What follows belongs to an exercise in optimizing a design on an open flow for small area and a short achievable clock period; a production flow would make more cautious choices. Where RTL was checked, it was by simulation tests only, not by an equivalence proof against the original. Some runs may be left out. An edit can pass the tests and still lose a function that they never use. No functional check of the RTL was part of runs 5 and 14 to 18. Power is estimated from default activity; no workload was simulated.

Figure 1. Register map, names as in the netlist (run 1).
Other sequential cells in the stronger gray, the rest of the logic in the fainter gray.
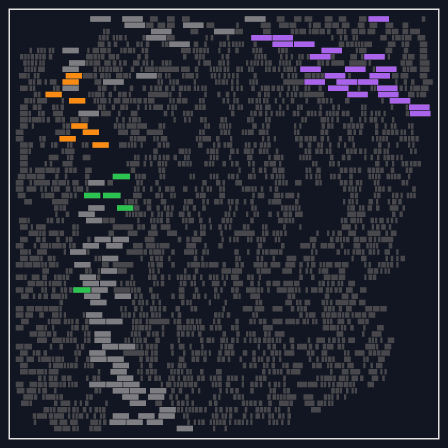
Figure 2. Path with the least slack (run 1).
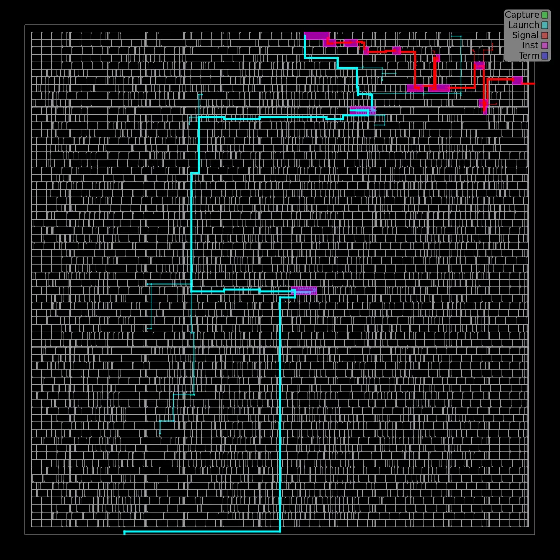
Figure 3. Wiring by layer (run 1).
The bar under the picture is 50 um long.
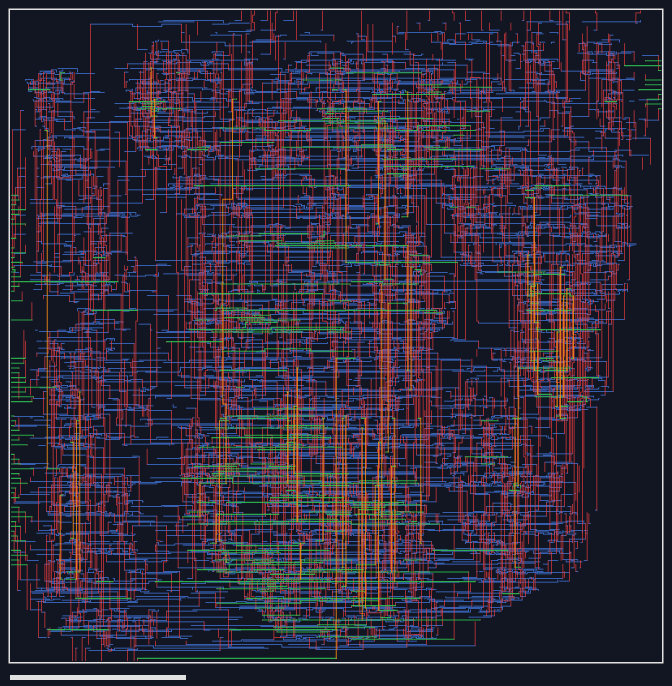
[flow/flow/run.sh]
#!/bin/bash
set -euo pipefail
bash standard.sh SETUP_SLACK_MARGIN=9 finish > standard_flow.log 2>&1
[flow/standard.sh]
#!/bin/bash
# synth_recipe.tcl (not shown) runs the flow's synth.tcl, then flattens the netlist and writes it again
# the make line also repeats each setting of config.mk as NAME=value (left out here)
make -C /OpenROAD-flow-scripts/flow DESIGN_CONFIG=/design/flow/config.mk WORK_HOME=/design/flow/orfs CLKGATE_MAP_FILE= SYNTH_SCRIPT=/design/flow/synth_recipe.tcl "${@:-finish}"
[flow/config.mk]
export PLATFORM = sky130hd
export DESIGN_NAME = FPU_top
export DESIGN_NICKNAME = FPU_top
export VERILOG_FILES = /design/flow/design.v
export SDC_FILE = /design/flow/constraint.sdc
export NUM_CORES = 4
export LEC_CHECK = 0
export ABC_AREA = 1
export CAP_MARGIN = 20
export CORE_MARGIN = 2
export CORE_UTILIZATION = 40
export PLACE_DENSITY = 0.6
export SLEW_MARGIN = 20
[flow/constraint.sdc]
create_clock -name core_clock -period 15.0 [get_ports {i_clk}]
set_input_delay 3.0000 -clock core_clock [delete_from_list [all_inputs] [get_ports {i_clk}]]
set_output_delay 3.0000 -clock core_clock [all_outputs]
set_load 0.01 [all_outputs]
[flow/design.v]
module CLA_4bit (
    input  logic [3:0]  a,
    input  logic [3:0]  b,
    input  logic        cin,
    output logic [3:0]  sum,
    output logic        o_p,
    output logic        o_g
);
    logic [3:0] w_g, w_p;
    logic [3:0] w_c;
    assign w_g = a & b;
    assign w_p = a ^ b;
        assign w_c[0] = cin;
        assign w_c[1] = w_g[0] | (w_p[0] & w_c[0]);
        assign w_c[2] = w_g[1] | (w_p[1] & w_g[0]) | (w_p[1] & w_p[0] & w_c[0]);
        assign w_c[3] = w_g[2] | (w_p[2] & w_g[1]) | (w_p[2] & w_p[1] & w_g[0]) | (w_p[2] & w_p[1] & w_p[0] & w_c[0]);
    assign sum = w_p ^ w_c;
    assign o_p = &w_p;
    assign o_g = w_g[3] | (w_p[3] & w_g[2]) | (w_p[3] & w_p[2] & w_g[1]) | (w_p[3] & w_p[2] & w_p[1] & w_g[0]) | (w_p[3] & w_p[2] & w_p[1] & w_p[0] & w_c[0]);
endmodule
module CLA_8bit(
    input  logic        i_carry,
    input  logic [7:0]  i_data_a,
    input  logic [7:0]  i_data_b,
    output logic [7:0]  o_sum,
    output logic        o_carry
);
    logic [1:0] w_P, w_G;
    logic w_C;
    CLA_4bit CLA_4BIT_UNIT_0 (
        .a      (i_data_a[3:0]),
        .b      (i_data_b[3:0]),
        .cin    (i_carry),
        .sum    (o_sum[3:0]),
        .o_p    (w_P[0]),
        .o_g    (w_G[0])
    );
    assign w_C = w_G[0] | (w_P[0] & i_carry);
    CLA_4bit CLA_4BIT_UNIT_1 (
        .a      (i_data_a[7:4]),
        .b      (i_data_b[7:4]),
        .cin    (w_C),
        .sum    (o_sum[7:4]),
        .o_p    (w_P[1]),
        .o_g    (w_G[1])
    );
    assign o_carry = w_G[1] | (w_P[1] & (w_G[0] | (w_P[0] & i_carry)));
endmodule
module CLA_28bit(
    input logic         i_carry,
    input logic [27:0]  i_data_a,
    input logic [27:0]  i_data_b,
    output logic [27:0] o_sum,
    output logic        o_carry
);
logic [7:0] w_c;
logic [6:0] w_p;
logic [6:0] w_g;
genvar i;
generate
    assign w_c[0] = i_carry;
    CLA_4bit CLA_4BIT_UNIT_0 (
        .a      (i_data_a[3:0]),
        .b      (i_data_b[3:0]),
        .cin    (w_c[0]),
        .sum    (o_sum[3:0]),
        .o_p    (w_p[0]),
        .o_g    (w_g[0])
    );
    assign w_c[1] = w_g[0] | (w_p[0] & w_c[0]);
    for (i = 1; i < 7; i = i + 1) begin : CLA_BLOCK_GEN
        CLA_4bit CLA_4BIT_UNIT_1 (
            .a      (i_data_a[(i*4)+3 : i*4]),
            .b      (i_data_b[(i*4)+3 : i*4]),
            .cin    (w_c[i]),
            .sum    (o_sum[(i*4)+3 : i*4]),
            .o_p    (w_p[i]),
            .o_g    (w_g[i])
        );        
        assign w_c[i+1] = w_g[i] | (w_p[i] & w_c[i]);
    end
endgenerate
assign o_carry = w_c[7];
endmodule
module COMP_2bit(
    input  logic [1:0] i_data_a,
    input  logic [1:0] i_data_b,
    output logic       o_less,
    output logic       o_equal
);
    assign o_less  = ((~(i_data_a[1] | i_data_a[0])) & i_data_b[0]) | (~i_data_a[0] & (i_data_b[1] & i_data_b[0])) | (~i_data_a[1] & i_data_b[1]);
    assign o_equal = ~|(i_data_a ^ i_data_b);
endmodule
module COMP_4bit(
    input  logic [3:0] i_data_a,
    input  logic [3:0] i_data_b,
    output logic       o_less,
    output logic       o_equal
);
    logic w_less_low, w_equal_low;
    logic w_less_high, w_equal_high;
    COMP_2bit u_low (
        .i_data_a (i_data_a[1:0]),
        .i_data_b (i_data_b[1:0]),
        .o_less   (w_less_low),
        .o_equal  (w_equal_low)
    );
    COMP_2bit u_high (
        .i_data_a (i_data_a[3:2]),
        .i_data_b (i_data_b[3:2]),
        .o_less   (w_less_high),
        .o_equal  (w_equal_high)
    );
    assign o_less  = w_less_high | (w_equal_high & w_less_low);
    assign o_equal = w_equal_high & w_equal_low;
endmodule
module COMP_8bit (
    input  logic [7:0] i_data_a,
    input  logic [7:0] i_data_b,
    output logic                 o_less
);
    logic w_less_low, w_equal_low;
    logic w_less_high, w_equal_high;
    COMP_4bit u_low (
        .i_data_a (i_data_a[3:0]),
        .i_data_b (i_data_b[3:0]),
        .o_less   (w_less_low),
        .o_equal  (w_equal_low)
    );
    COMP_4bit u_high (
        .i_data_a (i_data_a[7:4]),
        .i_data_b (i_data_b[7:4]),
        .o_less   (w_less_high),
        .o_equal  (w_equal_high)
    );
    assign o_less = w_less_high | (w_equal_high & w_less_low);
endmodule
module COMP_28bit (
    input  logic [27:0] i_data_a,
    input  logic [27:0] i_data_b,
    output logic                 o_less  
);
    logic w_less_0_0, w_less_0_1, w_less_0_2, w_less_0_3, w_less_0_4, w_less_0_5, w_less_0_6;
    logic w_equal_0_0, w_equal_0_1, w_equal_0_2, w_equal_0_3, w_equal_0_4, w_equal_0_5, w_equal_0_6;
    COMP_4bit u_i_data_0 (
        .i_data_a (i_data_a[3:0]),
        .i_data_b (i_data_b[3:0]),
        .o_less   (w_less_0_0),
        .o_equal  (w_equal_0_0)
    );
    COMP_4bit u_i_data_1 (
        .i_data_a (i_data_a[7:4]),
        .i_data_b (i_data_b[7:4]),
        .o_less   (w_less_0_1),
        .o_equal  (w_equal_0_1)
    );
    COMP_4bit u_i_data_2 (
        .i_data_a (i_data_a[11:8]),
        .i_data_b (i_data_b[11:8]),
        .o_less   (w_less_0_2),
        .o_equal  (w_equal_0_2)
    );
    COMP_4bit u_i_data_3 (
        .i_data_a (i_data_a[15:12]),
        .i_data_b (i_data_b[15:12]),
        .o_less   (w_less_0_3),
        .o_equal  (w_equal_0_3)
    );
    COMP_4bit u_i_data_4 (
        .i_data_a (i_data_a[19:16]),
        .i_data_b (i_data_b[19:16]),
        .o_less   (w_less_0_4),
        .o_equal  (w_equal_0_4)
    );
    COMP_4bit u_i_data_5 (
        .i_data_a (i_data_a[23:20]),
        .i_data_b (i_data_b[23:20]),
        .o_less   (w_less_0_5),
        .o_equal  (w_equal_0_5)
    );
    COMP_4bit u_i_data_6 (
        .i_data_a (i_data_a[27:24]),
        .i_data_b (i_data_b[27:24]),
        .o_less   (w_less_0_6),
        .o_equal  (w_equal_0_6)
    );
    assign o_less = w_less_0_6
                  | (w_equal_0_6 & w_less_0_5)
                  | (w_equal_0_6 & w_equal_0_5 & w_less_0_4)
                  | (w_equal_0_6 & w_equal_0_5 & w_equal_0_4 & w_less_0_3)
                  | (w_equal_0_6 & w_equal_0_5 & w_equal_0_4 & w_equal_0_3 & w_less_0_2)
                  | (w_equal_0_6 & w_equal_0_5 & w_equal_0_4 & w_equal_0_3 & w_equal_0_2 & w_less_0_1)
                  | (w_equal_0_6 & w_equal_0_5 & w_equal_0_4 & w_equal_0_3 & w_equal_0_2 & w_equal_0_1 & w_less_0_0);
endmodule
module EXP_swap (
    input logic [7:0]     i_data_a        ,
    input logic [7:0]     i_data_b        ,
    output logic                    o_compare       ,    
    output logic [7:0]    o_less_data     ,
    output logic [7:0]    o_greater_data  
);
COMP_8bit COMP_LESS_UNIT (
    .i_data_a       (i_data_a),
    .i_data_b       (i_data_b),
    .o_less         (o_compare)
);
always_comb begin
    o_less_data     = (o_compare) ? i_data_a : i_data_b;
    o_greater_data  = (o_compare) ? i_data_b : i_data_a;
end
endmodule
module EXP_sub (
    input logic [7:0]   i_data_a,
    input logic [7:0]   i_data_b,
    output logic [7:0]  o_sub        
);
logic [7:0] w_data_b;
assign w_data_b = ~(i_data_b);
CLA_8bit CLA_8BIT_UNIT (
    .i_carry    (1'b1),
    .i_data_a   (i_data_a),
    .i_data_b   (w_data_b),
    .o_sum      (o_sub),
    .o_carry    ()
);
endmodule
module MAN_swap (
    input logic [23:0]         i_man_a     ,
    input logic [23:0]         i_man_b     ,
    input logic                     i_compare   ,
    output logic [23:0]     o_man_max   ,
    output logic [23:0]     o_man_min   
);
assign o_man_max    = i_compare ? i_man_b : i_man_a;
assign o_man_min    = i_compare ? i_man_a : i_man_b;
endmodule
module MAN_swap_2 (
    input logic [27:0]         i_man_a     ,
    input logic [27:0]         i_man_b     ,
    input logic                     i_compare   ,
    output logic [27:0]     o_man_max   ,
    output logic [27:0]     o_man_min   
);
assign o_man_max    = i_compare ? i_man_b : i_man_a;
assign o_man_min    = i_compare ? i_man_a : i_man_b;
endmodule
module SHF_right_28bit (
    input  logic [4:0] i_shift_number,
    input  logic [27:0]  i_data, 
    output logic [27:0]  o_data
);
localparam  SIZE_SHIFT = 5 ;
localparam  SIZE_DATA  = 28;
    logic [SIZE_DATA-1:0] stage [SIZE_SHIFT:0];
    assign stage[0] = i_data;
    genvar i;
    generate
        for (i = 0; i < SIZE_SHIFT; i++) begin : GEN_SHIFT
            localparam SHIFT_AMT = (1 << i);
            always_comb begin
                if (i_shift_number[i])
                    stage[i+1] = { {SHIFT_AMT{1'b0}}, stage[i][SIZE_DATA-1:SHIFT_AMT] };
                else
                    stage[i+1] = stage[i];
            end
        end
    endgenerate
    assign o_data = stage[SIZE_SHIFT];
endmodule
module SHF_left_28bit (
    input  logic [4:0] i_shift_number,
    input  logic [27:0]  i_data, 
    output logic [27:0]  o_data
);
localparam  SIZE_DATA  = 28;
localparam  SIZE_SHIFT = 5 ;
    logic [SIZE_DATA-1:0] stage [SIZE_SHIFT:0];
    assign stage[0] = i_data;
    genvar i;
    generate
        for (i = 0; i < SIZE_SHIFT; i++) begin : GEN_SHIFT
            localparam SHIFT_AMT = (1 << i);
            always_comb begin
                if (i_shift_number[i])
                    stage[i+1] = { stage[i][SIZE_DATA-1-SHIFT_AMT:0], {SHIFT_AMT{1'b0}} };
                else
                    stage[i+1] = stage[i];
            end
        end
    endgenerate
    assign o_data = stage[SIZE_SHIFT];
endmodule
module SIGN_unit (
    input logic             i_add_sub       ,
    input logic             i_comp_man      ,
    input logic             i_sign_man_a    ,
    input logic             i_sign_man_b    ,
    output logic            o_sign_s        
);
assign o_sign_s = (~i_add_sub & i_sign_man_b & i_comp_man) | (i_add_sub & ~i_sign_man_b & i_comp_man) | (i_sign_man_a & ~i_comp_man);
endmodule
module MAN_ALU #(
    parameter NUM_OP    = 1 
)(
    input logic [NUM_OP-1:0]    i_fpu_op        ,
    input logic                 i_sign_a        ,
    input logic                 i_sign_b        ,
    input logic [27:0]  i_man_max       ,
    input logic [27:0]  i_man_min       ,
    output logic [27:0] o_man_alu       ,
    output logic                o_overflow       
);
logic w_i_carry;
logic [27:0] w_n_man_b;
logic [27:0] w_i_man_b;
logic w_overflow;
assign w_i_carry = i_fpu_op ? ~(i_sign_a ^ i_sign_b) : (i_sign_a ^ i_sign_b);
assign w_n_man_b = ~(i_man_min);
assign w_i_man_b = w_i_carry ? w_n_man_b : i_man_min;
CLA_28bit ALU_SUB_UNIT (
    .i_carry        (w_i_carry),
    .i_data_a       (i_man_max),
    .i_data_b       (w_i_man_b),
    .o_sum          (o_man_alu),
    .o_carry        (w_overflow)
);
assign o_overflow = w_i_carry ? 1'b0 : w_overflow;
endmodule
module LOPD_4bit(
    input logic [3:0]       i_data  ,
    output logic [1:0]      o_pos_one,
    output logic            o_zero_flag
);
assign o_zero_flag = ~(i_data[3]|i_data[2]|(i_data[1]|i_data[0])) ;
assign o_pos_one[1] = (i_data[0] | i_data[1])&(~i_data[2])&(~i_data[3]);
assign o_pos_one[0] = ((~i_data[3])&i_data[2]) | ((~i_data[3])&(~i_data[1])&(i_data[0]));
endmodule
module LOPD_8bit(
    input logic [7:0]       i_data  ,
    output logic [2:0]      o_pos_one,
    output logic            o_zero_flag
);
logic w_zero_flag_0;
logic [1:0] w_pos_one_0;
LOPD_4bit LOPD_4bit_unit_0 (
    .i_data         (i_data[3:0]),
    .o_pos_one      (w_pos_one_0),
    .o_zero_flag    (w_zero_flag_0)
);
logic w_zero_flag_1;
logic [1:0] w_pos_one_1;
LOPD_4bit LOPD_4bit_unit_1 (
    .i_data         (i_data[7:4]),
    .o_pos_one      (w_pos_one_1),
    .o_zero_flag    (w_zero_flag_1)
);
logic [2:0] w_o_pos_one;
assign o_zero_flag = w_zero_flag_0 & w_zero_flag_1;
assign w_o_pos_one[2] = w_zero_flag_1;
assign w_o_pos_one[1] = w_zero_flag_1 ? w_pos_one_0[1] : w_pos_one_1[1];
assign w_o_pos_one[0] = w_zero_flag_1 ? w_pos_one_0[0] : w_pos_one_1[0];
assign o_pos_one = o_zero_flag ? '0 : w_o_pos_one;
endmodule
module LOPD_16bit(
    input logic [15:0]       i_data  ,
    output logic [3:0]      o_pos_one,
    output logic            o_zero_flag
);
logic [2:0]         w_pos_one_0;  
logic               w_zero_flag_0;
LOPD_8bit LOPD_8bit_unit_0(
    .i_data         (i_data[7:0]),
    .o_pos_one      (w_pos_one_0),
    .o_zero_flag    (w_zero_flag_0)
);
logic [2:0]         w_pos_one_1;  
logic               w_zero_flag_1;
LOPD_8bit LOPD_8bit_unit_1(
    .i_data         (i_data[15:8]),
    .o_pos_one      (w_pos_one_1),
    .o_zero_flag    (w_zero_flag_1)
);
logic [3:0] w_o_pos_one;
assign o_zero_flag = w_zero_flag_0 & w_zero_flag_1;
assign w_o_pos_one[3] = w_zero_flag_1;
assign w_o_pos_one[2] = w_zero_flag_1 ? w_pos_one_0[2] : w_pos_one_1[2];
assign w_o_pos_one[1] = w_zero_flag_1 ? w_pos_one_0[1] : w_pos_one_1[1];
assign w_o_pos_one[0] = w_zero_flag_1 ? w_pos_one_0[0] : w_pos_one_1[0];
assign o_pos_one = o_zero_flag ? '0 : w_o_pos_one;
endmodule
module LOPD_24bit (
    input logic [23:0]     i_data          ,
    output logic [4:0]    o_one_position  ,
    output logic                    o_zero_flag      
);
logic [15:0]     LOPD16_i_data;
assign LOPD16_i_data = i_data[23:8];
logic [3:0]      LOPD16_o_pos_one;
logic            LOPD16_o_zero_flag;
LOPD_16bit LOPD_16bit_UNIT_MSB (
    .i_data             (LOPD16_i_data),
    .o_pos_one          (LOPD16_o_pos_one),
    .o_zero_flag        (LOPD16_o_zero_flag)
);
logic [7:0]      LOPD8_i_data;
assign LOPD8_i_data = i_data[7:0];
logic [2:0]      LOPD8_o_pos_one;
logic            LOPD8_o_zero_flag;
LOPD_8bit LOPD_8bit_UNIT_LSB (
    .i_data             (LOPD8_i_data),
    .o_pos_one          (LOPD8_o_pos_one),
    .o_zero_flag        (LOPD8_o_zero_flag)
);
logic [4:0]        w_o_one_position;
assign o_zero_flag         = LOPD16_o_zero_flag & LOPD8_o_zero_flag;
assign w_o_one_position[4] = LOPD16_o_zero_flag;
assign w_o_one_position[3] = LOPD16_o_zero_flag ? 1'b0               : LOPD16_o_pos_one[3];
assign w_o_one_position[2] = LOPD16_o_zero_flag ? LOPD8_o_pos_one[2] : LOPD16_o_pos_one[2];
assign w_o_one_position[1] = LOPD16_o_zero_flag ? LOPD8_o_pos_one[1] : LOPD16_o_pos_one[1];
assign w_o_one_position[0] = LOPD16_o_zero_flag ? LOPD8_o_pos_one[0] : LOPD16_o_pos_one[0];
assign o_one_position = o_zero_flag ? 5'b11111 : w_o_one_position;
endmodule
module EXP_adjust (
    input  logic                    i_overflow  ,
    input  logic                    i_underflow ,
    input  logic                    i_zero_flag ,
    input  logic [7:0]    i_lopd_value,
    input  logic [7:0]     i_exp_value ,
    output logic [7:0]     o_exp_result
);
logic [7:0] w_exp_result;
logic w_i_carry;
assign w_i_carry = ~(i_overflow | i_underflow);
logic [7:0] w_data_b;
assign w_data_b = i_overflow ? 8'b0000_0001 : (i_underflow ? '0 : ~(i_lopd_value));
CLA_8bit CLA_8BIT_UNIT (
    .i_carry    (w_i_carry),
    .i_data_a   (i_exp_value),
    .i_data_b   (w_data_b),
    .o_sum      (w_exp_result),
    .o_carry    ()
);
assign o_exp_result = i_zero_flag ? 8'h00 : w_exp_result;
endmodule
module NORMALIZATION_unit (
    input logic                     i_overflow      ,
    input logic                     i_zero_flag     ,
    input logic [4:0]     i_one_position  ,
    input logic [27:0]     i_mantissa      ,
    output logic [27:0]    o_mantissa       
);
logic [27:0] w_shift_left;
SHF_left_28bit  SHF_left_28bit_unit (
    .i_shift_number     (i_one_position),
    .i_data             (i_mantissa), 
    .o_data             (w_shift_left)
);
assign o_mantissa = i_zero_flag ? '0 : (i_overflow ? {1'b1, i_mantissa[27:1]} : (~i_mantissa[27] ? w_shift_left : i_mantissa) );
endmodule
module RND_add (
    input logic [23:0]     i_data  ,
    input logic                     i_carry ,
    output logic [23:0]    o_data  ,
    output logic                    o_carry  
);
    logic [23:0] w_carry;
    assign w_carry[0] = i_carry;
    genvar i;
    generate
        for (i = 1; i < 24; i++) begin : proc_propage_one
            assign w_carry[i] = (&i_data[i-1:0]) & w_carry[0];
        end
    endgenerate
    assign o_data = i_data ^ w_carry;
    assign o_carry = (&i_data) & w_carry[0];
endmodule
module ROUNDING_unit (
    input logic [27:0]          i_man           ,
    output logic [23:0]  o_man_result    ,
    output logic                        o_ov_flow       
);
localparam SIZE_MAN          = 28;
localparam SIZE_MAN_RESULT   = 24;
logic [SIZE_MAN_RESULT-1:0] w_man_temp;
assign w_man_temp = i_man[SIZE_MAN-1:SIZE_MAN-SIZE_MAN_RESULT];
logic w_guard_bit, w_round_bit, w_sticky_bit;
assign w_guard_bit = i_man[3];
assign w_round_bit = i_man[2];
assign w_sticky_bit= i_man[1] | i_man[0];
logic w_rounding_result;
assign w_rounding_result = (w_guard_bit & w_round_bit) | (w_round_bit & w_sticky_bit);
RND_add  INCREASE_ROUNDING (
    .i_data         (w_man_temp),
    .i_carry        (w_rounding_result),
    .o_data         (o_man_result),
    .o_carry        (o_ov_flow) 
);
endmodule
module PSC_unit(
    input logic                     i_add_sub   ,
    input logic                     i_sign_a    ,
    input logic [7:0]               i_exp_a     ,
    input logic [23:0]              i_man_a     ,
    input logic                     i_sign_b    ,
    input logic [7:0]               i_exp_b     ,
    input logic [23:0]              i_man_b     ,
    output logic                    o_sel_exp   ,
    output logic [1:0]              o_sel_man    
);
logic w_E_one_A, w_E_one_B;
logic w_M_zero_A, w_M_zero_B;
assign w_E_one_A    = &i_exp_a;
assign w_E_one_B    = &i_exp_b;
assign w_M_zero_A   = ~|i_man_a[22:0];
assign w_M_zero_B   = ~|i_man_b[22:0];
assign o_sel_exp = (~i_sign_b & w_E_one_B & ~w_M_zero_B) | (~i_sign_a & w_E_one_A & ~w_M_zero_A) | (w_E_one_A & w_M_zero_A & w_E_one_B & w_M_zero_B);
assign o_sel_man[1] = (~i_sign_b & w_E_one_B & ~w_M_zero_B) | (~i_sign_a & w_E_one_A & ~w_M_zero_A & ~i_sign_b) | (~i_add_sub & ~i_sign_a & w_E_one_A & ~w_M_zero_A & ~w_M_zero_B) | (~i_add_sub & ~i_sign_a & w_E_one_A & w_E_one_B & w_M_zero_B) | (~i_sign_a & w_E_one_A & ~w_M_zero_A & w_E_one_B) | (~i_sign_a & w_E_one_A & ~i_sign_b & w_E_one_B) | (i_add_sub & i_sign_a & w_E_one_A & w_M_zero_A & i_sign_b & w_E_one_B & w_M_zero_B);
assign o_sel_man[0] = (~i_add_sub & ~i_sign_a & w_E_one_A & w_M_zero_A & ~i_sign_b & w_E_one_B & w_M_zero_B) | (~i_add_sub & i_sign_a & w_E_one_A & w_M_zero_A & i_sign_b & w_E_one_B & w_M_zero_B) | (i_add_sub & ~i_sign_a & w_E_one_A & w_M_zero_A & i_sign_b & w_E_one_B & w_M_zero_B) | (i_add_sub & i_sign_a & w_E_one_A & w_M_zero_A & ~i_sign_b & w_E_one_B & w_M_zero_B);
endmodule
module FPU_unit #(
    parameter NUM_OP    = 1
)(
    input logic [NUM_OP-1:0]    i_add_sub       ,
    input logic [31:0]          i_32_a          ,
    input logic [31:0]          i_32_b          ,
    output logic [31:0]         o_32_s          ,
    output logic                o_ov_flag       ,
    output logic                o_un_flag        
);
logic w_sign_a, w_sign_b;
logic [7:0] w_exponent_a, w_exponent_b;
logic [23:0] w_mantissa_a, w_mantissa_b;
assign w_sign_a = i_32_a[31];
assign w_sign_b = i_32_b[31];
assign w_exponent_a = i_32_a[30:23];
assign w_exponent_b = i_32_b[30:23]; 
assign w_mantissa_a = {1'b1, i_32_a[22:0]};
assign w_mantissa_b = {1'b1, i_32_b[22:0]};
logic w_sign_result;
logic [7:0] w_exponent_result;
logic [23:0] w_mantissa_result;
logic w_EXPSWAP_compare;
logic [7:0] w_EXPSWAP_max, w_EXPSWAP_min;
logic [7:0] w_EXPSUB_diff_value;
logic [23:0] w_MAN_SWAP1_max, w_MAN_SWAP1_min;
logic [27:0] w_MAN_SHF_RIGHT_min, w_MAN_SHF_RIGHT_max;
logic w_MAN_COMP_28BIT_less;
logic w_MAN_PRE_SWAP_BY_MAN_compara;
logic [27:0] w_MAN_PRE_SWAP_BY_MAN_max,      w_MAN_PRE_SWAP_BY_MAN_min;
logic [27:0] w_MAN_ALU_man;
logic        w_MAN_ALU_overflow;
logic [4:0] w_LOPD_24BIT_one_position;
logic       w_LOPD_24BIT_zero_flag;
logic [7:0] w_EXP_ADJUST_result;
logic [27:0] w_NORMALIZATION_man;
logic [23:0] w_ROUNDING_man;
logic        w_ROUNDING_ov_flow;
logic                    PSC_o_sel_exp;
logic [1:0]              PSC_o_sel_man;
EXP_swap EXP_SWAP_UNIT (
    .i_data_a           (w_exponent_a),
    .i_data_b           (w_exponent_b),
    .o_compare          (w_EXPSWAP_compare),    
    .o_less_data        (w_EXPSWAP_min),
    .o_greater_data     (w_EXPSWAP_max) 
);
EXP_sub  EXP_SUB_UNIT(
    .i_data_a           (w_EXPSWAP_max),
    .i_data_b           (w_EXPSWAP_min),
    .o_sub              (w_EXPSUB_diff_value)
);
 MAN_swap MAN_PRE_SWAP_BY_EXPONENT_UNIT (
    .i_man_a            (w_mantissa_a),
    .i_man_b            (w_mantissa_b),
    .i_compare          (w_EXPSWAP_compare),
    .o_man_max          (w_MAN_SWAP1_max),
    .o_man_min          (w_MAN_SWAP1_min)
);
assign w_MAN_SHF_RIGHT_max = {w_MAN_SWAP1_max, 4'b0};
SHF_right_28bit  SHF_RIGHT_28BIT_UNIT (
    .i_shift_number     (w_EXPSUB_diff_value[4:0]),
    .i_data             ({w_MAN_SWAP1_min, 4'b0}), 
    .o_data             (w_MAN_SHF_RIGHT_min)
);
COMP_28bit MAN_COMP_28BIT_UNIT (
    .i_data_a           (w_MAN_SHF_RIGHT_max),
    .i_data_b           (w_MAN_SHF_RIGHT_min),
    .o_less             (w_MAN_COMP_28BIT_less)
);
assign w_MAN_PRE_SWAP_BY_MAN_compara = w_MAN_COMP_28BIT_less;
MAN_swap_2  MAN_PRE_SWAP_BY_MAN_UNIT (
    .i_man_a            (w_MAN_SHF_RIGHT_max),   
    .i_man_b            (w_MAN_SHF_RIGHT_min),   
    .i_compare          (w_MAN_PRE_SWAP_BY_MAN_compara),
    .o_man_max          (w_MAN_PRE_SWAP_BY_MAN_max),
    .o_man_min          (w_MAN_PRE_SWAP_BY_MAN_min)
);
SIGN_unit SIGN_OUT(
    .i_add_sub       (i_add_sub),
    .i_comp_man      (w_MAN_COMP_28BIT_less | w_EXPSWAP_compare),
    .i_sign_man_a    (w_sign_a),
    .i_sign_man_b    (w_sign_b),
    .o_sign_s        (w_sign_result) 
);
MAN_ALU #(
    .NUM_OP         (NUM_OP)
) MAN_ALU_UNIT (
    .i_fpu_op           (i_add_sub),
    .i_sign_a           (w_sign_a),
    .i_sign_b           (w_sign_b),
    .i_man_max          (w_MAN_PRE_SWAP_BY_MAN_max),
    .i_man_min          (w_MAN_PRE_SWAP_BY_MAN_min),
    .o_man_alu          (w_MAN_ALU_man),
    .o_overflow         (w_MAN_ALU_overflow)
);
LOPD_24bit LOPD_24BIT_UNIT (
    .i_data             (w_MAN_ALU_man[27:4]),
    .o_one_position     (w_LOPD_24BIT_one_position),
    .o_zero_flag        (w_LOPD_24BIT_zero_flag)
);
EXP_adjust EXP_ADJUST_UNIT (
    .i_overflow         (o_ov_flag),
    .i_underflow        (w_MAN_ALU_man[27]),
    .i_zero_flag        (w_LOPD_24BIT_zero_flag),
    .i_lopd_value       ({3'b0, w_LOPD_24BIT_one_position}),
    .i_exp_value        (w_EXPSWAP_max),
    .o_exp_result       (w_EXP_ADJUST_result)
);
NORMALIZATION_unit NORMALIZATION_UNIT (
    .i_overflow         (w_MAN_ALU_overflow),
    .i_zero_flag        (w_LOPD_24BIT_zero_flag),
    .i_one_position     (w_LOPD_24BIT_one_position),
    .i_mantissa         (w_MAN_ALU_man),
    .o_mantissa         (w_NORMALIZATION_man) 
);
ROUNDING_unit ROUNDING_UNIT (
    .i_man              (w_NORMALIZATION_man),
    .o_man_result       (w_ROUNDING_man),
    .o_ov_flow          (w_ROUNDING_ov_flow)
);
PSC_unit PSC_UNIT(
    .i_add_sub          (i_add_sub),
    .i_sign_a           (w_sign_a),
    .i_exp_a            (w_exponent_a),
    .i_man_a            (w_mantissa_a),
    .i_sign_b           (w_sign_b),
    .i_exp_b            (w_exponent_b),
    .i_man_b            (w_mantissa_b),
    .o_sel_exp          (PSC_o_sel_exp),
    .o_sel_man          (PSC_o_sel_man) 
);
assign w_exponent_result = PSC_o_sel_exp ? 8'hFF : w_EXP_ADJUST_result; 
Mux_4_to_1 SEL_MANTISSA_FOR_RESULT (
    .i_sel          (PSC_o_sel_man),
    .i_data_00      (w_ROUNDING_man),
    .i_data_01      (24'h000000),
    .i_data_10      (24'h000001),
    .i_data_11      (w_ROUNDING_man),
    .o_data         (w_mantissa_result) 
);
assign o_32_s = {w_sign_result, w_exponent_result, w_mantissa_result[22:0]};
assign o_ov_flag = w_MAN_ALU_overflow | w_ROUNDING_ov_flow;
assign o_un_flag = ~w_MAN_ALU_man[27];
endmodule
module Mux_4_to_1 (
    input logic [1:0]               i_sel    ,
    input logic [23:0]     i_data_00,
    input logic [23:0]     i_data_01,
    input logic [23:0]     i_data_10,
    input logic [23:0]     i_data_11,
    output logic [23:0]    o_data    
);
logic [23:0] w_o_data;
always_comb begin : proc_mux_4_to_1
    case (i_sel)
        2'b00: 
            w_o_data = i_data_00;
        2'b01:
            w_o_data = i_data_01;
        2'b10:
            w_o_data = i_data_10;
        2'b11:
            w_o_data = i_data_11; 
        default: 
            w_o_data = i_data_00;
    endcase
end
assign o_data = w_o_data;
endmodule
module FPU_top  #(
    parameter NUM_OP    = 1
)(
    input logic                 i_clk           ,
    input logic                 i_rst_n         ,
    input logic [NUM_OP-1:0]    i_add_sub       ,
    input logic [31:0]          i_32_a          ,
    input logic [31:0]          i_32_b          ,
    output logic [31:0]         o_32_s          ,
    output logic                o_ov_flag       ,
    output logic                o_un_flag
);
logic        w_sa, w_sb, w_sbe, w_eff_sub;
logic [7:0]  w_ea, w_eb;
logic [22:0] w_fa, w_fb;
logic [8:0]  w_dab;
logic [4:0]  w_dba;
logic        w_exp_lt;
logic [4:0]  w_shamt;
logic        w_sh0, w_f_lt, w_f_gt, w_swap2, w_sign, w_near;
logic [7:0]  w_emax;
logic [22:0] w_big, w_small;
logic        w_sel_exp;
logic [1:0]  w_sel_man;
assign w_sa = i_32_a[31];
assign w_sb = i_32_b[31];
assign w_ea = i_32_a[30:23];
assign w_eb = i_32_b[30:23];
assign w_fa = i_32_a[22:0];
assign w_fb = i_32_b[22:0];
assign w_sbe     = w_sb ^ i_add_sub[0];
assign w_eff_sub = w_sa ^ w_sbe;
assign w_dab    = {1'b0, w_ea} - {1'b0, w_eb};
assign w_dba    = w_eb[4:0] - w_ea[4:0];
assign w_exp_lt = w_dab[8];
assign w_shamt  = w_exp_lt ? w_dba : w_dab[4:0];
assign w_emax   = w_exp_lt ? w_eb : w_ea;
assign w_sh0    = (w_ea[4:0] == w_eb[4:0]);
assign w_f_lt   = w_fa < w_fb;
assign w_f_gt   = w_fb < w_fa;
assign w_big    = w_exp_lt ? w_fb : w_fa;
assign w_small  = w_exp_lt ? w_fa : w_fb;
assign w_swap2  = w_eff_sub & w_sh0 & (w_exp_lt ? w_f_gt : w_f_lt);
assign w_sign   = (w_exp_lt | (w_sh0 & w_f_lt)) ? w_sbe : w_sa;
assign w_near   = w_eff_sub & ~|w_shamt[4:1];
PSC_unit PSC_UNIT(
    .i_add_sub          (i_add_sub[0]),
    .i_sign_a           (w_sa),
    .i_exp_a            (w_ea),
    .i_man_a            ({1'b1, w_fa}),
    .i_sign_b           (w_sb),
    .i_exp_b            (w_eb),
    .i_man_b            ({1'b1, w_fb}),
    .o_sel_exp          (w_sel_exp),
    .o_sel_man          (w_sel_man)
);
logic [22:0] r_big, r_small;
logic [4:0]  r_shamt;
logic [7:0]  r_emax;
logic        r_sign, r_eff_sub, r_swap2, r_near, r_sel_exp;
logic [1:0]  r_sel_man;
always_ff @( posedge i_clk ) begin
    r_big       <= w_big;
    r_small     <= w_small;
    r_shamt     <= w_shamt;
    r_emax      <= w_emax;
    r_sign      <= w_sign;
    r_eff_sub   <= w_eff_sub;
    r_swap2     <= w_swap2;
    r_near      <= w_near;
    r_sel_exp   <= w_sel_exp;
    r_sel_man   <= w_sel_man;
end
logic [27:0] w_A, w_Bf;
logic [27:0] w_sh [5:0];
logic [27:0] w_Rf, w_Nf;
logic        w_coutf, w_ovf, w_zerof, w_rndf, w_rnd_ovf;
logic [7:0]  w_expf;
assign w_A = {1'b1, r_big, 4'b0};
assign w_sh[0] = {1'b1, r_small, 4'b0} ^ {28{r_eff_sub}};
genvar gi;
generate
    for (gi = 0; gi < 5; gi++) begin : GEN_RSHIFT
        assign w_sh[gi+1] = r_shamt[gi] ? {{(1<<gi){r_eff_sub}}, w_sh[gi][27:(1<<gi)]} : w_sh[gi];
    end
endgenerate
assign w_Bf = w_sh[5];
assign {w_coutf, w_Rf} = {1'b0, w_A} + {1'b0, w_Bf} + {28'd0, r_eff_sub};
assign w_ovf   = ~r_eff_sub & w_coutf;
assign w_zerof = ~|w_Rf[27:4];
assign w_Nf = w_ovf ? {1'b1, w_Rf[27:1]} : (w_Rf[27] ? w_Rf : {w_Rf[26:0], 1'b0});
assign w_rndf    = ~w_zerof & w_Nf[2] & (w_Nf[3] | w_Nf[1] | w_Nf[0]);
assign w_rnd_ovf = w_rndf & (&w_Nf[27:4]);
always_comb begin
    if (w_zerof)                  w_expf = 8'h00;
    else if (w_ovf | w_rnd_ovf)   w_expf = r_emax + 8'd1;
    else if (w_Rf[27])            w_expf = r_emax;
    else                          w_expf = r_emax - 8'd1;
end
logic [27:0] w_Bn, w_Sn, w_Rn, w_Nn;
logic [4:0]  w_lz;
logic        w_zeron;
logic [7:0]  w_expn;
assign w_Bn = r_shamt[0] ? {1'b0, 1'b1, r_small, 3'b0} : {1'b1, r_small, 4'b0};
assign w_Sn = w_A + ~w_Bn + {27'd0, ~r_swap2};
assign w_Rn = w_Sn ^ {28{r_swap2}};
logic [31:0] w_lzd_in;
assign w_lzd_in = {w_Rn[27:4], 8'hFF};
logic [15:0] w_v1;  logic [15:0] w_p1;
logic [7:0]  w_v2;  logic [1:0]  w_p2 [7:0];
logic [3:0]  w_v3;  logic [2:0]  w_p3 [3:0];
logic [1:0]  w_v4;  logic [3:0]  w_p4 [1:0];
generate
    for (gi = 0; gi < 16; gi++) begin : GEN_LZ1
        assign w_v1[gi] = w_lzd_in[2*gi+1] | w_lzd_in[2*gi];
        assign w_p1[gi] = ~w_lzd_in[2*gi+1];
    end
    for (gi = 0; gi < 8; gi++) begin : GEN_LZ2
        assign w_v2[gi] = w_v1[2*gi+1] | w_v1[2*gi];
        assign w_p2[gi] = w_v1[2*gi+1] ? {1'b0, w_p1[2*gi+1]} : {1'b1, w_p1[2*gi]};
    end
    for (gi = 0; gi < 4; gi++) begin : GEN_LZ3
        assign w_v3[gi] = w_v2[2*gi+1] | w_v2[2*gi];
        assign w_p3[gi] = w_v2[2*gi+1] ? {1'b0, w_p2[2*gi+1]} : {1'b1, w_p2[2*gi]};
    end
    for (gi = 0; gi < 2; gi++) begin : GEN_LZ4
        assign w_v4[gi] = w_v3[2*gi+1] | w_v3[2*gi];
        assign w_p4[gi] = w_v3[2*gi+1] ? {1'b0, w_p3[2*gi+1]} : {1'b1, w_p3[2*gi]};
    end
endgenerate
assign w_lz    = w_v4[1] ? {1'b0, w_p4[1]} : {1'b1, w_p4[0]};
assign w_zeron = ~|w_Rn[27:4];
logic [27:0] w_ls [5:0];
assign w_ls[5] = w_Rn;
generate
    for (gi = 4; gi >= 0; gi--) begin : GEN_LSHIFT
        assign w_ls[gi] = w_lz[gi] ? {w_ls[gi+1][27-(1<<gi):0], {(1<<gi){1'b0}}} : w_ls[gi+1];
    end
endgenerate
assign w_Nn = w_ls[0];
assign w_expn = w_zeron ? 8'h00 : (r_emax - {3'b0, w_lz});
logic [22:0] w_man_pre;
logic        w_rnd_sel, w_ov_flag, w_un_flag;
logic [7:0]  w_exp;
always_comb begin
    case (r_sel_man)
        2'b01:   begin w_man_pre = 23'd0; w_rnd_sel = 1'b0;  end
        2'b10:   begin w_man_pre = 23'd1; w_rnd_sel = 1'b0;  end
        default: begin
            w_man_pre = r_near ? w_Nn[26:4] : w_Nf[26:4];
            w_rnd_sel = ~r_near & w_rndf;
        end
    endcase
end
assign w_exp     = r_sel_exp ? 8'hFF : (r_near ? w_expn : w_expf);
assign w_ov_flag = ~r_near & (w_ovf | w_rnd_ovf);
assign w_un_flag = r_near ? ~w_Rn[27] : ~w_Rf[27];
logic        q_sign, q_rnd;
logic [7:0]  q_exp;
logic [22:0] q_man;
always_ff @( posedge i_clk or negedge i_rst_n ) begin
    if(~i_rst_n) begin
        q_sign              <= '0;
        q_exp               <= '0;
        q_man               <= '0;
        q_rnd               <= '0;
        o_ov_flag           <= '0;
        o_un_flag           <= '0;
    end else begin
        q_sign              <= r_sign;
        q_exp               <= w_exp;
        q_man               <= w_man_pre;
        q_rnd               <= w_rnd_sel;
        o_ov_flag           <= w_ov_flag;
        o_un_flag           <= w_un_flag;
    end
end
assign o_32_s = {q_sign, q_exp, q_man + {22'd0, q_rnd}};
endmodule
==> reports/qor.yml, run 1 <==
switching_power_mw: 1.70
grt_busiest_layer: "met2"
slew_violations: 0
antenna_left: 0
clock_latency_ns: 0.37
max-cap-violations: 0
nFillCells: 3542
dr.pass1.iters: 6
cts_tree: "yes"
synth_nets: 2407
dp_hpwl_um: 39600
gp_congestion: 0.998
cp.arrival_ns: 3.07
die_area_mm2: 0.0341
synthFlopType: "dfxtp_1"
post-route-period-util_pct: 40.5
pwr-share-seq_pct: 14.6
seq_area_share_pct: 14.9
final_common_cell: "nand2_1"
std_cell_rows: 66
route.met3.wl_um: 3260
required_ns: 12.00
clock-skew-final_ns: 0.00919
nMultiInputCombCells: 1808
comb_power_share_pct: 77.6
initial_utilization_pct: 40.4
viasPerCell: 5.48
met3_usage_pct: 3.26
timing.rr.start: "r_eff_sub$_DFF_P_"
n_all_inverters: 254
clock_power_share_pct: 7.8
endpoint_kind: "primary output"
drt_iter0_markers: 1581
worst_pin_slew_ns: 0.809
power.density_mw_per_mm2: 196
post_drt_wl_per_cell_um: 17.6
diodes: 0
grt_max_degree: 88
final_cell_mix: "646 x nand2_1, 268 x nand3_1, 237 x inv_1"
worstPathMaxFanout: 4
areaGrowthSynthToFinish_pct: 13.4
htree_levels: 3
signal_buffers: 121
dr_wl_met2_um: 21300
synth_edf_count: 0
max_clock_freq_mhz: 165
ys_warn_count: 6
setup_viol: 0
port_buffers: 100
crit_type: "flop to primary output"
cts_resized: 9
hold_viol: 0
fp.coreArea_mm2: 0.0324
clockRootBuffer: "clkbuf_16"
slew-limit-headroom_pct: 45.5
clkTransAtPathRegs_ns: 0.07
synth_seq_cells: 101
largest_class: "multi-input combinational cells"
startpoint: "q_rnd$_DFF_PN0_"
taps: 442
nonClkBufAreaFrac_pct: 7.99
yosysSeqAreaShare_pct: 16.8
irDropWorstVdd_mv: 0.0793
cts_hold_buf: 0
seq_cell_count: 101
seqCellArea_mm2: 0.00220
wl_met1_um: 21900
nets: 2459
p_int_mw: 1.21
multi_input_area_mm2: 0.00962
hold_class: "flop to flop"
power_leakage_nw: 7.30
drive_gt1_share_pct: 4.91
clock_area_share_pct: 1.90
numCtsBuffers: 9
dpl_cell_area_mm2: 0.0143
status: "finished clean"
grt_setup_unrepaired: "yes"
drc: 0
switching_share_pct: 58.4
dr.max_layer_used: "met4"
hp-start: "r_sign$_DFF_P_"
post-cts-setup-buffers: 1
num_io_pins: 101
setup.worst_path.start_class: "flop"
cts_buffer_depth: 2
grt_pass1_wl_um: 75200
yosysUniqueCellTypes: 57
cts.sinks: 101
die_w_um: 185
-- Figure 1 (at the start) --
Key: q_man = purple [placed flops 23, where upper right]; r_emax = orange [placed flops 8, where upper left]; r_shamt = green [placed flops 5, where middle left]

-- Figure 2 (at the start) --
Setup TNS: 0 ns
fin util: 45.8%
Setup WS post-layout: 8.93 ns
Final min period: 6.07 ns

-- Figure 3 (at the start) --
Key: metal 1 = blue [wire length 21.9 mm]; metal 4 = orange [wire length 1710 um]; metal 3 = green [wire length 3260 um]; metal 2 = red [wire length 21.3 mm]
Vias: 15.0k
Post-Route WL: 48200 um
GRT Overall Usage: 28.3%

-- run 1: worst max-delay path: stages (launching register included) --
cell and delay, ns:
dfrtp_1 0.33, ha_1 0.16, ha_1 0.18, nand3_1 0.11, nand3b_1 0.24, nor3_4 0.20
inv_1 0.11, nor4_4 0.33, nand3_2 0.16, nor2_1 0.14, xor2_1 0.18, clkdlybuf4s50_1 0.56
-- run 1: stage by stage --
stage	utilization (%)	hold slack, ns	worst slack [ns]	instances	power (mW)
6_report	45.8	0.336	8.93	2742	2.91
5_1_grt	45.8	0.341	8.74	2742	3.19
4_1_cts	45.1	0.340	8.94	2727	2.84
3_5_place_dp	44.0	0.331	8.83	2710	2.60
3_3_place_gp	44.0	0.329	8.91	2710	2.60
2_1_floorplan	-	0.316	9.73	2243	1.95
-- run 1: registers in the layout, indices dropped and copies added, names as in the netlist, 2 cells and up --
| register | cells |
|---|---|
| q_man | 23 |
| r_big | 23 |
| r_small | 23 |
| q_exp | 8 |
| r_emax | 8 |
| r_shamt | 5 |
| r_sel_man | 2 |
-- run 1: kinds of logic (layout without fill, tap and decap cells) --
logic type	count (synthesis)	in the layout	share of synthesized area (%)
buffers and inverters	335	391	10.5
AO/OA/AOI/OAI	371	371	15.9
flip-flops	101	101	16.8
XOR/XNOR	94	94	6.36
multiplexers	4	4	0.306
adder cells (fa/ha/maj)	97	97	9.46
AND/OR/NAND/NOR	1241	1242	40.7
-- run 1: final timing paths --
path / end / cells past startpoint
max: o_32_s[22] / 11
min: q_sign$_DFF_PN0_ / 0
max reg2reg: q_exp[6]$_DFF_PN0_ / 34
min reg2reg: q_sign$_DFF_PN0_ / 0
max in group asynchronous: q_exp[5]$_DFF_PN0_ / 1
min in group asynchronous: q_man[13]$_DFF_PN0_ / 1
-- run 1: cells in the mapped netlist, drive strengths merged (17+ instances only) --
library cell  number  area (um2)
nor3              21         105
nand2            662        2530
a31oi             29         181
xor2              64         561
buf               48         289
nor4              17         106
inv              252         946
o21ai            170         858
dfxtp             66        1320
ha                94        1180
nand4             28         175
nor2             218         853
clkbuf            35         131
a21oi            116         584
dfrtp             35         876
xnor2             30         270
nand3            276        1410
-- run 1: power by group through the flow --
stage	Clock (mW)	Combinational (mW)	Sequential [mW]
detailed placement	0	2.17	0.425
CTS	0.231	2.19	0.420
finish	0.226	2.26	0.424
global route	0.243	2.51	0.432
floorplan	0	1.56	0.394
global placement	0	2.17	0.426
Figure 4. I/O nets highlighted (run 1).
The bar under the picture is 50 um long.
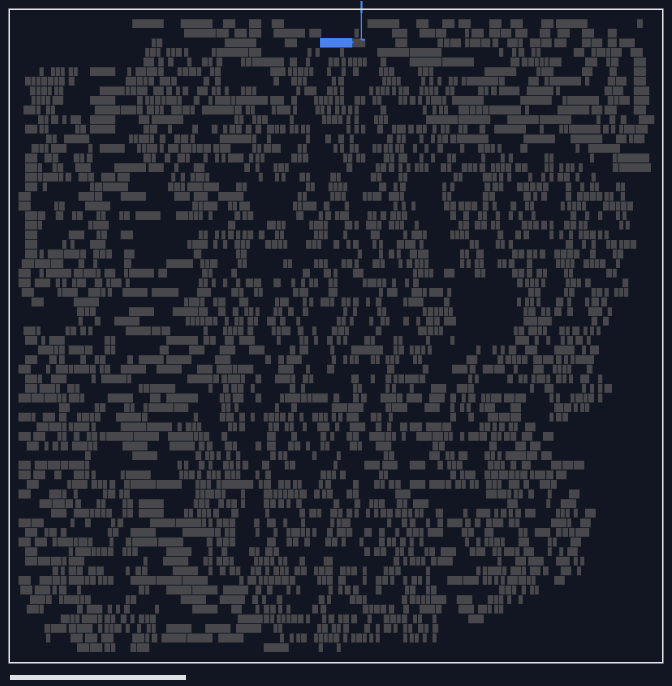

==> run 1 -> run 2 <==
==> flow/flow/run.sh (replaced) <==
#!/bin/bash
set -euo pipefail
bash standard.sh SETUP_SLACK_MARGIN=10 finish > standard_flow.log 2>&1
Figure 5. I/O nets highlighted (run 2).
The bar under the picture is 50 um long.
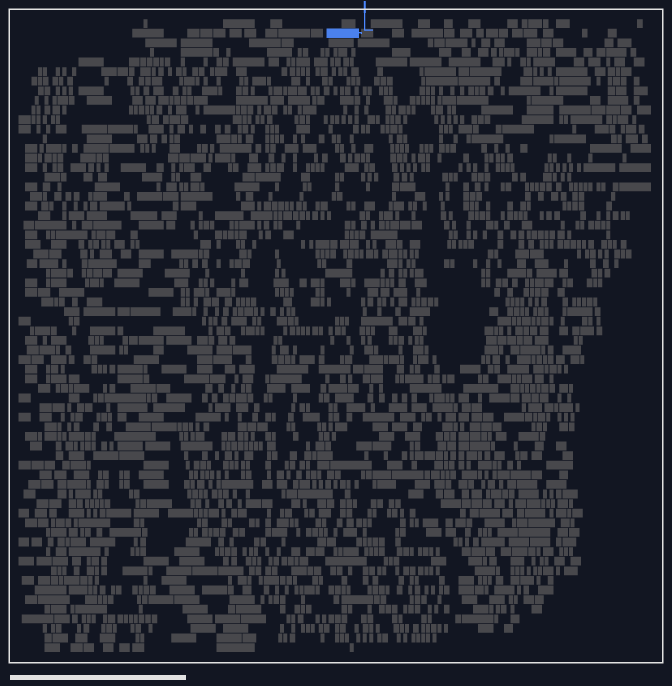
Key: o_un_flag = blue [direction output, end cells 1, buffers 1, wire 9.00 um]
PortBufs: 100
IO Pins: 101

Figure 6. Register map, names as in the netlist (run 2).
Other sequential cells in the stronger gray, the rest of the logic in the fainter gray.
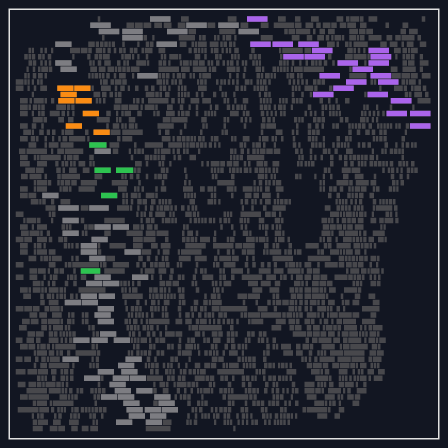
Key: r_shamt = green [placed flops 5]; r_emax = orange [placed flops 8, where upper left]; q_man = purple [placed flops 23, where upper right]
Seq/total area: 13.0%
Seq power: 435 uW
fin util: 52.4%
register area: 0.00221 mm2

Figure 7. Path with the least slack (run 2).
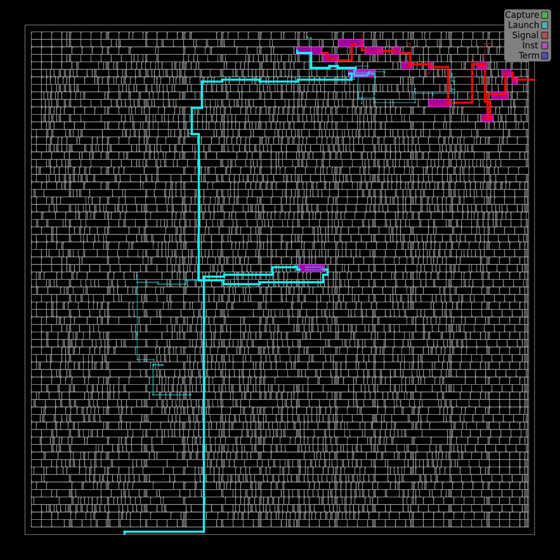
Setup WS post-layout: 9.47 ns
Non-Filler Instances: 2833
Final min period: 5.53 ns

==> run 2 against run 1 <==
Still clean; die area is the same; critical path depth grew 1; sequential cell count is the same; first-iteration DRC count grew 18%; area after synthesis is the same; cell area grew 14%; synthesized cell count is the same; worst setup slack gained 0.54 ns; clock skew grew 0.0014 ns; largest power group unchanged.
==> reports/qor.yml, run 2 <==
post-route-period-util_pct: 36.8  # was 40.5%
die_area_mm2: 0.0341  # unchanged
cts_buffer_depth: 2  # unchanged
gp_congestion: 1.01  # was 0.998
nFillCells: 3279  # was 3542
yosysUniqueCellTypes: 57  # unchanged
max_clock_freq_mhz: 181  # was 165 MHz
diodes: 0  # unchanged
setup.worst_path.start_class: "flop"  # unchanged
die_w_um: 185  # unchanged
dr.pass1.iters: 6  # unchanged
whs_endpoint: "q_sign$_DFF_PN0_"  # unchanged
synth_seq_cells: 101  # unchanged
clock-skew-final_ns: 0.0106  # was 0.00919 ns
dpl_cell_area_mm2: 0.0143  # about the same
slew-limit-headroom_pct: 43.9  # was 45.5%
dpl.cell_count: 2710  # unchanged
yosysTopAreaCell: "nand2_1"  # unchanged
hold_class: "flop to flop"  # unchanged
grt_pass1_wl_um: 79200  # was 75200 um
cp.arrival_ns: 2.53  # was 3.07 ns
std_cell_rows: 66  # unchanged
nets: 2550  # was 2459
ys_warn_count: 6  # unchanged
drive_gt1_share_pct: 17.0  # was 4.91%
grt_setup_unrepaired: "yes"  # unchanged
required_ns: 12.00  # about the same
power.density_mw_per_mm2: 197  # was 196 mW/mm2
slew_violations: 0  # unchanged
ys_top_cells_by_count: "649 x nand2_1, 270 x nand3_1, 239 x inv_1"  # unchanged
post_drt_wl_per_cell_um: 18.8  # was 17.6 um
synth_area_leaders: "nand2_1 19%, nand3_1 10%, dfxtp_1 10%, ha_1 9.0%, inv_1 6.9%"  # unchanged
r2r_setup_slack_ns: 10.09  # was 9.35 ns
dp_hpwl_um: 39700  # was 39600 um
clockRootBuffer: "clkbuf_16"  # unchanged
mappedNetlistArea_mm2: 0.0131  # unchanged
status: "finished clean"  # unchanged
initial_utilization_pct: 40.4  # unchanged
design_area_mm2: 0.0170  # was 0.0148 mm2
numCtsBuffers: 9  # unchanged
final_common_cell: "nand2_1"  # unchanged
grt-ovfl-total: 0  # unchanged
cts_hold_buf: 0  # unchanged
viasPerCell: 5.63  # was 5.48
dp_slack_ns: 8.81  # was 8.83 ns
startpoint: "q_rnd$_DFF_PN0_"  # unchanged
rr_worst_depth: 28  # was 34
die_h_um: 185  # unchanged
htree_levels: 3  # unchanged
areaGrowthSynthToFinish_pct: 29.8  # was 13.4%
synth.top_cell.area_share_pct: 18.6  # unchanged
cts_tree: "yes"  # unchanged
timing.rr.end: "q_exp[5]$_DFF_PN0_"  # was q_exp[6]$_DFF_PN0_
multi_input_area_mm2: 0.0109  # was 0.00962 mm2
fp.coreArea_mm2: 0.0324  # unchanged
synth_nets: 2407  # unchanged
hold_depth: 0  # unchanged
synth_area_per_cell_um2: 5.83  # unchanged
synth_edf_count: 0  # unchanged
crit_type: "flop to primary output"  # unchanged
power_leakage_nw: 8.08  # was 7.30 nW
cts.sinks: 101  # unchanged
grt_usage_pct: 29.8  # was 28.3%
endpoint_kind: "primary output"  # unchanged
hold_viol: 0  # unchanged
worst_pin_slew_ns: 0.842  # was 0.809 ns
worstPathMaxFanout: 3  # was 4
vias: 15900  # was 15.0k
setup_tns_ns: 0  # unchanged
antenna_left: 0  # unchanged
max-cap-violations: 0  # unchanged
wl_um: 53300  # was 48200 um
drc: 0  # unchanged
hp-start: "r_sign$_DFF_P_"  # unchanged
drt_iter0_markers: 1861  # was 1581
setup_viol: 0  # unchanged
clkTransAtPathRegs_ns: 0.07  # about the same
synthFlopType: "dfxtp_1"  # unchanged
yosysSeqAreaShare_pct: 16.8  # unchanged
synthArstFlopShare_pct: 34.7  # unchanged
final_cell_mix: "623 x nand2_1, 260 x nand3_1, 226 x inv_1"  # was 646 x nand2_1, 268 x nand3_1, 237 x inv_1
grt_max_degree: 44  # was 88
reg_top3: "q_man: 23 flops, r_big: 23 flops, r_small: 23 flops"  # unchanged
clock_latency_ns: 0.37  # about the same
timing.rr.start: "r_shamt[0]$_DFF_P_"  # was r_eff_sub$_DFF_P_
irDropWorstVdd_mv: 0.0734  # was 0.0793 mV
antenna_found_initial: 0  # unchanged
synth_cells: 2243  # unchanged
yosysMostFrequentCell: "nand2_1"  # unchanged
grt_pass1_vias: 14700  # was 13.9k
-- run 2: cell counts after synthesis --
No cell type changed its count.
-- run 2: routing by layer --
| metal | routed length (um) | GRT usage [%] | vias up |
|---|---|---|---|
| met4 | 2210 | 10.6 | 0 |
| li1 | - | - | 7711 |
| met1 | 22700 | 38.9 | 7394 |
| met5 | 0 | 0 | - |
| met2 | 24300 | 50.1 | 704 |
| met3 | 4080 | 4.31 | 140 |
-- run 2: logic make-up after synthesis --
| logic type | synth area share (%) |
|---|---|
| xor+xnor | 6.36 |
| buf+inv | 10.5 |
| mux | 0.306 |
| fa+ha+maj | 9.46 |
| simple gates | 40.7 |
| compound gates | 15.9 |
| flops | 16.8 |
-- run 2: layout make-up --
class	instances	area share (%)
clock buffers	9	1.33
clock inverters	7	0.391
inverters	252	5.90
multi-input cells	1815	64.2
flip-flops and latches	101	13.0
well taps	442	3.26
repair buffers	203	11.7
repair inverters	4	0.199
-- run 2: power breakdown --
group,switching [mW],internal [mW]
Clock,0.117,0.117
Sequential,0.0892,0.346
Combinational,1.71,0.966
-- run 2: how the worst max path moves through the flow --
stage | end | slack [ns] | cells after the start
floorplan | o_32_s[18] | 9.96 | 10
global placement | q_exp[5]$_DFF_PN0_ | 8.78 | 28
detailed placement | q_exp[5]$_DFF_PN0_ | 8.81 | 28
CTS | o_32_s[18] | 9.29 | 12
global route | o_32_s[18] | 9.27 | 12
finish | o_32_s[18] | 9.47 | 12
-- run 2: repair_timing --
action,in CTS,in global routing
hold endpoints to repair,0,0
setup endpoints to repair,108,38
pin swaps,39,86
setup buffers,37,51
gates resized for setup,169,244
cloned,12,7
-- run 2: critical path, cell delays in order, from the launching register on --
cell	delay, ns
dfrtp_1	0.34
ha_2	0.20
ha_4	0.15
nand3_4	0.07
nand3b_1	0.20
nor3_2	0.16
inv_1	0.10
nor4_4	0.20
nand3_2	0.18
buf_6	0.17
nor3_4	0.11
xor2_1	0.14
buf_2	0.14
-- run 2: stage by stage --
stage | total power, mW | hold slack (ns)
CTS | 2.96 | 0.336
global placement | 2.60 | 0.322
floorplan | 1.95 | 0.316
detailed placement | 2.60 | 0.326
finish | 3.35 | 0.332
global route | 3.61 | 0.344
Figure 8. Met2 routing (run 2).
The bar under the picture is 50 um long. Cells faint in the background.
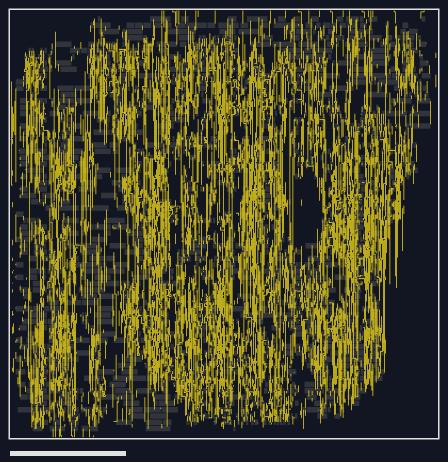

==> run 2 -> run 3 <==
==> flow/flow/run.sh (replaced) <==
#!/bin/bash
set -euo pipefail
bash standard.sh SETUP_SLACK_MARGIN=9 "BUFFER_PORTS_ARGS=-buffer_cell sky130_fd_sc_hd__buf_2" finish > standard_flow.log 2>&1
Figure 9. Met2 routing (run 3).
The bar under the picture is 50 um long. Cells faint in the background.
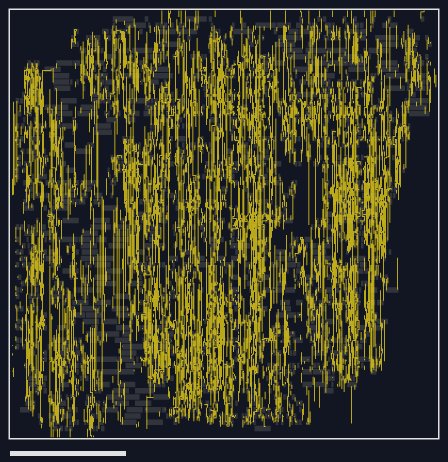
The layer holds 44% of the routed length. The wires run mostly vertical. The layer carries 21.1 mm of wire. 1979 nets have wire on it. The longest straight run is 84.0 um.
Vias: 15.0k
routing usage on met2: 45.0%
Post-Route WL: 48200 um

Figure 10. Register map, names as in the netlist (run 3).
Other sequential cells in the stronger gray, the rest of the logic in the fainter gray.
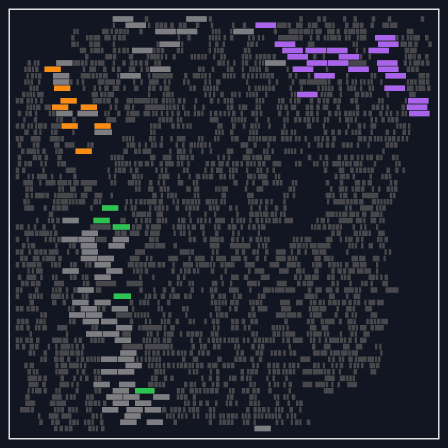
Key: r_shamt = green [placed flops 5, where middle left]; r_emax = orange [placed flops 8, where upper left]; q_man = purple [placed flops 23, where upper right]
Another 65 sequential cells are not colored.
Seq/total area: 15.4%
fin util: 44.2%
register area: 0.00220 mm2
Seq power: 426 uW

==> run 3 against run 2 <==
Die area is the same; sequential share of layout area grew 2.4 points; synthesized cell count is the same; combinational power shrank 18%; total power shrank 14%; critical path type unchanged; largest power group unchanged.
==> reports/qor.yml, run 3 <==
status: "finished clean"  # unchanged
cts_resized: 7  # was 169
nets: 2455  # was 2550
grt_pass1_wl_um: 74600  # was 79200 um
endpoint_kind: "primary output"  # unchanged
drt_iter0_markers: 1600  # was 1861
post-cts-setup-buffers: 0  # was 37
grt_setup_unrepaired: "no"  # was yes
rr_worst_depth: 27  # was 28
clockRootBuffer: "clkbuf_16"  # unchanged
antenna_left: 0  # unchanged
worst_pin_slew_ns: 0.831  # was 0.842 ns
setup_tns_ns: 0  # unchanged
initial_utilization_pct: 40.4  # unchanged
dpl.cell_count: 2709  # was 2710
dr.pass1.iters: 6  # unchanged
yosysMostFrequentCell: "nand2_1"  # unchanged
synth_nets: 2407  # unchanged
r2r_setup_slack_ns: 9.33  # was 10.09 ns
fp.coreArea_mm2: 0.0324  # unchanged
gp_congestion: 0.997  # was 1.01
hold_viol: 0  # unchanged
max_clock_freq_mhz: 176  # was 181 MHz
numCtsBuffers: 9  # unchanged
hold_class: "flop to flop"  # unchanged
irDropWorstVdd_mv: 0.0682  # was 0.0734 mV
antenna_found_initial: 0  # unchanged
synthAdderAreaFrac_pct: 9.46  # unchanged
startpoint: "q_rnd$_DFF_PN0_"  # unchanged
synth_area_per_cell_um2: 5.83  # unchanged
synth.top_cell.area_share_pct: 18.6  # unchanged
clock-skew-final_ns: 0.0125  # was 0.0106 ns
final_common_cell: "nand2_1"  # unchanged
synth_xor_xnor_area_share_pct: 6.36  # unchanged
synthArstFlopShare_pct: 34.7  # unchanged
std_cell_rows: 66  # unchanged
grt_usage_pct: 28.3  # was 29.8%
dp_hpwl_um: 39300  # was 39700 um
synth_mux_area_share_pct: 0.306  # unchanged
cts_buffer_depth: 2  # unchanged
cp.arrival_ns: 2.69  # was 2.53 ns
setup.worst_path.start_class: "flop"  # unchanged
post-route-period-util_pct: 38.0  # was 36.8%
die_area_mm2: 0.0341  # unchanged
cts.sinks: 101  # unchanged
final_cell_mix: "646 x nand2_1, 268 x nand3_1, 237 x inv_1"  # was 623 x nand2_1, 260 x nand3_1, 226 x inv_1
worstPathMaxFanout: 4  # was 3
mappedNetlistArea_mm2: 0.0131  # unchanged
viasPerCell: 5.48  # was 5.63
ys_warn_count: 6  # unchanged
synth-compound-area-share_pct: 15.9  # unchanged
power.density_mw_per_mm2: 201  # was 197 mW/mm2
reg_top3: "q_man: 23 flops, r_big: 23 flops, r_small: 23 flops"  # unchanged
slew-limit-headroom_pct: 43.2  # was 43.9%
synth_seq_cells: 101  # unchanged
synthFlopType: "dfxtp_1"  # unchanged
die_h_um: 185  # unchanged
htree_levels: 3  # unchanged
clkTransAtPathRegs_ns: 0.07  # about the same
synth_cells: 2243  # unchanged
areaGrowthSynthToFinish_pct: 9.60  # was 29.8%
required_ns: 12.00  # about the same
dp_slack_ns: 8.67  # was 8.81 ns
crit_type: "flop to primary output"  # unchanged
grt_max_degree: 88  # was 44
synthSimpleGateAreaFrac_pct: 40.7  # unchanged
cts_hold_buf: 0  # unchanged
crit_end: "o_32_s[20]"  # was o_32_s[18]
diodes: 0  # unchanged
grt-ovfl-total: 0  # unchanged
synth_top_family_by_area: "simple AND/OR/NAND/NOR gates"  # unchanged
drc: 0  # unchanged
yosysSeqAreaShare_pct: 16.8  # unchanged
max-cap-violations: 0  # unchanged
cts_tree: "yes"  # unchanged
timing.rr.end: "q_exp[5]$_DFF_PN0_"  # unchanged
setup_viol: 0  # unchanged
ys_top_cells_by_count: "649 x nand2_1, 270 x nand3_1, 239 x inv_1"  # unchanged
port_buffers: 100  # unchanged
drive_gt1_share_pct: 9.15  # was 17.0%
synth_area_leaders: "nand2_1 19%, nand3_1 10%, dfxtp_1 10%, ha_1 9.0%, inv_1 6.9%"  # unchanged
yosysUniqueCellTypes: 57  # unchanged
power_leakage_nw: 7.28  # was 8.08 nW
timing.rr.start: "r_shamt[0]$_DFF_P_"  # unchanged
slew_violations: 0  # unchanged
die_w_um: 185  # unchanged
synth_edf_count: 0  # unchanged
post_drt_wl_per_cell_um: 17.6  # was 18.8 um
num_io_pins: 101  # unchanged
grt_pass1_vias: 13800  # was 14.7k
hold_depth: 0  # unchanged
clock_latency_ns: 0.37  # about the same
yosysTopAreaCell: "nand2_1"  # unchanged
Figure 11. Path with the least slack (run 3).
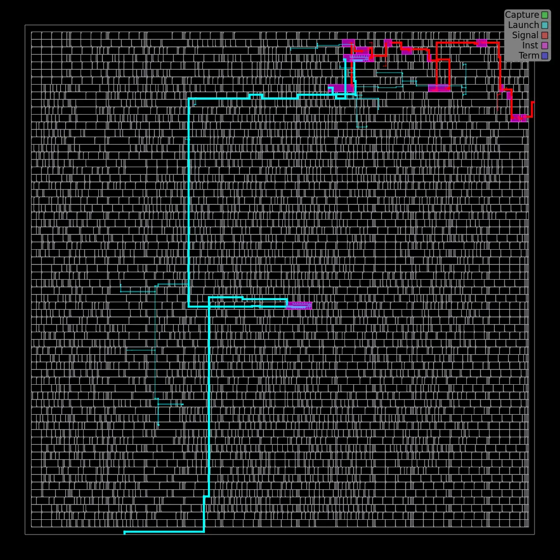
Non-Filler Instances: 2738
Setup WS post-layout: 9.31 ns
Final min period: 5.69 ns

-- run 3: changes by cell type in the layout (fill, tap and decap cells not counted), moves of 24 or more --
cell,delta
a21oi_1,+25
a21oi_2,-24
buf_2,+91
buf_4,-67
clkdlybuf4s50_1,-67
ha_1,+33
o21ai_0,+35
-- run 3: through the flow --
| stage | util (%) | instance area (um2) | power (mW) | hold slack (ns) |
|---|---|---|---|---|
| floorplan | - | 13100 | 1.95 | 0.316 |
| global placement | 42.5 | 13800 | 2.54 | 0.322 |
| detailed placement | 42.5 | 13800 | 2.53 | 0.322 |
| CTS | 43.6 | 14100 | 2.80 | 0.331 |
| global route | 44.2 | 14300 | 3.14 | 0.343 |
| finish | 44.2 | 14300 | 2.87 | 0.331 |
-- run 3: worst max-delay path, cell delays in order, from the launching register on --
cell	delay, ns
dfrtp_1	0.34
ha_1	0.17
ha_1	0.18
nand3_1	0.12
nand3b_1	0.22
nor3_2	0.21
inv_1	0.12
nor4_4	0.23
nand3_2	0.17
nor2_1	0.18
nand3_1	0.11
xnor2_1	0.13
buf_2	0.14
-- run 3: worst min-delay path by stage --
| stage | startpoint | to | slack, ns |
|---|---|---|---|
| 6_report | r_sign$_DFF_P_ | q_sign$_DFF_PN0_ | 0.33 |
| 5_1_grt | r_sign$_DFF_P_ | q_sign$_DFF_PN0_ | 0.34 |
| 4_1_cts | r_sign$_DFF_P_ | q_sign$_DFF_PN0_ | 0.33 |
| 3_5_place_dp | r_sign$_DFF_P_ | q_sign$_DFF_PN0_ | 0.32 |
| 3_3_place_gp | r_sign$_DFF_P_ | q_sign$_DFF_PN0_ | 0.32 |
| 2_1_floorplan | r_sign$_DFF_P_ | q_sign$_DFF_PN0_ | 0.32 |
-- run 3: report_power, final --
part | internal (mW) | switching (mW) | total, mW
combinational | 0.696 | 1.51 | 2.21
sequential | 0.346 | 0.0799 | 0.426
clock | 0.134 | 0.108 | 0.242
total | 1.18 | 1.70 | 2.87
-- run 3: area by class of cell --
class	count	area, um2
clock buffers	11	243
fillers	3644	18100
repair buffers	117	644
clock inverters	5	60.1
inverters	252	961
flip-flops and latches	101	2200
multi-input cells	1809	9650
repair inverters	1	5.00
well taps	442	553
-- run 3: metal layers --
layer	GRT usage (%)	vias to the layer above	part of all wire [%]
li1	-	7484	-
met1	38.6	6840	45
met2	45.0	603	44
met3	4.15	89	7.4
met4	10.7	0	3.4
met5	0	-	0
Figure 12. Wiring by layer (run 3).
The bar under the picture is 50 um long.
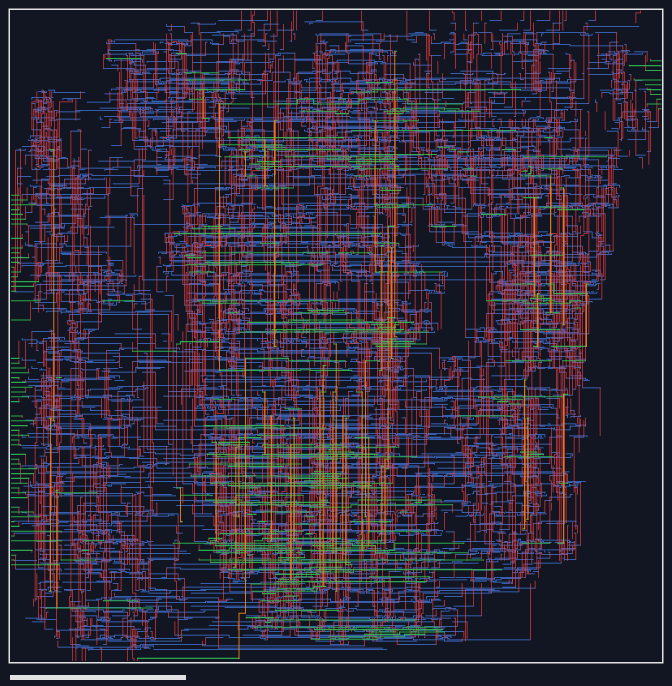

==> run 3 -> run 4 <==
--- a/flow/config.mk
+++ b/flow/config.mk
@@ -6,8 +6,8 @@
 export NUM_CORES = 4
 export LEC_CHECK = 0
 export ABC_AREA = 1
-export CAP_MARGIN = 20
+export CAP_MARGIN = 10
 export CORE_MARGIN = 2
-export CORE_UTILIZATION = 40
-export PLACE_DENSITY = 0.6
-export SLEW_MARGIN = 20
+export CORE_UTILIZATION = 55
+export PLACE_DENSITY = 0.75
+export SLEW_MARGIN = 10
Figure 13. Wiring by layer (run 4).
The bar under the picture is 50 um long.
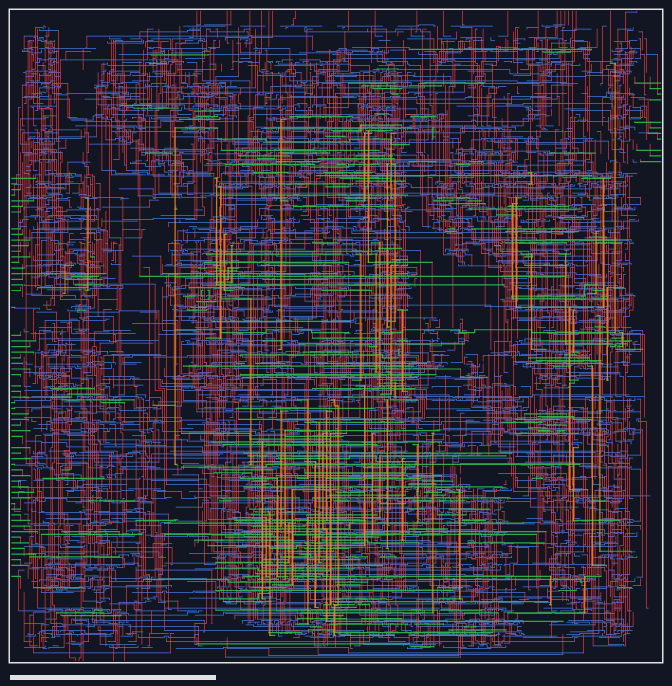
Key: metal 1 = blue [wire length 19700 um]; metal 4 = orange [wire length 1720 um]; metal 2 = red [wire length 20.1 mm]; metal 3 = green [wire length 5140 um]

Figure 14. Register map, names as in the netlist (run 4).
Other sequential cells in the stronger gray, the rest of the logic in the fainter gray.
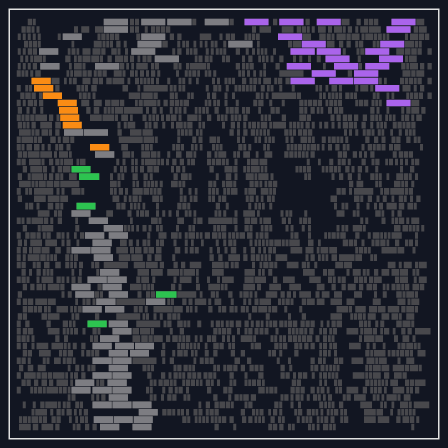
Key: r_emax = orange [placed flops 8, where upper left]; r_shamt = green [placed flops 5, where middle left]; q_man = purple [placed flops 23, where upper right]
Another 65 sequential cells are not colored.
Seq/total area: 15.6%
Seq power: 423 uW
register area: 0.00220 mm2

==> run 4 against run 3 <==
Combinational power hardly changed; count of clock-buffer cells in the layout stayed put; still clean; routed wire length is 3.2% lower; largest power group unchanged; worst setup slack worse by 0.038 ns; critical endpoint is now q_exp[3]$_DFF_PN0_; highest routed layer unchanged.
==> reports/qor.yml, run 4 <==
status: "finished clean"  # unchanged
fp.coreArea_mm2: 0.0234  # was 0.0324 mm2
max_stage_delay_ns: 0.47  # was 0.34 ns
clkTransAtPathRegs_ns: 0.08  # was 0.07 ns
std_cell_rows: 56  # was 66
irDropWorstVdd_mv: 0.0761  # was 0.0682 mV
num_io_pins: 101  # unchanged
ys_top_cells_by_count: "649 x nand2_1, 270 x nand3_1, 239 x inv_1"  # unchanged
wl_um: 46600  # was 48200 um
grt_pass1_vias: 13700  # was 13.8k
clockRootBuffer: "clkbuf_16"  # unchanged
crit_family: "simple AND/OR/NAND/NOR gates"  # unchanged
drt_iter0_markers: 1759  # was 1600
synth_nets: 2407  # unchanged
clock_latency_ns: 0.36  # was 0.37 ns
switching_share_pct: 58.9  # was 59.1%
post-route-period-util_pct: 38.2  # was 38.0%
synth_cells: 2243  # unchanged
gp_congestion: 1.05  # was 0.997
dp_hpwl_um: 37400  # was 39300 um
required_ns: 15.24  # was 12.00 ns
areaGrowthSynthToFinish_pct: 8.10  # was 9.60%
vias: 15400  # was 15.0k
hold_class: "flop to flop"  # unchanged
finalPower_mw: 2.87  # about the same
final_common_cell: "nand2_1"  # unchanged
hold_viol: 0  # unchanged
grt-ovfl-total: 0  # unchanged
yosysSeqAreaShare_pct: 16.8  # unchanged
drc: 0  # unchanged
post_drt_wl_per_cell_um: 17.9  # was 17.6 um
nets: 2452  # was 2455
crit_path_top_delay_cell: "nor3_1"  # was dfrtp_1
slew_violations: 0  # unchanged
grt_max_degree: 88  # unchanged
mappedNetlistArea_mm2: 0.0131  # unchanged
whs_ns: 0.328  # was 0.331 ns
antenna_found_initial: 0  # unchanged
drive_gt1_share_pct: 8.81  # was 9.15%
finalCriticalPeriod_ns: 5.73  # was 5.69 ns
reg_top3: "q_man: 23 flops, r_big: 23 flops, r_small: 23 flops"  # unchanged
initial_utilization_pct: 55.8  # was 40.4%
max-cap-violations: 0  # unchanged
die_h_um: 158  # was 185 um
switching_power_mw: 1.69  # was 1.70 mW
p_int_mw: 1.18  # about the same
numCtsBuffers: 9  # unchanged
power_leakage_nw: 7.26  # was 7.28 nW
dpl_cell_area_mm2: 0.0136  # was 0.0138 mm2
final_util_pct: 60.4  # was 44.2%
max_clock_freq_mhz: 174  # was 176 MHz
comb_power_share_pct: 76.6  # was 76.8%
viasPerCell: 5.90  # was 5.48
yosysMostFrequentCell: "nand2_1"  # unchanged
worst_pin_slew_ns: 1.07  # was 0.831 ns
final_cell_mix: "646 x nand2_1, 268 x nand3_1, 238 x inv_1"  # was 646 x nand2_1, 268 x nand3_1, 237 x inv_1
ys_warn_count: 6  # unchanged
grt_pass1_wl_um: 71700  # was 74600 um
antenna_left: 0  # unchanged
grt_setup_unrepaired: "yes"  # was no
clock-skew-final_ns: 0.0145  # was 0.0125 ns
dpl.cell_count: 2588  # was 2709
synthFlopType: "dfxtp_1"  # unchanged
die_w_um: 158  # was 185 um
cts_tree: "yes"  # unchanged
multi_input_area_mm2: 0.00962  # was 0.00965 mm2
synth_area_leaders: "nand2_1 19%, nand3_1 10%, dfxtp_1 10%, ha_1 9.0%, inv_1 6.9%"  # unchanged
synth.top_cell.area_share_pct: 18.6  # unchanged
synth_area_per_cell_um2: 5.83  # unchanged
crit_type: "flop to flop"  # was flop to primary output
setup_tns_ns: 0  # unchanged
dr.pass1.iters: 6  # unchanged
cts_buffer_depth: 2  # unchanged
pwr-share-seq_pct: 14.7  # was 14.8%
synth_edf_count: 0  # unchanged
cp.arrival_ns: 5.98  # was 2.69 ns
setup_viol: 0  # unchanged
layout.cells.non_filler: 2613  # was 2738
port_buffers: 100  # unchanged
setup.worst_path.start_class: "flop"  # unchanged
critPathBufInv: 5  # was 2
clock_power_share_pct: 8.7  # was 8.4%
endpoint_kind: "flop"  # was primary output
slew-limit-headroom_pct: 28.7  # was 43.2%
power.density_mw_per_mm2: 203  # was 201 mW/mm2
yosysUniqueCellTypes: 57  # unchanged
dp_slack_ns: 8.70  # was 8.67 ns
nFillCells: 2458  # was 3644
htree_levels: 3  # unchanged
cts.sinks: 101  # unchanged
yosysTopAreaCell: "nand2_1"  # unchanged
cp_common_cell: "nand2_1"
synthArstFlopShare_pct: 34.7  # unchanged
die_area_mm2: 0.0250  # was 0.0341 mm2
design_area_mm2: 0.0141  # was 0.0143 mm2
synth_seq_cells: 101  # unchanged
grt_usage_pct: 36.8  # was 28.3%
fin_ws_ns: 9.27  # was 9.31 ns
worstPathMaxFanout: 33  # was 4
Figure 15. Met2 routing (run 4).
The bar under the picture is 50 um long. Cells faint in the background.
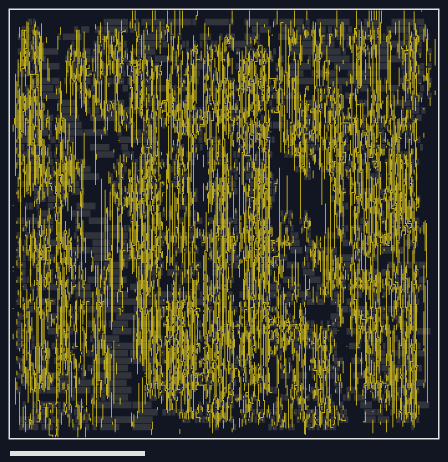
The wires run mostly vertical. The layer holds 43% of the routed length. The layer carries 20.1 mm of wire.

## run 4: cells by family (layout without fill, tap and decap cells)
kind of cell	count (synthesis)	in the layout	share of synthesized area [%]
mux	4	4	0.306
other cells	0	1	0
xor+xnor	94	94	6.36
fa+ha+maj	97	97	9.46
flops	101	101	16.8
buf+inv	335	384	10.5
compound gates	371	371	15.9
simple gates	1241	1242	40.7
## run 4: layer usage
metal	track usage (%)	vias up	routed length, um
li1	-	7489	-
met2	57.3	820	20100
met5	0	-	0
met3	8.13	136	5140
met4	13.6	0	1720
met1	49.9	6971	19700
## run 4: power groups by stage
stage | sequential (mW) | combinational (mW) | clock [mW]
after floorplan | 0.394 | 1.56 | 0
after global placement | 0.422 | 2.07 | 0
after detailed placement | 0.422 | 2.08 | 0
after CTS | 0.416 | 2.09 | 0.253
after global routing | 0.427 | 2.43 | 0.263
final | 0.423 | 2.20 | 0.250
## run 4: path summary, 6_finish.rpt
path	from	endpoint	slack, ns	depth (start not counted)
min reg2reg	r_sign$_DFF_P_	q_sign$_DFF_PN0_	0.33	0
max	r_shamt[2]$_DFF_P_	q_exp[3]$_DFF_PN0_	9.27	30
min	r_sign$_DFF_P_	q_sign$_DFF_PN0_	0.33	0
max reg2reg	r_shamt[2]$_DFF_P_	q_exp[3]$_DFF_PN0_	9.27	30
min in group asynchronous	i_rst_n	q_man[15]$_DFF_PN0_	2.71	1
max in group asynchronous	i_rst_n	q_sign$_DFF_PN0_	11.78	1
## run 4: timing repair
item,4_1_cts,5_1_grt
hold buffers,0,0
buffers inserted,0,6
endpoints found under the setup margin,11,14
resized for setup,3,32
cloned,0,2
pin swaps,0,2
## run 4: layout make-up
class,instances,share of cell area (%)
tap,319,2.83
inverter,252,6.78
clock inverter,5,0.452
timing repair inverter,1,0.0354
clock buffer,11,1.79
multi-input combinational,1808,68.1
timing repair buffer,115,4.46
antenna,1,0.0177
sequential,101,15.6
Figure 16. I/O nets highlighted (run 4).
The bar under the picture is 50 um long.
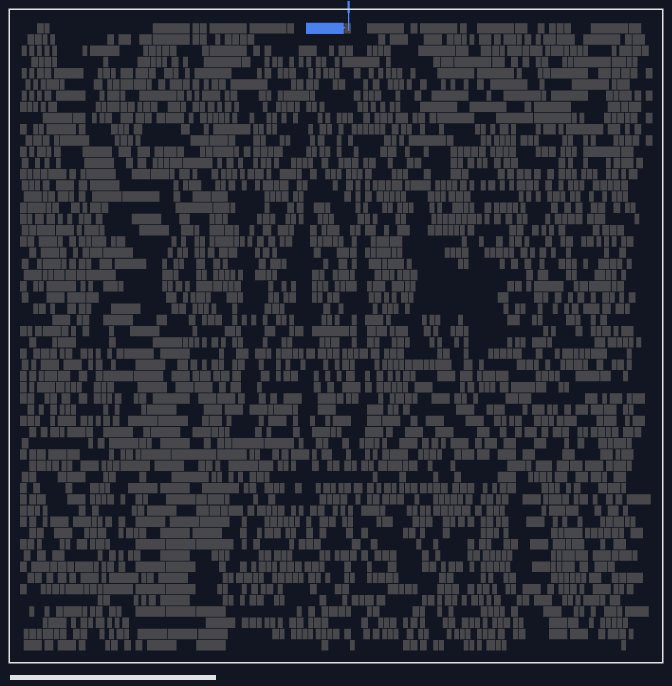

==> run 4 -> run 5 <==
--- a/flow/design.v
+++ b/flow/design.v
@@ -725,8 +725,23 @@
 assign w_shamt  = w_exp_lt ? w_dba : w_dab[4:0];
 assign w_emax   = w_exp_lt ? w_eb : w_ea;
 assign w_sh0    = (w_ea[4:0] == w_eb[4:0]);
-assign w_f_lt   = w_fa < w_fb;
-assign w_f_gt   = w_fb < w_fa;
+logic [31:0] w_c_gt [5:0];
+logic [31:0] w_c_lt [5:0];
+assign w_c_gt[0] = {9'b0, w_fa & ~w_fb};
+assign w_c_lt[0] = {9'b0, ~w_fa & w_fb};
+genvar gi;
+generate
+    for (gi = 0; gi < 5; gi++) begin : GEN_CMP
+        for (genvar gj = 0; gj < (16 >> gi); gj++) begin : GEN_CMP_NODE
+            assign w_c_gt[gi+1][gj] = w_c_gt[gi][2*gj+1] | (~w_c_lt[gi][2*gj+1] & w_c_gt[gi][2*gj]);
+            assign w_c_lt[gi+1][gj] = w_c_lt[gi][2*gj+1] | (~w_c_gt[gi][2*gj+1] & w_c_lt[gi][2*gj]);
+        end
+        assign w_c_gt[gi+1][31:(16 >> gi)] = '0;
+        assign w_c_lt[gi+1][31:(16 >> gi)] = '0;
+    end
+endgenerate
+assign w_f_lt   = w_c_lt[5][0];
+assign w_f_gt   = w_c_gt[5][0];
 assign w_big    = w_exp_lt ? w_fb : w_fa;
 assign w_small  = w_exp_lt ? w_fa : w_fb;
 assign w_swap2  = w_eff_sub & w_sh0 & (w_exp_lt ? w_f_gt : w_f_lt);
@@ -746,7 +761,7 @@
 logic [22:0] r_big, r_small;
 logic [4:0]  r_shamt;
 logic [7:0]  r_emax;
-logic        r_sign, r_eff_sub, r_swap2, r_near, r_sel_exp;
+logic        r_sign, r_eff_sub, r_swap2, r_ncin, r_near, r_sel_exp;
 logic [1:0]  r_sel_man;
 always_ff @( posedge i_clk ) begin
     r_big       <= w_big;
@@ -756,6 +771,7 @@
     r_sign      <= w_sign;
     r_eff_sub   <= w_eff_sub;
     r_swap2     <= w_swap2;
+    r_ncin      <= ~w_swap2;
     r_near      <= w_near;
     r_sel_exp   <= w_sel_exp;
     r_sel_man   <= w_sel_man;
@@ -767,7 +783,6 @@
 logic [7:0]  w_expf;
 assign w_A = {1'b1, r_big, 4'b0};
 assign w_sh[0] = {1'b1, r_small, 4'b0} ^ {28{r_eff_sub}};
-genvar gi;
 generate
     for (gi = 0; gi < 5; gi++) begin : GEN_RSHIFT
         assign w_sh[gi+1] = r_shamt[gi] ? {{(1<<gi){r_eff_sub}}, w_sh[gi][27:(1<<gi)]} : w_sh[gi];
@@ -791,7 +806,7 @@
 logic        w_zeron;
 logic [7:0]  w_expn;
 assign w_Bn = r_shamt[0] ? {1'b0, 1'b1, r_small, 3'b0} : {1'b1, r_small, 4'b0};
-assign w_Sn = w_A + ~w_Bn + {27'd0, ~r_swap2};
+assign w_Sn = w_A + ~w_Bn + {27'd0, r_ncin};
 assign w_Rn = w_Sn ^ {28{r_swap2}};
 logic [31:0] w_lzd_in;
 assign w_lzd_in = {w_Rn[27:4], 8'hFF};
@@ -827,7 +842,30 @@
     end
 endgenerate
 assign w_Nn = w_ls[0];
-assign w_expn = w_zeron ? 8'h00 : (r_emax - {3'b0, w_lz});
+logic       w_eborrow;
+logic [2:0] w_elow;
+logic [4:0] w_ehigh;
+logic [4:0] w_ehc [4:0];
+assign w_eborrow = r_emax[2:0] < w_lz[2:0];
+assign w_elow    = r_emax[2:0] - w_lz[2:0];
+generate
+    for (gi = 0; gi < 5; gi++) begin : GEN_EHC
+        assign w_ehc[gi] = r_emax[7:3] - 5'(gi);
+    end
+endgenerate
+always_comb begin
+    case ({w_lz[4:3], w_eborrow})
+        3'b000:  w_ehigh = w_ehc[0];
+        3'b001:  w_ehigh = w_ehc[1];
+        3'b010:  w_ehigh = w_ehc[1];
+        3'b011:  w_ehigh = w_ehc[2];
+        3'b100:  w_ehigh = w_ehc[2];
+        3'b101:  w_ehigh = w_ehc[3];
+        3'b110:  w_ehigh = w_ehc[3];
+        default: w_ehigh = w_ehc[4];
+    endcase
+end
+assign w_expn = w_zeron ? 8'h00 : {w_ehigh, w_elow};
 logic [22:0] w_man_pre;
 logic        w_rnd_sel, w_ov_flag, w_un_flag;
 logic [7:0]  w_exp;
==> flow/run.sh (new file) <==
#!/bin/bash
# synth_recipe.tcl (not shown) runs the flow's synth.tcl, then flattens the netlist and writes it again
# the make line also repeats each setting of config.mk as NAME=value (left out here)
make -C /OpenROAD-flow-scripts/flow DESIGN_CONFIG=/design/flow/config.mk WORK_HOME=/design/flow/orfs CLKGATE_MAP_FILE= SYNTH_SCRIPT=/design/flow/synth_recipe.tcl finish
==> flow/config.mk (replaced) <==
export PLATFORM = sky130hd
export DESIGN_NAME = FPU_top
export DESIGN_NICKNAME = FPU_top
export VERILOG_FILES = /design/flow/design.v
export SDC_FILE = /design/flow/constraint.sdc
export NUM_CORES = 4
export LEC_CHECK = 0
export CAP_MARGIN = 20
export CORE_MARGIN = 2
export CORE_UTILIZATION = 40
export PLACE_DENSITY = 0.6
export SLEW_MARGIN = 20
removed: flow/flow/run.sh
removed: flow/standard.sh
Figure 17. I/O nets highlighted (run 5).
The bar under the picture is 50 um long.
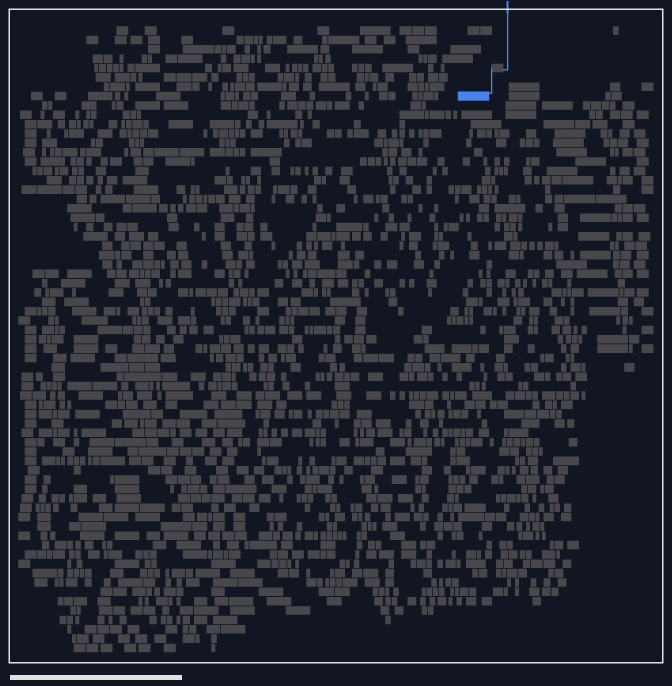
Key: o_un_flag = blue [direction output, end cells 1, buffers 1, wire 26.6 um]

Figure 18. Path with the least slack (run 5).
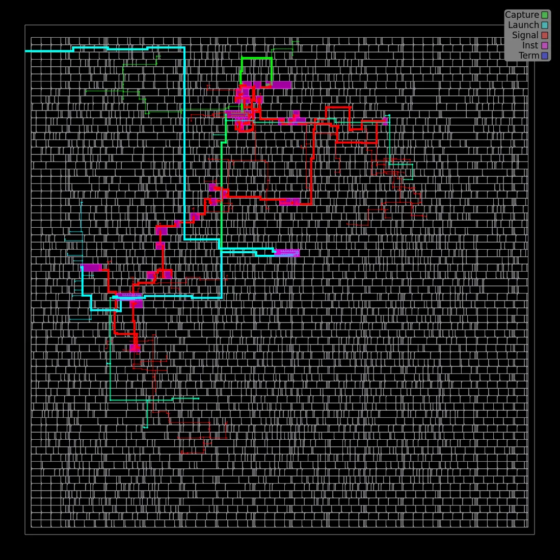
Non-Filler Instances: 2303
Setup WS post-layout: 6.47 ns
Final min period: 8.53 ns
fin util: 45.2%

==> run 5 against run 4 <==
Sequential power fell by 3%; via count fell by 6.5%; count of clock-buffer cells in the layout fell by 1; cell area rose by 7.8%; total power rose by 4.8%; final cell count fell by 12%; clock skew fell by 0.0012 ns; critical endpoint is now q_exp[6]$_DFF_PN0_; sequential share of layout area fell by 1.0 points; register-to-register slack got worse by 2.8 ns; utilization fell by 15 points; worst hold slack improved by 0.013 ns; maximum frequency fell by 33%.
==> reports/qor.yml, run 5 <==
antenna_found_initial: 0  # unchanged
clockRootBuffer: "clkbuf_16"  # unchanged
rr_worst_depth: 29  # was 30
yosysUniqueCellTypes: 102  # was 57
finalPower_mw: 3.01  # was 2.87 mW
post_drt_wl_per_cell_um: 21.4  # was 17.9 um
fp.coreArea_mm2: 0.0337  # was 0.0234 mm2
timing.rr.end: "q_exp[6]$_DFF_PN0_"  # was q_exp[3]$_DFF_PN0_
cts_buffer_depth: 2  # unchanged
synth_nets: 1985  # was 2407
dr.pass1.iters: 9  # was 6
synth_edf_count: 0  # unchanged
grt_usage_pct: 26.8  # was 36.8%
setup_viol: 0  # unchanged
multi_input_area_mm2: 0.0108  # was 0.00962 mm2
cts_hold_buf: 0  # unchanged
synthArstFlopShare_pct: 34.3  # was 34.7%
hold_depth: 0  # unchanged
status: "finished clean"  # unchanged
wl_um: 49200  # was 46600 um
clkTransAtPathRegs_ns: 0.08  # about the same
cts_tree: "yes"  # unchanged
die_w_um: 190  # was 158 um
std_cell_rows: 67  # was 56
required_ns: 15.25  # was 15.24 ns
max_clock_freq_mhz: 117  # was 174 MHz
grt_pass1_wl_um: 76200  # was 71700 um
die_h_um: 190  # was 158 um
power_leakage_nw: 6.08  # was 7.26 nW
irDropWorstVdd_mv: 0.0839  # was 0.0761 mV
dpl.cell_count: 2287  # was 2588
hold_class: "flop to flop"  # unchanged
max-cap-violations: 0  # unchanged
synth.top_cell.area_share_pct: 9.73  # was 18.6%
worstPathMaxFanout: 35  # was 33
power.density_mw_per_mm2: 198  # was 203 mW/mm2
final_common_cell: "nand2_1"  # unchanged
yosysTopAreaCell: "dfxtp_1"  # was nand2_1
cts_resized: 0  # was 3
clock-skew-final_ns: 0.0134  # was 0.0145 ns
numCtsBuffers: 9  # unchanged
dp_hpwl_um: 39400  # was 37400 um
drive_gt1_share_pct: 7.39  # was 8.81%
clock_latency_ns: 0.37  # was 0.36 ns
cp.arrival_ns: 8.78  # was 5.98 ns
nets: 1999  # was 2452
grt_max_degree: 83  # was 88
post-route-period-util_pct: 56.9  # was 38.2%
nFillCells: 3420  # was 2458
crit_path_top_delay_cell: "dfxtp_2"  # was nor3_1
slew-limit-headroom_pct: 28.0  # was 28.7%
setup.worst_path.start_class: "flop"  # unchanged
synth_seq_cells: 102  # was 101
r2r_setup_slack_ns: 6.47  # was 9.27 ns
max_stage_delay_ns: 0.96  # was 0.47 ns
cp_common_cell: "ha_1"  # was nand2_1
initial_utilization_pct: 40.9  # was 55.8%
ys_top_cells_by_count: "178 x nand2_1, 155 x nor2_1, 154 x a21oi_1"  # was 649 x nand2_1, 270 x nand3_1, 239 x inv_1
worst_pin_slew_ns: 1.07  # about the same
seqCellArea_mm2: 0.00222  # was 0.00220 mm2
die_area_mm2: 0.0359  # was 0.0250 mm2
grt-ovfl-total: 0  # unchanged
synth_area_leaders: "dfxtp_1 9.7%, ha_1 7.1%, dfrtp_1 6.4%, xnor2_1 5.7%, a21oi_1 5.6%"  # was nand2_1 19%, nand3_1 10%, dfxtp_1 10%, ha_1 9.0%, inv_1 6.9%
crit_type: "flop to flop"  # unchanged
cts.sinks: 102  # was 101
hp-start: "r_sign$_DFF_P_"  # unchanged
yosysMostFrequentCell: "nand2_1"  # unchanged
gp_congestion: 0.975  # was 1.05
drt_iter0_markers: 1601  # was 1759
num_io_pins: 101  # unchanged
synth_area_per_cell_um2: 7.50  # was 5.83 um2
hold_viol: 0  # unchanged
areaGrowthSynthToFinish_pct: 10.5  # was 8.10%
viasPerCell: 6.26  # was 5.90
reg_top3: "q_man: 23 flops, r_big: 23 flops, r_small: 23 flops"  # unchanged
htree_levels: 3  # unchanged
port_buffers: 100  # unchanged
grt_pass1_vias: 13400  # was 13.7k
final_cell_mix: "178 x nand2_1, 155 x nor2_1, 154 x a21oi_1"  # was 646 x nand2_1, 268 x nand3_1, 238 x inv_1
slew_violations: 0  # unchanged
grt_setup_unrepaired: "no"  # was yes
dp_slack_ns: 6.68  # was 8.70 ns
Figure 19. Met2 routing (run 5).
The bar under the picture is 50 um long. Cells faint in the background.
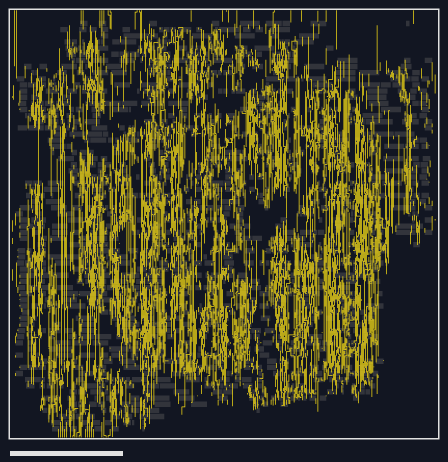
The wires run mostly vertical. 1668 nets have wire on it. The longest straight run is 92.5 um.

run 5: cell families after synthesis:
family,synth area share [%]
and+or+nand+nor,23.0
AOI/OAI and AO/OA,27.0
buffers and inverters,5.50
muxes,11.0
xor gates and xnor gates,8.59
DFF,16.1
adders and majority gates,8.90
run 5: metrics by stage:
stage                     cell area (um2)  hold slack (ns)
after floorplan                     13800            0.316
after global placement              14900            0.339
after detailed placement            14900            0.336
after CTS                           15200            0.346
after global routing                15200            0.343
final                               15200            0.341
run 5: area by class of cell:
| type | count | area share, % |
|---|---|---|
| Clock inverter | 6 | 0.395 |
| Timing Repair Buffer | 115 | 7.28 |
| Multi-Input combinational cell | 1563 | 71.1 |
| Clock buffer | 10 | 1.50 |
| Inverter | 59 | 1.45 |
| Sequential cell | 102 | 14.6 |
| Tap cell | 448 | 3.68 |
run 5: how the worst max path moves through the flow:
stage | startpoint | end | depth (start not counted)
final | r_shamt[0]$_DFF_P_ | q_exp[6]$_DFF_PN0_ | 29
after global routing | r_shamt[0]$_DFF_P_ | q_exp[6]$_DFF_PN0_ | 29
after floorplan | r_shamt[0]$_DFF_P_ | q_exp[6]$_DFF_PN0_ | 34
after CTS | r_shamt[0]$_DFF_P_ | q_exp[6]$_DFF_PN0_ | 29
after global placement | r_shamt[0]$_DFF_P_ | q_exp[6]$_DFF_PN0_ | 28
after detailed placement | r_shamt[0]$_DFF_P_ | q_exp[6]$_DFF_PN0_ | 29
run 5: where the power goes:
| group | internal, mW | switching (mW) | total (mW) |
|---|---|---|---|
| clock network | 0.129 | 0.107 | 0.236 |
| logic | 0.885 | 1.48 | 2.36 |
| registers | 0.347 | 0.0649 | 0.411 |
| total | 1.36 | 1.65 | 3.01 |
run 5: metal layers:
| metal | track usage, % | share of wire [%] | vias up |
|---|---|---|---|
| met5 | 0 | 0 | - |
| met4 | 8.74 | 3.0 | 0 |
| met1 | 37.7 | 46 | 6895 |
| met2 | 42.2 | 44 | 629 |
| met3 | 3.73 | 6.8 | 84 |
| li1 | - | - | 6812 |
Figure 20. Wiring by layer (run 5).
The bar under the picture is 50 um long.
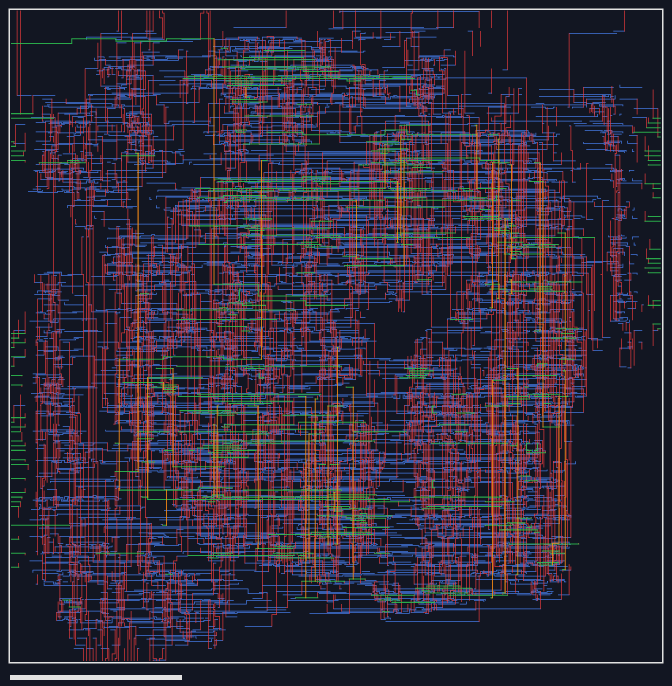

==> run 5 -> run 6 <==
--- a/flow/design.v
+++ b/flow/design.v
@@ -702,7 +702,7 @@
 logic        w_sa, w_sb, w_sbe, w_eff_sub;
 logic [7:0]  w_ea, w_eb;
 logic [22:0] w_fa, w_fb;
-logic [8:0]  w_dab;
+logic [4:0]  w_dab;
 logic [4:0]  w_dba;
 logic        w_exp_lt;
 logic [4:0]  w_shamt;
@@ -719,34 +719,34 @@
 assign w_fb = i_32_b[22:0];
 assign w_sbe     = w_sb ^ i_add_sub[0];
 assign w_eff_sub = w_sa ^ w_sbe;
-assign w_dab    = {1'b0, w_ea} - {1'b0, w_eb};
+assign w_dab    = w_ea[4:0] - w_eb[4:0];
 assign w_dba    = w_eb[4:0] - w_ea[4:0];
-assign w_exp_lt = w_dab[8];
-assign w_shamt  = w_exp_lt ? w_dba : w_dab[4:0];
-assign w_emax   = w_exp_lt ? w_eb : w_ea;
-assign w_sh0    = (w_ea[4:0] == w_eb[4:0]);
-logic [31:0] w_c_gt [5:0];
-logic [31:0] w_c_lt [5:0];
-assign w_c_gt[0] = {9'b0, w_fa & ~w_fb};
-assign w_c_lt[0] = {9'b0, ~w_fa & w_fb};
+assign w_shamt  = w_exp_lt ? w_dba : w_dab;
+logic [7:0] w_e_gt [3:0];
+logic [7:0] w_e_lt [3:0];
+assign w_e_gt[0] = w_ea & ~w_eb;
+assign w_e_lt[0] = ~w_ea & w_eb;
 genvar gi;
 generate
-    for (gi = 0; gi < 5; gi++) begin : GEN_CMP
-        for (genvar gj = 0; gj < (16 >> gi); gj++) begin : GEN_CMP_NODE
-            assign w_c_gt[gi+1][gj] = w_c_gt[gi][2*gj+1] | (~w_c_lt[gi][2*gj+1] & w_c_gt[gi][2*gj]);
-            assign w_c_lt[gi+1][gj] = w_c_lt[gi][2*gj+1] | (~w_c_gt[gi][2*gj+1] & w_c_lt[gi][2*gj]);
+    for (gi = 0; gi < 3; gi++) begin : GEN_ECMP
+        for (genvar gj = 0; gj < (4 >> gi); gj++) begin : GEN_ECMP_NODE
+            assign w_e_gt[gi+1][gj] = w_e_gt[gi][2*gj+1] | (~w_e_lt[gi][2*gj+1] & w_e_gt[gi][2*gj]);
+            assign w_e_lt[gi+1][gj] = w_e_lt[gi][2*gj+1] | (~w_e_gt[gi][2*gj+1] & w_e_lt[gi][2*gj]);
         end
-        assign w_c_gt[gi+1][31:(16 >> gi)] = '0;
-        assign w_c_lt[gi+1][31:(16 >> gi)] = '0;
+        assign w_e_gt[gi+1][7:(4 >> gi)] = '0;
+        assign w_e_lt[gi+1][7:(4 >> gi)] = '0;
     end
 endgenerate
-assign w_f_lt   = w_c_lt[5][0];
-assign w_f_gt   = w_c_gt[5][0];
+assign w_exp_lt = w_e_lt[3][0];
+assign w_emax   = w_exp_lt ? w_eb : w_ea;
+assign w_sh0    = (w_ea[4:0] == w_eb[4:0]);
+assign w_f_lt   = w_fa < w_fb;
+assign w_f_gt   = w_fb < w_fa;
 assign w_big    = w_exp_lt ? w_fb : w_fa;
 assign w_small  = w_exp_lt ? w_fa : w_fb;
 assign w_swap2  = w_eff_sub & w_sh0 & (w_exp_lt ? w_f_gt : w_f_lt);
 assign w_sign   = (w_exp_lt | (w_sh0 & w_f_lt)) ? w_sbe : w_sa;
-assign w_near   = w_eff_sub & ~|w_shamt[4:1];
+assign w_near   = w_eff_sub & ((w_dab == 5'd0) | (w_exp_lt ? (w_dab == 5'd31) : (w_dab == 5'd1)));
 PSC_unit PSC_UNIT(
     .i_add_sub          (i_add_sub[0]),
     .i_sign_a           (w_sa),
@@ -761,7 +761,7 @@
 logic [22:0] r_big, r_small;
 logic [4:0]  r_shamt;
 logic [7:0]  r_emax;
-logic        r_sign, r_eff_sub, r_swap2, r_ncin, r_near, r_sel_exp;
+logic        r_sign, r_eff_sub, r_swap2, r_near, r_sh0n, r_sel_exp;
 logic [1:0]  r_sel_man;
 always_ff @( posedge i_clk ) begin
     r_big       <= w_big;
@@ -771,8 +771,8 @@
     r_sign      <= w_sign;
     r_eff_sub   <= w_eff_sub;
     r_swap2     <= w_swap2;
-    r_ncin      <= ~w_swap2;
     r_near      <= w_near;
+    r_sh0n      <= ~w_shamt[0];
     r_sel_exp   <= w_sel_exp;
     r_sel_man   <= w_sel_man;
 end
@@ -805,8 +805,8 @@
 logic [4:0]  w_lz;
 logic        w_zeron;
 logic [7:0]  w_expn;
-assign w_Bn = r_shamt[0] ? {1'b0, 1'b1, r_small, 3'b0} : {1'b1, r_small, 4'b0};
-assign w_Sn = w_A + ~w_Bn + {27'd0, r_ncin};
+assign w_Bn = r_sh0n ? {1'b1, r_small, 4'b0} : {1'b0, 1'b1, r_small, 3'b0};
+assign w_Sn = w_A + ~w_Bn + {27'd0, ~r_swap2};
 assign w_Rn = w_Sn ^ {28{r_swap2}};
 logic [31:0] w_lzd_in;
 assign w_lzd_in = {w_Rn[27:4], 8'hFF};
@@ -842,30 +842,7 @@
     end
 endgenerate
 assign w_Nn = w_ls[0];
-logic       w_eborrow;
-logic [2:0] w_elow;
-logic [4:0] w_ehigh;
-logic [4:0] w_ehc [4:0];
-assign w_eborrow = r_emax[2:0] < w_lz[2:0];
-assign w_elow    = r_emax[2:0] - w_lz[2:0];
-generate
-    for (gi = 0; gi < 5; gi++) begin : GEN_EHC
-        assign w_ehc[gi] = r_emax[7:3] - 5'(gi);
-    end
-endgenerate
-always_comb begin
-    case ({w_lz[4:3], w_eborrow})
-        3'b000:  w_ehigh = w_ehc[0];
-        3'b001:  w_ehigh = w_ehc[1];
-        3'b010:  w_ehigh = w_ehc[1];
-        3'b011:  w_ehigh = w_ehc[2];
-        3'b100:  w_ehigh = w_ehc[2];
-        3'b101:  w_ehigh = w_ehc[3];
-        3'b110:  w_ehigh = w_ehc[3];
-        default: w_ehigh = w_ehc[4];
-    endcase
-end
-assign w_expn = w_zeron ? 8'h00 : {w_ehigh, w_elow};
+assign w_expn = w_zeron ? 8'h00 : (r_emax - {3'b0, w_lz});
 logic [22:0] w_man_pre;
 logic        w_rnd_sel, w_ov_flag, w_un_flag;
 logic [7:0]  w_exp;
@@ -902,5 +879,19 @@
         o_un_flag           <= w_un_flag;
     end
 end
-assign o_32_s = {q_sign, q_exp, q_man + {22'd0, q_rnd}};
+logic [22:0] w_pa [5:0];
+assign w_pa[0] = q_man;
+generate
+    for (gi = 0; gi < 5; gi++) begin : GEN_PAND
+        for (genvar gj = 0; gj < 23; gj++) begin : GEN_PAND_BIT
+            if (gj >= (1 << gi))
+                assign w_pa[gi+1][gj] = w_pa[gi][gj] & w_pa[gi][gj - (1 << gi)];
+            else
+                assign w_pa[gi+1][gj] = w_pa[gi][gj];
+        end
+    end
+endgenerate
+logic [22:0] w_inc;
+assign w_inc = {w_pa[5][21:0], 1'b1} & {23{q_rnd}};
+assign o_32_s = {q_sign, q_exp, q_man ^ w_inc};
 endmodule
==> flow/flow/run.sh (new file) <==
#!/bin/bash
set -euo pipefail
bash standard.sh SETUP_SLACK_MARGIN=9 "BUFFER_PORTS_ARGS=-buffer_cell sky130_fd_sc_hd__buf_2" finish > standard_flow.log 2>&1
==> flow/standard.sh (new file) <==
#!/bin/bash
# synth_recipe.tcl (not shown) runs the flow's synth.tcl, then flattens the netlist and writes it again
# the make line also repeats each setting of config.mk as NAME=value (left out here)
make -C /OpenROAD-flow-scripts/flow DESIGN_CONFIG=/design/flow/config.mk WORK_HOME=/design/flow/orfs CLKGATE_MAP_FILE= SYNTH_SCRIPT=/design/flow/synth_recipe.tcl "${@:-finish}"
--- a/flow/config.mk
+++ b/flow/config.mk
@@ -5,6 +5,7 @@
 export SDC_FILE = /design/flow/constraint.sdc
 export NUM_CORES = 4
 export LEC_CHECK = 0
+export ABC_AREA = 1
 export CAP_MARGIN = 20
 export CORE_MARGIN = 2
 export CORE_UTILIZATION = 40
removed: flow/run.sh
Figure 21. Wiring by layer (run 6).
The bar under the picture is 50 um long.
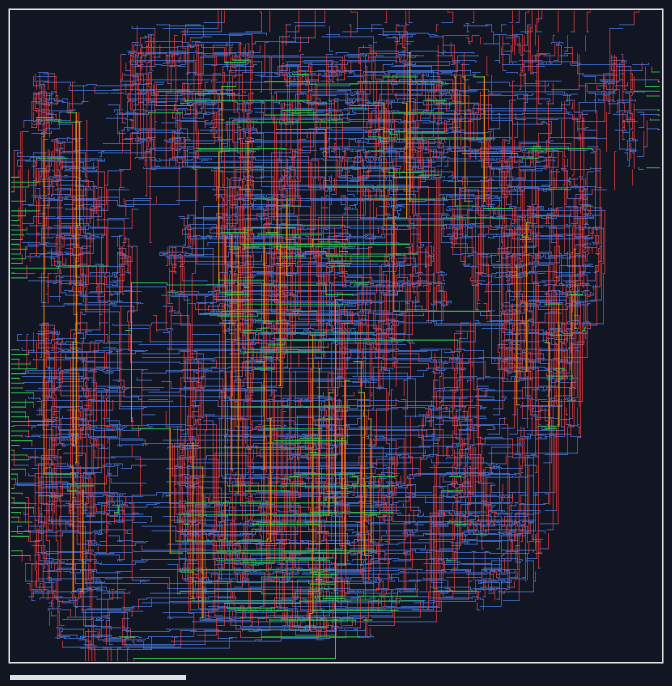
Key: metal 3 = green [wire length 3080 um]; metal 2 = red [wire length 20.8 mm]; metal 4 = orange [wire length 1960 um]; metal 1 = blue [wire length 21.4 mm]

Figure 22. Path with the least slack (run 6).
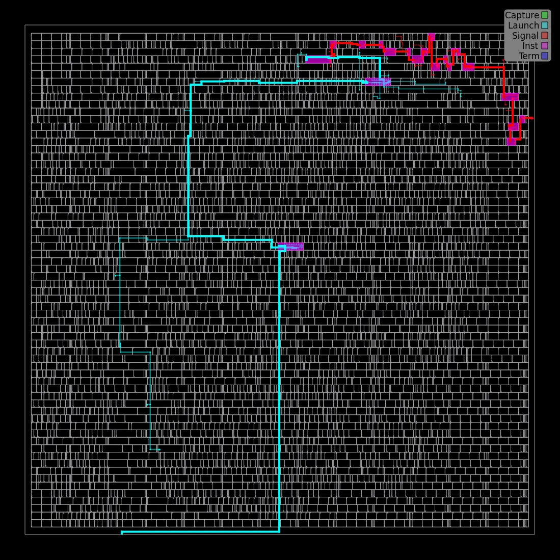
Non-Filler Instances: 2770
fin util: 44.2%
Setup WS post-layout: 9.23 ns

==> run 6 against run 5 <==
Total power is 5.6% lower; maximum frequency grew 48%; via count is 4.6% higher; die area down 4.5%; clock power is 2% lower; largest power group unchanged; utilization shrank 0.95 points; sequential power rose by 4.9%; critical path depth decreased by 11; first-iteration DRC count shrank 16%; cell area decreased by 5.7%.
==> reports/qor.yml, run 6 <==
synth_nets: 2438  # was 1985
max_stage_delay_ns: 0.38  # was 0.96 ns
synth_edf_count: 0  # unchanged
slew-limit-headroom_pct: 28.2  # was 28.0%
max-cap-violations: 0  # unchanged
status: "finished clean"  # unchanged
seqCellArea_mm2: 0.00222  # about the same
worst_pin_slew_ns: 1.07  # about the same
grt_max_degree: 85  # was 83
crit_family: "simple AND/OR/NAND/NOR gates"  # unchanged
pwr-share-seq_pct: 15.2  # was 13.7%
gp_congestion: 1.02  # was 0.975
ys_top_cells_by_count: "656 x nand2_1, 273 x nand3_1, 268 x inv_1"  # was 178 x nand2_1, 155 x nor2_1, 154 x a21oi_1
areaGrowthSynthToFinish_pct: 9.19  # was 10.5%
cp.arrival_ns: 2.77  # was 8.78 ns
synth_cells: 2276  # was 1836
finalCriticalPeriod_ns: 5.77  # was 8.53 ns
p_int_mw: 1.16  # was 1.36 mW
yosysUniqueCellTypes: 54  # was 102
irDropWorstVdd_mv: 0.0788  # was 0.0839 mV
synth_seq_cells: 102  # unchanged
antenna_found_initial: 0  # unchanged
fp.coreArea_mm2: 0.0325  # was 0.0337 mm2
dpl.cell_count: 2741  # was 2287
die_h_um: 185  # was 190 um
post_drt_wl_per_cell_um: 17.0  # was 21.4 um
power.density_mw_per_mm2: 198  # about the same
nets: 2485  # was 1999
drive_gt1_share_pct: 8.76  # was 7.39%
port_buffers: 100  # unchanged
nFillCells: 3546  # was 3420
drc: 0  # unchanged
comb_power_share_pct: 76.6  # was 78.5%
endpoint_kind: "primary output"  # was flop
switching_power_mw: 1.68  # was 1.65 mW
crit_chain: "nand4_1 > nor2_2 > inv_1 > nor2_4 > inv_2 > nor2_4 > nand2_2 > nor2_2 > and2_4 > nand2_1 > inv_1 > nand2_1 > inv_2 > nand2_4 > nor3_4 > nand3_2 > xnor2_1 > buf_2"
finalPower_mw: 2.84  # was 3.01 mW
drt_iter0_markers: 1345  # was 1601
grt_usage_pct: 27.6  # was 26.8%
final_cell_mix: "653 x nand2_1, 272 x nand3_1, 263 x inv_1"  # was 178 x nand2_1, 155 x nor2_1, 154 x a21oi_1
yosysSeqAreaShare_pct: 16.9  # was 16.1%
clkTransAtPathRegs_ns: 0.07  # was 0.08 ns
power_leakage_nw: 7.43  # was 6.08 nW
mappedNetlistArea_mm2: 0.0131  # was 0.0138 mm2
std_cell_rows: 66  # was 67
numCtsBuffers: 9  # unchanged
setup.worst_path.start_class: "flop"  # unchanged
clock_latency_ns: 0.37  # about the same
grt_setup_unrepaired: "no"  # unchanged
yosysMostFrequentCell: "nand2_1"  # unchanged
clock_power_share_pct: 8.2  # was 7.8%
hold_viol: 0  # unchanged
die_w_um: 185  # was 190 um
setup_viol: 0  # unchanged
die_area_mm2: 0.0343  # was 0.0359 mm2
yosysTopAreaCell: "nand2_1"  # was dfxtp_1
hold_class: "flop to flop"  # unchanged
antenna_left: 0  # unchanged
dpl_cell_area_mm2: 0.0138  # was 0.0149 mm2
viasPerCell: 5.45  # was 6.26
wl_um: 47200  # was 49200 um
cts_buffer_depth: 2  # unchanged
num_io_pins: 101  # unchanged
synth.top_cell.area_share_pct: 18.7  # was 9.73%
whs_ns: 0.329  # was 0.341 ns
cts_hold_buf: 0  # unchanged
dp_slack_ns: 8.32  # was 6.68 ns
max_clock_freq_mhz: 173  # was 117 MHz
grt_pass1_wl_um: 74400  # was 76200 um
reg_top3: "q_man: 23 flops, r_big: 23 flops, r_small: 23 flops"  # unchanged
initial_utilization_pct: 40.5  # was 40.9%
grt-ovfl-total: 0  # unchanged
synth_area_per_cell_um2: 5.77  # was 7.50 um2
clock-skew-final_ns: 0.0124  # was 0.0134 ns
slew_violations: 0  # unchanged
cts_tree: "yes"  # unchanged
crit_path_top_delay_cell: "dfrtp_1"  # was dfxtp_2
crit_type: "flop to primary output"  # was flop to flop
Figure 23. I/O nets highlighted (run 6).
The bar under the picture is 50 um long.
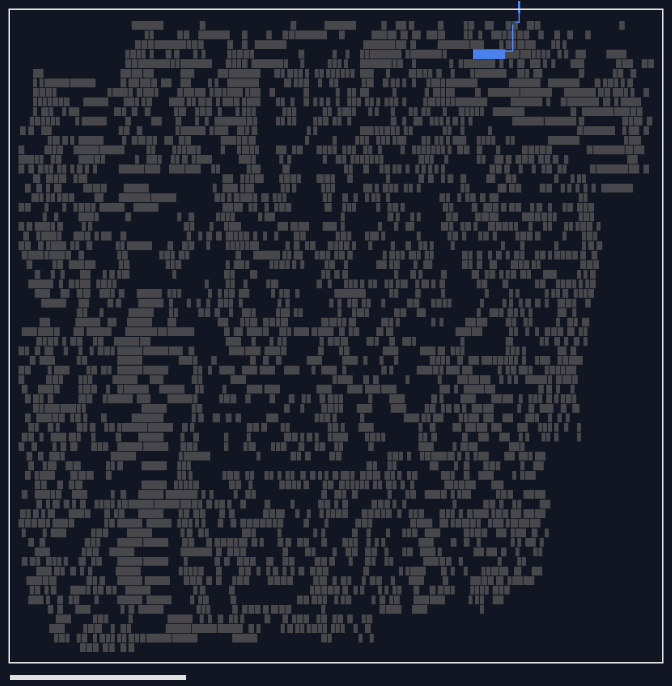
Key: o_un_flag = blue [direction output, end cells 1, buffers 1, wire 14.0 um]

-- run 6: cell count changes after synthesis, moves of 33 or more --
cell | before | now
nand2_1 | 178 | 656
inv_1 | 54 | 268
nand3_1 | 59 | 273
mux2i_1 | 77 | 1
xnor2_1 | 89 | 24
mux2_2 | 48 | 0
o21ai_0 | 126 | 173
a21o_1 | 35 | 2
-- run 6: worst paths after layout --
kind,startpoint,endpoint,slack (ns),cells after the start
min in group asynchronous,i_rst_n,q_man[18]$_DFF_PN0_,2.72,1
worst min register to register,r_sign$_DFF_P_,q_sign$_DFF_PN0_,0.33,0
worst max-delay path,q_man[1]$_DFF_PN0_,o_32_s[21],9.23,18
max in group asynchronous,i_rst_n,q_sign$_DFF_PN0_,11.77,1
worst max register to register,r_sh0n$_DFF_P_,q_exp[6]$_DFF_PN0_,9.36,25
worst min-delay path,r_sign$_DFF_P_,q_sign$_DFF_PN0_,0.33,0
-- run 6: what timing repair did --
action | in CTS | in global routing
resized for setup | 8 | 37
endpoints found under the setup margin | 13 | 29
pin swaps | 0 | 9
cloned | 2 | 2
setup buffers | 1 | 8
-- run 6: metal layers --
| layer | share of wire, % | global-route usage (%) |
|---|---|---|
| met2 | 44 | 44.8 |
| met5 | 0 | 0 |
| met3 | 6.5 | 3.20 |
| met4 | 4.2 | 11.2 |
| met1 | 45 | 37.3 |
-- run 6: area by class of cell --
class | instances | area share [%]
flip-flops and latches | 102 | 15.5
well taps | 442 | 3.85
repair buffers | 117 | 4.46
clock inverters | 7 | 0.462
repair inverters | 3 | 0.105
clock buffers | 9 | 1.57
inverters | 280 | 7.47
multi-input cells | 1810 | 66.6
-- run 6: kinds of logic (layout without fill, tap and decap cells) --
| family | Yosys count | in the layout | share of synthesized area [%] |
|---|---|---|---|
| adders and majority gates | 95 | 95 | 9.22 |
| DFF | 102 | 102 | 16.9 |
| xor gates and xnor gates | 90 | 90 | 6.00 |
| muxes | 1 | 1 | 0.0762 |
| buffers and inverters | 365 | 416 | 11.4 |
| AOI/OAI and AO/OA | 397 | 397 | 16.6 |
| and+or+nand+nor | 1226 | 1227 | 39.9 |
-- run 6: power by group through the flow --
stage | clock network (mW) | registers, mW | logic, mW
after floorplan | 0 | 0.398 | 1.56
after global placement | 0 | 0.431 | 2.09
after detailed placement | 0 | 0.432 | 2.10
after CTS | 0.236 | 0.427 | 2.11
after global routing | 0.248 | 0.438 | 2.44
final | 0.232 | 0.431 | 2.18
Figure 24. Register map, names as in the netlist (run 6).
Other sequential cells in the stronger gray, the rest of the logic in the fainter gray.
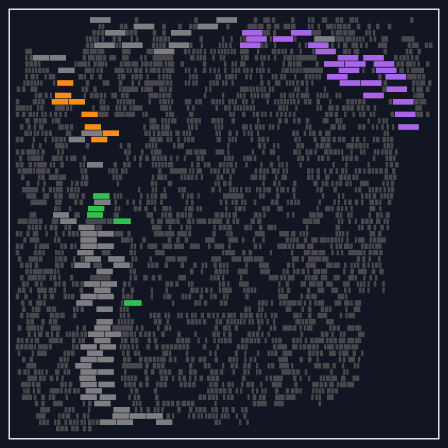

==> run 6 -> run 7 <==
==> flow/flow/run.sh (replaced) <==
#!/bin/bash
set -euo pipefail
bash standard.sh SETUP_SLACK_MARGIN=9.6 "BUFFER_PORTS_ARGS=-buffer_cell sky130_fd_sc_hd__buf_2" finish > standard_flow.log 2>&1
Figure 25. Register map, names as in the netlist (run 7).
Other sequential cells in the stronger gray, the rest of the logic in the fainter gray.
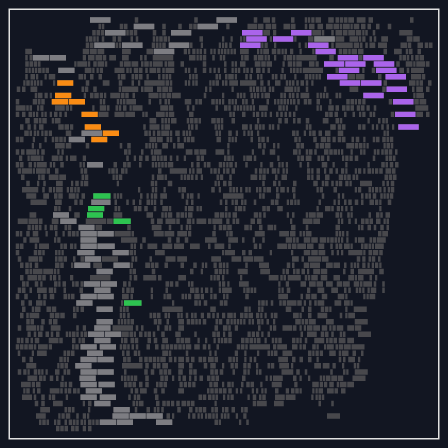
Key: r_shamt = green [placed flops 5, where middle left]; r_emax = orange [placed flops 8, where upper left]; q_man = purple [placed flops 23, where upper right]
fin util: 46.5%
Seq power: 436 uW
register area: 0.00223 mm2

Figure 26. Wiring by layer (run 7).
The bar under the picture is 50 um long.
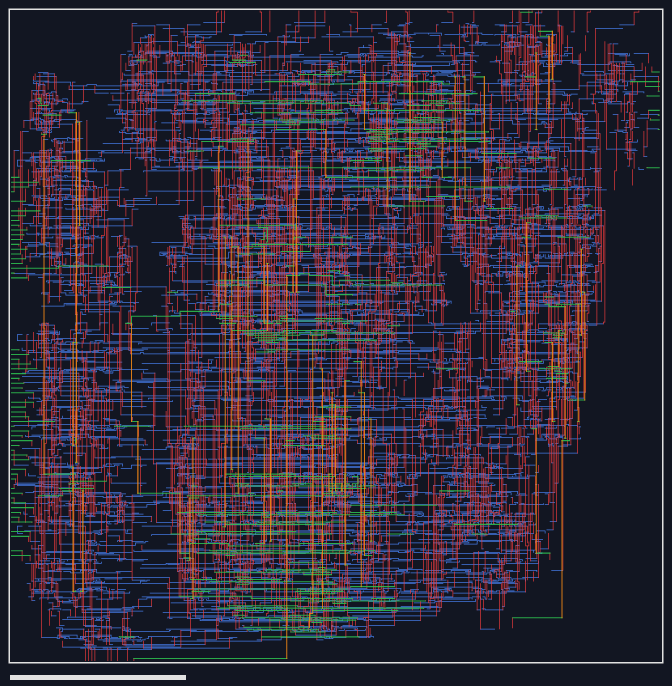
Key: metal 2 = red [wire length 21.6 mm]; metal 3 = green [wire length 3290 um]; metal 4 = orange [wire length 2080 um]; metal 1 = blue [wire length 21.9 mm]

==> run 7 against run 6 <==
Worst hold slack hardly changed; worst setup slack better by 0.13 ns; routed wire length is 3.5% higher; non-clock buffer count is 52 higher; combinational power is 6% higher; register-to-register slack better by 0.60 ns; sequential cell count stayed put; utilization is 2.3 points higher; clock skew is 0.00099 ns lower; via count is 2.1% higher; largest cell class unchanged; largest power group unchanged.
==> reports/qor.yml, run 7 <==
status: "finished clean"  # unchanged
hold_depth: 0  # unchanged
synth.top_cell.area_share_pct: 18.7  # unchanged
crit_end: "o_32_s[8]"  # was o_32_s[21]
post_drt_wl_per_cell_um: 17.3  # was 17.0 um
endpoint_kind: "primary output"  # unchanged
cp.arrival_ns: 2.64  # was 2.77 ns
fp.coreArea_mm2: 0.0325  # unchanged
power.density_mw_per_mm2: 198  # about the same
setup_tns_ns: 0  # unchanged
wl_um: 48800  # was 47200 um
std_cell_rows: 66  # unchanged
required_ns: 12.00  # about the same
die_w_um: 185  # unchanged
finalPower_mw: 2.99  # was 2.84 mW
hp-start: "r_sign$_DFF_P_"  # unchanged
synthFlopType: "dfxtp_1"  # unchanged
hold_viol: 0  # unchanged
diodes: 0  # unchanged
final_common_cell: "nand2_1"  # unchanged
viasPerCell: 5.46  # was 5.45
grt_busiest_layer: "met2"  # unchanged
max-cap-violations: 0  # unchanged
pwr-share-seq_pct: 14.6  # was 15.2%
yosysTopAreaCell: "nand2_1"  # unchanged
synthArstFlopShare_pct: 34.3  # unchanged
yosysMostFrequentCell: "nand2_1"  # unchanged
worstPathMaxFanout: 2  # was 5
antenna_left: 0  # unchanged
route.met3.wl_um: 3290  # was 3080 um
grt_max_degree: 85  # unchanged
met3_usage_pct: 3.19  # was 3.20%
reg_top3: "q_man: 23 flops, r_big: 23 flops, r_small: 23 flops"  # unchanged
grt_setup_unrepaired: "yes"  # was no
die_h_um: 185  # unchanged
max_clock_freq_mhz: 177  # was 173 MHz
nFillCells: 3471  # was 3546
grt-ovfl-total: 0  # unchanged
use_met1_pct: 37.4  # was 37.3%
synth_cells: 2276  # unchanged
initial_utilization_pct: 40.5  # unchanged
switching_share_pct: 58.6  # was 59.2%
clock_latency_ns: 0.37  # about the same
comb_power_share_pct: 77.6  # was 76.6%
cts_tree: "yes"  # unchanged
die_area_mm2: 0.0343  # unchanged
dr_wl_met2_um: 21600  # was 20800 um
clockRootBuffer: "clkbuf_16"  # unchanged
synth_nets: 2438  # unchanged
numCtsBuffers: 9  # unchanged
final_cell_mix: "648 x nand2_1, 272 x nand3_1, 260 x inv_1"  # was 653 x nand2_1, 272 x nand3_1, 263 x inv_1
layout.cells.non_filler: 2824  # was 2770
rr_worst_depth: 29  # was 25
dr.max_layer_used: "met4"  # unchanged
cts.sinks: 102  # unchanged
switching_power_mw: 1.75  # was 1.68 mW
clock_power_share_pct: 7.8  # was 8.2%
clock-skew-final_ns: 0.0114  # was 0.0124 ns
vias: 15400  # was 15.1k
startpoint: "q_rnd$_DFF_PN0_"  # was q_man[1]$_DFF_PN0_
power_leakage_nw: 7.75  # was 7.43 nW
drive_gt1_share_pct: 12.6  # was 8.76%
slew_violations: 0  # unchanged
grt_pass1_wl_um: 75000  # was 74400 um
cts_buffer_depth: 2  # unchanged
setup_viol: 0  # unchanged
port_buffers: 100  # unchanged
Figure 27. I/O nets highlighted (run 7).
The bar under the picture is 50 um long.
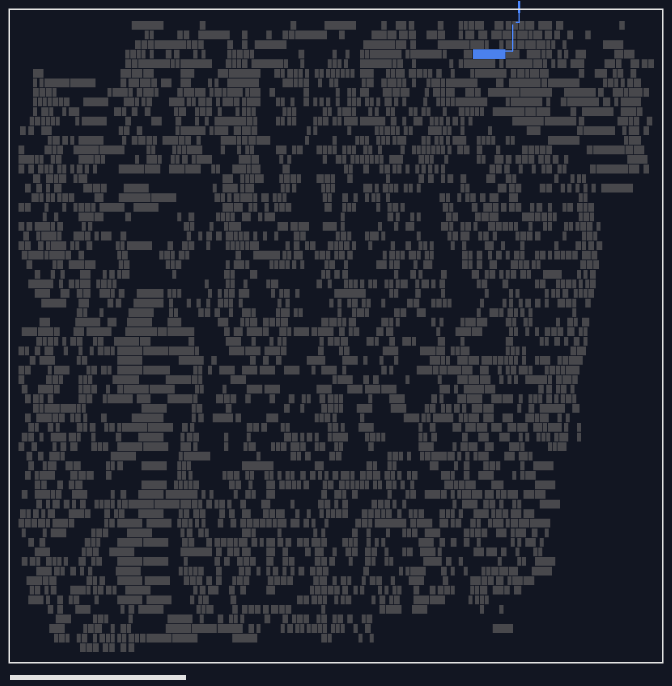
Key: o_un_flag = blue [direction output, end cells 1, buffers 1, wire 14.0 um]

## run 7: cell counts after synthesis
Identical to the previous run, type by type.
## run 7: power groups by stage
stage          Clock (mW)  Combinational (mW)  Sequential (mW)
6_report            0.233                2.32            0.436
2_1_floorplan           0                1.56            0.398
4_1_cts             0.236                2.15            0.428
5_1_grt             0.248                2.58            0.442
3_3_place_gp            0                2.09            0.431
3_5_place_dp            0                2.10            0.432
## run 7: worst max-delay path, cell delays in order (launching register included)
cell,delay (ns)
dfrtp_1,0.36
nand4_1,0.15
nor2_2,0.15
inv_2,0.06
nor2_4,0.09
inv_2,0.05
nor2_4,0.09
nand2_2,0.07
buf_4,0.14
buf_6,0.11
buf_6,0.10
buf_6,0.10
buf_6,0.10
buf_4,0.12
buf_4,0.12
buf_4,0.12
xor2_1,0.15
buf_2,0.17
## run 7: stage by stage
stage	worst slack (ns)	hold slack [ns]
finish	9.36	0.329
global route	9.21	0.342
CTS	9.32	0.330
detailed placement	8.32	0.320
global placement	8.31	0.318
floorplan	9.67	0.316
## run 7: kinds of logic after synthesis
| family | Yosys count | synth area share (%) |
|---|---|---|
| flops | 102 | 16.9 |
| compound gates | 397 | 16.6 |
| simple gates | 1226 | 39.9 |
| mux | 1 | 0.0762 |
| xor+xnor | 90 | 6.00 |
| buf+inv | 365 | 11.4 |
| fa+ha+maj | 95 | 9.22 |
## run 7: area by class of cell
| cell class | instances | area [um2] | share of cell area [%] |
|---|---|---|---|
| multi-input combinational | 1812 | 9790 | 64.9 |
| sequential | 102 | 2230 | 14.8 |
| timing repair buffer | 169 | 1110 | 7.35 |
| inverter | 280 | 1100 | 7.28 |
| tap | 442 | 553 | 3.66 |
| clock buffer | 9 | 225 | 1.49 |
| clock inverter | 7 | 66.3 | 0.439 |
| timing repair inverter | 3 | 20.0 | 0.133 |
## run 7: worst min-delay path by stage
| stage | endpoint | slack (ns) |
|---|---|---|
| after floorplan | q_sign$_DFF_PN0_ | 0.32 |
| after global placement | q_sign$_DFF_PN0_ | 0.32 |
| after CTS | q_sign$_DFF_PN0_ | 0.33 |
| final | q_sign$_DFF_PN0_ | 0.33 |
| after detailed placement | q_sign$_DFF_PN0_ | 0.32 |
| after global routing | q_sign$_DFF_PN0_ | 0.34 |
## run 7: what timing repair did
item	in CTS	in global routing
gates resized for setup	47	88
gates cloned	3	5
endpoints found under the setup margin	42	40
pin swaps	12	28
buffers inserted	24	35
Figure 28. Met2 routing (run 7).
The bar under the picture is 50 um long. Cells faint in the background.
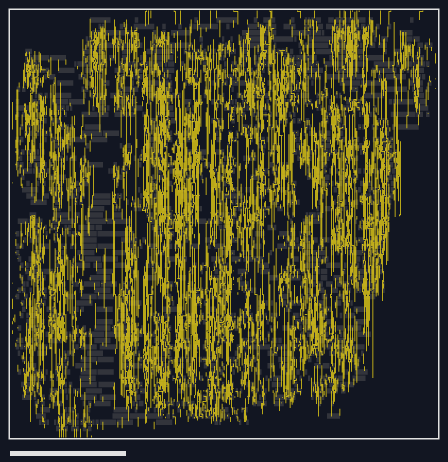

==> run 7 -> run 8 <==
==> flow/flow/run.sh (replaced) <==
#!/bin/bash
set -euo pipefail
bash standard.sh SETUP_SLACK_MARGIN=9.9 "BUFFER_PORTS_ARGS=-buffer_cell sky130_fd_sc_hd__buf_2" finish > standard_flow.log 2>&1
Figure 29. Met2 routing (run 8).
The bar under the picture is 50 um long. Cells faint in the background.
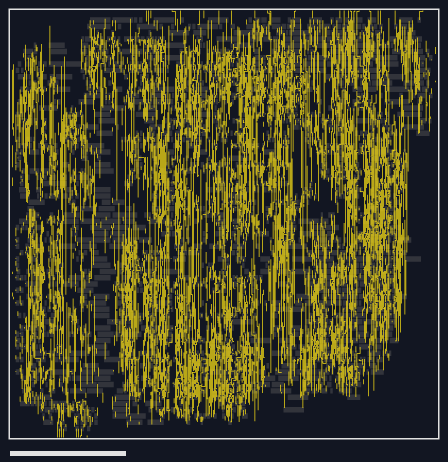
The layer holds 46% of the routed length. 2152 nets have wire on it. The layer carries 24.4 mm of wire.
routing usage on met2: 48.4%
Post-Route WL: 53000 um
Vias: 16.1k

Figure 30. Path with the least slack (run 8).
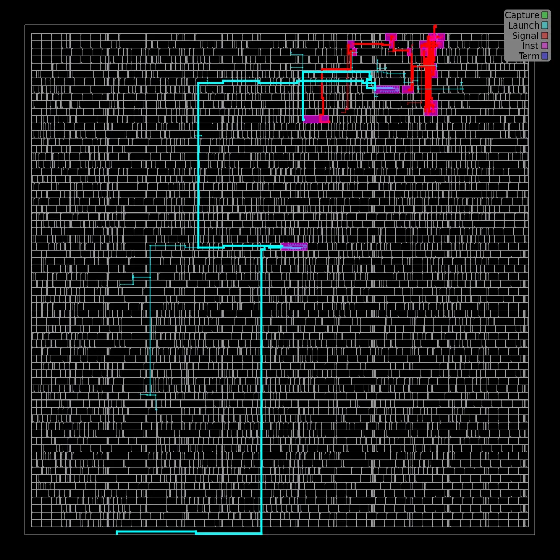
Final min period: 5.74 ns
fin util: 51.7%
Non-Filler Instances: 2901

==> run 8 against run 7 <==
Still clean on timing, DRC and antenna; first-iteration DRC count is 21% higher; maximum frequency decreased by 1.8%; synthesized cell count unchanged; non-clock buffer count rose by 72; die area did not move; worst hold slack gained 0.0047 ns; worst setup slack lost 0.10 ns; clock skew up 0.0028 ns; global-route usage is 1.3 points higher; routed wire length grew 8.5%; critical endpoint unchanged.
==> reports/qor.yml, run 8 <==
status: "finished clean"  # unchanged
diodes: 0  # unchanged
yosysSeqAreaShare_pct: 16.9  # unchanged
comb_power_share_pct: 79.5  # was 77.6%
drive_gt1_share_pct: 20.3  # was 12.6%
ys_warn_count: 9  # unchanged
nets: 2616  # was 2539
num_io_pins: 101  # unchanged
synthArstFlopShare_pct: 34.3  # unchanged
drc: 0  # unchanged
switching_power_mw: 1.89  # was 1.75 mW
antenna_found_initial: 0  # unchanged
post-cts-setup-buffers: 64  # was 24
gp_congestion: 1.00  # was 1.02
crit_path_top_delay_cell: "dfrtp_1"  # unchanged
port_buffers: 100  # unchanged
grt_max_degree: 85  # unchanged
power.density_mw_per_mm2: 198  # about the same
fp.coreArea_mm2: 0.0325  # unchanged
max-cap-violations: 0  # unchanged
required_ns: 12.00  # about the same
crit_type: "flop to primary output"  # unchanged
setup_viol: 0  # unchanged
pwr-share-seq_pct: 13.2  # was 14.6%
powerComb_mw: 2.64  # was 2.32 mW
clockRootBuffer: "clkbuf_16"  # unchanged
areaGrowthSynthToFinish_pct: 27.7  # was 14.8%
synthFlopType: "dfxtp_1"  # unchanged
timing.rr.start: "r_sh0n$_DFF_P_"  # unchanged
clock_power_share_pct: 7.3  # was 7.8%
setup.worst_path.start_class: "flop"  # unchanged
setup_tns_ns: 0  # unchanged
synth_nets: 2438  # unchanged
cts_buffer_depth: 2  # unchanged
viasPerCell: 5.56  # was 5.46
clock-skew-final_ns: 0.0142  # was 0.0114 ns
slew_violations: 0  # unchanged
rr_worst_depth: 28  # was 29
synth_edf_count: 0  # unchanged
dpl.cell_count: 2742  # was 2741
hold_viol: 0  # unchanged
power-top-group: "combinational cells"  # unchanged
die_area_mm2: 0.0343  # unchanged
initial_utilization_pct: 40.5  # unchanged
dr.pass1.iters: 7  # was 6
htree_levels: 3  # unchanged
synth_area_per_cell_um2: 5.77  # unchanged
die_w_um: 185  # unchanged
hold_class: "flop to flop"  # unchanged
max_stage_delay_ns: 0.38  # was 0.36 ns
switching_share_pct: 57.1  # was 58.6%
whs_ns: 0.333  # was 0.329 ns
cts_resized: 91  # was 47
grt_usage_pct: 29.1  # was 27.9%
cp_common_cell: "buf_4"
yosysUniqueCellTypes: 54  # unchanged
dp_hpwl_um: 39300  # was 38900 um
irDropWorstVdd_mv: 0.0838  # was 0.0790 mV
grt-ovfl-total: 0  # unchanged
p_seq_uw: 439  # was 436 uW
endpoint_kind: "primary output"  # unchanged
yosysTopAreaCell: "nand2_1"  # unchanged
reg_top3: "q_man: 23 flops, r_big: 23 flops, r_small: 23 flops"  # unchanged
cts_hold_buf: 0  # unchanged
p_int_mw: 1.42  # was 1.24 mW
synth_seq_cells: 102  # unchanged
worst_pin_slew_ns: 0.936  # was 0.932 ns
drt_iter0_markers: 1751  # was 1453
hp-start: "r_sign$_DFF_P_"  # unchanged
grt_setup_unrepaired: "yes"  # unchanged
power_leakage_nw: 8.37  # was 7.75 nW
worstPathMaxFanout: 2  # unchanged
clock_latency_ns: 0.37  # about the same
grt_pass1_vias: 14600  # was 14.3k
post-route-period-util_pct: 38.3  # was 37.6%
std_cell_rows: 66  # unchanged
hold_depth: 0  # unchanged
yosysMostFrequentCell: "nand2_1"  # unchanged
timing.rr.end: "q_exp[6]$_DFF_PN0_"  # unchanged
post_drt_wl_per_cell_um: 18.3  # was 17.3 um
cts.sinks: 102  # unchanged
r2r_setup_slack_ns: 10.16  # was 9.96 ns
final_common_cell: "nand2_1"  # unchanged
synth_area_leaders: "nand2_1 19%, nand3_1 10%, dfxtp_1 10%, ha_1 8.8%, inv_1 7.7%"  # unchanged
mappedNetlistArea_mm2: 0.0131  # unchanged
crit_chain: "inv_1 > nor2_2 > inv_2 > nor2_4 > inv_2 > nor2_4 > nand2_2 > buf_4 > buf_4 > buf_4 > buf_4 > buf_4 > buf_4 > buf_4 > buf_4 > xor2_1 > buf_2"  # was nand4_1 > nor2_2 > inv_2 > nor2_4 > inv_2 > nor2_4 > nand2_2 > buf_4 > buf_6 > buf_6 > buf_6 > buf_6 > buf_4 > buf_4 > buf_4 > xor2_1 > buf_2
whs_endpoint: "q_sign$_DFF_PN0_"  # unchanged
ys_top_cells_by_count: "656 x nand2_1, 273 x nand3_1, 268 x inv_1"  # unchanged
max_clock_freq_mhz: 174  # was 177 MHz
final_cell_mix: "625 x nand2_1, 271 x nand3_1, 257 x inv_1"  # was 648 x nand2_1, 272 x nand3_1, 260 x inv_1
clkTransAtPathRegs_ns: 0.08  # about the same
synth_cells: 2276  # unchanged
cts_tree: "yes"  # unchanged
powerClk_uw: 242  # was 233 uW
slew-limit-headroom_pct: 37.5  # was 37.8%
die_h_um: 185  # unchanged
synth.top_cell.area_share_pct: 18.7  # unchanged
cp.arrival_ns: 2.74  # was 2.64 ns
numCtsBuffers: 9  # unchanged
antenna_left: 0  # unchanged
grt_pass1_wl_um: 78100  # was 75000 um
Figure 31. I/O nets highlighted (run 8).
The bar under the picture is 50 um long.
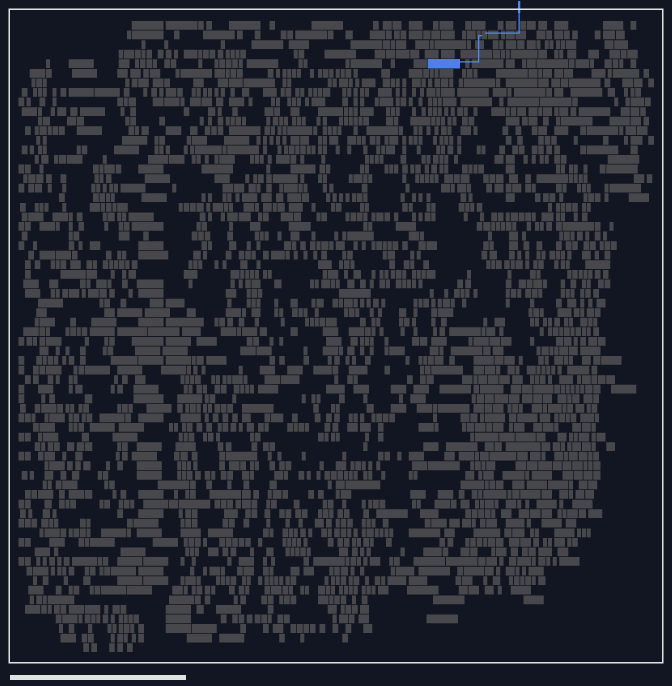
Key: o_un_flag = blue [direction output, end cells 1, buffers 1, wire 30.6 um]

## run 8: changes by cell type in the layout (fill, tap and decap cells not counted), sizes merged
cell	before	now
buf	167	234
bufinv	0	1
clkbuf	11	16
clkinv	4	3
clkinvlp	7	8
nand2	670	673
nor2	191	192
## run 8: cell type report
cell class              instances  area [um2]
fillers                      3266       15700
flip-flops and latches        102        2230
repair inverters                4        25.0
clock buffers                   9         225
inverters                     280        1110
clock inverters                 7        78.8
multi-input cells            1816       10700
repair buffers                241        1890
well taps                     442         553
## run 8: worst max path at each step
| stage | start | end | slack, ns | depth (start not counted) |
|---|---|---|---|---|
| after floorplan | q_man[1]$_DFF_PN0_ | o_32_s[21] | 9.89 | 17 |
| after global placement | r_sh0n$_DFF_P_ | q_exp[6]$_DFF_PN0_ | 8.23 | 26 |
| after detailed placement | r_sh0n$_DFF_P_ | q_exp[6]$_DFF_PN0_ | 8.29 | 26 |
| after CTS | q_rnd$_DFF_PN0_ | o_32_s[3] | 9.31 | 17 |
| after global routing | q_man[1]$_DFF_PN0_ | o_32_s[16] | 9.10 | 19 |
| final | q_man[3]$_DFF_PN0_ | o_32_s[8] | 9.26 | 17 |
## run 8: critical path: cells and delay by family (launching register included)
kind / cells / cell delay [ns]
AND/OR/NAND/NOR: 4 / 0.43
XOR/XNOR: 1 / 0.17
buffers and inverters: 12 / 1.39
flip-flops: 1 / 0.38
## run 8: cell families (layout without fill, tap and decap cells)
group	after synthesis	after routing	synth area share [%]
AO/OA/AOI/OAI	397	397	16.6
XOR/XNOR	90	90	6.00
adder cells (fa/ha/maj)	95	95	9.22
buffers and inverters	365	541	11.4
flip-flops	102	102	16.9
multiplexers	1	1	0.0762
AND/OR/NAND/NOR	1226	1233	39.9
## run 8: metrics by stage
step	cell area (um2)	util [%]	power, mW	setup slack [ns]
after floorplan	13200	-	1.96	9.89
after global placement	13900	42.7	2.54	8.23
after detailed placement	13900	42.7	2.53	8.29
after CTS	15100	46.4	2.91	9.31
after global routing	16800	51.7	3.59	9.10
final	16800	51.7	3.32	9.26
## run 8: metal layers
| layer | share of wire (%) | vias up | track usage [%] |
|---|---|---|---|
| met4 | 3.5 | 0 | 9.52 |
| met5 | 0 | - | 0 |
| li1 | - | 7836 | - |
| met2 | 46 | 754 | 48.4 |
| met1 | 42 | 7395 | 38.3 |
| met3 | 8.2 | 144 | 4.90 |
Figure 32. Register map, names as in the netlist (run 8).
Other sequential cells in the stronger gray, the rest of the logic in the fainter gray.
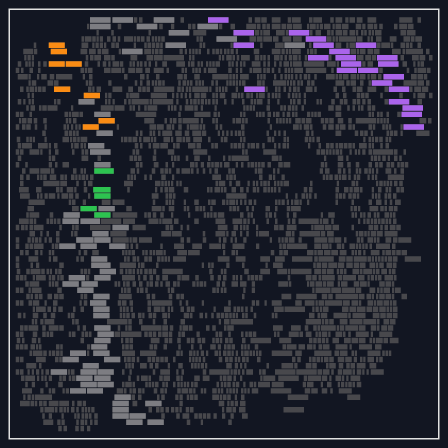

==> run 8 -> run 9 <==
==> flow/flow/run.sh (replaced) <==
#!/bin/bash
set -euo pipefail
bash standard.sh SETUP_SLACK_MARGIN=9.4 "BUFFER_PORTS_ARGS=-buffer_cell sky130_fd_sc_hd__buf_2" finish > standard_flow.log 2>&1
Figure 33. Register map, names as in the netlist (run 9).
Other sequential cells in the stronger gray, the rest of the logic in the fainter gray.
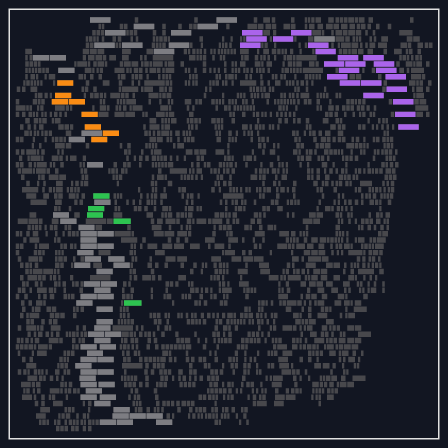
Key: r_shamt = green [placed flops 5, where middle left]; q_man = purple [placed flops 23, where upper right]; r_emax = orange [placed flops 8, where upper left]
Another 66 sequential cells are not colored.

Figure 34. I/O nets highlighted (run 9).
The bar under the picture is 50 um long.
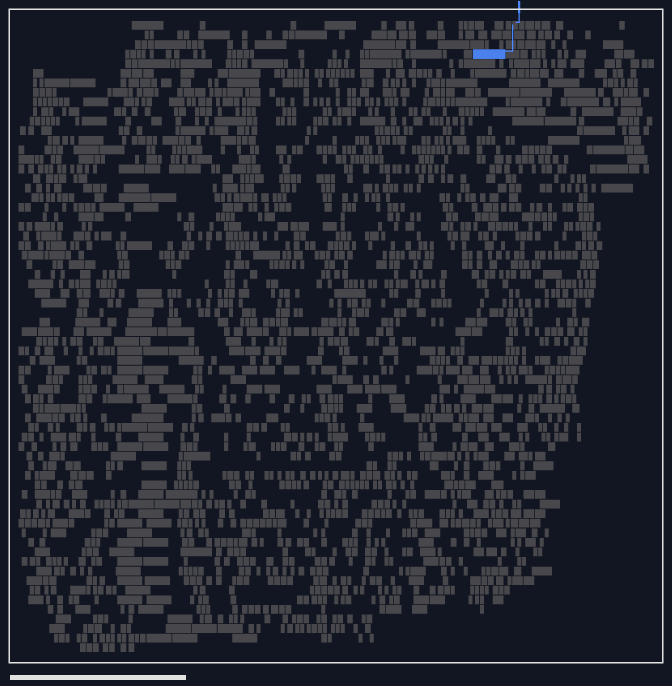
Key: o_un_flag = blue [direction output, end cells 1, buffers 1, wire 14.0 um]

==> run 9 against run 8 <==
Still clean on timing, DRC and antenna; total power down 12%; routed wire length down 9.8%; sequential power down 1%; cell area down 12%; worst setup slack better by 0.19 ns; non-clock buffer count down 98; die area unchanged.
==> reports/qor.yml, run 9 <==
grt_setup_unrepaired: "yes"  # unchanged
multi_input_area_mm2: 0.00967  # was 0.0107 mm2
seqCellArea_mm2: 0.00222  # was 0.00223 mm2
post-route-period-util_pct: 37.0  # was 38.3%
max_stage_delay_ns: 0.36  # was 0.38 ns
synth_area_leaders: "nand2_1 19%, nand3_1 10%, dfxtp_1 10%, ha_1 8.8%, inv_1 7.7%"  # unchanged
antenna_left: 0  # unchanged
die_h_um: 185  # unchanged
fp.coreArea_mm2: 0.0325  # unchanged
mappedNetlistArea_mm2: 0.0131  # unchanged
clkTransAtPathRegs_ns: 0.08  # about the same
synth_nets: 2438  # unchanged
max-cap-violations: 0  # unchanged
nFillCells: 3505  # was 3266
crit_path_top_delay_cell: "dfrtp_1"  # unchanged
wl_um: 47800  # was 53000 um
max_clock_freq_mhz: 180  # was 174 MHz
worstPathMaxFanout: 5  # was 2
reg_top3: "q_man: 23 flops, r_big: 23 flops, r_small: 23 flops"  # unchanged
slew_violations: 0  # unchanged
synth_area_per_cell_um2: 5.77  # unchanged
synth_seq_cells: 102  # unchanged
grt_max_degree: 85  # unchanged
cp_common_cell: "inv_2"  # was buf_4
dr.pass1.iters: 8  # was 7
yosysUniqueCellTypes: 54  # unchanged
finalCriticalPeriod_ns: 5.56  # was 5.74 ns
dp_slack_ns: 8.32  # was 8.29 ns
drt_iter0_markers: 1444  # was 1751
slew-limit-headroom_pct: 38.8  # was 37.5%
die_area_mm2: 0.0343  # unchanged
worst_pin_slew_ns: 0.917  # was 0.936 ns
synthFlopType: "dfxtp_1"  # unchanged
yosysMostFrequentCell: "nand2_1"  # unchanged
viasPerCell: 5.44  # was 5.56
whs_ns: 0.329  # was 0.333 ns
crit_type: "flop to primary output"  # unchanged
crit_family: "simple AND/OR/NAND/NOR gates"  # was buffers and inverters
drive_gt1_share_pct: 10.6  # was 20.3%
htree_levels: 3  # unchanged
power_leakage_nw: 7.57  # was 8.37 nW
cts.sinks: 102  # unchanged
required_ns: 12.00  # about the same
status: "finished clean"  # unchanged
cts_tree: "yes"  # unchanged
antenna_found_initial: 0  # unchanged
hold_viol: 0  # unchanged
die_w_um: 185  # unchanged
setup_viol: 0  # unchanged
fin_ws_ns: 9.44  # was 9.26 ns
grt_pass1_vias: 14300  # was 14.6k
synth.top_cell.area_share_pct: 18.7  # unchanged
synthArstFlopShare_pct: 34.3  # unchanged
synth_cells: 2276  # unchanged
numCtsBuffers: 9  # unchanged
std_cell_rows: 66  # unchanged
crit_chain: "nand4_1 > nor2_2 > inv_2 > nor2_4 > inv_2 > nor2_4 > nand2_2 > nor2_2 > and2_4 > nand2_2 > inv_2 > nand2_2 > inv_2 > nand2_4 > nor3_4 > a21oi_2 > a21oi_1 > buf_2"  # was inv_1 > nor2_2 > inv_2 > nor2_4 > inv_2 > nor2_4 > nand2_2 > buf_4 > buf_4 > buf_4 > buf_4 > buf_4 > buf_4 > buf_4 > buf_4 > xor2_1 > buf_2
post_drt_wl_per_cell_um: 17.1  # was 18.3 um
clock_latency_ns: 0.37  # about the same
drc: 0  # unchanged
ys_warn_count: 9  # unchanged
irDropWorstVdd_mv: 0.0796  # was 0.0838 mV
cp.arrival_ns: 2.56  # was 2.74 ns
setup_tns_ns: 0  # unchanged
final_util_pct: 45.3  # was 51.7%
areaGrowthSynthToFinish_pct: 11.8  # was 27.7%
final_cell_mix: "651 x nand2_1, 272 x nand3_1, 260 x inv_1"  # was 625 x nand2_1, 271 x nand3_1, 257 x inv_1
port_buffers: 100  # unchanged
setup.worst_path.start_class: "flop"  # unchanged
final_common_cell: "nand2_1"  # unchanged
ys_top_cells_by_count: "656 x nand2_1, 273 x nand3_1, 268 x inv_1"  # unchanged
nets: 2511  # was 2616
clockRootBuffer: "clkbuf_16"  # unchanged
hold_class: "flop to flop"  # unchanged
grt_usage_pct: 27.9  # was 29.1%
num_io_pins: 101  # unchanged
power.density_mw_per_mm2: 198  # about the same
gp_congestion: 1.02  # was 1.00
diodes: 0  # unchanged
critPathBufInv: 5  # was 12
yosysTopAreaCell: "nand2_1"  # unchanged
initial_utilization_pct: 40.5  # unchanged
clock-skew-final_ns: 0.0115  # was 0.0142 ns
cts_buffer_depth: 2  # unchanged
vias: 15200  # was 16.1k
synth_edf_count: 0  # unchanged
yosysSeqAreaShare_pct: 16.9  # unchanged
grt_pass1_wl_um: 75000  # was 78100 um
grt-ovfl-total: 0  # unchanged
dp_hpwl_um: 38900  # was 39300 um
endpoint_kind: "primary output"  # unchanged
Figure 35. Met2 routing (run 9).
The bar under the picture is 50 um long. Cells faint in the background.
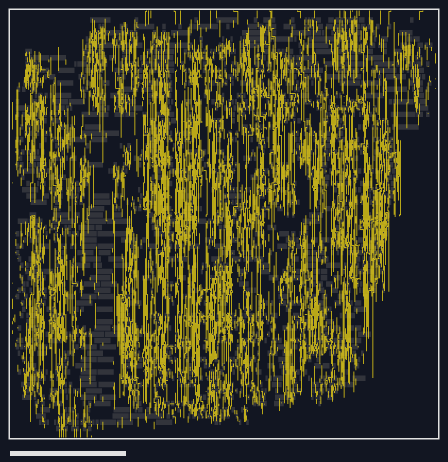
The wires run mostly vertical. The layer carries 21.2 mm of wire. The longest straight run is 55.1 um.

## run 9: cell counts after synthesis
Identical to the previous run, type by type.
## run 9: layout make-up
type                            instances  area share (%)
Multi-Input combinational cell       1810            65.8
Sequential cell                       102            15.1
Inverter                              280            7.41
Timing Repair Buffer                  143            5.82
Tap cell                              442            3.76
Clock buffer                            9            1.53
Clock inverter                          7           0.451
Timing Repair inverter                  3           0.119
## run 9: cell families (layout without fill, tap and decap cells)
logic type | count (synthesis) | count (layout) | synth area share, %
XOR/XNOR | 90 | 90 | 6.00
flip-flops | 102 | 102 | 16.9
buffers and inverters | 365 | 442 | 11.4
adder cells (fa/ha/maj) | 95 | 95 | 9.22
AO/OA/AOI/OAI | 397 | 397 | 16.6
AND/OR/NAND/NOR | 1226 | 1227 | 39.9
multiplexers | 1 | 1 | 0.0762
## run 9: report_power, final
group	switching (mW)	total [mW]	internal, mW
Combinational	1.51	2.24	0.726
Clock	0.115	0.232	0.117
Sequential	0.0845	0.434	0.349
## run 9: final timing paths
| kind | start | end | slack [ns] | depth (start not counted) |
|---|---|---|---|---|
| max | q_rnd$_DFF_PN0_ | o_32_s[16] | 9.44 | 18 |
| min | r_sign$_DFF_P_ | q_sign$_DFF_PN0_ | 0.33 | 0 |
| max reg2reg | r_sh0n$_DFF_P_ | q_exp[6]$_DFF_PN0_ | 9.66 | 26 |
| min reg2reg | r_sign$_DFF_P_ | q_sign$_DFF_PN0_ | 0.33 | 0 |
| max in group asynchronous | i_rst_n | q_sign$_DFF_PN0_ | 11.77 | 1 |
| min in group asynchronous | i_rst_n | q_man[18]$_DFF_PN0_ | 2.72 | 1 |
## run 9: through the flow
step / std cells / area (um2) / total power, mW
floorplan: 2276 / 13100 / 1.96
global placement: 2741 / 13800 / 2.53
detailed placement: 2741 / 13800 / 2.53
CTS: 2783 / 14400 / 2.80
global route: 2796 / 14700 / 3.19
finish: 2796 / 14700 / 2.90
## run 9: timing repair
| item | 4_1_cts | 5_1_grt |
|---|---|---|
| setup endpoints to repair | 40 | 28 |
| gates cloned | 3 | 1 |
| hold buffers | 0 | 0 |
| buffers inserted | 23 | 12 |
| pin swaps | 10 | 14 |
| resized for setup | 38 | 50 |
## run 9: metal layers
metal / routed length, um / GRT usage [%]
met5: 0 / 0
met4: 1900 / 11.5
met3: 2920 / 3.30
met2: 21200 / 45.2
met1: 21800 / 37.4
Figure 36. Wiring by layer (run 9).
The bar under the picture is 50 um long.
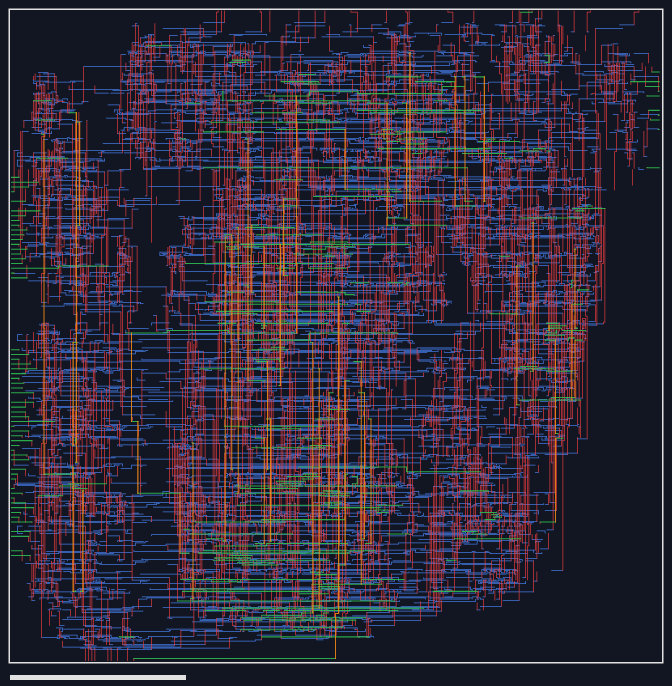

==> run 9 -> run 10 <==
==> flow/flow/run.sh (replaced) <==
#!/bin/bash
set -euo pipefail
bash standard.sh SETUP_SLACK_MARGIN=9.3 "BUFFER_PORTS_ARGS=-buffer_cell sky130_fd_sc_hd__buf_1" finish > standard_flow.log 2>&1
Figure 37. Wiring by layer (run 10).
The bar under the picture is 50 um long.
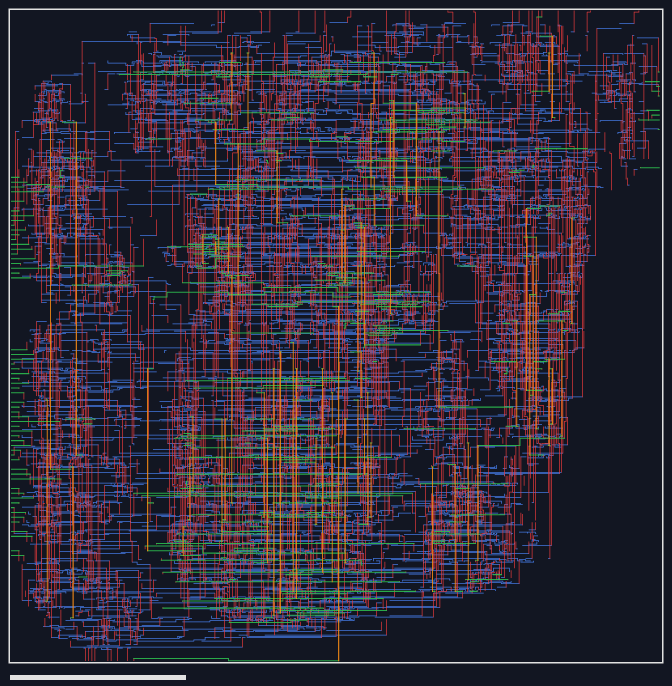
Key: metal 3 = green [wire length 3620 um]; metal 4 = orange [wire length 2320 um]; metal 1 = blue [wire length 20.8 mm]; metal 2 = red [wire length 20.7 mm]
GRT Overall Usage: 27.7%
Post-Route WL: 47500 um
DR WL/cell: 16.9 um
Vias: 15.4k

Figure 38. Register map, names as in the netlist (run 10).
Other sequential cells in the stronger gray, the rest of the logic in the fainter gray.
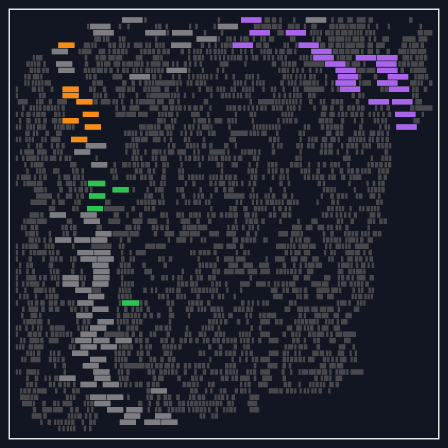
Key: r_shamt = green [placed flops 5, where middle left]; q_man = purple [placed flops 23, where upper right]; r_emax = orange [placed flops 8, where upper left]
Another 66 sequential cells are not colored.

Figure 39. Met2 routing (run 10).
The bar under the picture is 50 um long. Cells faint in the background.
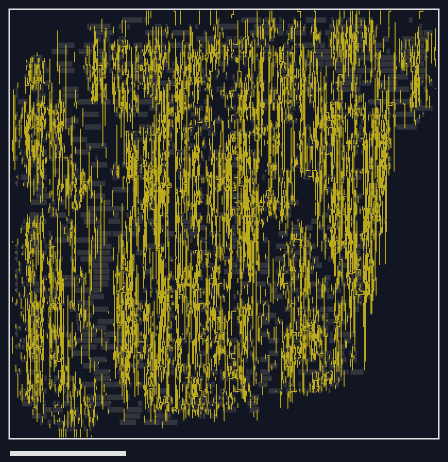
The layer carries 20.7 mm of wire. The layer holds 44% of the routed length. The wires run mostly vertical.

==> run 10 against run 9 <==
Sequential power decreased by 0.9%; non-clock buffer count is 8 higher; critical path type unchanged; final cell count increased by 0.29%.
==> reports/qor.yml, run 10 <==
endpoint_kind: "primary output"  # unchanged
fin_ws_ns: 9.42  # was 9.44 ns
synth_top_family_by_area: "simple AND/OR/NAND/NOR gates"  # unchanged
final_util_pct: 45.1  # was 45.3%
powerClk_uw: 231  # was 232 uW
die_h_um: 185  # unchanged
p_int_mw: 1.18  # was 1.19 mW
synth_xor_xnor_area_share_pct: 6.00  # unchanged
synthAdderAreaFrac_pct: 9.22  # unchanged
ys_top_cells_by_count: "656 x nand2_1, 273 x nand3_1, 268 x inv_1"  # unchanged
crit_type: "flop to primary output"  # unchanged
rr_worst_depth: 27  # was 26
max_stage_delay_ns: 0.40  # was 0.36 ns
grt-ovfl-total: 0  # unchanged
finalPower_mw: 2.89  # was 2.90 mW
antenna_left: 0  # unchanged
grt_setup_unrepaired: "yes"  # unchanged
worstPathMaxFanout: 3  # was 5
comb_power_share_pct: 77.1  # about the same
max-cap-violations: 0  # unchanged
whs_ns: 0.328  # was 0.329 ns
irDropWorstVdd_mv: 0.0773  # was 0.0796 mV
crit_family: "buffers and inverters"  # was simple AND/OR/NAND/NOR gates
setup_viol: 0  # unchanged
reg_top3: "q_man: 23 flops, r_big: 23 flops, r_small: 23 flops"  # unchanged
hp-start: "r_sign$_DFF_P_"  # unchanged
dr.pass1.iters: 8  # unchanged
die_w_um: 185  # unchanged
required_ns: 12.00  # about the same
grt_pass1_wl_um: 75100  # was 75000 um
fp.coreArea_mm2: 0.0325  # unchanged
final_common_cell: "nand2_1"  # unchanged
hold_viol: 0  # unchanged
design_area_mm2: 0.0146  # was 0.0147 mm2
status: "finished clean"  # unchanged
cts_tree: "yes"  # unchanged
power.density_mw_per_mm2: 197  # was 198 mW/mm2
switching_power_mw: 1.71  # about the same
synth-compound-area-share_pct: 16.6  # unchanged
max_clock_freq_mhz: 179  # was 180 MHz
setup.worst_path.start_class: "flop"  # unchanged
viasPerCell: 5.50  # was 5.44
slew_violations: 0  # unchanged
ys_warn_count: 9  # unchanged
clock_power_share_pct: 8.0  # about the same
cts_hold_buf: 0  # unchanged
synth_mux_area_share_pct: 0.0762  # unchanged
clockRootBuffer: "clkbuf_16"  # unchanged
initial_utilization_pct: 40.5  # unchanged
synth_cells: 2276  # unchanged
mappedNetlistArea_mm2: 0.0131  # unchanged
drt_iter0_markers: 1383  # was 1444
synthArstFlopShare_pct: 34.3  # unchanged
clock-skew-final_ns: 0.0103  # was 0.0115 ns
pwr-share-seq_pct: 14.9  # about the same
grt_pass1_vias: 14500  # was 14.3k
port_buffers: 100  # unchanged
synth_seq_cells: 102  # unchanged
whs_endpoint: "q_sign$_DFF_PN0_"  # unchanged
antenna_found_initial: 0  # unchanged
setup_tns_ns: 0  # unchanged
htree_levels: 3  # unchanged
drc: 0  # unchanged
grt_max_degree: 85  # unchanged
r2r_setup_slack_ns: 9.59  # was 9.66 ns
cts_buffer_depth: 2  # unchanged
areaGrowthSynthToFinish_pct: 11.4  # was 11.8%
yosysTopAreaCell: "nand2_1"  # unchanged
timing.rr.start: "r_sh0n$_DFF_P_"  # unchanged
hold_class: "flop to flop"  # unchanged
post-route-period-util_pct: 37.2  # was 37.0%
clkTransAtPathRegs_ns: 0.08  # about the same
synth.top_cell.area_share_pct: 18.7  # unchanged
slew-limit-headroom_pct: 38.8  # about the same
yosysSeqAreaShare_pct: 16.9  # unchanged
clock_latency_ns: 0.37  # about the same
num_io_pins: 101  # unchanged
nets: 2519  # was 2511
final_cell_mix: "651 x nand2_1, 273 x nand3_1, 261 x inv_1"  # was 651 x nand2_1, 272 x nand3_1, 260 x inv_1
synthSimpleGateAreaFrac_pct: 39.9  # unchanged
critPathBufInv: 12  # was 5
layout.cells.non_filler: 2804  # was 2796
dp_hpwl_um: 38200  # was 38900 um
crit_path_top_delay_cell: "dfrtp_1"  # unchanged
synth_area_per_cell_um2: 5.77  # unchanged
hold_depth: 0  # unchanged
synthFlopType: "dfxtp_1"  # unchanged
drive_gt1_share_pct: 6.86  # was 10.6%
powerComb_mw: 2.23  # was 2.24 mW
yosysMostFrequentCell: "nand2_1"  # unchanged
worst_pin_slew_ns: 0.919  # was 0.917 ns
timing.rr.end: "q_exp[6]$_DFF_PN0_"  # unchanged
dpl.cell_count: 2742  # was 2741
crit_chain: "nand4_1 > nor2_2 > inv_1 > nor2_2 > inv_2 > nor2_4 > buf_4 > buf_4 > buf_4 > buf_4 > buf_4 > buf_4 > buf_4 > buf_4 > buf_4 > xor2_1 > clkbuf_2"  # was nand4_1 > nor2_2 > inv_2 > nor2_4 > inv_2 > nor2_4 > nand2_2 > nor2_2 > and2_4 > nand2_2 > inv_2 > nand2_2 > inv_2 > nand2_4 > nor3_4 > a21oi_2 > a21oi_1 > buf_2
die_area_mm2: 0.0343  # unchanged
yosysUniqueCellTypes: 54  # unchanged
diodes: 0  # unchanged
finalCriticalPeriod_ns: 5.58  # was 5.56 ns
power_leakage_nw: 7.39  # was 7.57 nW
cp_common_cell: "buf_4"  # was inv_2
dp_slack_ns: 8.42  # was 8.32 ns
synth_nets: 2438  # unchanged
dpl_cell_area_mm2: 0.0137  # was 0.0138 mm2
cts.sinks: 102  # unchanged
synth_edf_count: 0  # unchanged
std_cell_rows: 66  # unchanged
p_seq_uw: 430  # was 434 uW
synth_area_leaders: "nand2_1 19%, nand3_1 10%, dfxtp_1 10%, ha_1 8.8%, inv_1 7.7%"  # unchanged
gp_congestion: 1.02  # about the same
power-top-group: "combinational cells"  # unchanged
switching_share_pct: 59.2  # was 58.9%
cp.arrival_ns: 2.58  # was 2.56 ns
numCtsBuffers: 9  # unchanged
run 10: layout make-up:
type	count	area, um2
Fill cell	3517	17800
Multi-Input combinational cell	1810	9640
Sequential cell	102	2220
Timing Repair inverter	3	17.5
Clock inverter	7	65.1
Inverter	280	1080
Timing Repair Buffer	151	838
Clock buffer	9	225
Tap cell	442	553
run 10: how the worst max path moves through the flow:
| stage | start | end | slack (ns) | cells past startpoint |
|---|---|---|---|---|
| after floorplan | q_man[1]$_DFF_PN0_ | o_32_s[21] | 9.67 | 17 |
| after global placement | r_sh0n$_DFF_P_ | q_exp[6]$_DFF_PN0_ | 8.41 | 27 |
| after detailed placement | r_sh0n$_DFF_P_ | q_exp[6]$_DFF_PN0_ | 8.42 | 27 |
| after CTS | q_man[1]$_DFF_PN0_ | o_32_s[21] | 9.27 | 18 |
| after global routing | q_rnd$_DFF_PN0_ | o_32_s[16] | 9.19 | 18 |
| final | q_rnd$_DFF_PN0_ | o_32_s[7] | 9.42 | 17 |
run 10: worst reg2reg max path, cell delays in order (launching register included):
cell and delay [ns]:
dfxtp_1 0.33, buf_12 0.17, o21ai_0 0.54, ha_1 0.41, a21oi_1 0.15, o21ai_0 0.11
a21oi_2 0.27, nor2_1 0.09, nor2_2 0.15, xor2_1 0.43, nand2_1 0.09, nor2_1 0.11
nand2_1 0.07, inv_1 0.12, nand2_2 0.12, inv_2 0.17, nor3_1 0.07, nor2_1 0.13
o21ai_2 0.08, buf_6 0.18, ha_1 0.24, fa_1 0.42, o31ai_2 0.30, nand2_1 0.10
a21oi_1 0.13, nor3_1 0.06, a21oi_1 0.19, nand2_1 0.07
run 10: kinds of logic after synthesis:
family | count (synthesis)
adder cells (fa/ha/maj) | 95
buffers and inverters | 365
XOR/XNOR | 90
AO/OA/AOI/OAI | 397
multiplexers | 1
AND/OR/NAND/NOR | 1226
flip-flops | 102
run 10: routing by layer:
layer,wire (um),part of all wire [%],vias to the layer above,global-route usage [%]
met3,3620,7.6,131,4.94
met1,20800,44,7030,36.2
met4,2320,4.9,0,13.0
li1,-,-,7644,-
met2,20700,44,620,44.3
met5,0,0,-,0
run 10: timing repair:
| item | CTS | global route |
|---|---|---|
| gates resized for setup | 31 | 66 |
| hold endpoints to repair | 0 | 0 |
| setup endpoints to repair | 25 | 21 |
| gates cloned | 3 | 1 |
| setup buffers | 30 | 12 |
| pin swaps | 10 | 15 |
Figure 40. I/O nets highlighted (run 10).
The bar under the picture is 50 um long.
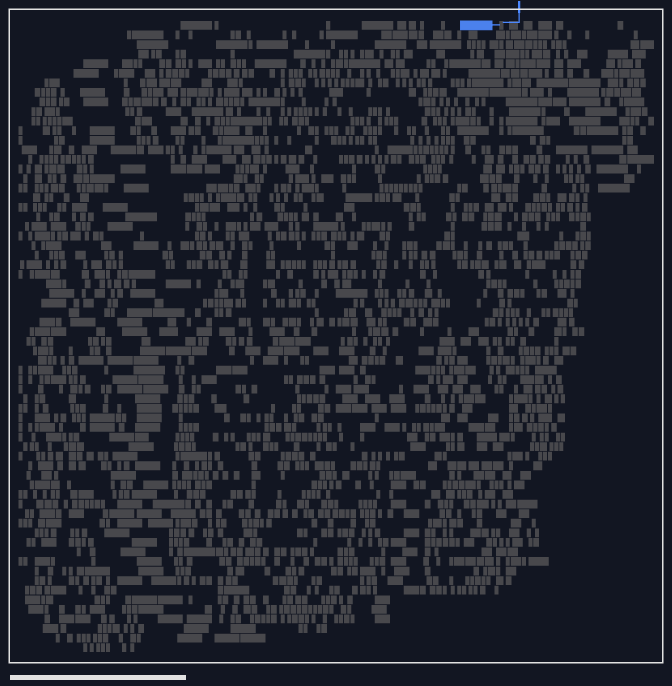

==> run 10 -> run 11 <==
==> flow/flow/run.sh (replaced) <==
#!/bin/bash
set -euo pipefail
bash standard.sh SETUP_SLACK_MARGIN=9.3 "BUFFER_PORTS_ARGS=-buffer_cell sky130_fd_sc_hd__buf_2" finish > standard_flow.log 2>&1
Figure 41. I/O nets highlighted (run 11).
The bar under the picture is 50 um long.
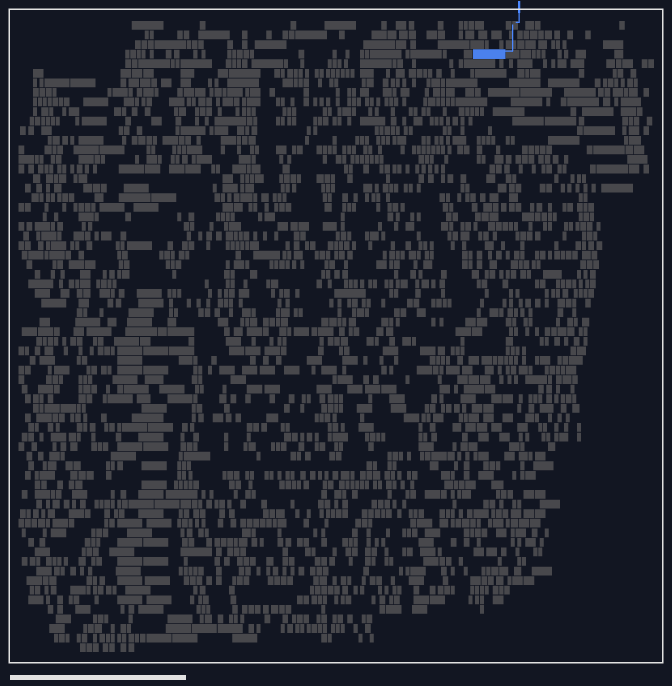
Key: o_un_flag = blue [direction output, end cells 1, buffers 1, wire 14.0 um]

Figure 42. Register map, names as in the netlist (run 11).
Other sequential cells in the stronger gray, the rest of the logic in the fainter gray.
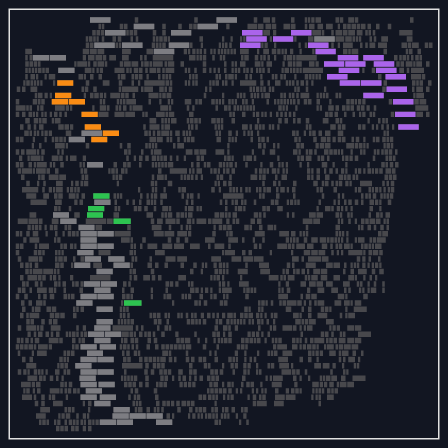
Key: q_man = purple [placed flops 23, where upper right]; r_emax = orange [placed flops 8, where upper left]; r_shamt = green [placed flops 5, where middle left]
Another 66 sequential cells are not colored.
register area: 0.00222 mm2
fin util: 44.9%
Seq/total area: 15.2%

Figure 43. Path with the least slack (run 11).
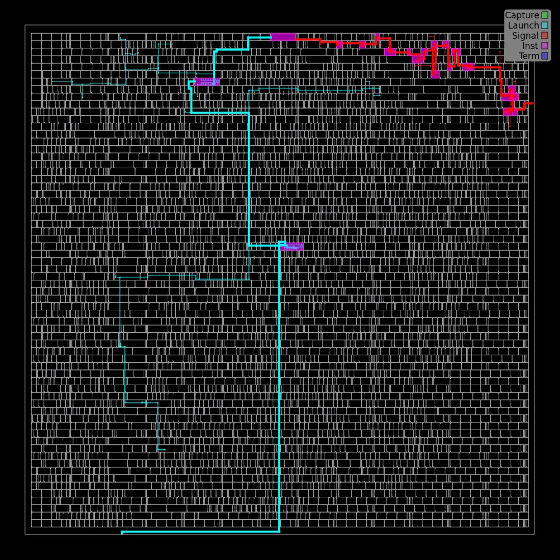
Non-Filler Instances: 2786
Final min period: 5.50 ns
Setup WS post-layout: 9.50 ns

==> run 11 against run 10 <==
Largest cell class unchanged; die area unchanged; utilization decreased by 0.23 points; still clean on timing, DRC and antenna; clock skew increased by 0.0015 ns.
==> reports/qor.yml, run 11 <==
std_cell_rows: 66  # unchanged
slew_violations: 0  # unchanged
yosysSeqAreaShare_pct: 16.9  # unchanged
setup_viol: 0  # unchanged
nFillCells: 3521  # was 3517
clockRootBuffer: "clkbuf_16"  # unchanged
diodes: 0  # unchanged
die_w_um: 185  # unchanged
synthFlopType: "dfxtp_1"  # unchanged
synth_top_family_by_area: "simple AND/OR/NAND/NOR gates"  # unchanged
num_io_pins: 101  # unchanged
synth_cells: 2276  # unchanged
yosysUniqueCellTypes: 54  # unchanged
max_stage_delay_ns: 0.36  # was 0.40 ns
initial_utilization_pct: 40.5  # unchanged
post_drt_wl_per_cell_um: 17.0  # was 16.9 um
startpoint: "q_rnd$_DFF_PN0_"  # unchanged
grt_pass1_wl_um: 74700  # was 75100 um
wl_um: 47300  # was 47500 um
viasPerCell: 5.43  # was 5.50
irDropWorstVdd_mv: 0.0791  # was 0.0773 mV
synth_nets: 2438  # unchanged
hold_class: "flop to flop"  # unchanged
synthArstFlopShare_pct: 34.3  # unchanged
synth_edf_count: 0  # unchanged
clkTransAtPathRegs_ns: 0.08  # about the same
multi_input_area_mm2: 0.00963  # was 0.00964 mm2
rr_worst_depth: 28  # was 27
status: "finished clean"  # unchanged
grt-ovfl-total: 0  # unchanged
yosysMostFrequentCell: "nand2_1"  # unchanged
cts_hold_buf: 0  # unchanged
numCtsBuffers: 9  # unchanged
cts_tree: "yes"  # unchanged
crit_chain: "nand4_1 > nor2_2 > inv_2 > nor2_4 > inv_2 > nor2_4 > nand2_2 > nor2_2 > and2_4 > nand2_2 > inv_2 > nand2_1 > inv_2 > nand2_4 > nor3_4 > buf_4 > a21oi_1 > nor2_1 > buf_2"  # was nand4_1 > nor2_2 > inv_1 > nor2_2 > inv_2 > nor2_4 > buf_4 > buf_4 > buf_4 > buf_4 > buf_4 > buf_4 > buf_4 > buf_4 > buf_4 > xor2_1 > clkbuf_2
synth_mux_area_share_pct: 0.0762  # unchanged
crit_family: "simple AND/OR/NAND/NOR gates"  # was buffers and inverters
ys_warn_count: 9  # unchanged
synth_area_per_cell_um2: 5.77  # unchanged
cts.sinks: 102  # unchanged
synth.top_cell.area_share_pct: 18.7  # unchanged
grt_setup_unrepaired: "yes"  # unchanged
htree_levels: 3  # unchanged
slew-limit-headroom_pct: 40.5  # was 38.8%
worst_pin_slew_ns: 0.891  # was 0.919 ns
worstPathMaxFanout: 5  # was 3
ys_top_cells_by_count: "656 x nand2_1, 273 x nand3_1, 268 x inv_1"  # unchanged
fp.coreArea_mm2: 0.0325  # unchanged
die_h_um: 185  # unchanged
drc: 0  # unchanged
cts_buffer_depth: 2  # unchanged
synthSimpleGateAreaFrac_pct: 39.9  # unchanged
die_area_mm2: 0.0343  # unchanged
hold_viol: 0  # unchanged
port_buffers: 100  # unchanged
areaGrowthSynthToFinish_pct: 10.8  # was 11.4%
critPathBufInv: 6  # was 12
antenna_found_initial: 0  # unchanged
post-route-period-util_pct: 36.7  # was 37.2%
drt_iter0_markers: 1344  # was 1383
synth-compound-area-share_pct: 16.6  # unchanged
nets: 2501  # was 2519
hp-start: "r_sign$_DFF_P_"  # unchanged
[run 11: cell count changes in the layout (fill, tap and decap cells not counted), moves of 2 or more]
cell,change
o21ai_1,+2
buf_2,+96
clkbuf_2,-5
xnor2_1,-2
xnor2_2,+2
a21oi_2,-2
buf_1,-90
buf_4,-8
buf_6,-12
a21oi_1,+2
[run 11: report_power, final]
group | total, mW | switching (mW) | leakage (nW) | internal (mW)
Combinational | 2.22 | 1.50 | 6.43 | 0.721
Sequential | 0.431 | 0.0819 | 0.958 | 0.349
Clock | 0.233 | 0.116 | 0.146 | 0.117
Total | 2.89 | 1.70 | 7.53 | 1.19
[run 11: final cells by class]
type,instances,share of cell area [%]
timing repair buffer,133,5.33
timing repair inverter,3,0.120
clock buffer,9,1.55
clock inverter,7,0.455
tap,442,3.80
multi-input combinational,1810,66.1
inverter,280,7.41
sequential,102,15.2
[run 11: cells by family (layout without fill, tap and decap cells)]
logic type | Yosys count | count (layout)
compound gates | 397 | 397
simple gates | 1226 | 1227
flops | 102 | 102
mux | 1 | 1
xor+xnor | 90 | 90
buf+inv | 365 | 432
fa+ha+maj | 95 | 95
[run 11: worst paths after layout]
path	end	slack (ns)
worst max-delay path	o_32_s[19]	9.50
worst min-delay path	q_sign$_DFF_PN0_	0.33
worst max register to register	q_exp[6]$_DFF_PN0_	9.59
worst min register to register	q_sign$_DFF_PN0_	0.33
max in group asynchronous	q_sign$_DFF_PN0_	11.77
min in group asynchronous	q_man[18]$_DFF_PN0_	2.72
[run 11: through the flow]
stage / area [um2] / hold slack (ns) / utilization (%) / power (mW) / cells
after CTS: 14300 / 0.330 / 44.2 / 2.80 / 2776
after floorplan: 13100 / 0.316 / - / 1.96 / 2276
after global routing: 14600 / 0.342 / 44.9 / 3.18 / 2786
final: 14600 / 0.329 / 44.9 / 2.89 / 2786
after detailed placement: 13800 / 0.320 / 42.6 / 2.53 / 2741
after global placement: 13800 / 0.318 / 42.6 / 2.53 / 2741
[run 11: layer usage]
metal,part of all wire (%),global-route usage (%),vias to the layer above
met5,0,0,-
met2,44,44.9,554
li1,-,-,7603
met3,6.5,3.26,93
met4,4.1,11.5,0
met1,45,37.4,6871
[run 11: repair_timing]
item	4_1_cts	5_1_grt
setup buffers	16	9
pin swaps	11	10
resized for setup	29	43
endpoints found under the setup margin	36	26
gates cloned	3	1
Figure 44. Met2 routing (run 11).
The bar under the picture is 50 um long. Cells faint in the background.
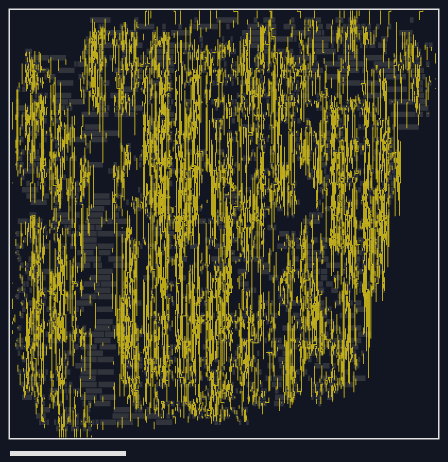

==> run 11 -> run 12 <==
--- a/flow/config.mk
+++ b/flow/config.mk
@@ -9,5 +9,6 @@
 export CAP_MARGIN = 20
 export CORE_MARGIN = 2
 export CORE_UTILIZATION = 40
+export CTS_BUF_LIST = sky130_fd_sc_hd__clkbuf_4 sky130_fd_sc_hd__clkbuf_8
 export PLACE_DENSITY = 0.6
 export SLEW_MARGIN = 20
Figure 45. Met2 routing (run 12).
The bar under the picture is 50 um long. Cells faint in the background.
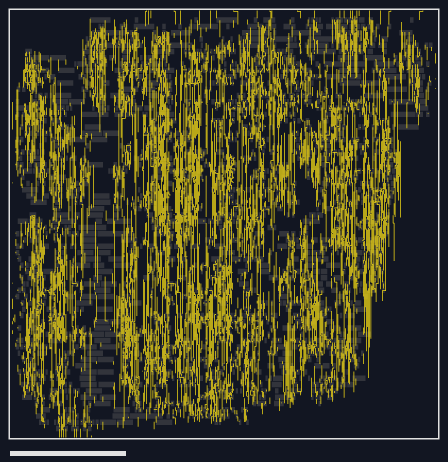
The wires run mostly vertical. 2028 nets have wire on it. The longest straight run is 58.5 um. The layer carries 20.8 mm of wire.

Figure 46. Path with the least slack (run 12).
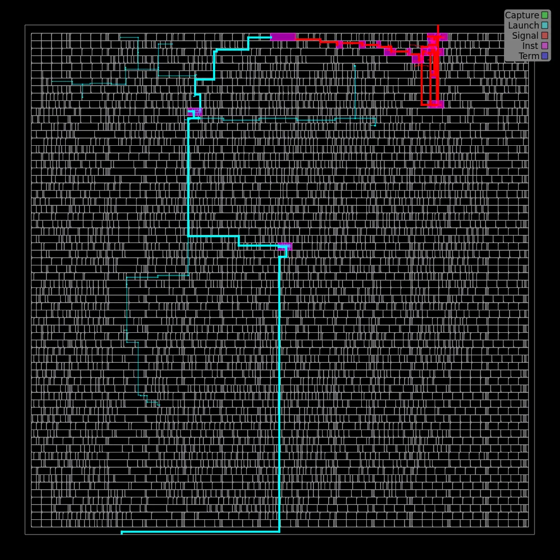
fin util: 44.8%
Non-Filler Instances: 2793
Final min period: 5.58 ns
Setup WS post-layout: 9.42 ns

Figure 47. I/O nets highlighted (run 12).
The bar under the picture is 50 um long.
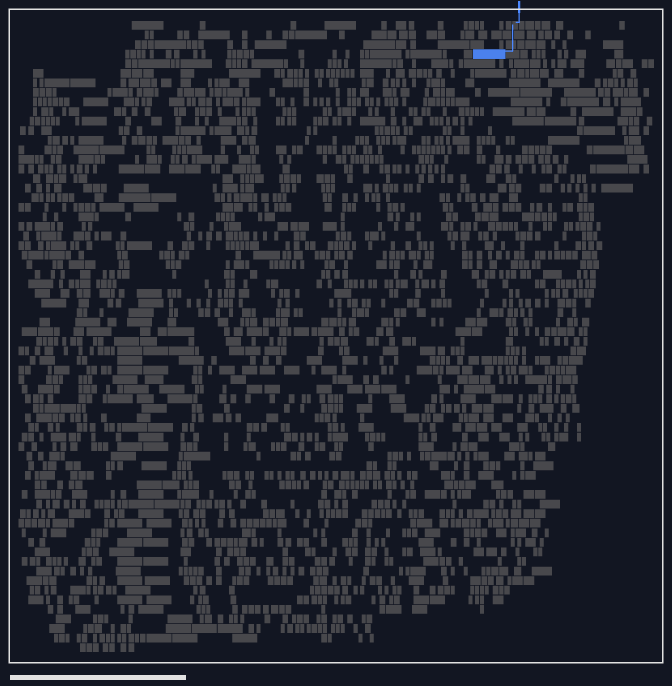
Key: o_un_flag = blue [direction output, end cells 1, buffers 1, wire 14.0 um]

==> run 12 against run 11 <==
Routed wire length grew 0.26%; cell area shrank 0.23%; largest power group unchanged; via count grew 0.62%; clock skew grew 0.0061 ns; first-iteration DRC count grew 3.3%; global-route usage is essentially flat.
==> reports/qor.yml, run 12 <==
status: "finished clean"  # unchanged
post-route-period-util_pct: 37.2  # was 36.7%
reg_top3: "q_man: 23 flops, r_big: 23 flops, r_small: 23 flops"  # unchanged
powerComb_mw: 2.22  # about the same
yosysTopAreaCell: "nand2_1"  # unchanged
power.density_mw_per_mm2: 195  # was 198 mW/mm2
hold_class: "flop to flop"  # unchanged
synth_area_per_cell_um2: 5.77  # unchanged
clock-skew-final_ns: 0.0179  # was 0.0118 ns
clock_power_share_pct: 6.1  # was 8.1%
dp_slack_ns: 8.32  # unchanged
mappedNetlistArea_mm2: 0.0131  # unchanged
finalPower_mw: 2.83  # was 2.89 mW
areaGrowthSynthToFinish_pct: 10.6  # was 10.8%
cts_hold_buf: 0  # unchanged
die_area_mm2: 0.0343  # unchanged
fp.coreArea_mm2: 0.0325  # unchanged
power-top-group: "combinational cells"  # unchanged
cp.arrival_ns: 2.58  # was 2.50 ns
clock_latency_ns: 0.41  # was 0.37 ns
max_stage_delay_ns: 0.38  # was 0.36 ns
die_w_um: 185  # unchanged
grt_usage_pct: 27.8  # about the same
wl_um: 47400  # was 47300 um
grt-ovfl-total: 0  # unchanged
switching_share_pct: 59.8  # was 58.9%
cts_buffer_depth: 2  # unchanged
drt_iter0_markers: 1389  # was 1344
gp_congestion: 1.02  # unchanged
dr.pass1.iters: 6  # was 7
nFillCells: 3529  # was 3521
power_leakage_nw: 7.52  # was 7.53 nW
final_common_cell: "nand2_1"  # unchanged
crit_chain: "nand4_1 > nor2_2 > inv_2 > nor2_4 > inv_2 > nor2_4 > nand2_2 > buf_4 > buf_4 > buf_4 > buf_4 > buf_4 > buf_4 > buf_4 > xor2_1 > buf_2"  # was nand4_1 > nor2_2 > inv_2 > nor2_4 > inv_2 > nor2_4 > nand2_2 > nor2_2 > and2_4 > nand2_2 > inv_2 > nand2_1 > inv_2 > nand2_4 > nor3_4 > buf_4 > a21oi_1 > nor2_1 > buf_2
pwr-share-seq_pct: 15.3  # was 14.9%
setup_viol: 0  # unchanged
synth_nets: 2438  # unchanged
viasPerCell: 5.45  # was 5.43
final_cell_mix: "651 x nand2_1, 272 x nand3_1, 261 x inv_1"  # was 652 x nand2_1, 272 x nand3_1, 261 x inv_1
vias: 15200  # was 15.1k
powerClk_uw: 171  # was 233 uW
worstPathMaxFanout: 3  # was 5
hp-start: "r_sign$_DFF_P_"  # unchanged
synth_cells: 2276  # unchanged
dp_hpwl_um: 38900  # unchanged
antenna_found_initial: 0  # unchanged
clockRootBuffer: "clkbuf_8"  # was clkbuf_16
antenna_left: 0  # unchanged
p_int_mw: 1.14  # was 1.19 mW
clkTransAtPathRegs_ns: 0.11  # was 0.08 ns
dpl.cell_count: 2741  # unchanged
nets: 2508  # was 2501
synthArstFlopShare_pct: 34.3  # unchanged
slew_violations: 0  # unchanged
max-cap-violations: 0  # unchanged
comb_power_share_pct: 78.7  # was 77.0%
max_clock_freq_mhz: 179  # was 182 MHz
cp_common_cell: "buf_4"  # was inv_2
grt_pass1_wl_um: 74900  # was 74700 um
grt_max_degree: 85  # unchanged
crit_path_top_delay_cell: "dfrtp_1"  # unchanged
hold_depth: 0  # unchanged
grt_pass1_vias: 14200  # about the same
startpoint: "q_rnd$_DFF_PN0_"  # unchanged
drive_gt1_share_pct: 10.3  # was 9.90%
crit_type: "flop to primary output"  # unchanged
die_h_um: 185  # unchanged
slew-limit-headroom_pct: 40.0  # was 40.5%
switching_power_mw: 1.69  # was 1.70 mW
num_io_pins: 101  # unchanged
grt_setup_unrepaired: "yes"  # unchanged
synth.top_cell.area_share_pct: 18.7  # unchanged
worst_pin_slew_ns: 0.899  # was 0.891 ns
htree_levels: 3  # unchanged
timing.rr.start: "r_sh0n$_DFF_P_"  # unchanged
irDropWorstVdd_mv: 0.0887  # was 0.0791 mV
p_seq_uw: 432  # was 431 uW
diodes: 0  # unchanged
numCtsBuffers: 9  # unchanged
setup.worst_path.start_class: "flop"  # unchanged
synthFlopType: "dfxtp_1"  # unchanged
drc: 0  # unchanged
std_cell_rows: 66  # unchanged
post_drt_wl_per_cell_um: 17.0  # about the same
setup_tns_ns: 0  # unchanged
synth_area_leaders: "nand2_1 19%, nand3_1 10%, dfxtp_1 10%, ha_1 8.8%, inv_1 7.7%"  # unchanged
required_ns: 12.00  # about the same
ys_warn_count: 9  # unchanged
cts.sinks: 102  # unchanged
yosysUniqueCellTypes: 54  # unchanged
port_buffers: 100  # unchanged
synth_seq_cells: 102  # unchanged
initial_utilization_pct: 40.5  # unchanged
yosysSeqAreaShare_pct: 16.9  # unchanged
ys_top_cells_by_count: "656 x nand2_1, 273 x nand3_1, 268 x inv_1"  # unchanged
cts_tree: "yes"  # unchanged
endpoint_kind: "primary output"  # unchanged
rr_worst_depth: 28  # unchanged
hold_viol: 0  # unchanged
yosysMostFrequentCell: "nand2_1"  # unchanged
synth_edf_count: 0  # unchanged
[run 12: through the flow]
| stage | hold WS (ns) | instance area [um2] |
|---|---|---|
| after floorplan | 0.316 | 13100 |
| after global placement | 0.318 | 13800 |
| after detailed placement | 0.320 | 13800 |
| after CTS | 0.335 | 14300 |
| after global routing | 0.347 | 14500 |
| final | 0.335 | 14500 |
[run 12: metal layers]
metal	track usage [%]	wire length (um)	vias to the layer above
met3	3.19	3110	99
met1	37.4	21500	6939
met2	44.9	20800	554
met5	0	0	-
met4	11.8	1990	0
li1	-	-	7623
[run 12: area by class of cell]
class | count | area (um2) | share of cell area (%)
multi-input combinational | 1810 | 9640 | 66.4
sequential | 102 | 2220 | 15.3
clock buffer | 9 | 124 | 0.853
timing repair inverter | 3 | 17.5 | 0.121
inverter | 280 | 1080 | 7.43
timing repair buffer | 140 | 828 | 5.70
clock inverter | 7 | 66.3 | 0.456
tap | 442 | 553 | 3.81
[run 12: timing repair]
action | in CTS | in global routing
endpoints found under the hold margin | 0 | 0
setup endpoints to repair | 37 | 25
pin swaps | 11 | 10
resized for setup | 31 | 44
gates cloned | 3 | 1
buffers inserted | 21 | 11
[run 12: final timing paths]
kind                                 endpoint  slack, ns
min in group asynchronous     q_rnd$_DFF_PN0_       2.68
max                                 o_32_s[8]       9.42
min                          q_sign$_DFF_PN0_       0.34
max reg2reg                q_exp[6]$_DFF_PN0_       9.66
max in group asynchronous    q_sign$_DFF_PN0_      11.81
min reg2reg                  q_sign$_DFF_PN0_       0.34
[run 12: worst max-delay path: cells and delay by family, from the launching register on]
kind	cells	cell delay [ns]
buffers and inverters	10	1.13
xor gates and xnor gates	1	0.12
DFF	1	0.38
and+or+nand+nor	5	0.54
[run 12: logic make-up (layout without fill, tap and decap cells)]
logic type / Yosys count / count (layout) / share of synthesized area (%)
and+or+nand+nor: 1226 / 1227 / 39.9
AOI/OAI and AO/OA: 397 / 397 / 16.6
buffers and inverters: 365 / 439 / 11.4
DFF: 102 / 102 / 16.9
adders and majority gates: 95 / 95 / 9.22
xor gates and xnor gates: 90 / 90 / 6.00
muxes: 1 / 1 / 0.0762
Figure 48. Wiring by layer (run 12).
The bar under the picture is 50 um long.
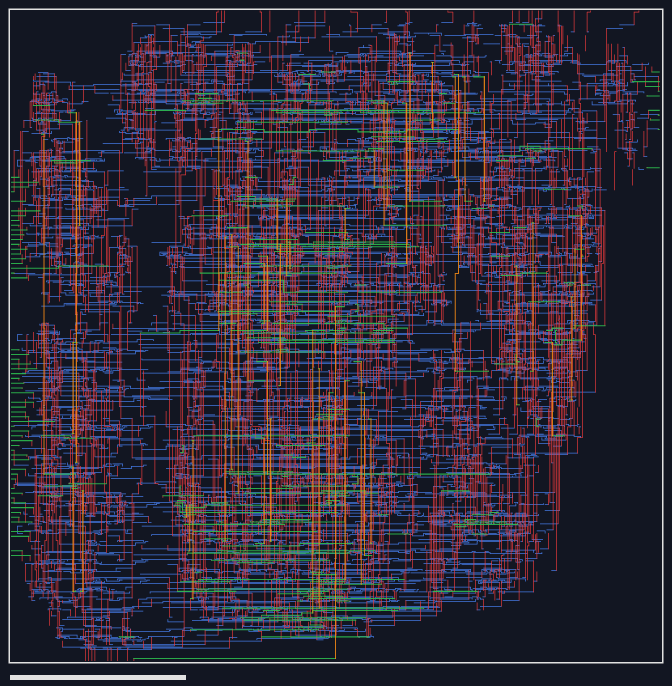

==> run 12 -> run 13 <==
==> flow/flow/run.sh (replaced) <==
#!/bin/bash
set -euo pipefail
bash standard.sh SETUP_SLACK_MARGIN=9.3 SETUP_MOVE_SEQUENCE=unbuffer,sizeup,swap,clone,split "BUFFER_PORTS_ARGS=-buffer_cell sky130_fd_sc_hd__buf_2" finish > standard_flow.log 2>&1
--- a/flow/config.mk
+++ b/flow/config.mk
@@ -9,6 +9,5 @@
 export CAP_MARGIN = 20
 export CORE_MARGIN = 2
 export CORE_UTILIZATION = 40
-export CTS_BUF_LIST = sky130_fd_sc_hd__clkbuf_4 sky130_fd_sc_hd__clkbuf_8
 export PLACE_DENSITY = 0.6
 export SLEW_MARGIN = 20
Figure 49. Wiring by layer (run 13).
The bar under the picture is 50 um long.
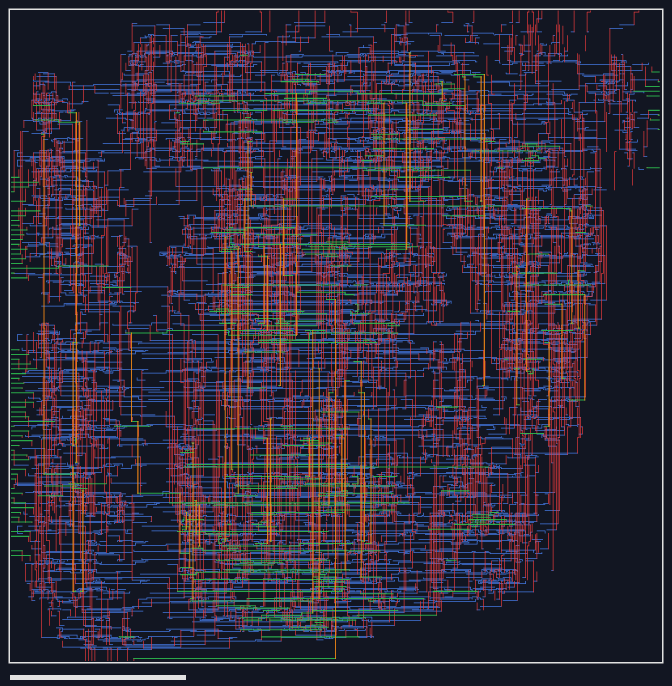
Key: metal 4 = orange [wire length 2010 um]; metal 3 = green [wire length 3240 um]; metal 2 = red [wire length 20.8 mm]; metal 1 = blue [wire length 21.4 mm]

Figure 50. Register map, names as in the netlist (run 13).
Other sequential cells in the stronger gray, the rest of the logic in the fainter gray.
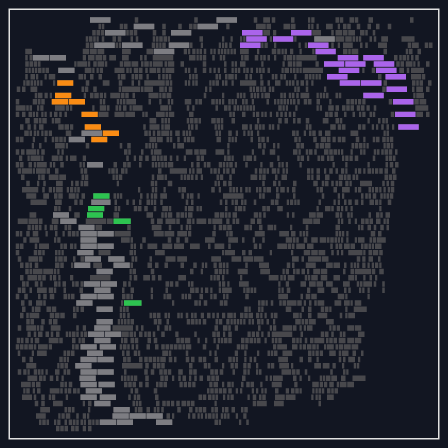
Key: r_emax = orange [placed flops 8, where upper left]; q_man = purple [placed flops 23, where upper right]; r_shamt = green [placed flops 5, where middle left]

==> run 13 against run 12 <==
Area after synthesis did not move; highest routed layer unchanged; die area did not move; critical path type unchanged; global-route usage rose by 0.050 points; sequential power barely moved.
==> reports/qor.yml, run 13 <==
dr.pass1.iters: 6  # unchanged
nonClkBufAreaFrac_pct: 4.24  # was 5.70%
taps: 442  # unchanged
grt_pass1_vias: 14200  # about the same
mappedNetlistArea_mm2: 0.0131  # unchanged
initial_utilization_pct: 40.5  # unchanged
power_leakage_nw: 7.41  # was 7.52 nW
setup_viol: 0  # unchanged
reg_top3: "q_man: 23 flops, r_big: 23 flops, r_small: 23 flops"  # unchanged
nets: 2480  # was 2508
yosysUniqueCellTypes: 54  # unchanged
antenna_found_initial: 0  # unchanged
fp.coreArea_mm2: 0.0325  # unchanged
ys_warn_count: 9  # unchanged
cts_tree: "yes"  # unchanged
whs_ns: 0.329  # was 0.335 ns
nClkBuffers: 9  # unchanged
die_h_um: 185  # unchanged
max-cap-violations: 0  # unchanged
seq_area_share_pct: 15.4  # was 15.3%
setup.worst_path.start_class: "flop"  # unchanged
required_ns: 12.00  # about the same
dpl_cell_area_mm2: 0.0138  # unchanged
irDropWorstVdd_mv: 0.0792  # was 0.0887 mV
vias: 15100  # was 15.2k
design_area_mm2: 0.0144  # was 0.0145 mm2
finalPower_mw: 2.86  # was 2.83 mW
dp_hpwl_um: 38900  # unchanged
seq_cell_count: 102  # unchanged
viasPerCell: 5.46  # was 5.45
synthArstFlopShare_pct: 34.3  # unchanged
comb_power_share_pct: 76.8  # was 78.7%
yosysSeqAreaShare_pct: 16.9  # unchanged
status: "finished clean"  # unchanged
areaGrowthSynthToFinish_pct: 9.92  # was 10.6%
nFillCells: 3534  # was 3529
yosysTopAreaCell: "nand2_1"  # unchanged
signal_buffers: 109  # was 140
cts_buffer_depth: 2  # unchanged
grt-ovfl-total: 0  # unchanged
nMultiInputCombCells: 1812  # was 1810
grt_setup_unrepaired: "yes"  # unchanged
cp.arrival_ns: 2.60  # was 2.58 ns
drc: 0  # unchanged
cts.sinks: 102  # unchanged
switching_share_pct: 59.3  # was 59.8%
grt_max_degree: 85  # unchanged
seqCellArea_mm2: 0.00222  # about the same
slew_violations: 0  # unchanged
switching_power_mw: 1.70  # was 1.69 mW
post-route-period-util_pct: 37.4  # was 37.2%
wl_um: 47400  # about the same
clock_latency_ns: 0.37  # was 0.41 ns
post-cts-setup-buffers: 0  # was 21
grt_usage_pct: 27.9  # was 27.8%
cp_common_cell: "inv_2"  # was buf_4
crit_family: "simple AND/OR/NAND/NOR gates"  # was buffers and inverters
antenna_left: 0  # unchanged
slew-limit-headroom_pct: 25.0  # was 40.0%
final_cell_mix: "649 x nand2_1, 272 x nand3_1, 260 x inv_1"  # was 651 x nand2_1, 272 x nand3_1, 261 x inv_1
synth_seq_cells: 102  # unchanged
drive_gt1_share_pct: 9.34  # was 10.3%
cts_hold_buf: 0  # unchanged
Figure 51. Path with the least slack (run 13).
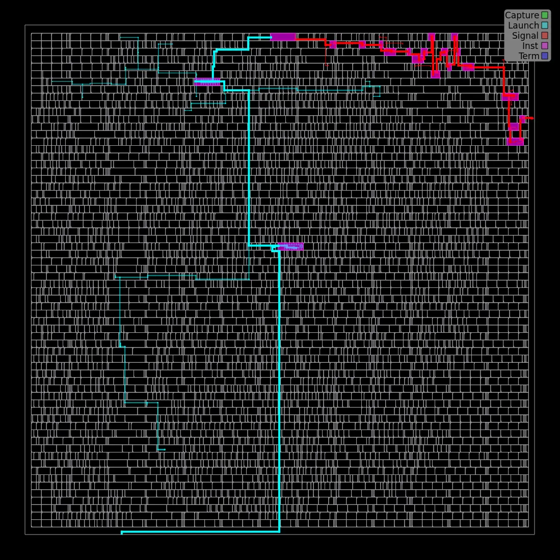
Non-Filler Instances: 2765
fin util: 44.5%
Setup WS post-layout: 9.40 ns
Final min period: 5.60 ns

## run 13: cell counts after synthesis
Identical to the previous run, type by type.
## run 13: power groups by stage
stage          Combinational (mW)  Sequential (mW)  Clock (mW)
6_report                     2.20            0.433       0.232
3_5_place_dp                 2.10            0.432           0
3_3_place_gp                 2.09            0.431           0
5_1_grt                      2.47            0.441       0.248
4_1_cts                      2.13            0.429       0.236
2_1_floorplan                1.56            0.398           0
## run 13: layer usage
metal | up-vias | part of all wire, % | wire length (um) | GRT usage (%)
met2 | 570 | 44 | 20800 | 44.9
li1 | 7566 | - | - | -
met4 | 0 | 4.2 | 2010 | 12.1
met3 | 105 | 6.8 | 3240 | 3.30
met1 | 6862 | 45 | 21400 | 37.4
met5 | - | 0 | 0 | 0
## run 13: worst reg2reg max path, cell delays in order (launching register included)
cell and delay, ns:
dfxtp_4 0.38, buf_12 0.16, o21ai_1 0.35, ha_1 0.37, a21oi_1 0.23, o21ai_0 0.16, nand2_1 0.09, nand2_1 0.05
a31oi_1 0.23, o21ai_0 0.20, a21oi_1 0.26, xor2_1 0.34, nand2_1 0.15, nor2_4 0.17, nand2_8 0.14, nor2_4 0.18
nand2_2 0.14, nand3_4 0.23, clkinvlp_4 0.29, fa_2 0.45, o31ai_2 0.28, nand2_1 0.10, a21oi_1 0.14, nor3_1 0.06
a21oi_1 0.19, nand2_1 0.07
## run 13: cell families (layout without fill, tap and decap cells)
family	count (synthesis)	after routing	share of synthesized area (%)
flip-flops	102	102	16.9
multiplexers	1	1	0.0762
AO/OA/AOI/OAI	397	397	16.6
XOR/XNOR	90	90	6.00
adder cells (fa/ha/maj)	95	95	9.22
AND/OR/NAND/NOR	1226	1229	39.9
buffers and inverters	365	409	11.4
## run 13: final timing paths
kind	from	slack, ns	to	depth (start not counted)
max	q_rnd$_DFF_PN0_	9.40	o_32_s[21]	18
min	r_sign$_DFF_P_	0.33	q_sign$_DFF_PN0_	0
max reg2reg	r_sh0n$_DFF_P_	9.47	q_exp[6]$_DFF_PN0_	25
min reg2reg	r_sign$_DFF_P_	0.33	q_sign$_DFF_PN0_	0
max in group asynchronous	i_rst_n	11.77	q_sign$_DFF_PN0_	1
min in group asynchronous	i_rst_n	2.72	q_man[18]$_DFF_PN0_	1
Figure 52. I/O nets highlighted (run 13).
The bar under the picture is 50 um long.
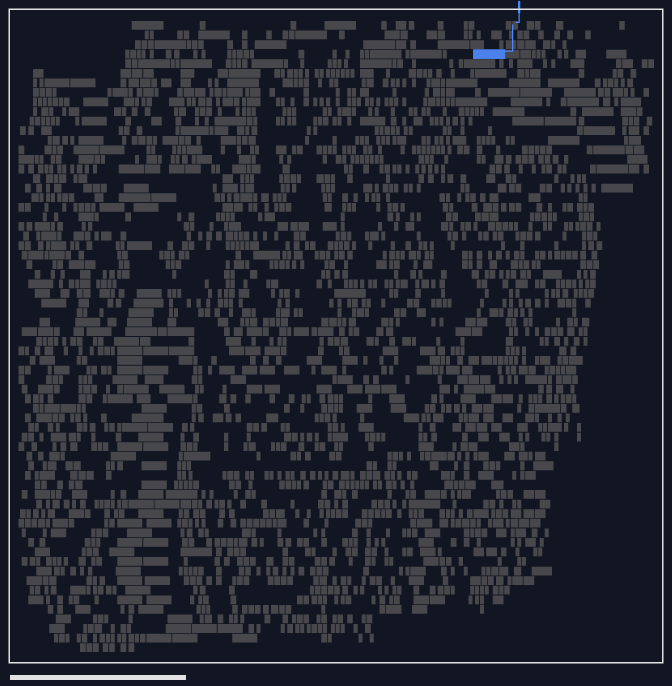

==> run 13 -> run 14 <==
--- a/flow/design.v
+++ b/flow/design.v
@@ -761,7 +761,7 @@
 logic [22:0] r_big, r_small;
 logic [4:0]  r_shamt;
 logic [7:0]  r_emax;
-logic        r_sign, r_eff_sub, r_swap2, r_near, r_sh0n, r_sel_exp;
+logic        r_sign, r_eff_sub, r_swap2, r_near, r_sel_exp;
 logic [1:0]  r_sel_man;
 always_ff @( posedge i_clk ) begin
     r_big       <= w_big;
@@ -772,7 +772,6 @@
     r_eff_sub   <= w_eff_sub;
     r_swap2     <= w_swap2;
     r_near      <= w_near;
-    r_sh0n      <= ~w_shamt[0];
     r_sel_exp   <= w_sel_exp;
     r_sel_man   <= w_sel_man;
 end
@@ -801,12 +800,11 @@
     else if (w_Rf[27])            w_expf = r_emax;
     else                          w_expf = r_emax - 8'd1;
 end
-logic [27:0] w_Bn, w_Sn, w_Rn, w_Nn;
+logic [27:0] w_Sn, w_Rn, w_Nn;
 logic [4:0]  w_lz;
 logic        w_zeron;
 logic [7:0]  w_expn;
-assign w_Bn = r_sh0n ? {1'b1, r_small, 4'b0} : {1'b0, 1'b1, r_small, 3'b0};
-assign w_Sn = w_A + ~w_Bn + {27'd0, ~r_swap2};
+assign w_Sn = w_A + w_sh[1] + {27'd0, ~r_swap2};
 assign w_Rn = w_Sn ^ {28{r_swap2}};
 logic [31:0] w_lzd_in;
 assign w_lzd_in = {w_Rn[27:4], 8'hFF};
==> flow/flow/run.sh (replaced) <==
#!/bin/bash
set -euo pipefail
bash standard.sh SETUP_SLACK_MARGIN=9 "BUFFER_PORTS_ARGS=-buffer_cell sky130_fd_sc_hd__buf_2" finish > standard_flow.log 2>&1
Figure 53. I/O nets highlighted (run 14).
The bar under the picture is 50 um long.
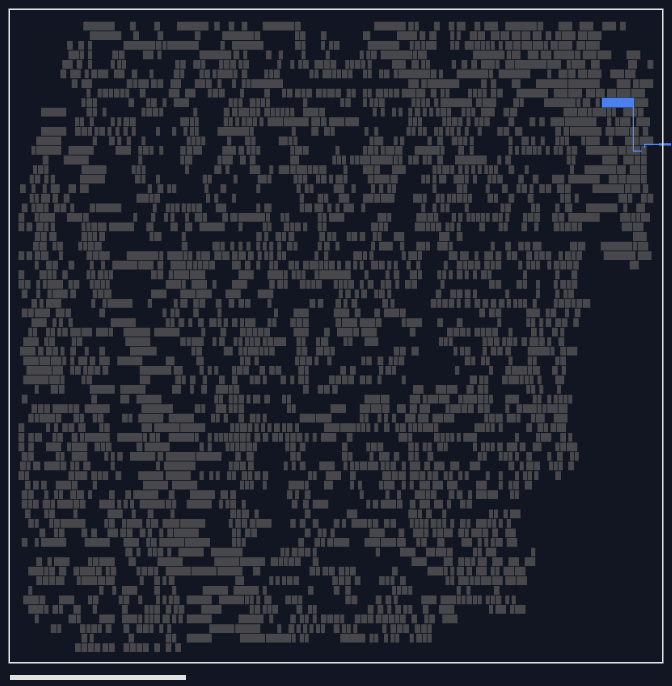
Key: o_un_flag = blue [direction output, end cells 1, buffers 1, wire 20.6 um]

Figure 54. Wiring by layer (run 14).
The bar under the picture is 50 um long.
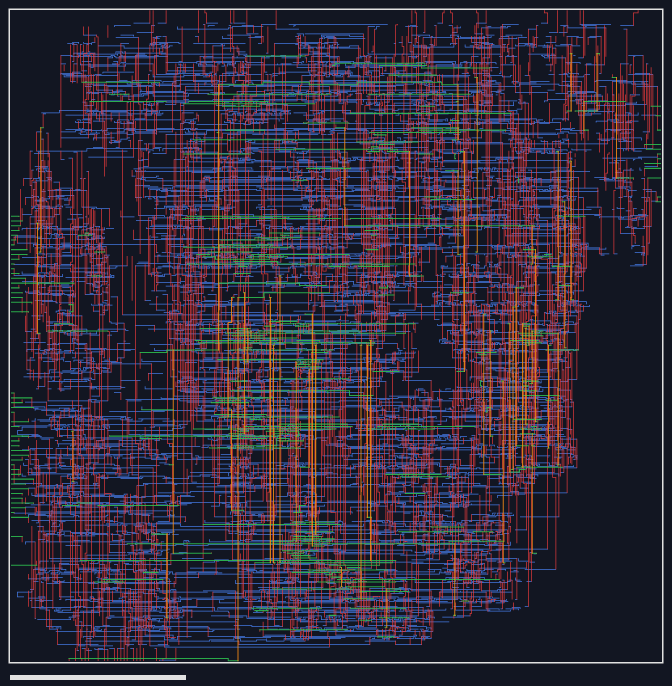
Key: metal 3 = green [wire length 3260 um]; metal 2 = red [wire length 21.7 mm]; metal 1 = blue [wire length 22.3 mm]; metal 4 = orange [wire length 2010 um]

==> run 14 against run 13 <==
First-iteration DRC count rose by 2.4%; critical path type unchanged; sequential power fell by 5.1%; non-clock buffer count rose by 71; die area rose by 0.23%.
==> reports/qor.yml, run 14 <==
status: "finished clean"  # unchanged
yosysTopAreaCell: "nand2_1"  # unchanged
synth.top_cell.area_share_pct: 18.3  # was 18.7%
dp_hpwl_um: 39200  # was 38900 um
worstPathMaxFanout: 2  # was 5
required_ns: 12.00  # about the same
irDropWorstVdd_mv: 0.0921  # was 0.0792 mV
grt_max_degree: 86  # was 85
design_area_mm2: 0.0150  # was 0.0144 mm2
grt_usage_pct: 28.6  # was 27.9%
hp-start: "r_sign$_DFF_P_"  # unchanged
cts_hold_buf: 0  # unchanged
final_cell_mix: "632 x nand2_1, 317 x nand3_1, 249 x inv_1"  # was 649 x nand2_1, 272 x nand3_1, 260 x inv_1
post_drt_wl_per_cell_um: 17.4  # was 17.1 um
mappedNetlistArea_mm2: 0.0132  # was 0.0131 mm2
reg_top3: "q_man: 23 flops, r_big: 23 flops, r_small: 23 flops"  # unchanged
max_stage_delay_ns: 0.37  # was 0.39 ns
numCtsBuffers: 9  # unchanged
yosysUniqueCellTypes: 56  # was 54
timing.rr.start: "r_shamt[0]$_DFF_P_"  # was r_sh0n$_DFF_P_
synth_cells: 2270  # was 2276
final_common_cell: "nand2_1"  # unchanged
grt-ovfl-total: 0  # unchanged
worst_pin_slew_ns: 1.02  # was 1.11 ns
initial_utilization_pct: 40.6  # was 40.5%
fp.coreArea_mm2: 0.0325  # unchanged
viasPerCell: 5.40  # was 5.46
timing.rr.end: "q_exp[6]$_DFF_PN0_"  # unchanged
drc: 0  # unchanged
cts_buffer_depth: 2  # unchanged
power_leakage_nw: 7.79  # was 7.41 nW
setup_tns_ns: 0  # unchanged
htree_levels: 3  # unchanged
setup.worst_path.start_class: "flop"  # unchanged
finalCriticalPeriod_ns: 6.20  # was 5.60 ns
slew-limit-headroom_pct: 32.1  # was 25.0%
cp_common_cell: "buf_6"  # was inv_2
synth_edf_count: 0  # unchanged
num_io_pins: 101  # unchanged
synthArstFlopShare_pct: 34.7  # was 34.3%
die_h_um: 185  # about the same
ys_warn_count: 9  # unchanged
max-cap-violations: 0  # unchanged
synthFlopType: "dfxtp_1"  # unchanged
clkTransAtPathRegs_ns: 0.08  # about the same
nFillCells: 3488  # was 3534
std_cell_rows: 66  # unchanged
synth_seq_cells: 101  # was 102
cp.arrival_ns: 3.20  # was 2.60 ns
r2r_setup_slack_ns: 9.48  # was 9.47 ns
gp_congestion: 1.02  # about the same
yosysMostFrequentCell: "nand2_1"  # unchanged
max_clock_freq_mhz: 161  # was 178 MHz
synth_area_per_cell_um2: 5.80  # was 5.77 um2
dr.pass1.iters: 6  # unchanged
clockRootBuffer: "clkbuf_16"  # unchanged
areaGrowthSynthToFinish_pct: 14.1  # was 9.92%
drive_gt1_share_pct: 12.1  # was 9.34%
antenna_left: 0  # unchanged
crit_chain: "nand4_1 > nor2_1 > and2_4 > nand2_4 > nor2_4 > nand2_2 > buf_6 > buf_6 > buf_6 > buf_6 > buf_6 > buf_6 > buf_6 > buf_6 > buf_6 > buf_6 > buf_6 > buf_6 > buf_6 > buf_6 > xor2_1 > buf_2"  # was nand4_1 > nor2_2 > inv_2 > nor2_4 > inv_2 > nor2_4 > nand2_2 > nor2_2 > and2_4 > nand2_2 > inv_2 > nand2_2 > inv_2 > nand2_4 > nor3_4 > nand3_2 > xnor2_2 > buf_2
nets: 2541  # was 2480
ys_top_cells_by_count: "643 x nand2_1, 318 x nand3_1, 254 x inv_1"  # was 656 x nand2_1, 273 x nand3_1, 268 x inv_1
grt_pass1_wl_um: 76500  # was 74900 um
Figure 55. Met2 routing (run 14).
The bar under the picture is 50 um long. Cells faint in the background.
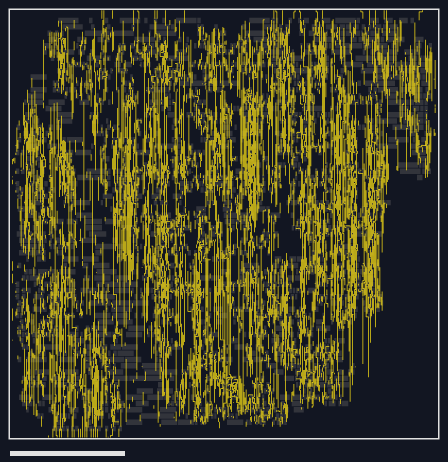
The longest straight run is 65.6 um. The layer carries 21.7 mm of wire. The wires run mostly vertical. The layer holds 44% of the routed length.
Vias: 15.3k
Post-Route WL: 49300 um
routing usage on met2: 45.8%

==> run 14: repair_timing <==
| item | CTS | global route |
|---|---|---|
| endpoints found under the setup margin | 53 | 30 |
| buffers inserted | 56 | 16 |
| gates resized for setup | 46 | 62 |
| pin swaps | 17 | 16 |
| cloned | 0 | 3 |
==> run 14: worst max-delay path by stage <==
stage                              end  slack, ns
finish                       o_32_s[8]       8.80
floorplan                   o_32_s[22]       9.06
detailed placement  q_exp[6]$_DFF_PN0_       7.57
CTS                          o_32_s[8]       8.73
global route                o_32_s[22]       8.63
global placement    q_exp[6]$_DFF_PN0_       7.76
==> run 14: cell type report <==
cell class                      instances  area [um2]  share of cell area (%)
Timing Repair inverter                  1        7.51                  0.0499
Sequential cell                       101        2200                    14.7
Clock buffer                           10         239                    1.59
Inverter                              270        1040                    6.93
Timing Repair Buffer                  180        1240                    8.27
Clock inverter                          6        51.3                   0.341
Multi-Input combinational cell       1817        9690                    64.5
Tap cell                              442         553                    3.68
==> run 14: critical path, delay by kind of cell, from the launching register on <==
| family | cells | cell delay, ns |
|---|---|---|
| DFF | 1 | 0.37 |
| xor gates and xnor gates | 1 | 0.13 |
| and+or+nand+nor | 6 | 0.68 |
| buffers and inverters | 15 | 1.62 |
==> run 14: layer usage <==
| metal | vias up | share of wire (%) | global-route usage, % |
|---|---|---|---|
| met2 | 580 | 44 | 45.8 |
| met5 | - | 0 | 0 |
| met3 | 114 | 6.6 | 3.87 |
| li1 | 7681 | - | - |
| met4 | 0 | 4.1 | 11.1 |
| met1 | 6903 | 45 | 38.9 |
==> run 14: kinds of logic after synthesis <==
family                     share of synthesized area [%]
buffers and inverters                               11.2
AOI/OAI and AO/OA                                   15.3
and+or+nand+nor                                     41.2
adders and majority gates                           9.10
DFF                                                 16.7
xor gates and xnor gates                            6.38
muxes                                              0.152
==> run 14: stage by stage <==
stage	std cells	hold WS (ns)
2_1_floorplan	2270	0.316
3_3_place_gp	2736	0.336
3_5_place_dp	2736	0.338
4_1_cts	2808	0.342
5_1_grt	2827	0.349
6_report	2827	0.335
==> run 14: where the power goes <==
group	total, mW	internal (mW)	switching (mW)
clock	0.234	0.120	0.114
sequential	0.411	0.345	0.0664
combinational	2.30	0.741	1.56
total	2.94	1.21	1.74
Figure 56. Register map, names as in the netlist (run 14).
Other sequential cells in the stronger gray, the rest of the logic in the fainter gray.
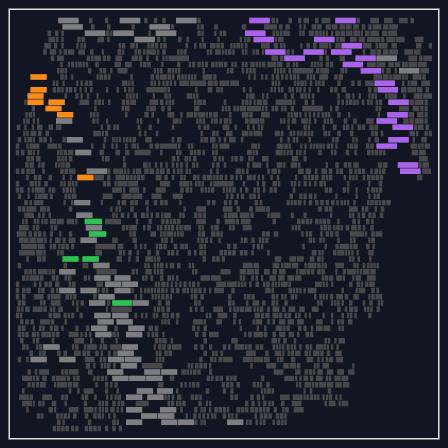

==> run 14 -> run 15 <==
--- a/flow/design.v
+++ b/flow/design.v
@@ -840,7 +840,7 @@
     end
 endgenerate
 assign w_Nn = w_ls[0];
-assign w_expn = w_zeron ? 8'h00 : (r_emax - {3'b0, w_lz});
+assign w_expn = w_zeron ? 8'd24 : r_emax;
 logic [22:0] w_man_pre;
 logic        w_rnd_sel, w_ov_flag, w_un_flag;
 logic [7:0]  w_exp;
@@ -855,15 +855,19 @@
     endcase
 end
 assign w_exp     = r_sel_exp ? 8'hFF : (r_near ? w_expn : w_expf);
+logic [4:0]  w_lzq;
+assign w_lzq     = (r_near & ~r_sel_exp) ? w_lz : 5'd0;
 assign w_ov_flag = ~r_near & (w_ovf | w_rnd_ovf);
 assign w_un_flag = r_near ? ~w_Rn[27] : ~w_Rf[27];
 logic        q_sign, q_rnd;
 logic [7:0]  q_exp;
+logic [4:0]  q_lz;
 logic [22:0] q_man;
 always_ff @( posedge i_clk or negedge i_rst_n ) begin
     if(~i_rst_n) begin
         q_sign              <= '0;
         q_exp               <= '0;
+        q_lz                <= '0;
         q_man               <= '0;
         q_rnd               <= '0;
         o_ov_flag           <= '0;
@@ -871,6 +875,7 @@
     end else begin
         q_sign              <= r_sign;
         q_exp               <= w_exp;
+        q_lz                <= w_lzq;
         q_man               <= w_man_pre;
         q_rnd               <= w_rnd_sel;
         o_ov_flag           <= w_ov_flag;
@@ -891,5 +896,7 @@
 endgenerate
 logic [22:0] w_inc;
 assign w_inc = {w_pa[5][21:0], 1'b1} & {23{q_rnd}};
-assign o_32_s = {q_sign, q_exp, q_man ^ w_inc};
+logic [7:0] w_exp_out;
+assign w_exp_out = q_exp - {3'b0, q_lz};
+assign o_32_s = {q_sign, w_exp_out, q_man ^ w_inc};
 endmodule
Figure 57. Register map, names as in the netlist (run 15).
Other sequential cells in the stronger gray, the rest of the logic in the fainter gray.
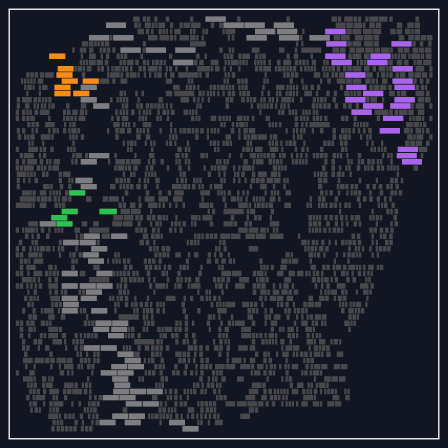
Key: r_emax = orange [placed flops 8, where upper left]; r_shamt = green [placed flops 5, where middle left]; q_man = purple [placed flops 23, where upper right]
Another 70 sequential cells are not colored.

Figure 58. Wiring by layer (run 15).
The bar under the picture is 50 um long.
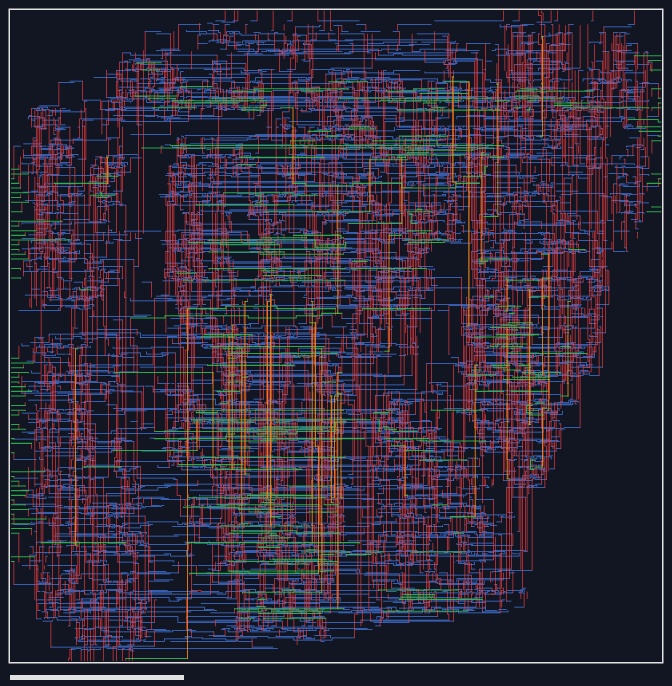
Key: metal 1 = blue [wire length 21.4 mm]; metal 3 = green [wire length 3490 um]; metal 4 = orange [wire length 1460 um]; metal 2 = red [wire length 21.5 mm]

==> run 15 against run 14 <==
Sequential power is 3% higher; combinational power is 6% higher; first-iteration DRC count is 4.8% lower; cell area is 1.1% higher; sequential cell count is 5 higher; non-clock buffer count is 2 lower; via count is 1.6% higher; clock skew is 0.0019 ns lower; critical endpoint is now o_32_s[3]; sequential share of layout area is 0.64 points higher; final cell count is 1.2% higher; global-route usage is 2.1 points lower.
==> reports/qor.yml, run 15 <==
startpoint: "q_man[2]$_DFF_PN0_"  # was q_rnd$_DFF_PN0_
cts_buffer_depth: 2  # unchanged
dpl.cell_count: 2775  # was 2736
synthFlopType: "dfxtp_1"  # unchanged
synth_area_leaders: "nand2_1 17%, nand3_1 12%, dfxtp_1 9.8%, ha_1 8.5%, inv_1 8.0%"  # was nand2_1 18%, nand3_1 12%, dfxtp_1 10%, ha_1 8.6%, inv_1 7.2%
num_io_pins: 101  # unchanged
hp-start: "r_sign$_DFF_P_"  # unchanged
max_clock_freq_mhz: 161  # about the same
rr_worst_depth: 25  # was 36
final_cell_mix: "598 x nand2_1, 320 x nand3_1, 279 x inv_1"  # was 632 x nand2_1, 317 x nand3_1, 249 x inv_1
finalPower_mw: 3.10  # was 2.94 mW
hold_depth: 0  # unchanged
synth_edf_count: 0  # unchanged
grt_max_degree: 90  # was 86
grt-ovfl-total: 0  # unchanged
drive_gt1_share_pct: 12.0  # was 12.1%
cts.sinks: 106  # was 101
power_leakage_nw: 7.89  # was 7.79 nW
post-route-period-util_pct: 41.5  # was 41.3%
slew-limit-headroom_pct: 32.0  # was 32.1%
crit_path_top_delay_cell: "dfrtp_1"  # unchanged
drt_iter0_markers: 1290  # was 1355
synth_seq_cells: 106  # was 101
nFillCells: 3604  # was 3488
setup_viol: 0  # unchanged
synth_nets: 2466  # was 2431
crit_type: "flop to primary output"  # unchanged
fp.coreArea_mm2: 0.0334  # was 0.0325 mm2
worst_pin_slew_ns: 1.02  # about the same
initial_utilization_pct: 40.4  # was 40.6%
timing.rr.start: "r_eff_sub$_DFF_P_"  # was r_shamt[0]$_DFF_P_
die_h_um: 188  # was 185 um
status: "finished clean"  # unchanged
crit_chain: "nand4_1 > buf_4 > buf_6 > buf_6 > buf_6 > buf_6 > buf_6 > buf_6 > buf_6 > buf_6 > buf_6 > buf_6 > buf_6 > buf_6 > buf_6 > buf_6 > buf_6 > buf_6 > buf_6 > buf_6 > xor2_1 > buf_2"  # was nand4_1 > nor2_1 > and2_4 > nand2_4 > nor2_4 > nand2_2 > buf_6 > buf_6 > buf_6 > buf_6 > buf_6 > buf_6 > buf_6 > buf_6 > buf_6 > buf_6 > buf_6 > buf_6 > buf_6 > buf_6 > xor2_1 > buf_2
die_w_um: 188  # was 185 um
dr.pass1.iters: 5  # was 6
cp.arrival_ns: 3.22  # was 3.20 ns
htree_levels: 3  # unchanged
nets: 2571  # was 2541
final_common_cell: "nand2_1"  # unchanged
grt_pass1_wl_um: 74700  # was 76500 um
setup_tns_ns: 0  # unchanged
post_drt_wl_per_cell_um: 16.7  # was 17.4 um
max_stage_delay_ns: 0.39  # was 0.37 ns
dp_slack_ns: 8.69  # was 7.57 ns
design_area_mm2: 0.0152  # was 0.0150 mm2
cp_common_cell: "buf_6"  # unchanged
grt_setup_unrepaired: "yes"  # unchanged
dp_hpwl_um: 38000  # was 39200 um
power.density_mw_per_mm2: 204  # was 196 mW/mm2
grt_usage_pct: 26.5  # was 28.6%
clkTransAtPathRegs_ns: 0.08  # about the same
numCtsBuffers: 9  # unchanged
antenna_found_initial: 0  # unchanged
hold_viol: 0  # unchanged
yosysSeqAreaShare_pct: 17.2  # was 16.7%
multi_input_area_mm2: 0.00971  # was 0.00969 mm2
hold_class: "flop to flop"  # unchanged
yosysMostFrequentCell: "nand2_1"  # unchanged
required_ns: 12.00  # about the same
vias: 15500  # was 15.3k
reg_top3: "q_man: 23 flops, r_big: 23 flops, r_small: 23 flops"  # unchanged
ys_warn_count: 9  # unchanged
synth_cells: 2304  # was 2270
antenna_left: 0  # unchanged
synth_area_per_cell_um2: 5.85  # was 5.80 um2
areaGrowthSynthToFinish_pct: 12.7  # was 14.1%
cts_tree: "yes"  # unchanged
worstPathMaxFanout: 2  # unchanged
clock_latency_ns: 0.37  # about the same
synthArstFlopShare_pct: 37.7  # was 34.7%
grt_pass1_vias: 14200  # was 14.1k
ys_top_cells_by_count: "606 x nand2_1, 321 x nand3_1, 287 x inv_1"  # was 643 x nand2_1, 318 x nand3_1, 254 x inv_1
clock-skew-final_ns: 0.0108  # was 0.0127 ns
yosysTopAreaCell: "nand2_1"  # unchanged
mappedNetlistArea_mm2: 0.0135  # was 0.0132 mm2
viasPerCell: 5.42  # was 5.40
synth.top_cell.area_share_pct: 16.9  # was 18.3%
seqCellArea_mm2: 0.00232  # was 0.00220 mm2
endpoint_kind: "primary output"  # unchanged
diodes: 0  # unchanged
drc: 0  # unchanged
setup.worst_path.start_class: "flop"  # unchanged
irDropWorstVdd_mv: 0.0744  # was 0.0921 mV
port_buffers: 100  # unchanged
std_cell_rows: 67  # was 66
clockRootBuffer: "clkbuf_16"  # unchanged
yosysUniqueCellTypes: 60  # was 56
whs_ns: 0.330  # was 0.335 ns
slew_violations: 0  # unchanged
die_area_mm2: 0.0352  # was 0.0344 mm2
wl_um: 47800  # was 49300 um
dpl_cell_area_mm2: 0.0142  # was 0.0138 mm2
max-cap-violations: 0  # unchanged
gp_congestion: 0.982  # was 1.02
Figure 59. Path with the least slack (run 15).
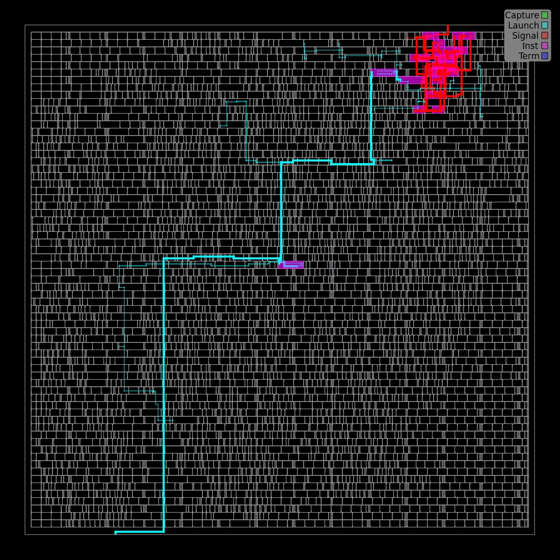
Setup WS post-layout: 8.78 ns
Final min period: 6.22 ns
Non-Filler Instances: 2862
fin util: 45.5%

[run 15: report_power, final]
| part | total [mW] | switching, mW | internal (mW) | leakage (nW) |
|---|---|---|---|---|
| clock | 0.230 | 0.115 | 0.115 | 0.135 |
| combinational | 2.44 | 1.65 | 0.791 | 6.74 |
| sequential | 0.422 | 0.0631 | 0.359 | 1.02 |
[run 15: worst max-delay path: cells and delay by family (launching register included)]
kind                      cells  cell delay, ns
xor gates and xnor gates      1            0.14
buffers and inverters        20            2.12
DFF                           1            0.39
and+or+nand+nor               1            0.15
[run 15: worst paths after layout]
path	endpoint	slack, ns
hold reg to reg	q_sign$_DFF_PN0_	0.33
min in group asynchronous	q_man[12]$_DFF_PN0_	2.76
hold / removal	q_sign$_DFF_PN0_	0.33
setup reg to reg	q_man[12]$_DFF_PN0_	9.43
max in group asynchronous	q_sign$_DFF_PN0_	11.67
setup / recovery	o_32_s[3]	8.78
[run 15: logic make-up after synthesis]
| family | share of synthesized area [%] |
|---|---|
| multiplexers | 0.0743 |
| AND/OR/NAND/NOR | 40.2 |
| flip-flops | 17.2 |
| XOR/XNOR | 5.91 |
| buffers and inverters | 11.6 |
| AO/OA/AOI/OAI | 15.9 |
| adder cells (fa/ha/maj) | 8.98 |
[run 15: layout make-up]
type | instances | area share, %
multi-input combinational | 1813 | 63.9
sequential | 106 | 15.3
timing repair buffer | 178 | 7.69
inverter | 298 | 7.50
tap | 448 | 3.69
clock buffer | 10 | 1.51
clock inverter | 6 | 0.329
timing repair inverter | 3 | 0.115
[run 15: metal layers]
metal  GRT usage [%]  vias up  wire length [um]
met1            35.1     7038             21400
met2            44.0      615             21500
met5               0        -                 0
met3            3.97       78              3490
li1                -     7790                 -
met4            9.21        0              1460
[run 15: timing repair]
action | 4_1_cts | 5_1_grt
gates cloned | 0 | 3
pin swaps | 10 | 10
resized for setup | 34 | 31
hold endpoints to repair | 0 | 0
setup buffers | 63 | 5
endpoints found under the setup margin | 16 | 46
hold buffers | 0 | 0
Figure 60. I/O nets highlighted (run 15).
The bar under the picture is 50 um long.
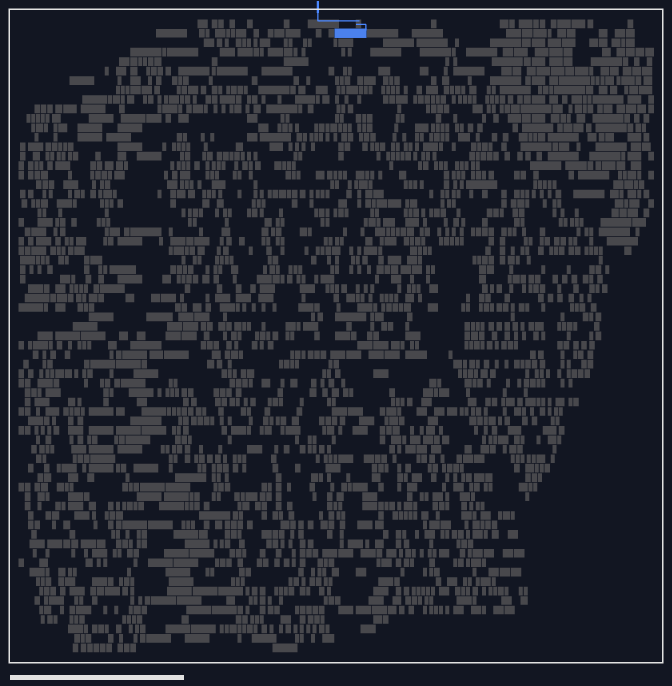

==> run 15 -> run 16 <==
--- a/flow/design.v
+++ b/flow/design.v
@@ -761,7 +761,7 @@
 logic [22:0] r_big, r_small;
 logic [4:0]  r_shamt;
 logic [7:0]  r_emax;
-logic        r_sign, r_eff_sub, r_swap2, r_near, r_sel_exp;
+logic        r_sign, r_eff_sub, r_swap2, r_near, r_sh0n, r_sel_exp;
 logic [1:0]  r_sel_man;
 always_ff @( posedge i_clk ) begin
     r_big       <= w_big;
@@ -772,6 +772,7 @@
     r_eff_sub   <= w_eff_sub;
     r_swap2     <= w_swap2;
     r_near      <= w_near;
+    r_sh0n      <= ~w_shamt[0];
     r_sel_exp   <= w_sel_exp;
     r_sel_man   <= w_sel_man;
 end
@@ -800,11 +801,12 @@
     else if (w_Rf[27])            w_expf = r_emax;
     else                          w_expf = r_emax - 8'd1;
 end
-logic [27:0] w_Sn, w_Rn, w_Nn;
+logic [27:0] w_Bn, w_Sn, w_Rn, w_Nn;
 logic [4:0]  w_lz;
 logic        w_zeron;
 logic [7:0]  w_expn;
-assign w_Sn = w_A + w_sh[1] + {27'd0, ~r_swap2};
+assign w_Bn = r_sh0n ? {1'b1, r_small, 4'b0} : {1'b0, 1'b1, r_small, 3'b0};
+assign w_Sn = w_A + ~w_Bn + {27'd0, ~r_swap2};
 assign w_Rn = w_Sn ^ {28{r_swap2}};
 logic [31:0] w_lzd_in;
 assign w_lzd_in = {w_Rn[27:4], 8'hFF};
Figure 61. I/O nets highlighted (run 16).
The bar under the picture is 50 um long.
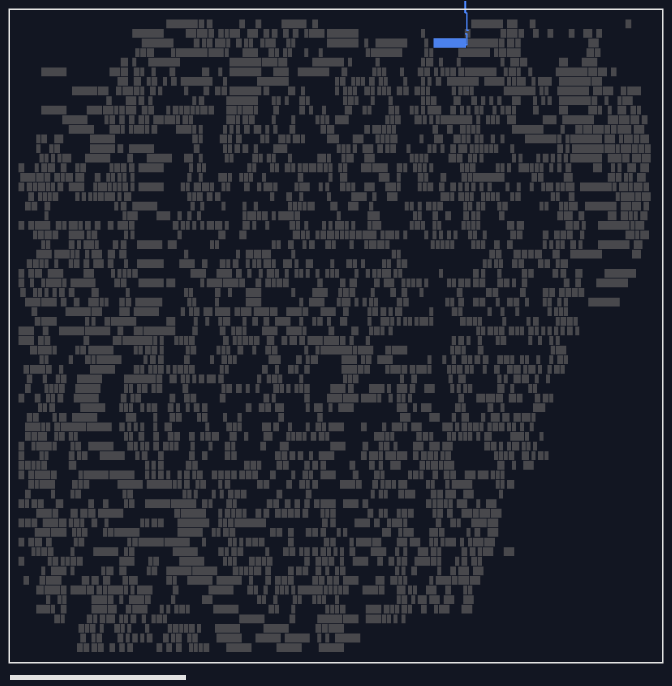
Key: o_un_flag = blue [direction output, end cells 1, buffers 1, wire 10.5 um]

Figure 62. Met2 routing (run 16).
The bar under the picture is 50 um long. Cells faint in the background.
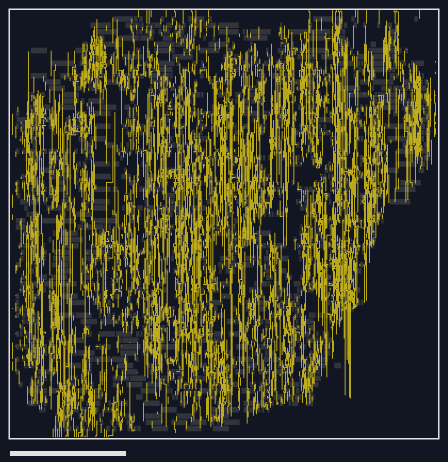
The layer holds 46% of the routed length. The longest straight run is 88.4 um. The wires run mostly vertical.

==> run 16 against run 15 <==
Worst hold slack gained 0.033 ns; die area is 3.0% lower; clock skew fell by 0.0022 ns; largest power group unchanged; largest cell class unchanged; non-clock buffer count down 37; still clean on timing, DRC and antenna; routed wire length down 4.8%; via count down 4.2%; cell area fell by 5.0%; count of clock-buffer cells in the layout is 1 lower; maximum frequency increased by 0.42%; total power down 8.0%; worst setup slack improved by 0.026 ns; register-to-register slack better by 0.12 ns.
==> reports/qor.yml, run 16 <==
port_buffers: 100  # unchanged
layout.cells.non_filler: 2747  # was 2862
mappedNetlistArea_mm2: 0.0131  # was 0.0135 mm2
synth_area_leaders: "nand2_1 17%, nand3_1 11%, dfxtp_1 10%, ha_1 8.8%, dfrtp_1 7.7%"  # was nand2_1 17%, nand3_1 12%, dfxtp_1 9.8%, ha_1 8.5%, inv_1 8.0%
crit_type: "flop to primary output"  # unchanged
required_ns: 12.00  # about the same
dr.pass1.iters: 5  # unchanged
vias: 14900  # was 15.5k
final_common_cell: "nand2_1"  # unchanged
post_drt_wl_per_cell_um: 16.6  # was 16.7 um
nets: 2462  # was 2571
synth_area_per_cell_um2: 5.86  # was 5.85 um2
hold_viol: 0  # unchanged
numCtsBuffers: 9  # unchanged
critPathBufInv: 8  # was 20
reg_top3: "q_man: 23 flops, r_big: 23 flops, r_small: 23 flops"  # unchanged
final_cell_mix: "579 x nand2_1, 285 x nand3_1, 259 x inv_1"  # was 598 x nand2_1, 320 x nand3_1, 279 x inv_1
ys_top_cells_by_count: "592 x nand2_1, 285 x nand3_1, 266 x inv_1"  # was 606 x nand2_1, 321 x nand3_1, 287 x inv_1
crit_path_top_delay_cell: "dfrtp_1"  # unchanged
synthFlopType: "dfxtp_1"  # unchanged
drc: 0  # unchanged
wl_um: 45500  # was 47800 um
synthArstFlopShare_pct: 37.4  # was 37.7%
antenna_left: 0  # unchanged
num_io_pins: 101  # unchanged
grt-ovfl-total: 0  # unchanged
post-route-period-util_pct: 41.3  # was 41.5%
setup_tns_ns: 0  # unchanged
setup_viol: 0  # unchanged
dp_hpwl_um: 36800  # was 38000 um
synth.top_cell.area_share_pct: 17.0  # was 16.9%
std_cell_rows: 66  # was 67
synth_cells: 2230  # was 2304
slew-limit-headroom_pct: 26.3  # was 32.0%
cts_buffer_depth: 2  # unchanged
drt_iter0_markers: 1218  # was 1290
power.density_mw_per_mm2: 197  # was 204 mW/mm2
cp.arrival_ns: 3.19  # was 3.22 ns
ys_warn_count: 9  # unchanged
nFillCells: 3610  # was 3604
viasPerCell: 5.41  # was 5.42
cp_common_cell: "nand2_2"  # was buf_6
max-cap-violations: 0  # unchanged
worst_pin_slew_ns: 1.10  # was 1.02 ns
grt_setup_unrepaired: "yes"  # unchanged
finalPower_mw: 2.85  # was 3.10 mW
areaGrowthSynthToFinish_pct: 10.5  # was 12.7%
power_leakage_nw: 7.33  # was 7.89 nW
grt_usage_pct: 26.6  # was 26.5%
dp_slack_ns: 8.76  # was 8.69 ns
worstPathMaxFanout: 3  # was 2
yosysUniqueCellTypes: 58  # was 60
clockRootBuffer: "clkbuf_16"  # unchanged
synth_edf_count: 0  # unchanged
max_stage_delay_ns: 0.36  # was 0.39 ns
htree_levels: 3  # unchanged
yosysTopAreaCell: "nand2_1"  # unchanged
grt_max_degree: 93  # was 90
design_area_mm2: 0.0144  # was 0.0152 mm2
status: "finished clean"  # unchanged
hold_class: "flop to flop"  # unchanged
whs_ns: 0.363  # was 0.330 ns
cts_hold_buf: 0  # unchanged
antenna_found_initial: 0  # unchanged
die_h_um: 185  # was 188 um
Figure 63. Register map, names as in the netlist (run 16).
Other sequential cells in the stronger gray, the rest of the logic in the fainter gray.
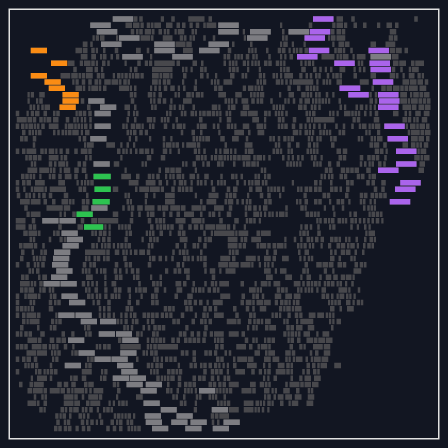
Key: q_man = purple [placed flops 23, where upper right]; r_shamt = green [placed flops 5, where middle left]; r_emax = orange [placed flops 8, where upper left]
Seq power: 438 uW
fin util: 44.6%

## run 16: changes by cell type in the layout (fill, tap and decap cells not counted), sizes merged, moves of 5 or more
| cell | previous run | this run |
|---|---|---|
| nor2 | 191 | 201 |
| buf | 178 | 141 |
| a31oi | 22 | 40 |
| nand3b | 6 | 11 |
| o21ai | 175 | 184 |
| inv | 296 | 274 |
| nand3 | 333 | 287 |
| a21oi | 134 | 115 |
| nand2 | 626 | 602 |
| xnor2 | 27 | 33 |
| nand4 | 30 | 20 |
| o22ai | 4 | 9 |
## run 16: layout make-up
class	instances	area, um2	area share, %
Inverter	276	1050	7.28
Clock buffer	9	225	1.56
Clock inverter	7	43.8	0.303
Timing Repair inverter	2	10.0	0.0693
Timing Repair Buffer	141	820	5.68
Multi-Input combinational cell	1763	9390	65.0
Sequential cell	107	2350	16.3
Tap cell	442	553	3.83
## run 16: final timing paths
path	from	to	slack, ns	depth (start not counted)
max	q_man[2]$_DFF_PN0_	o_32_s[20]	8.81	27
min	r_sign$_DFF_P_	q_sign$_DFF_PN0_	0.36	0
max reg2reg	r_shamt[2]$_DFF_P_	q_exp[4]$_DFF_PN0_	9.55	30
min reg2reg	r_sign$_DFF_P_	q_sign$_DFF_PN0_	0.36	0
max in group asynchronous	i_rst_n	q_exp[1]$_DFF_PN0_	11.71	1
min in group asynchronous	i_rst_n	q_man[0]$_DFF_PN0_	2.74	1
## run 16: cell families (layout without fill, tap and decap cells)
| logic type | Yosys count | in the layout | share of synthesized area [%] |
|---|---|---|---|
| AND/OR/NAND/NOR | 1175 | 1175 | 38.4 |
| XOR/XNOR | 97 | 97 | 6.56 |
| adder cells (fa/ha/maj) | 95 | 95 | 9.26 |
| flip-flops | 107 | 107 | 17.9 |
| buffers and inverters | 360 | 435 | 11.0 |
| multiplexers | 1 | 1 | 0.0766 |
| AO/OA/AOI/OAI | 395 | 395 | 16.8 |
## run 16: power breakdown
group	internal, mW	switching [mW]	total (mW)
Clock	0.112	0.113	0.224
Combinational	0.707	1.48	2.19
Sequential	0.364	0.0734	0.438
## run 16: per-layer routing
layer	track usage (%)	share of wire (%)
met5	0	0
met4	10.9	3.8
met3	3.19	5.8
met2	44.3	46
met1	34.8	45
## run 16: repair_timing
item | in CTS | in global routing
setup buffers | 22 | 10
setup endpoints to repair | 14 | 15
gates cloned | 0 | 2
pin swaps | 13 | 12
gates resized for setup | 24 | 23
Figure 64. Path with the least slack (run 16).
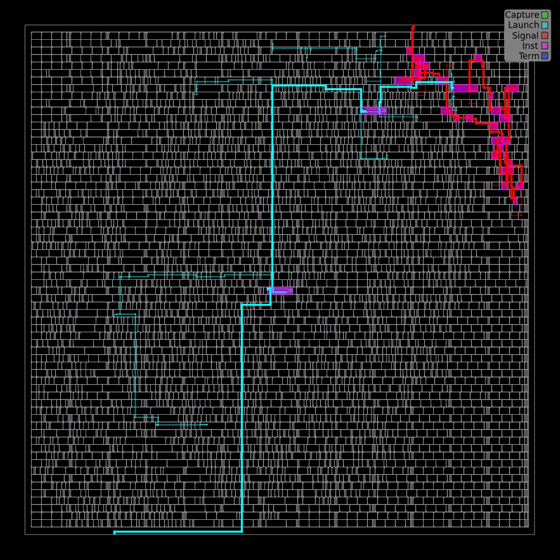

==> run 16 -> run 17 <==
--- a/flow/design.v
+++ b/flow/design.v
@@ -788,8 +788,12 @@
         assign w_sh[gi+1] = r_shamt[gi] ? {{(1<<gi){r_eff_sub}}, w_sh[gi][27:(1<<gi)]} : w_sh[gi];
     end
 endgenerate
-assign w_Bf = w_sh[5];
-assign {w_coutf, w_Rf} = {1'b0, w_A} + {1'b0, w_Bf} + {28'd0, r_eff_sub};
+logic [27:0] w_Bn;
+assign w_Bn = r_sh0n ? {1'b1, r_small, 4'b0} : {1'b0, 1'b1, r_small, 3'b0};
+assign w_Bf = r_near ? ~w_Bn : w_sh[5];
+logic [27:0] w_Sf;
+assign {w_coutf, w_Sf} = {1'b0, w_A} + {1'b0, w_Bf} + {28'd0, r_eff_sub & ~r_swap2};
+assign w_Rf = w_Sf ^ {28{r_swap2}};
 assign w_ovf   = ~r_eff_sub & w_coutf;
 assign w_zerof = ~|w_Rf[27:4];
 assign w_Nf = w_ovf ? {1'b1, w_Rf[27:1]} : (w_Rf[27] ? w_Rf : {w_Rf[26:0], 1'b0});
@@ -801,13 +805,11 @@
     else if (w_Rf[27])            w_expf = r_emax;
     else                          w_expf = r_emax - 8'd1;
 end
-logic [27:0] w_Bn, w_Sn, w_Rn, w_Nn;
+logic [27:0] w_Rn, w_Nn;
 logic [4:0]  w_lz;
 logic        w_zeron;
 logic [7:0]  w_expn;
-assign w_Bn = r_sh0n ? {1'b1, r_small, 4'b0} : {1'b0, 1'b1, r_small, 3'b0};
-assign w_Sn = w_A + ~w_Bn + {27'd0, ~r_swap2};
-assign w_Rn = w_Sn ^ {28{r_swap2}};
+assign w_Rn = w_Rf;
 logic [31:0] w_lzd_in;
 assign w_lzd_in = {w_Rn[27:4], 8'hFF};
 logic [15:0] w_v1;  logic [15:0] w_p1;
@@ -842,7 +844,7 @@
     end
 endgenerate
 assign w_Nn = w_ls[0];
-assign w_expn = w_zeron ? 8'd24 : r_emax;
+assign w_expn = w_zeron ? 8'h00 : (r_emax - {3'b0, w_lz});
 logic [22:0] w_man_pre;
 logic        w_rnd_sel, w_ov_flag, w_un_flag;
 logic [7:0]  w_exp;
@@ -857,19 +859,15 @@
     endcase
 end
 assign w_exp     = r_sel_exp ? 8'hFF : (r_near ? w_expn : w_expf);
-logic [4:0]  w_lzq;
-assign w_lzq     = (r_near & ~r_sel_exp) ? w_lz : 5'd0;
 assign w_ov_flag = ~r_near & (w_ovf | w_rnd_ovf);
 assign w_un_flag = r_near ? ~w_Rn[27] : ~w_Rf[27];
 logic        q_sign, q_rnd;
 logic [7:0]  q_exp;
-logic [4:0]  q_lz;
 logic [22:0] q_man;
 always_ff @( posedge i_clk or negedge i_rst_n ) begin
     if(~i_rst_n) begin
         q_sign              <= '0;
         q_exp               <= '0;
-        q_lz                <= '0;
         q_man               <= '0;
         q_rnd               <= '0;
         o_ov_flag           <= '0;
@@ -877,7 +875,6 @@
     end else begin
         q_sign              <= r_sign;
         q_exp               <= w_exp;
-        q_lz                <= w_lzq;
         q_man               <= w_man_pre;
         q_rnd               <= w_rnd_sel;
         o_ov_flag           <= w_ov_flag;
@@ -898,7 +895,5 @@
 endgenerate
 logic [22:0] w_inc;
 assign w_inc = {w_pa[5][21:0], 1'b1} & {23{q_rnd}};
-logic [7:0] w_exp_out;
-assign w_exp_out = q_exp - {3'b0, q_lz};
-assign o_32_s = {q_sign, w_exp_out, q_man ^ w_inc};
+assign o_32_s = {q_sign, q_exp, q_man ^ w_inc};
 endmodule
Figure 65. Path with the least slack (run 17).
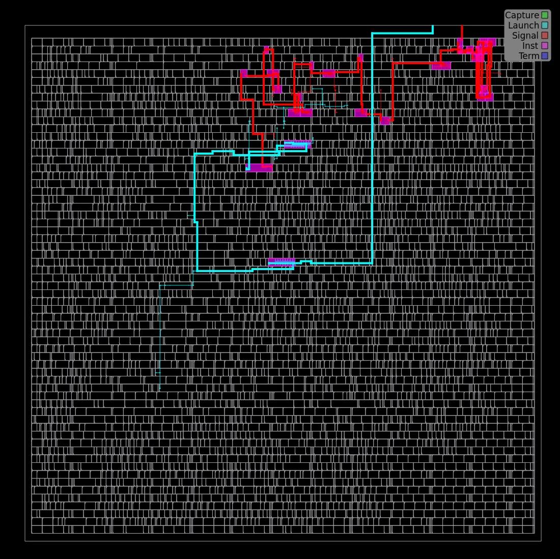
Non-Filler Instances: 2640
fin util: 50.4%
Setup WS post-layout: 8.84 ns

Figure 66. Register map, names as in the netlist (run 17).
Other sequential cells in the stronger gray, the rest of the logic in the fainter gray.
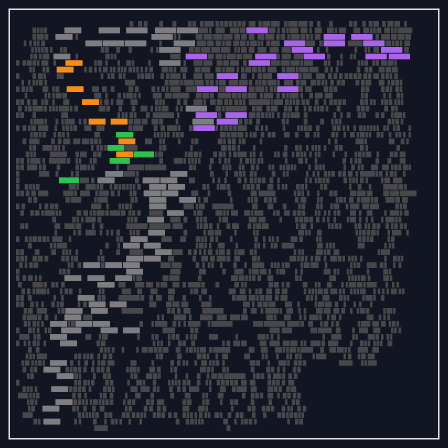
Key: r_emax = orange [placed flops 8, where upper left]; q_man = purple [placed flops 23]; r_shamt = green [placed flops 5]
Another 66 sequential cells are not colored.
Seq/total area: 14.9%
Seq power: 437 uW
register area: 0.00223 mm2

Figure 67. Wiring by layer (run 17).
The bar under the picture is 50 um long.
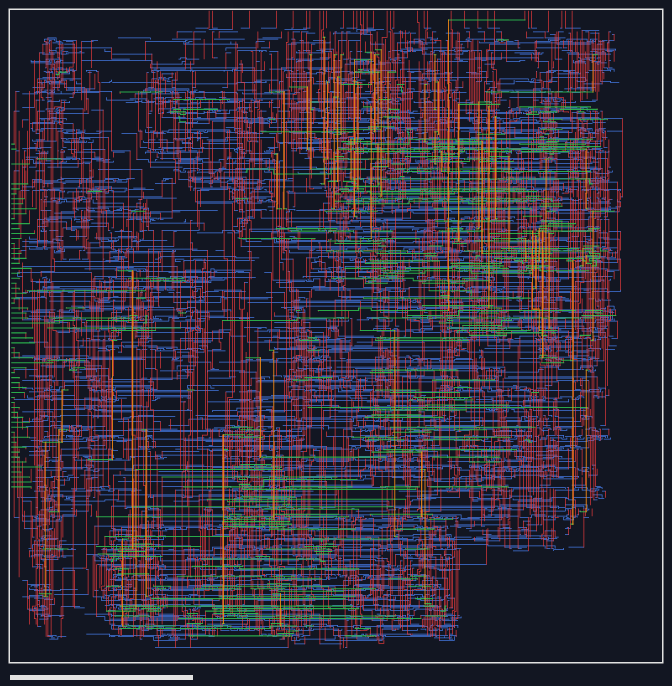
Key: metal 3 = green [wire length 4890 um]; metal 2 = red [wire length 22.6 mm]; metal 4 = orange [wire length 1700 um]; metal 1 = blue [wire length 22.6 mm]
Vias: 15.3k
DR WL/cell: 19.6 um
Post-Route WL: 51700 um

==> run 17 against run 16 <==
Routed wire length rose by 14%; combinational power grew about 30%; global-route usage rose by 4.7 points; worst setup slack gained 0.029 ns; worst hold slack worse by 0.023 ns; register-to-register slack worse by 0.28 ns; critical path type unchanged; maximum frequency up 0.47%; total power rose by 24%; area after synthesis fell by 6.8%; largest power group unchanged; synthesized cell count shrank 7.2%.
==> reports/qor.yml, run 17 <==
initial_utilization_pct: 40.9  # was 40.4%
powerComb_mw: 2.85  # was 2.19 mW
yosysUniqueCellTypes: 52  # was 58
synthFlopType: "dfxtp_1"  # unchanged
cp.arrival_ns: 3.16  # was 3.19 ns
areaGrowthSynthToFinish_pct: 23.3  # was 10.5%
worst_pin_slew_ns: 0.817  # was 1.10 ns
powerClk_uw: 236  # was 224 uW
drive_gt1_share_pct: 19.2  # was 9.98%
whs_ns: 0.341  # was 0.363 ns
dr.max_layer_used: "met4"  # unchanged
power_leakage_nw: 7.60  # was 7.33 nW
grt_pass1_wl_um: 76800  # was 71300 um
grt_pass1_vias: 13800  # was 13.7k
final_cell_mix: "535 x nand2_1, 365 x nand3_1, 230 x inv_1"  # was 579 x nand2_1, 285 x nand3_1, 259 x inv_1
clock_power_share_pct: 6.7  # was 7.9%
die_w_um: 179  # was 185 um
hold_viol: 0  # unchanged
irDropWorstVdd_mv: 0.0938  # was 0.0780 mV
p_int_mw: 1.38  # was 1.18 mW
timing.rr.start: "r_shamt[0]$_DFF_P_"  # was r_shamt[2]$_DFF_P_
grt_busiest_layer: "met2"  # unchanged
synth_cells: 2070  # was 2230
synthArstFlopShare_pct: 34.3  # was 37.4%
std_cell_rows: 63  # was 66
ys_top_cells_by_count: "557 x nand2_1, 367 x nand3_1, 239 x inv_1"  # was 592 x nand2_1, 285 x nand3_1, 266 x inv_1
design_area_mm2: 0.0150  # was 0.0144 mm2
yosysTopAreaCell: "nand2_1"  # unchanged
die_h_um: 179  # was 185 um
pwr-share-seq_pct: 12.4  # was 15.4%
htree_levels: 3  # unchanged
grt-ovfl-total: 0  # unchanged
dr_wl_met2_um: 22600  # was 20800 um
max_clock_freq_mhz: 162  # was 161 MHz
fp.coreArea_mm2: 0.0298  # was 0.0324 mm2
reg_top3: "q_man: 23 flops, r_big: 23 flops, r_small: 23 flops"  # unchanged
switching_share_pct: 60.7  # was 58.5%
grt_max_degree: 89  # was 93
diodes: 0  # unchanged
post-route-period-util_pct: 41.1  # was 41.3%
yosysSeqAreaShare_pct: 18.2  # was 17.9%
wl_met1_um: 22600  # was 20400 um
synth_edf_count: 0  # unchanged
clock-skew-final_ns: 0.0205  # was 0.00857 ns
port_buffers: 100  # unchanged
clockRootBuffer: "clkbuf_16"  # unchanged
dpl.cell_count: 2474  # was 2697
nets: 2384  # was 2462
clock_latency_ns: 0.35  # was 0.37 ns
slew-limit-headroom_pct: 45.4  # was 26.3%
crit_end: "o_32_s[16]"  # was o_32_s[20]
cts.sinks: 102  # was 107
required_ns: 12.00  # about the same
finalCriticalPeriod_ns: 6.16  # was 6.19 ns
drt_iter0_markers: 1861  # was 1218
synth_area_leaders: "nand2_1 17%, nand3_1 15%, dfxtp_1 11%, inv_1 7.4%, dfrtp_1 7.2%"  # was nand2_1 17%, nand3_1 11%, dfxtp_1 10%, ha_1 8.8%, dfrtp_1 7.7%
hold_class: "flop to flop"  # unchanged
numCtsBuffers: 9  # unchanged
power.density_mw_per_mm2: 235  # was 197 mW/mm2
ys_warn_count: 9  # unchanged
num_io_pins: 101  # unchanged
comb_power_share_pct: 80.9  # was 76.7%
clkTransAtPathRegs_ns: 0.09  # was 0.07 ns
switching_power_mw: 2.14  # was 1.66 mW
antenna_left: 0  # unchanged
setup_viol: 0  # unchanged
nFillCells: 3064  # was 3610
dr.pass1.iters: 8  # was 5
die_area_mm2: 0.0319  # was 0.0341 mm2
synth_area_per_cell_um2: 5.88  # was 5.86 um2
final_common_cell: "nand2_1"  # unchanged
viasPerCell: 5.81  # was 5.41
r2r_setup_slack_ns: 9.27  # was 9.55 ns
setup_tns_ns: 0  # unchanged
slew_violations: 0  # unchanged
finalPower_mw: 3.52  # was 2.85 mW
setup.worst_path.start_class: "flop"  # unchanged
drc: 0  # unchanged
cts_buffer_depth: 2  # unchanged
startpoint: "q_man[0]$_DFF_PN0_"  # was q_man[2]$_DFF_PN0_
grt_setup_unrepaired: "yes"  # unchanged
mappedNetlistArea_mm2: 0.0122  # was 0.0131 mm2
grt_usage_pct: 31.2  # was 26.6%
gr-usage-met2_pct: 48.5  # was 44.3%
worstPathMaxFanout: 2  # was 3
dp_hpwl_um: 38300  # was 36800 um
yosysMostFrequentCell: "nand2_1"  # unchanged
rr_worst_depth: 39  # was 30
dpl_cell_area_mm2: 0.0128  # was 0.0138 mm2
power-top-group: "combinational cells"  # unchanged
gp_congestion: 1.05  # was 1.02
timing.rr.end: "q_exp[4]$_DFF_PN0_"  # unchanged
route.met3.wl_um: 4890  # was 2630 um
synth_seq_cells: 102  # was 107
antenna_found_initial: 0  # unchanged
max-cap-violations: 0  # unchanged
crit_type: "flop to primary output"  # unchanged
endpoint_kind: "primary output"  # unchanged
synth.top_cell.area_share_pct: 17.2  # was 17.0%
cts_tree: "yes"  # unchanged
met3_usage_pct: 4.90  # was 3.19%
use_met1_pct: 44.3  # was 34.8%
synth_nets: 2209  # was 2392
status: "finished clean"  # unchanged
dp_slack_ns: 6.49  # was 8.76 ns
cts_hold_buf: 0  # unchanged
==> run 17: area by class of cell <==
| cell class | count | area (um2) | area share, % |
|---|---|---|---|
| tap | 390 | 488 | 3.25 |
| multi-input combinational | 1627 | 9100 | 60.6 |
| sequential | 102 | 2230 | 14.9 |
| inverter | 252 | 996 | 6.63 |
| timing repair buffer | 251 | 1880 | 12.5 |
| clock buffer | 9 | 225 | 1.50 |
| timing repair inverter | 2 | 15.0 | 0.100 |
| clock inverter | 7 | 86.3 | 0.575 |
==> run 17: worst min path at each step <==
stage / from / to / slack (ns) / cells past startpoint
after floorplan: r_sign$_DFF_P_ / q_sign$_DFF_PN0_ / 0.32 / 0
after global placement: r_sign$_DFF_P_ / q_sign$_DFF_PN0_ / 0.32 / 0
after detailed placement: r_sign$_DFF_P_ / q_sign$_DFF_PN0_ / 0.33 / 0
after CTS: r_sign$_DFF_P_ / q_sign$_DFF_PN0_ / 0.34 / 0
after global routing: r_sign$_DFF_P_ / q_sign$_DFF_PN0_ / 0.34 / 0
final: r_sign$_DFF_P_ / q_sign$_DFF_PN0_ / 0.34 / 0
==> run 17: worst max-delay path, stage by stage, from the launching register on <==
cell and delay (ns):
dfrtp_1 0.39, nand4_1 0.15, buf_4 0.17, nor2_4 0.09
inv_2 0.06, nor2_4 0.10, inv_2 0.07, nor2_4 0.10
inv_2 0.05, nor2_4 0.11, inv_2 0.06, nor2_4 0.09
and2_4 0.18, nand3_4 0.07, inv_2 0.07, nand2_2 0.06
nor2_4 0.12, buf_4 0.12, buf_4 0.09, buf_4 0.09
buf_4 0.09, buf_4 0.09, buf_4 0.10, nor2_1 0.03
nor2_1 0.10, buf_2 0.14
==> run 17: cells by family (layout without fill, tap and decap cells) <==
| kind of cell | count (synthesis) | after routing | synth area share [%] |
|---|---|---|---|
| simple gates | 1153 | 1156 | 42.4 |
| buf+inv | 344 | 521 | 11.5 |
| compound gates | 333 | 333 | 15.6 |
| flops | 102 | 102 | 18.2 |
| fa+ha+maj | 72 | 72 | 7.58 |
| xor+xnor | 65 | 65 | 4.67 |
| mux | 1 | 1 | 0.0822 |
==> run 17: what timing repair did <==
item / CTS / global route
pin swaps: 19 / 41
cloned: 4 / 2
buffers inserted: 100 / 44
gates resized for setup: 72 / 167
setup endpoints to repair: 40 / 46
Figure 68. I/O nets highlighted (run 17).
The bar under the picture is 50 um long.
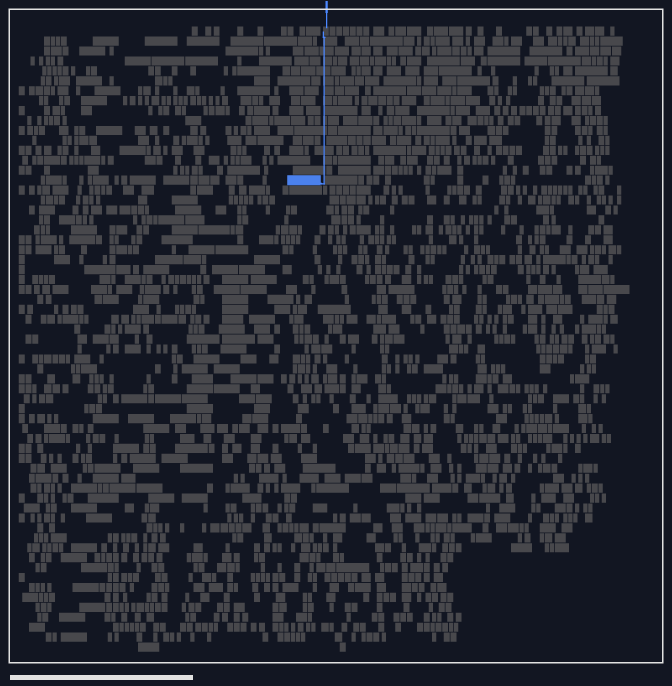

==> run 17 -> run 18 <==
==> flow/flow/run.sh (replaced) <==
#!/bin/bash
set -euo pipefail
bash standard.sh SETUP_SLACK_MARGIN=9.3 "BUFFER_PORTS_ARGS=-buffer_cell sky130_fd_sc_hd__buf_2" finish > standard_flow.log 2>&1
Figure 69. I/O nets highlighted (run 18).
The bar under the picture is 50 um long.
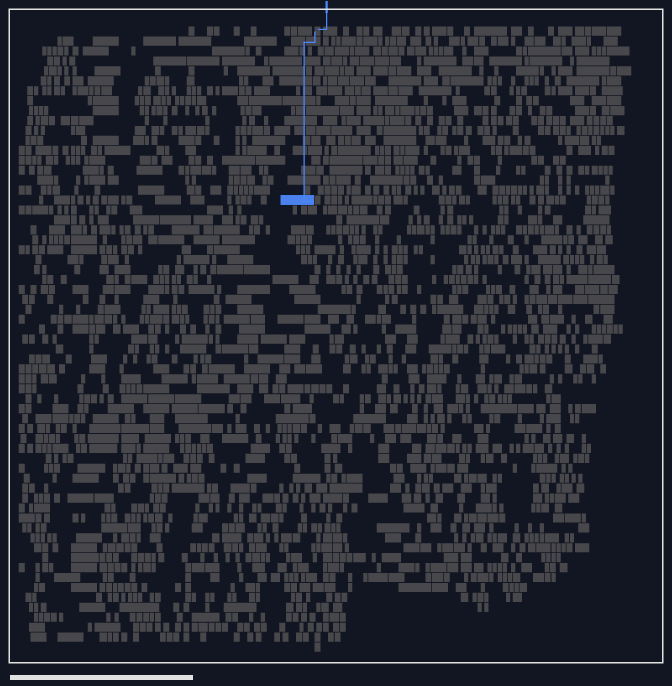
Key: o_un_flag = blue [direction output, end cells 1, buffers 1, wire 59.4 um]

Figure 70. Path with the least slack (run 18).
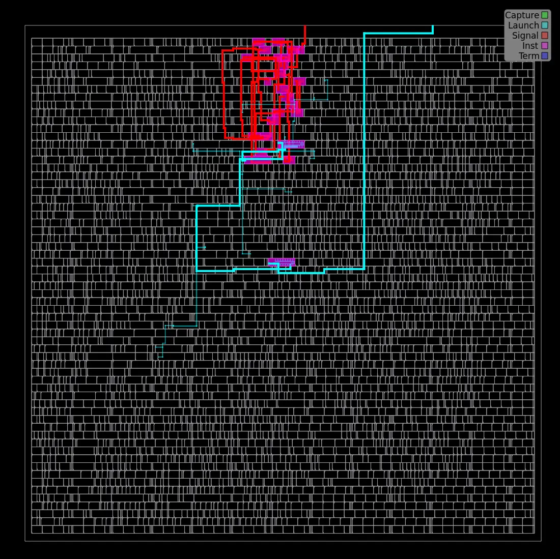
Final min period: 6.21 ns
fin util: 51.8%
Non-Filler Instances: 2647

==> run 18 against run 17 <==
Still clean on timing, DRC and antenna; utilization is 1.4 points higher; combinational power increased by 7%; non-clock buffer count is 2 higher; critical path type unchanged.
==> reports/qor.yml, run 18 <==
status: "finished clean"  # unchanged
fin_ws_ns: 8.79  # was 8.84 ns
finalPower_mw: 3.71  # was 3.52 mW
port_buffers: 100  # unchanged
gp_congestion: 1.01  # was 1.05
clockRootBuffer: "clkbuf_16"  # unchanged
viasPerCell: 5.81  # about the same
multi_input_area_mm2: 0.00935  # was 0.00910 mm2
die_h_um: 179  # unchanged
dp_slack_ns: 6.56  # was 6.49 ns
seq_cell_count: 102  # unchanged
final_common_cell: "nand2_1"  # unchanged
grt_pass1_wl_um: 76800  # about the same
startpoint: "q_man[0]$_DFF_PN0_"  # unchanged
synth_area_per_cell_um2: 5.88  # unchanged
drc: 0  # unchanged
n_all_inverters: 258  # was 254
clock_power_share_pct: 6.4  # was 6.7%
setup.worst_path.start_class: "flop"  # unchanged
synth_edf_count: 0  # unchanged
max-cap-violations: 0  # unchanged
nets: 2391  # was 2384
wl_um: 52600  # was 51700 um
yosysUniqueCellTypes: 52  # unchanged
taps: 390  # unchanged
synthFlopType: "dfxtp_1"  # unchanged
timing.rr.end: "q_exp[4]$_DFF_PN0_"  # unchanged
seqCellArea_mm2: 0.00223  # about the same
setup_tns_ns: 0  # unchanged
mappedNetlistArea_mm2: 0.0122  # unchanged
worstPathMaxFanout: 2  # unchanged
rr_worst_depth: 37  # was 39
crit_type: "flop to primary output"  # unchanged
timing.rr.start: "r_eff_sub$_DFF_P_"  # was r_shamt[0]$_DFF_P_
yosysTopAreaCell: "nand2_1"  # unchanged
clock_area_share_pct: 2.02  # was 2.07%
design_area_mm2: 0.0154  # was 0.0150 mm2
final_cell_mix: "516 x nand2_1, 364 x nand3_1, 228 x inv_1"  # was 535 x nand2_1, 365 x nand3_1, 230 x inv_1
clkTransAtPathRegs_ns: 0.08  # was 0.09 ns
cp.arrival_ns: 3.21  # was 3.16 ns
comb_power_share_pct: 81.9  # was 80.9%
synth_seq_cells: 102  # unchanged
switching_share_pct: 60.1  # was 60.7%
yosysSeqAreaShare_pct: 18.2  # unchanged
reg_top3: "q_man: 23 flops, r_big: 23 flops, r_small: 23 flops"  # unchanged
dpl_cell_area_mm2: 0.0128  # about the same
post-route-period-util_pct: 41.4  # was 41.1%
synth.top_cell.area_share_pct: 17.2  # unchanged
synth_cells: 2070  # unchanged
hold_class: "flop to flop"  # unchanged
synth_nets: 2209  # unchanged
largest_class: "multi-input combinational cells"  # unchanged
crit_end: "o_32_s[3]"  # was o_32_s[16]
antenna_left: 0  # unchanged
slew-limit-headroom_pct: 47.3  # was 45.4%
worst_pin_slew_ns: 0.791  # was 0.817 ns
post_drt_wl_per_cell_um: 19.9  # was 19.6 um
max_clock_freq_mhz: 161  # was 162 MHz
ys_top_cells_by_count: "557 x nand2_1, 367 x nand3_1, 239 x inv_1"  # unchanged
nClkBuffers: 9  # unchanged
grt_setup_unrepaired: "yes"  # unchanged
dp_hpwl_um: 37600  # was 38300 um
fp.coreArea_mm2: 0.0298  # unchanged
cts_hold_buf: 0  # unchanged
std_cell_rows: 63  # unchanged
slew_violations: 0  # unchanged
grt_pass1_vias: 13700  # was 13.8k
power_leakage_nw: 7.72  # was 7.60 nW
drt_iter0_markers: 2003  # was 1861
cts.sinks: 102  # unchanged
whs_ns: 0.339  # was 0.341 ns
pwr-share-seq_pct: 11.6  # was 12.4%
synth_area_leaders: "nand2_1 17%, nand3_1 15%, dfxtp_1 11%, inv_1 7.4%, dfrtp_1 7.2%"  # unchanged
required_ns: 12.00  # about the same
hold_viol: 0  # unchanged
seq_area_share_pct: 14.5  # was 14.9%
setup_viol: 0  # unchanged
cts_buffer_depth: 2  # unchanged
nonClkBufAreaFrac_pct: 12.8  # was 12.5%
irDropWorstVdd_mv: 0.100  # was 0.0938 mV
switching_power_mw: 2.23  # was 2.14 mW
die_w_um: 179  # unchanged
numCtsBuffers: 9  # unchanged
diodes: 0  # unchanged
cts_tree: "yes"  # unchanged
p_int_mw: 1.48  # was 1.38 mW
dr.pass1.iters: 7  # was 8
clock-skew-final_ns: 0.0161  # was 0.0205 ns
clock_latency_ns: 0.35  # about the same
Figure 71. Wiring by layer (run 18).
The bar under the picture is 50 um long.
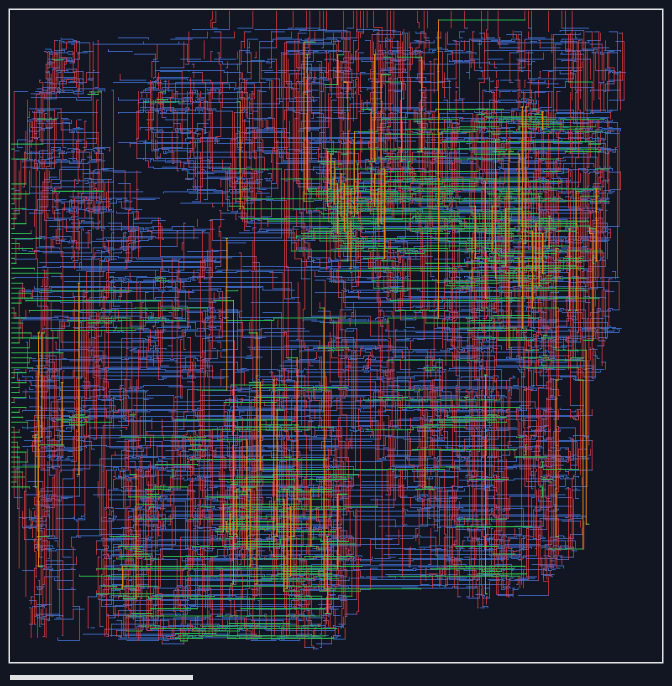
Key: metal 4 = orange [wire length 2140 um]; metal 2 = red [wire length 23.3 mm]; metal 3 = green [wire length 5440 um]; metal 1 = blue [wire length 21.7 mm]
Vias: 15.4k
GRT Overall Usage: 31.2%

==> run 18: power by group through the flow <==
stage | combinational (mW) | sequential [mW] | clock (mW)
2_1_floorplan | 1.75 | 0.397 | 0
3_3_place_gp | 2.43 | 0.426 | 0
6_report | 3.04 | 0.432 | 0.239
4_1_cts | 2.62 | 0.420 | 0.243
5_1_grt | 3.26 | 0.438 | 0.253
3_5_place_dp | 2.41 | 0.426 | 0
==> run 18: critical path, cell delays in order, from the launching register on <==
cell and delay (ns):
dfrtp_1 0.39, nand4_1 0.15, buf_4 0.17, buf_6 0.11, buf_6 0.10, buf_6 0.11
buf_6 0.11, buf_6 0.11, buf_6 0.11, buf_6 0.10, buf_6 0.11, buf_6 0.10
buf_6 0.10, buf_6 0.10, buf_6 0.10, buf_6 0.10, buf_6 0.10, buf_6 0.10
buf_6 0.11, buf_6 0.10, buf_6 0.10, xor2_1 0.12, buf_2 0.15
==> run 18: how the worst min path moves through the flow <==
stage                   startpoint               end  depth (start not counted)
floorplan           r_sign$_DFF_P_  q_sign$_DFF_PN0_                          0
global placement    r_sign$_DFF_P_  q_sign$_DFF_PN0_                          0
detailed placement  r_sign$_DFF_P_  q_sign$_DFF_PN0_                          0
CTS                 r_sign$_DFF_P_  q_sign$_DFF_PN0_                          0
global route        r_sign$_DFF_P_  q_sign$_DFF_PN0_                          0
finish              r_sign$_DFF_P_  q_sign$_DFF_PN0_                          0
==> run 18: timing repair <==
action | CTS | global route
gates cloned | 5 | 8
setup endpoints to repair | 42 | 61
gates resized for setup | 113 | 204
pin swaps | 29 | 65
setup buffers | 92 | 50
==> run 18: kinds of logic after synthesis <==
family | Yosys count | share of synthesized area, %
mux | 1 | 0.0822
simple gates | 1153 | 42.4
buf+inv | 344 | 11.5
compound gates | 333 | 15.6
xor+xnor | 65 | 4.67
flops | 102 | 18.2
fa+ha+maj | 72 | 7.58
==> run 18: per-layer routing <==
layer | track usage, % | wire length [um] | vias up
li1 | - | - | 7273
met1 | 43.3 | 21700 | 6988
met2 | 49.4 | 23300 | 948
met3 | 5.35 | 5440 | 175
met4 | 9.21 | 2140 | 0
met5 | 0 | 0 | -
==> run 18: per-stage QoR <==
stage,util (%),instances
finish,51.8,2647
global route,51.8,2647
CTS,47.7,2589
detailed placement,42.9,2476
global placement,42.9,2476
floorplan,-,2070

-- separate check: timing with driven ports --
Ports are ideal in the flow. The routed layouts listed here were re-timed in OpenROAD. Step 1 assumes that a clkbuf_16 drives the clock port and a buf_2 every other input. Step 2 moves the port delays by t, midway between the first and last clock arrival at a register: inputs arrive t later, outputs are due t later. That takes back most of the time a late clock gives input paths. Slacks: ideal ports / drivers / drivers and shift; pairs: ideal ports / drivers.
run | t, ns | setup slack, ns | hold WS [ns] | worst setup path after step 2 | slew at the worst register clock pin (ns)
run 1 | 0.412 | 8.929 / 8.882 / 8.989 | 0.336 / 0.336 / 0.336 | input to register | 0.07 / 0.07
run 2 | 0.416 | 9.473 / 9.422 / 9.677 | 0.332 / 0.332 / 0.332 | input to register | 0.08 / 0.08
run 3 | 0.409 | 9.305 / 9.259 / 9.232 | 0.331 / 0.331 / 0.331 | input to register | 0.07 / 0.07
run 4 | 0.402 | 9.267 / 9.242 / 9.267 | 0.328 / 0.328 / 0.328 | register to register | 0.08 / 0.08
run 5 | 0.421 | 6.469 / 6.469 / 6.469 | 0.341 / 0.341 / 0.341 | register to register | 0.08 / 0.08
run 6 | 0.414 | 9.232 / 9.183 / 9.251 | 0.329 / 0.329 / 0.329 | input to register | 0.08 / 0.08
run 7 | 0.418 | 9.358 / 9.306 / 9.487 | 0.329 / 0.329 / 0.329 | input to register | 0.08 / 0.08
run 8 | 0.412 | 9.255 / 9.205 / 9.617 | 0.333 / 0.333 / 0.333 | register to output | 0.08 / 0.08
run 9 | 0.415 | 9.443 / 9.394 / 9.465 | 0.329 / 0.329 / 0.329 | input to register | 0.08 / 0.08
run 10 | 0.411 | 9.418 / 9.370 / 9.253 | 0.328 / 0.328 / 0.328 | input to register | 0.08 / 0.08
run 11 | 0.417 | 9.497 / 9.447 / 9.238 | 0.329 / 0.329 / 0.329 | input to register | 0.08 / 0.08
run 12 | 0.442 | 9.418 / 9.373 / 9.311 | 0.335 / 0.335 / 0.335 | input to register | 0.11 / 0.11
run 13 | 0.416 | 9.396 / 9.347 / 9.286 | 0.329 / 0.329 / 0.329 | input to register | 0.08 / 0.08
run 14 | 0.420 | 8.802 / 8.749 / 9.118 | 0.335 / 0.335 / 0.335 | input to register | 0.08 / 0.08
run 15 | 0.412 | 8.780 / 8.729 / 9.142 | 0.330 / 0.330 / 0.330 | register to output | 0.08 / 0.08
run 16 | 0.418 | 8.806 / 8.758 / 9.176 | 0.363 / 0.363 / 0.363 | register to output | 0.07 / 0.07
run 17 | 0.393 | 8.835 / 8.787 / 9.179 | 0.341 / 0.341 / 0.341 | register to output | 0.09 / 0.09
run 18 | 0.396 | 8.791 / 8.743 / 9.138 | 0.339 / 0.339 / 0.339 | register to output | 0.08 / 0.08
After both steps setup and hold are still met in every run listed. For run 11, which loses most, drivers alone change the setup slack by -0.050 ns; drivers and shift together by -0.259 ns.
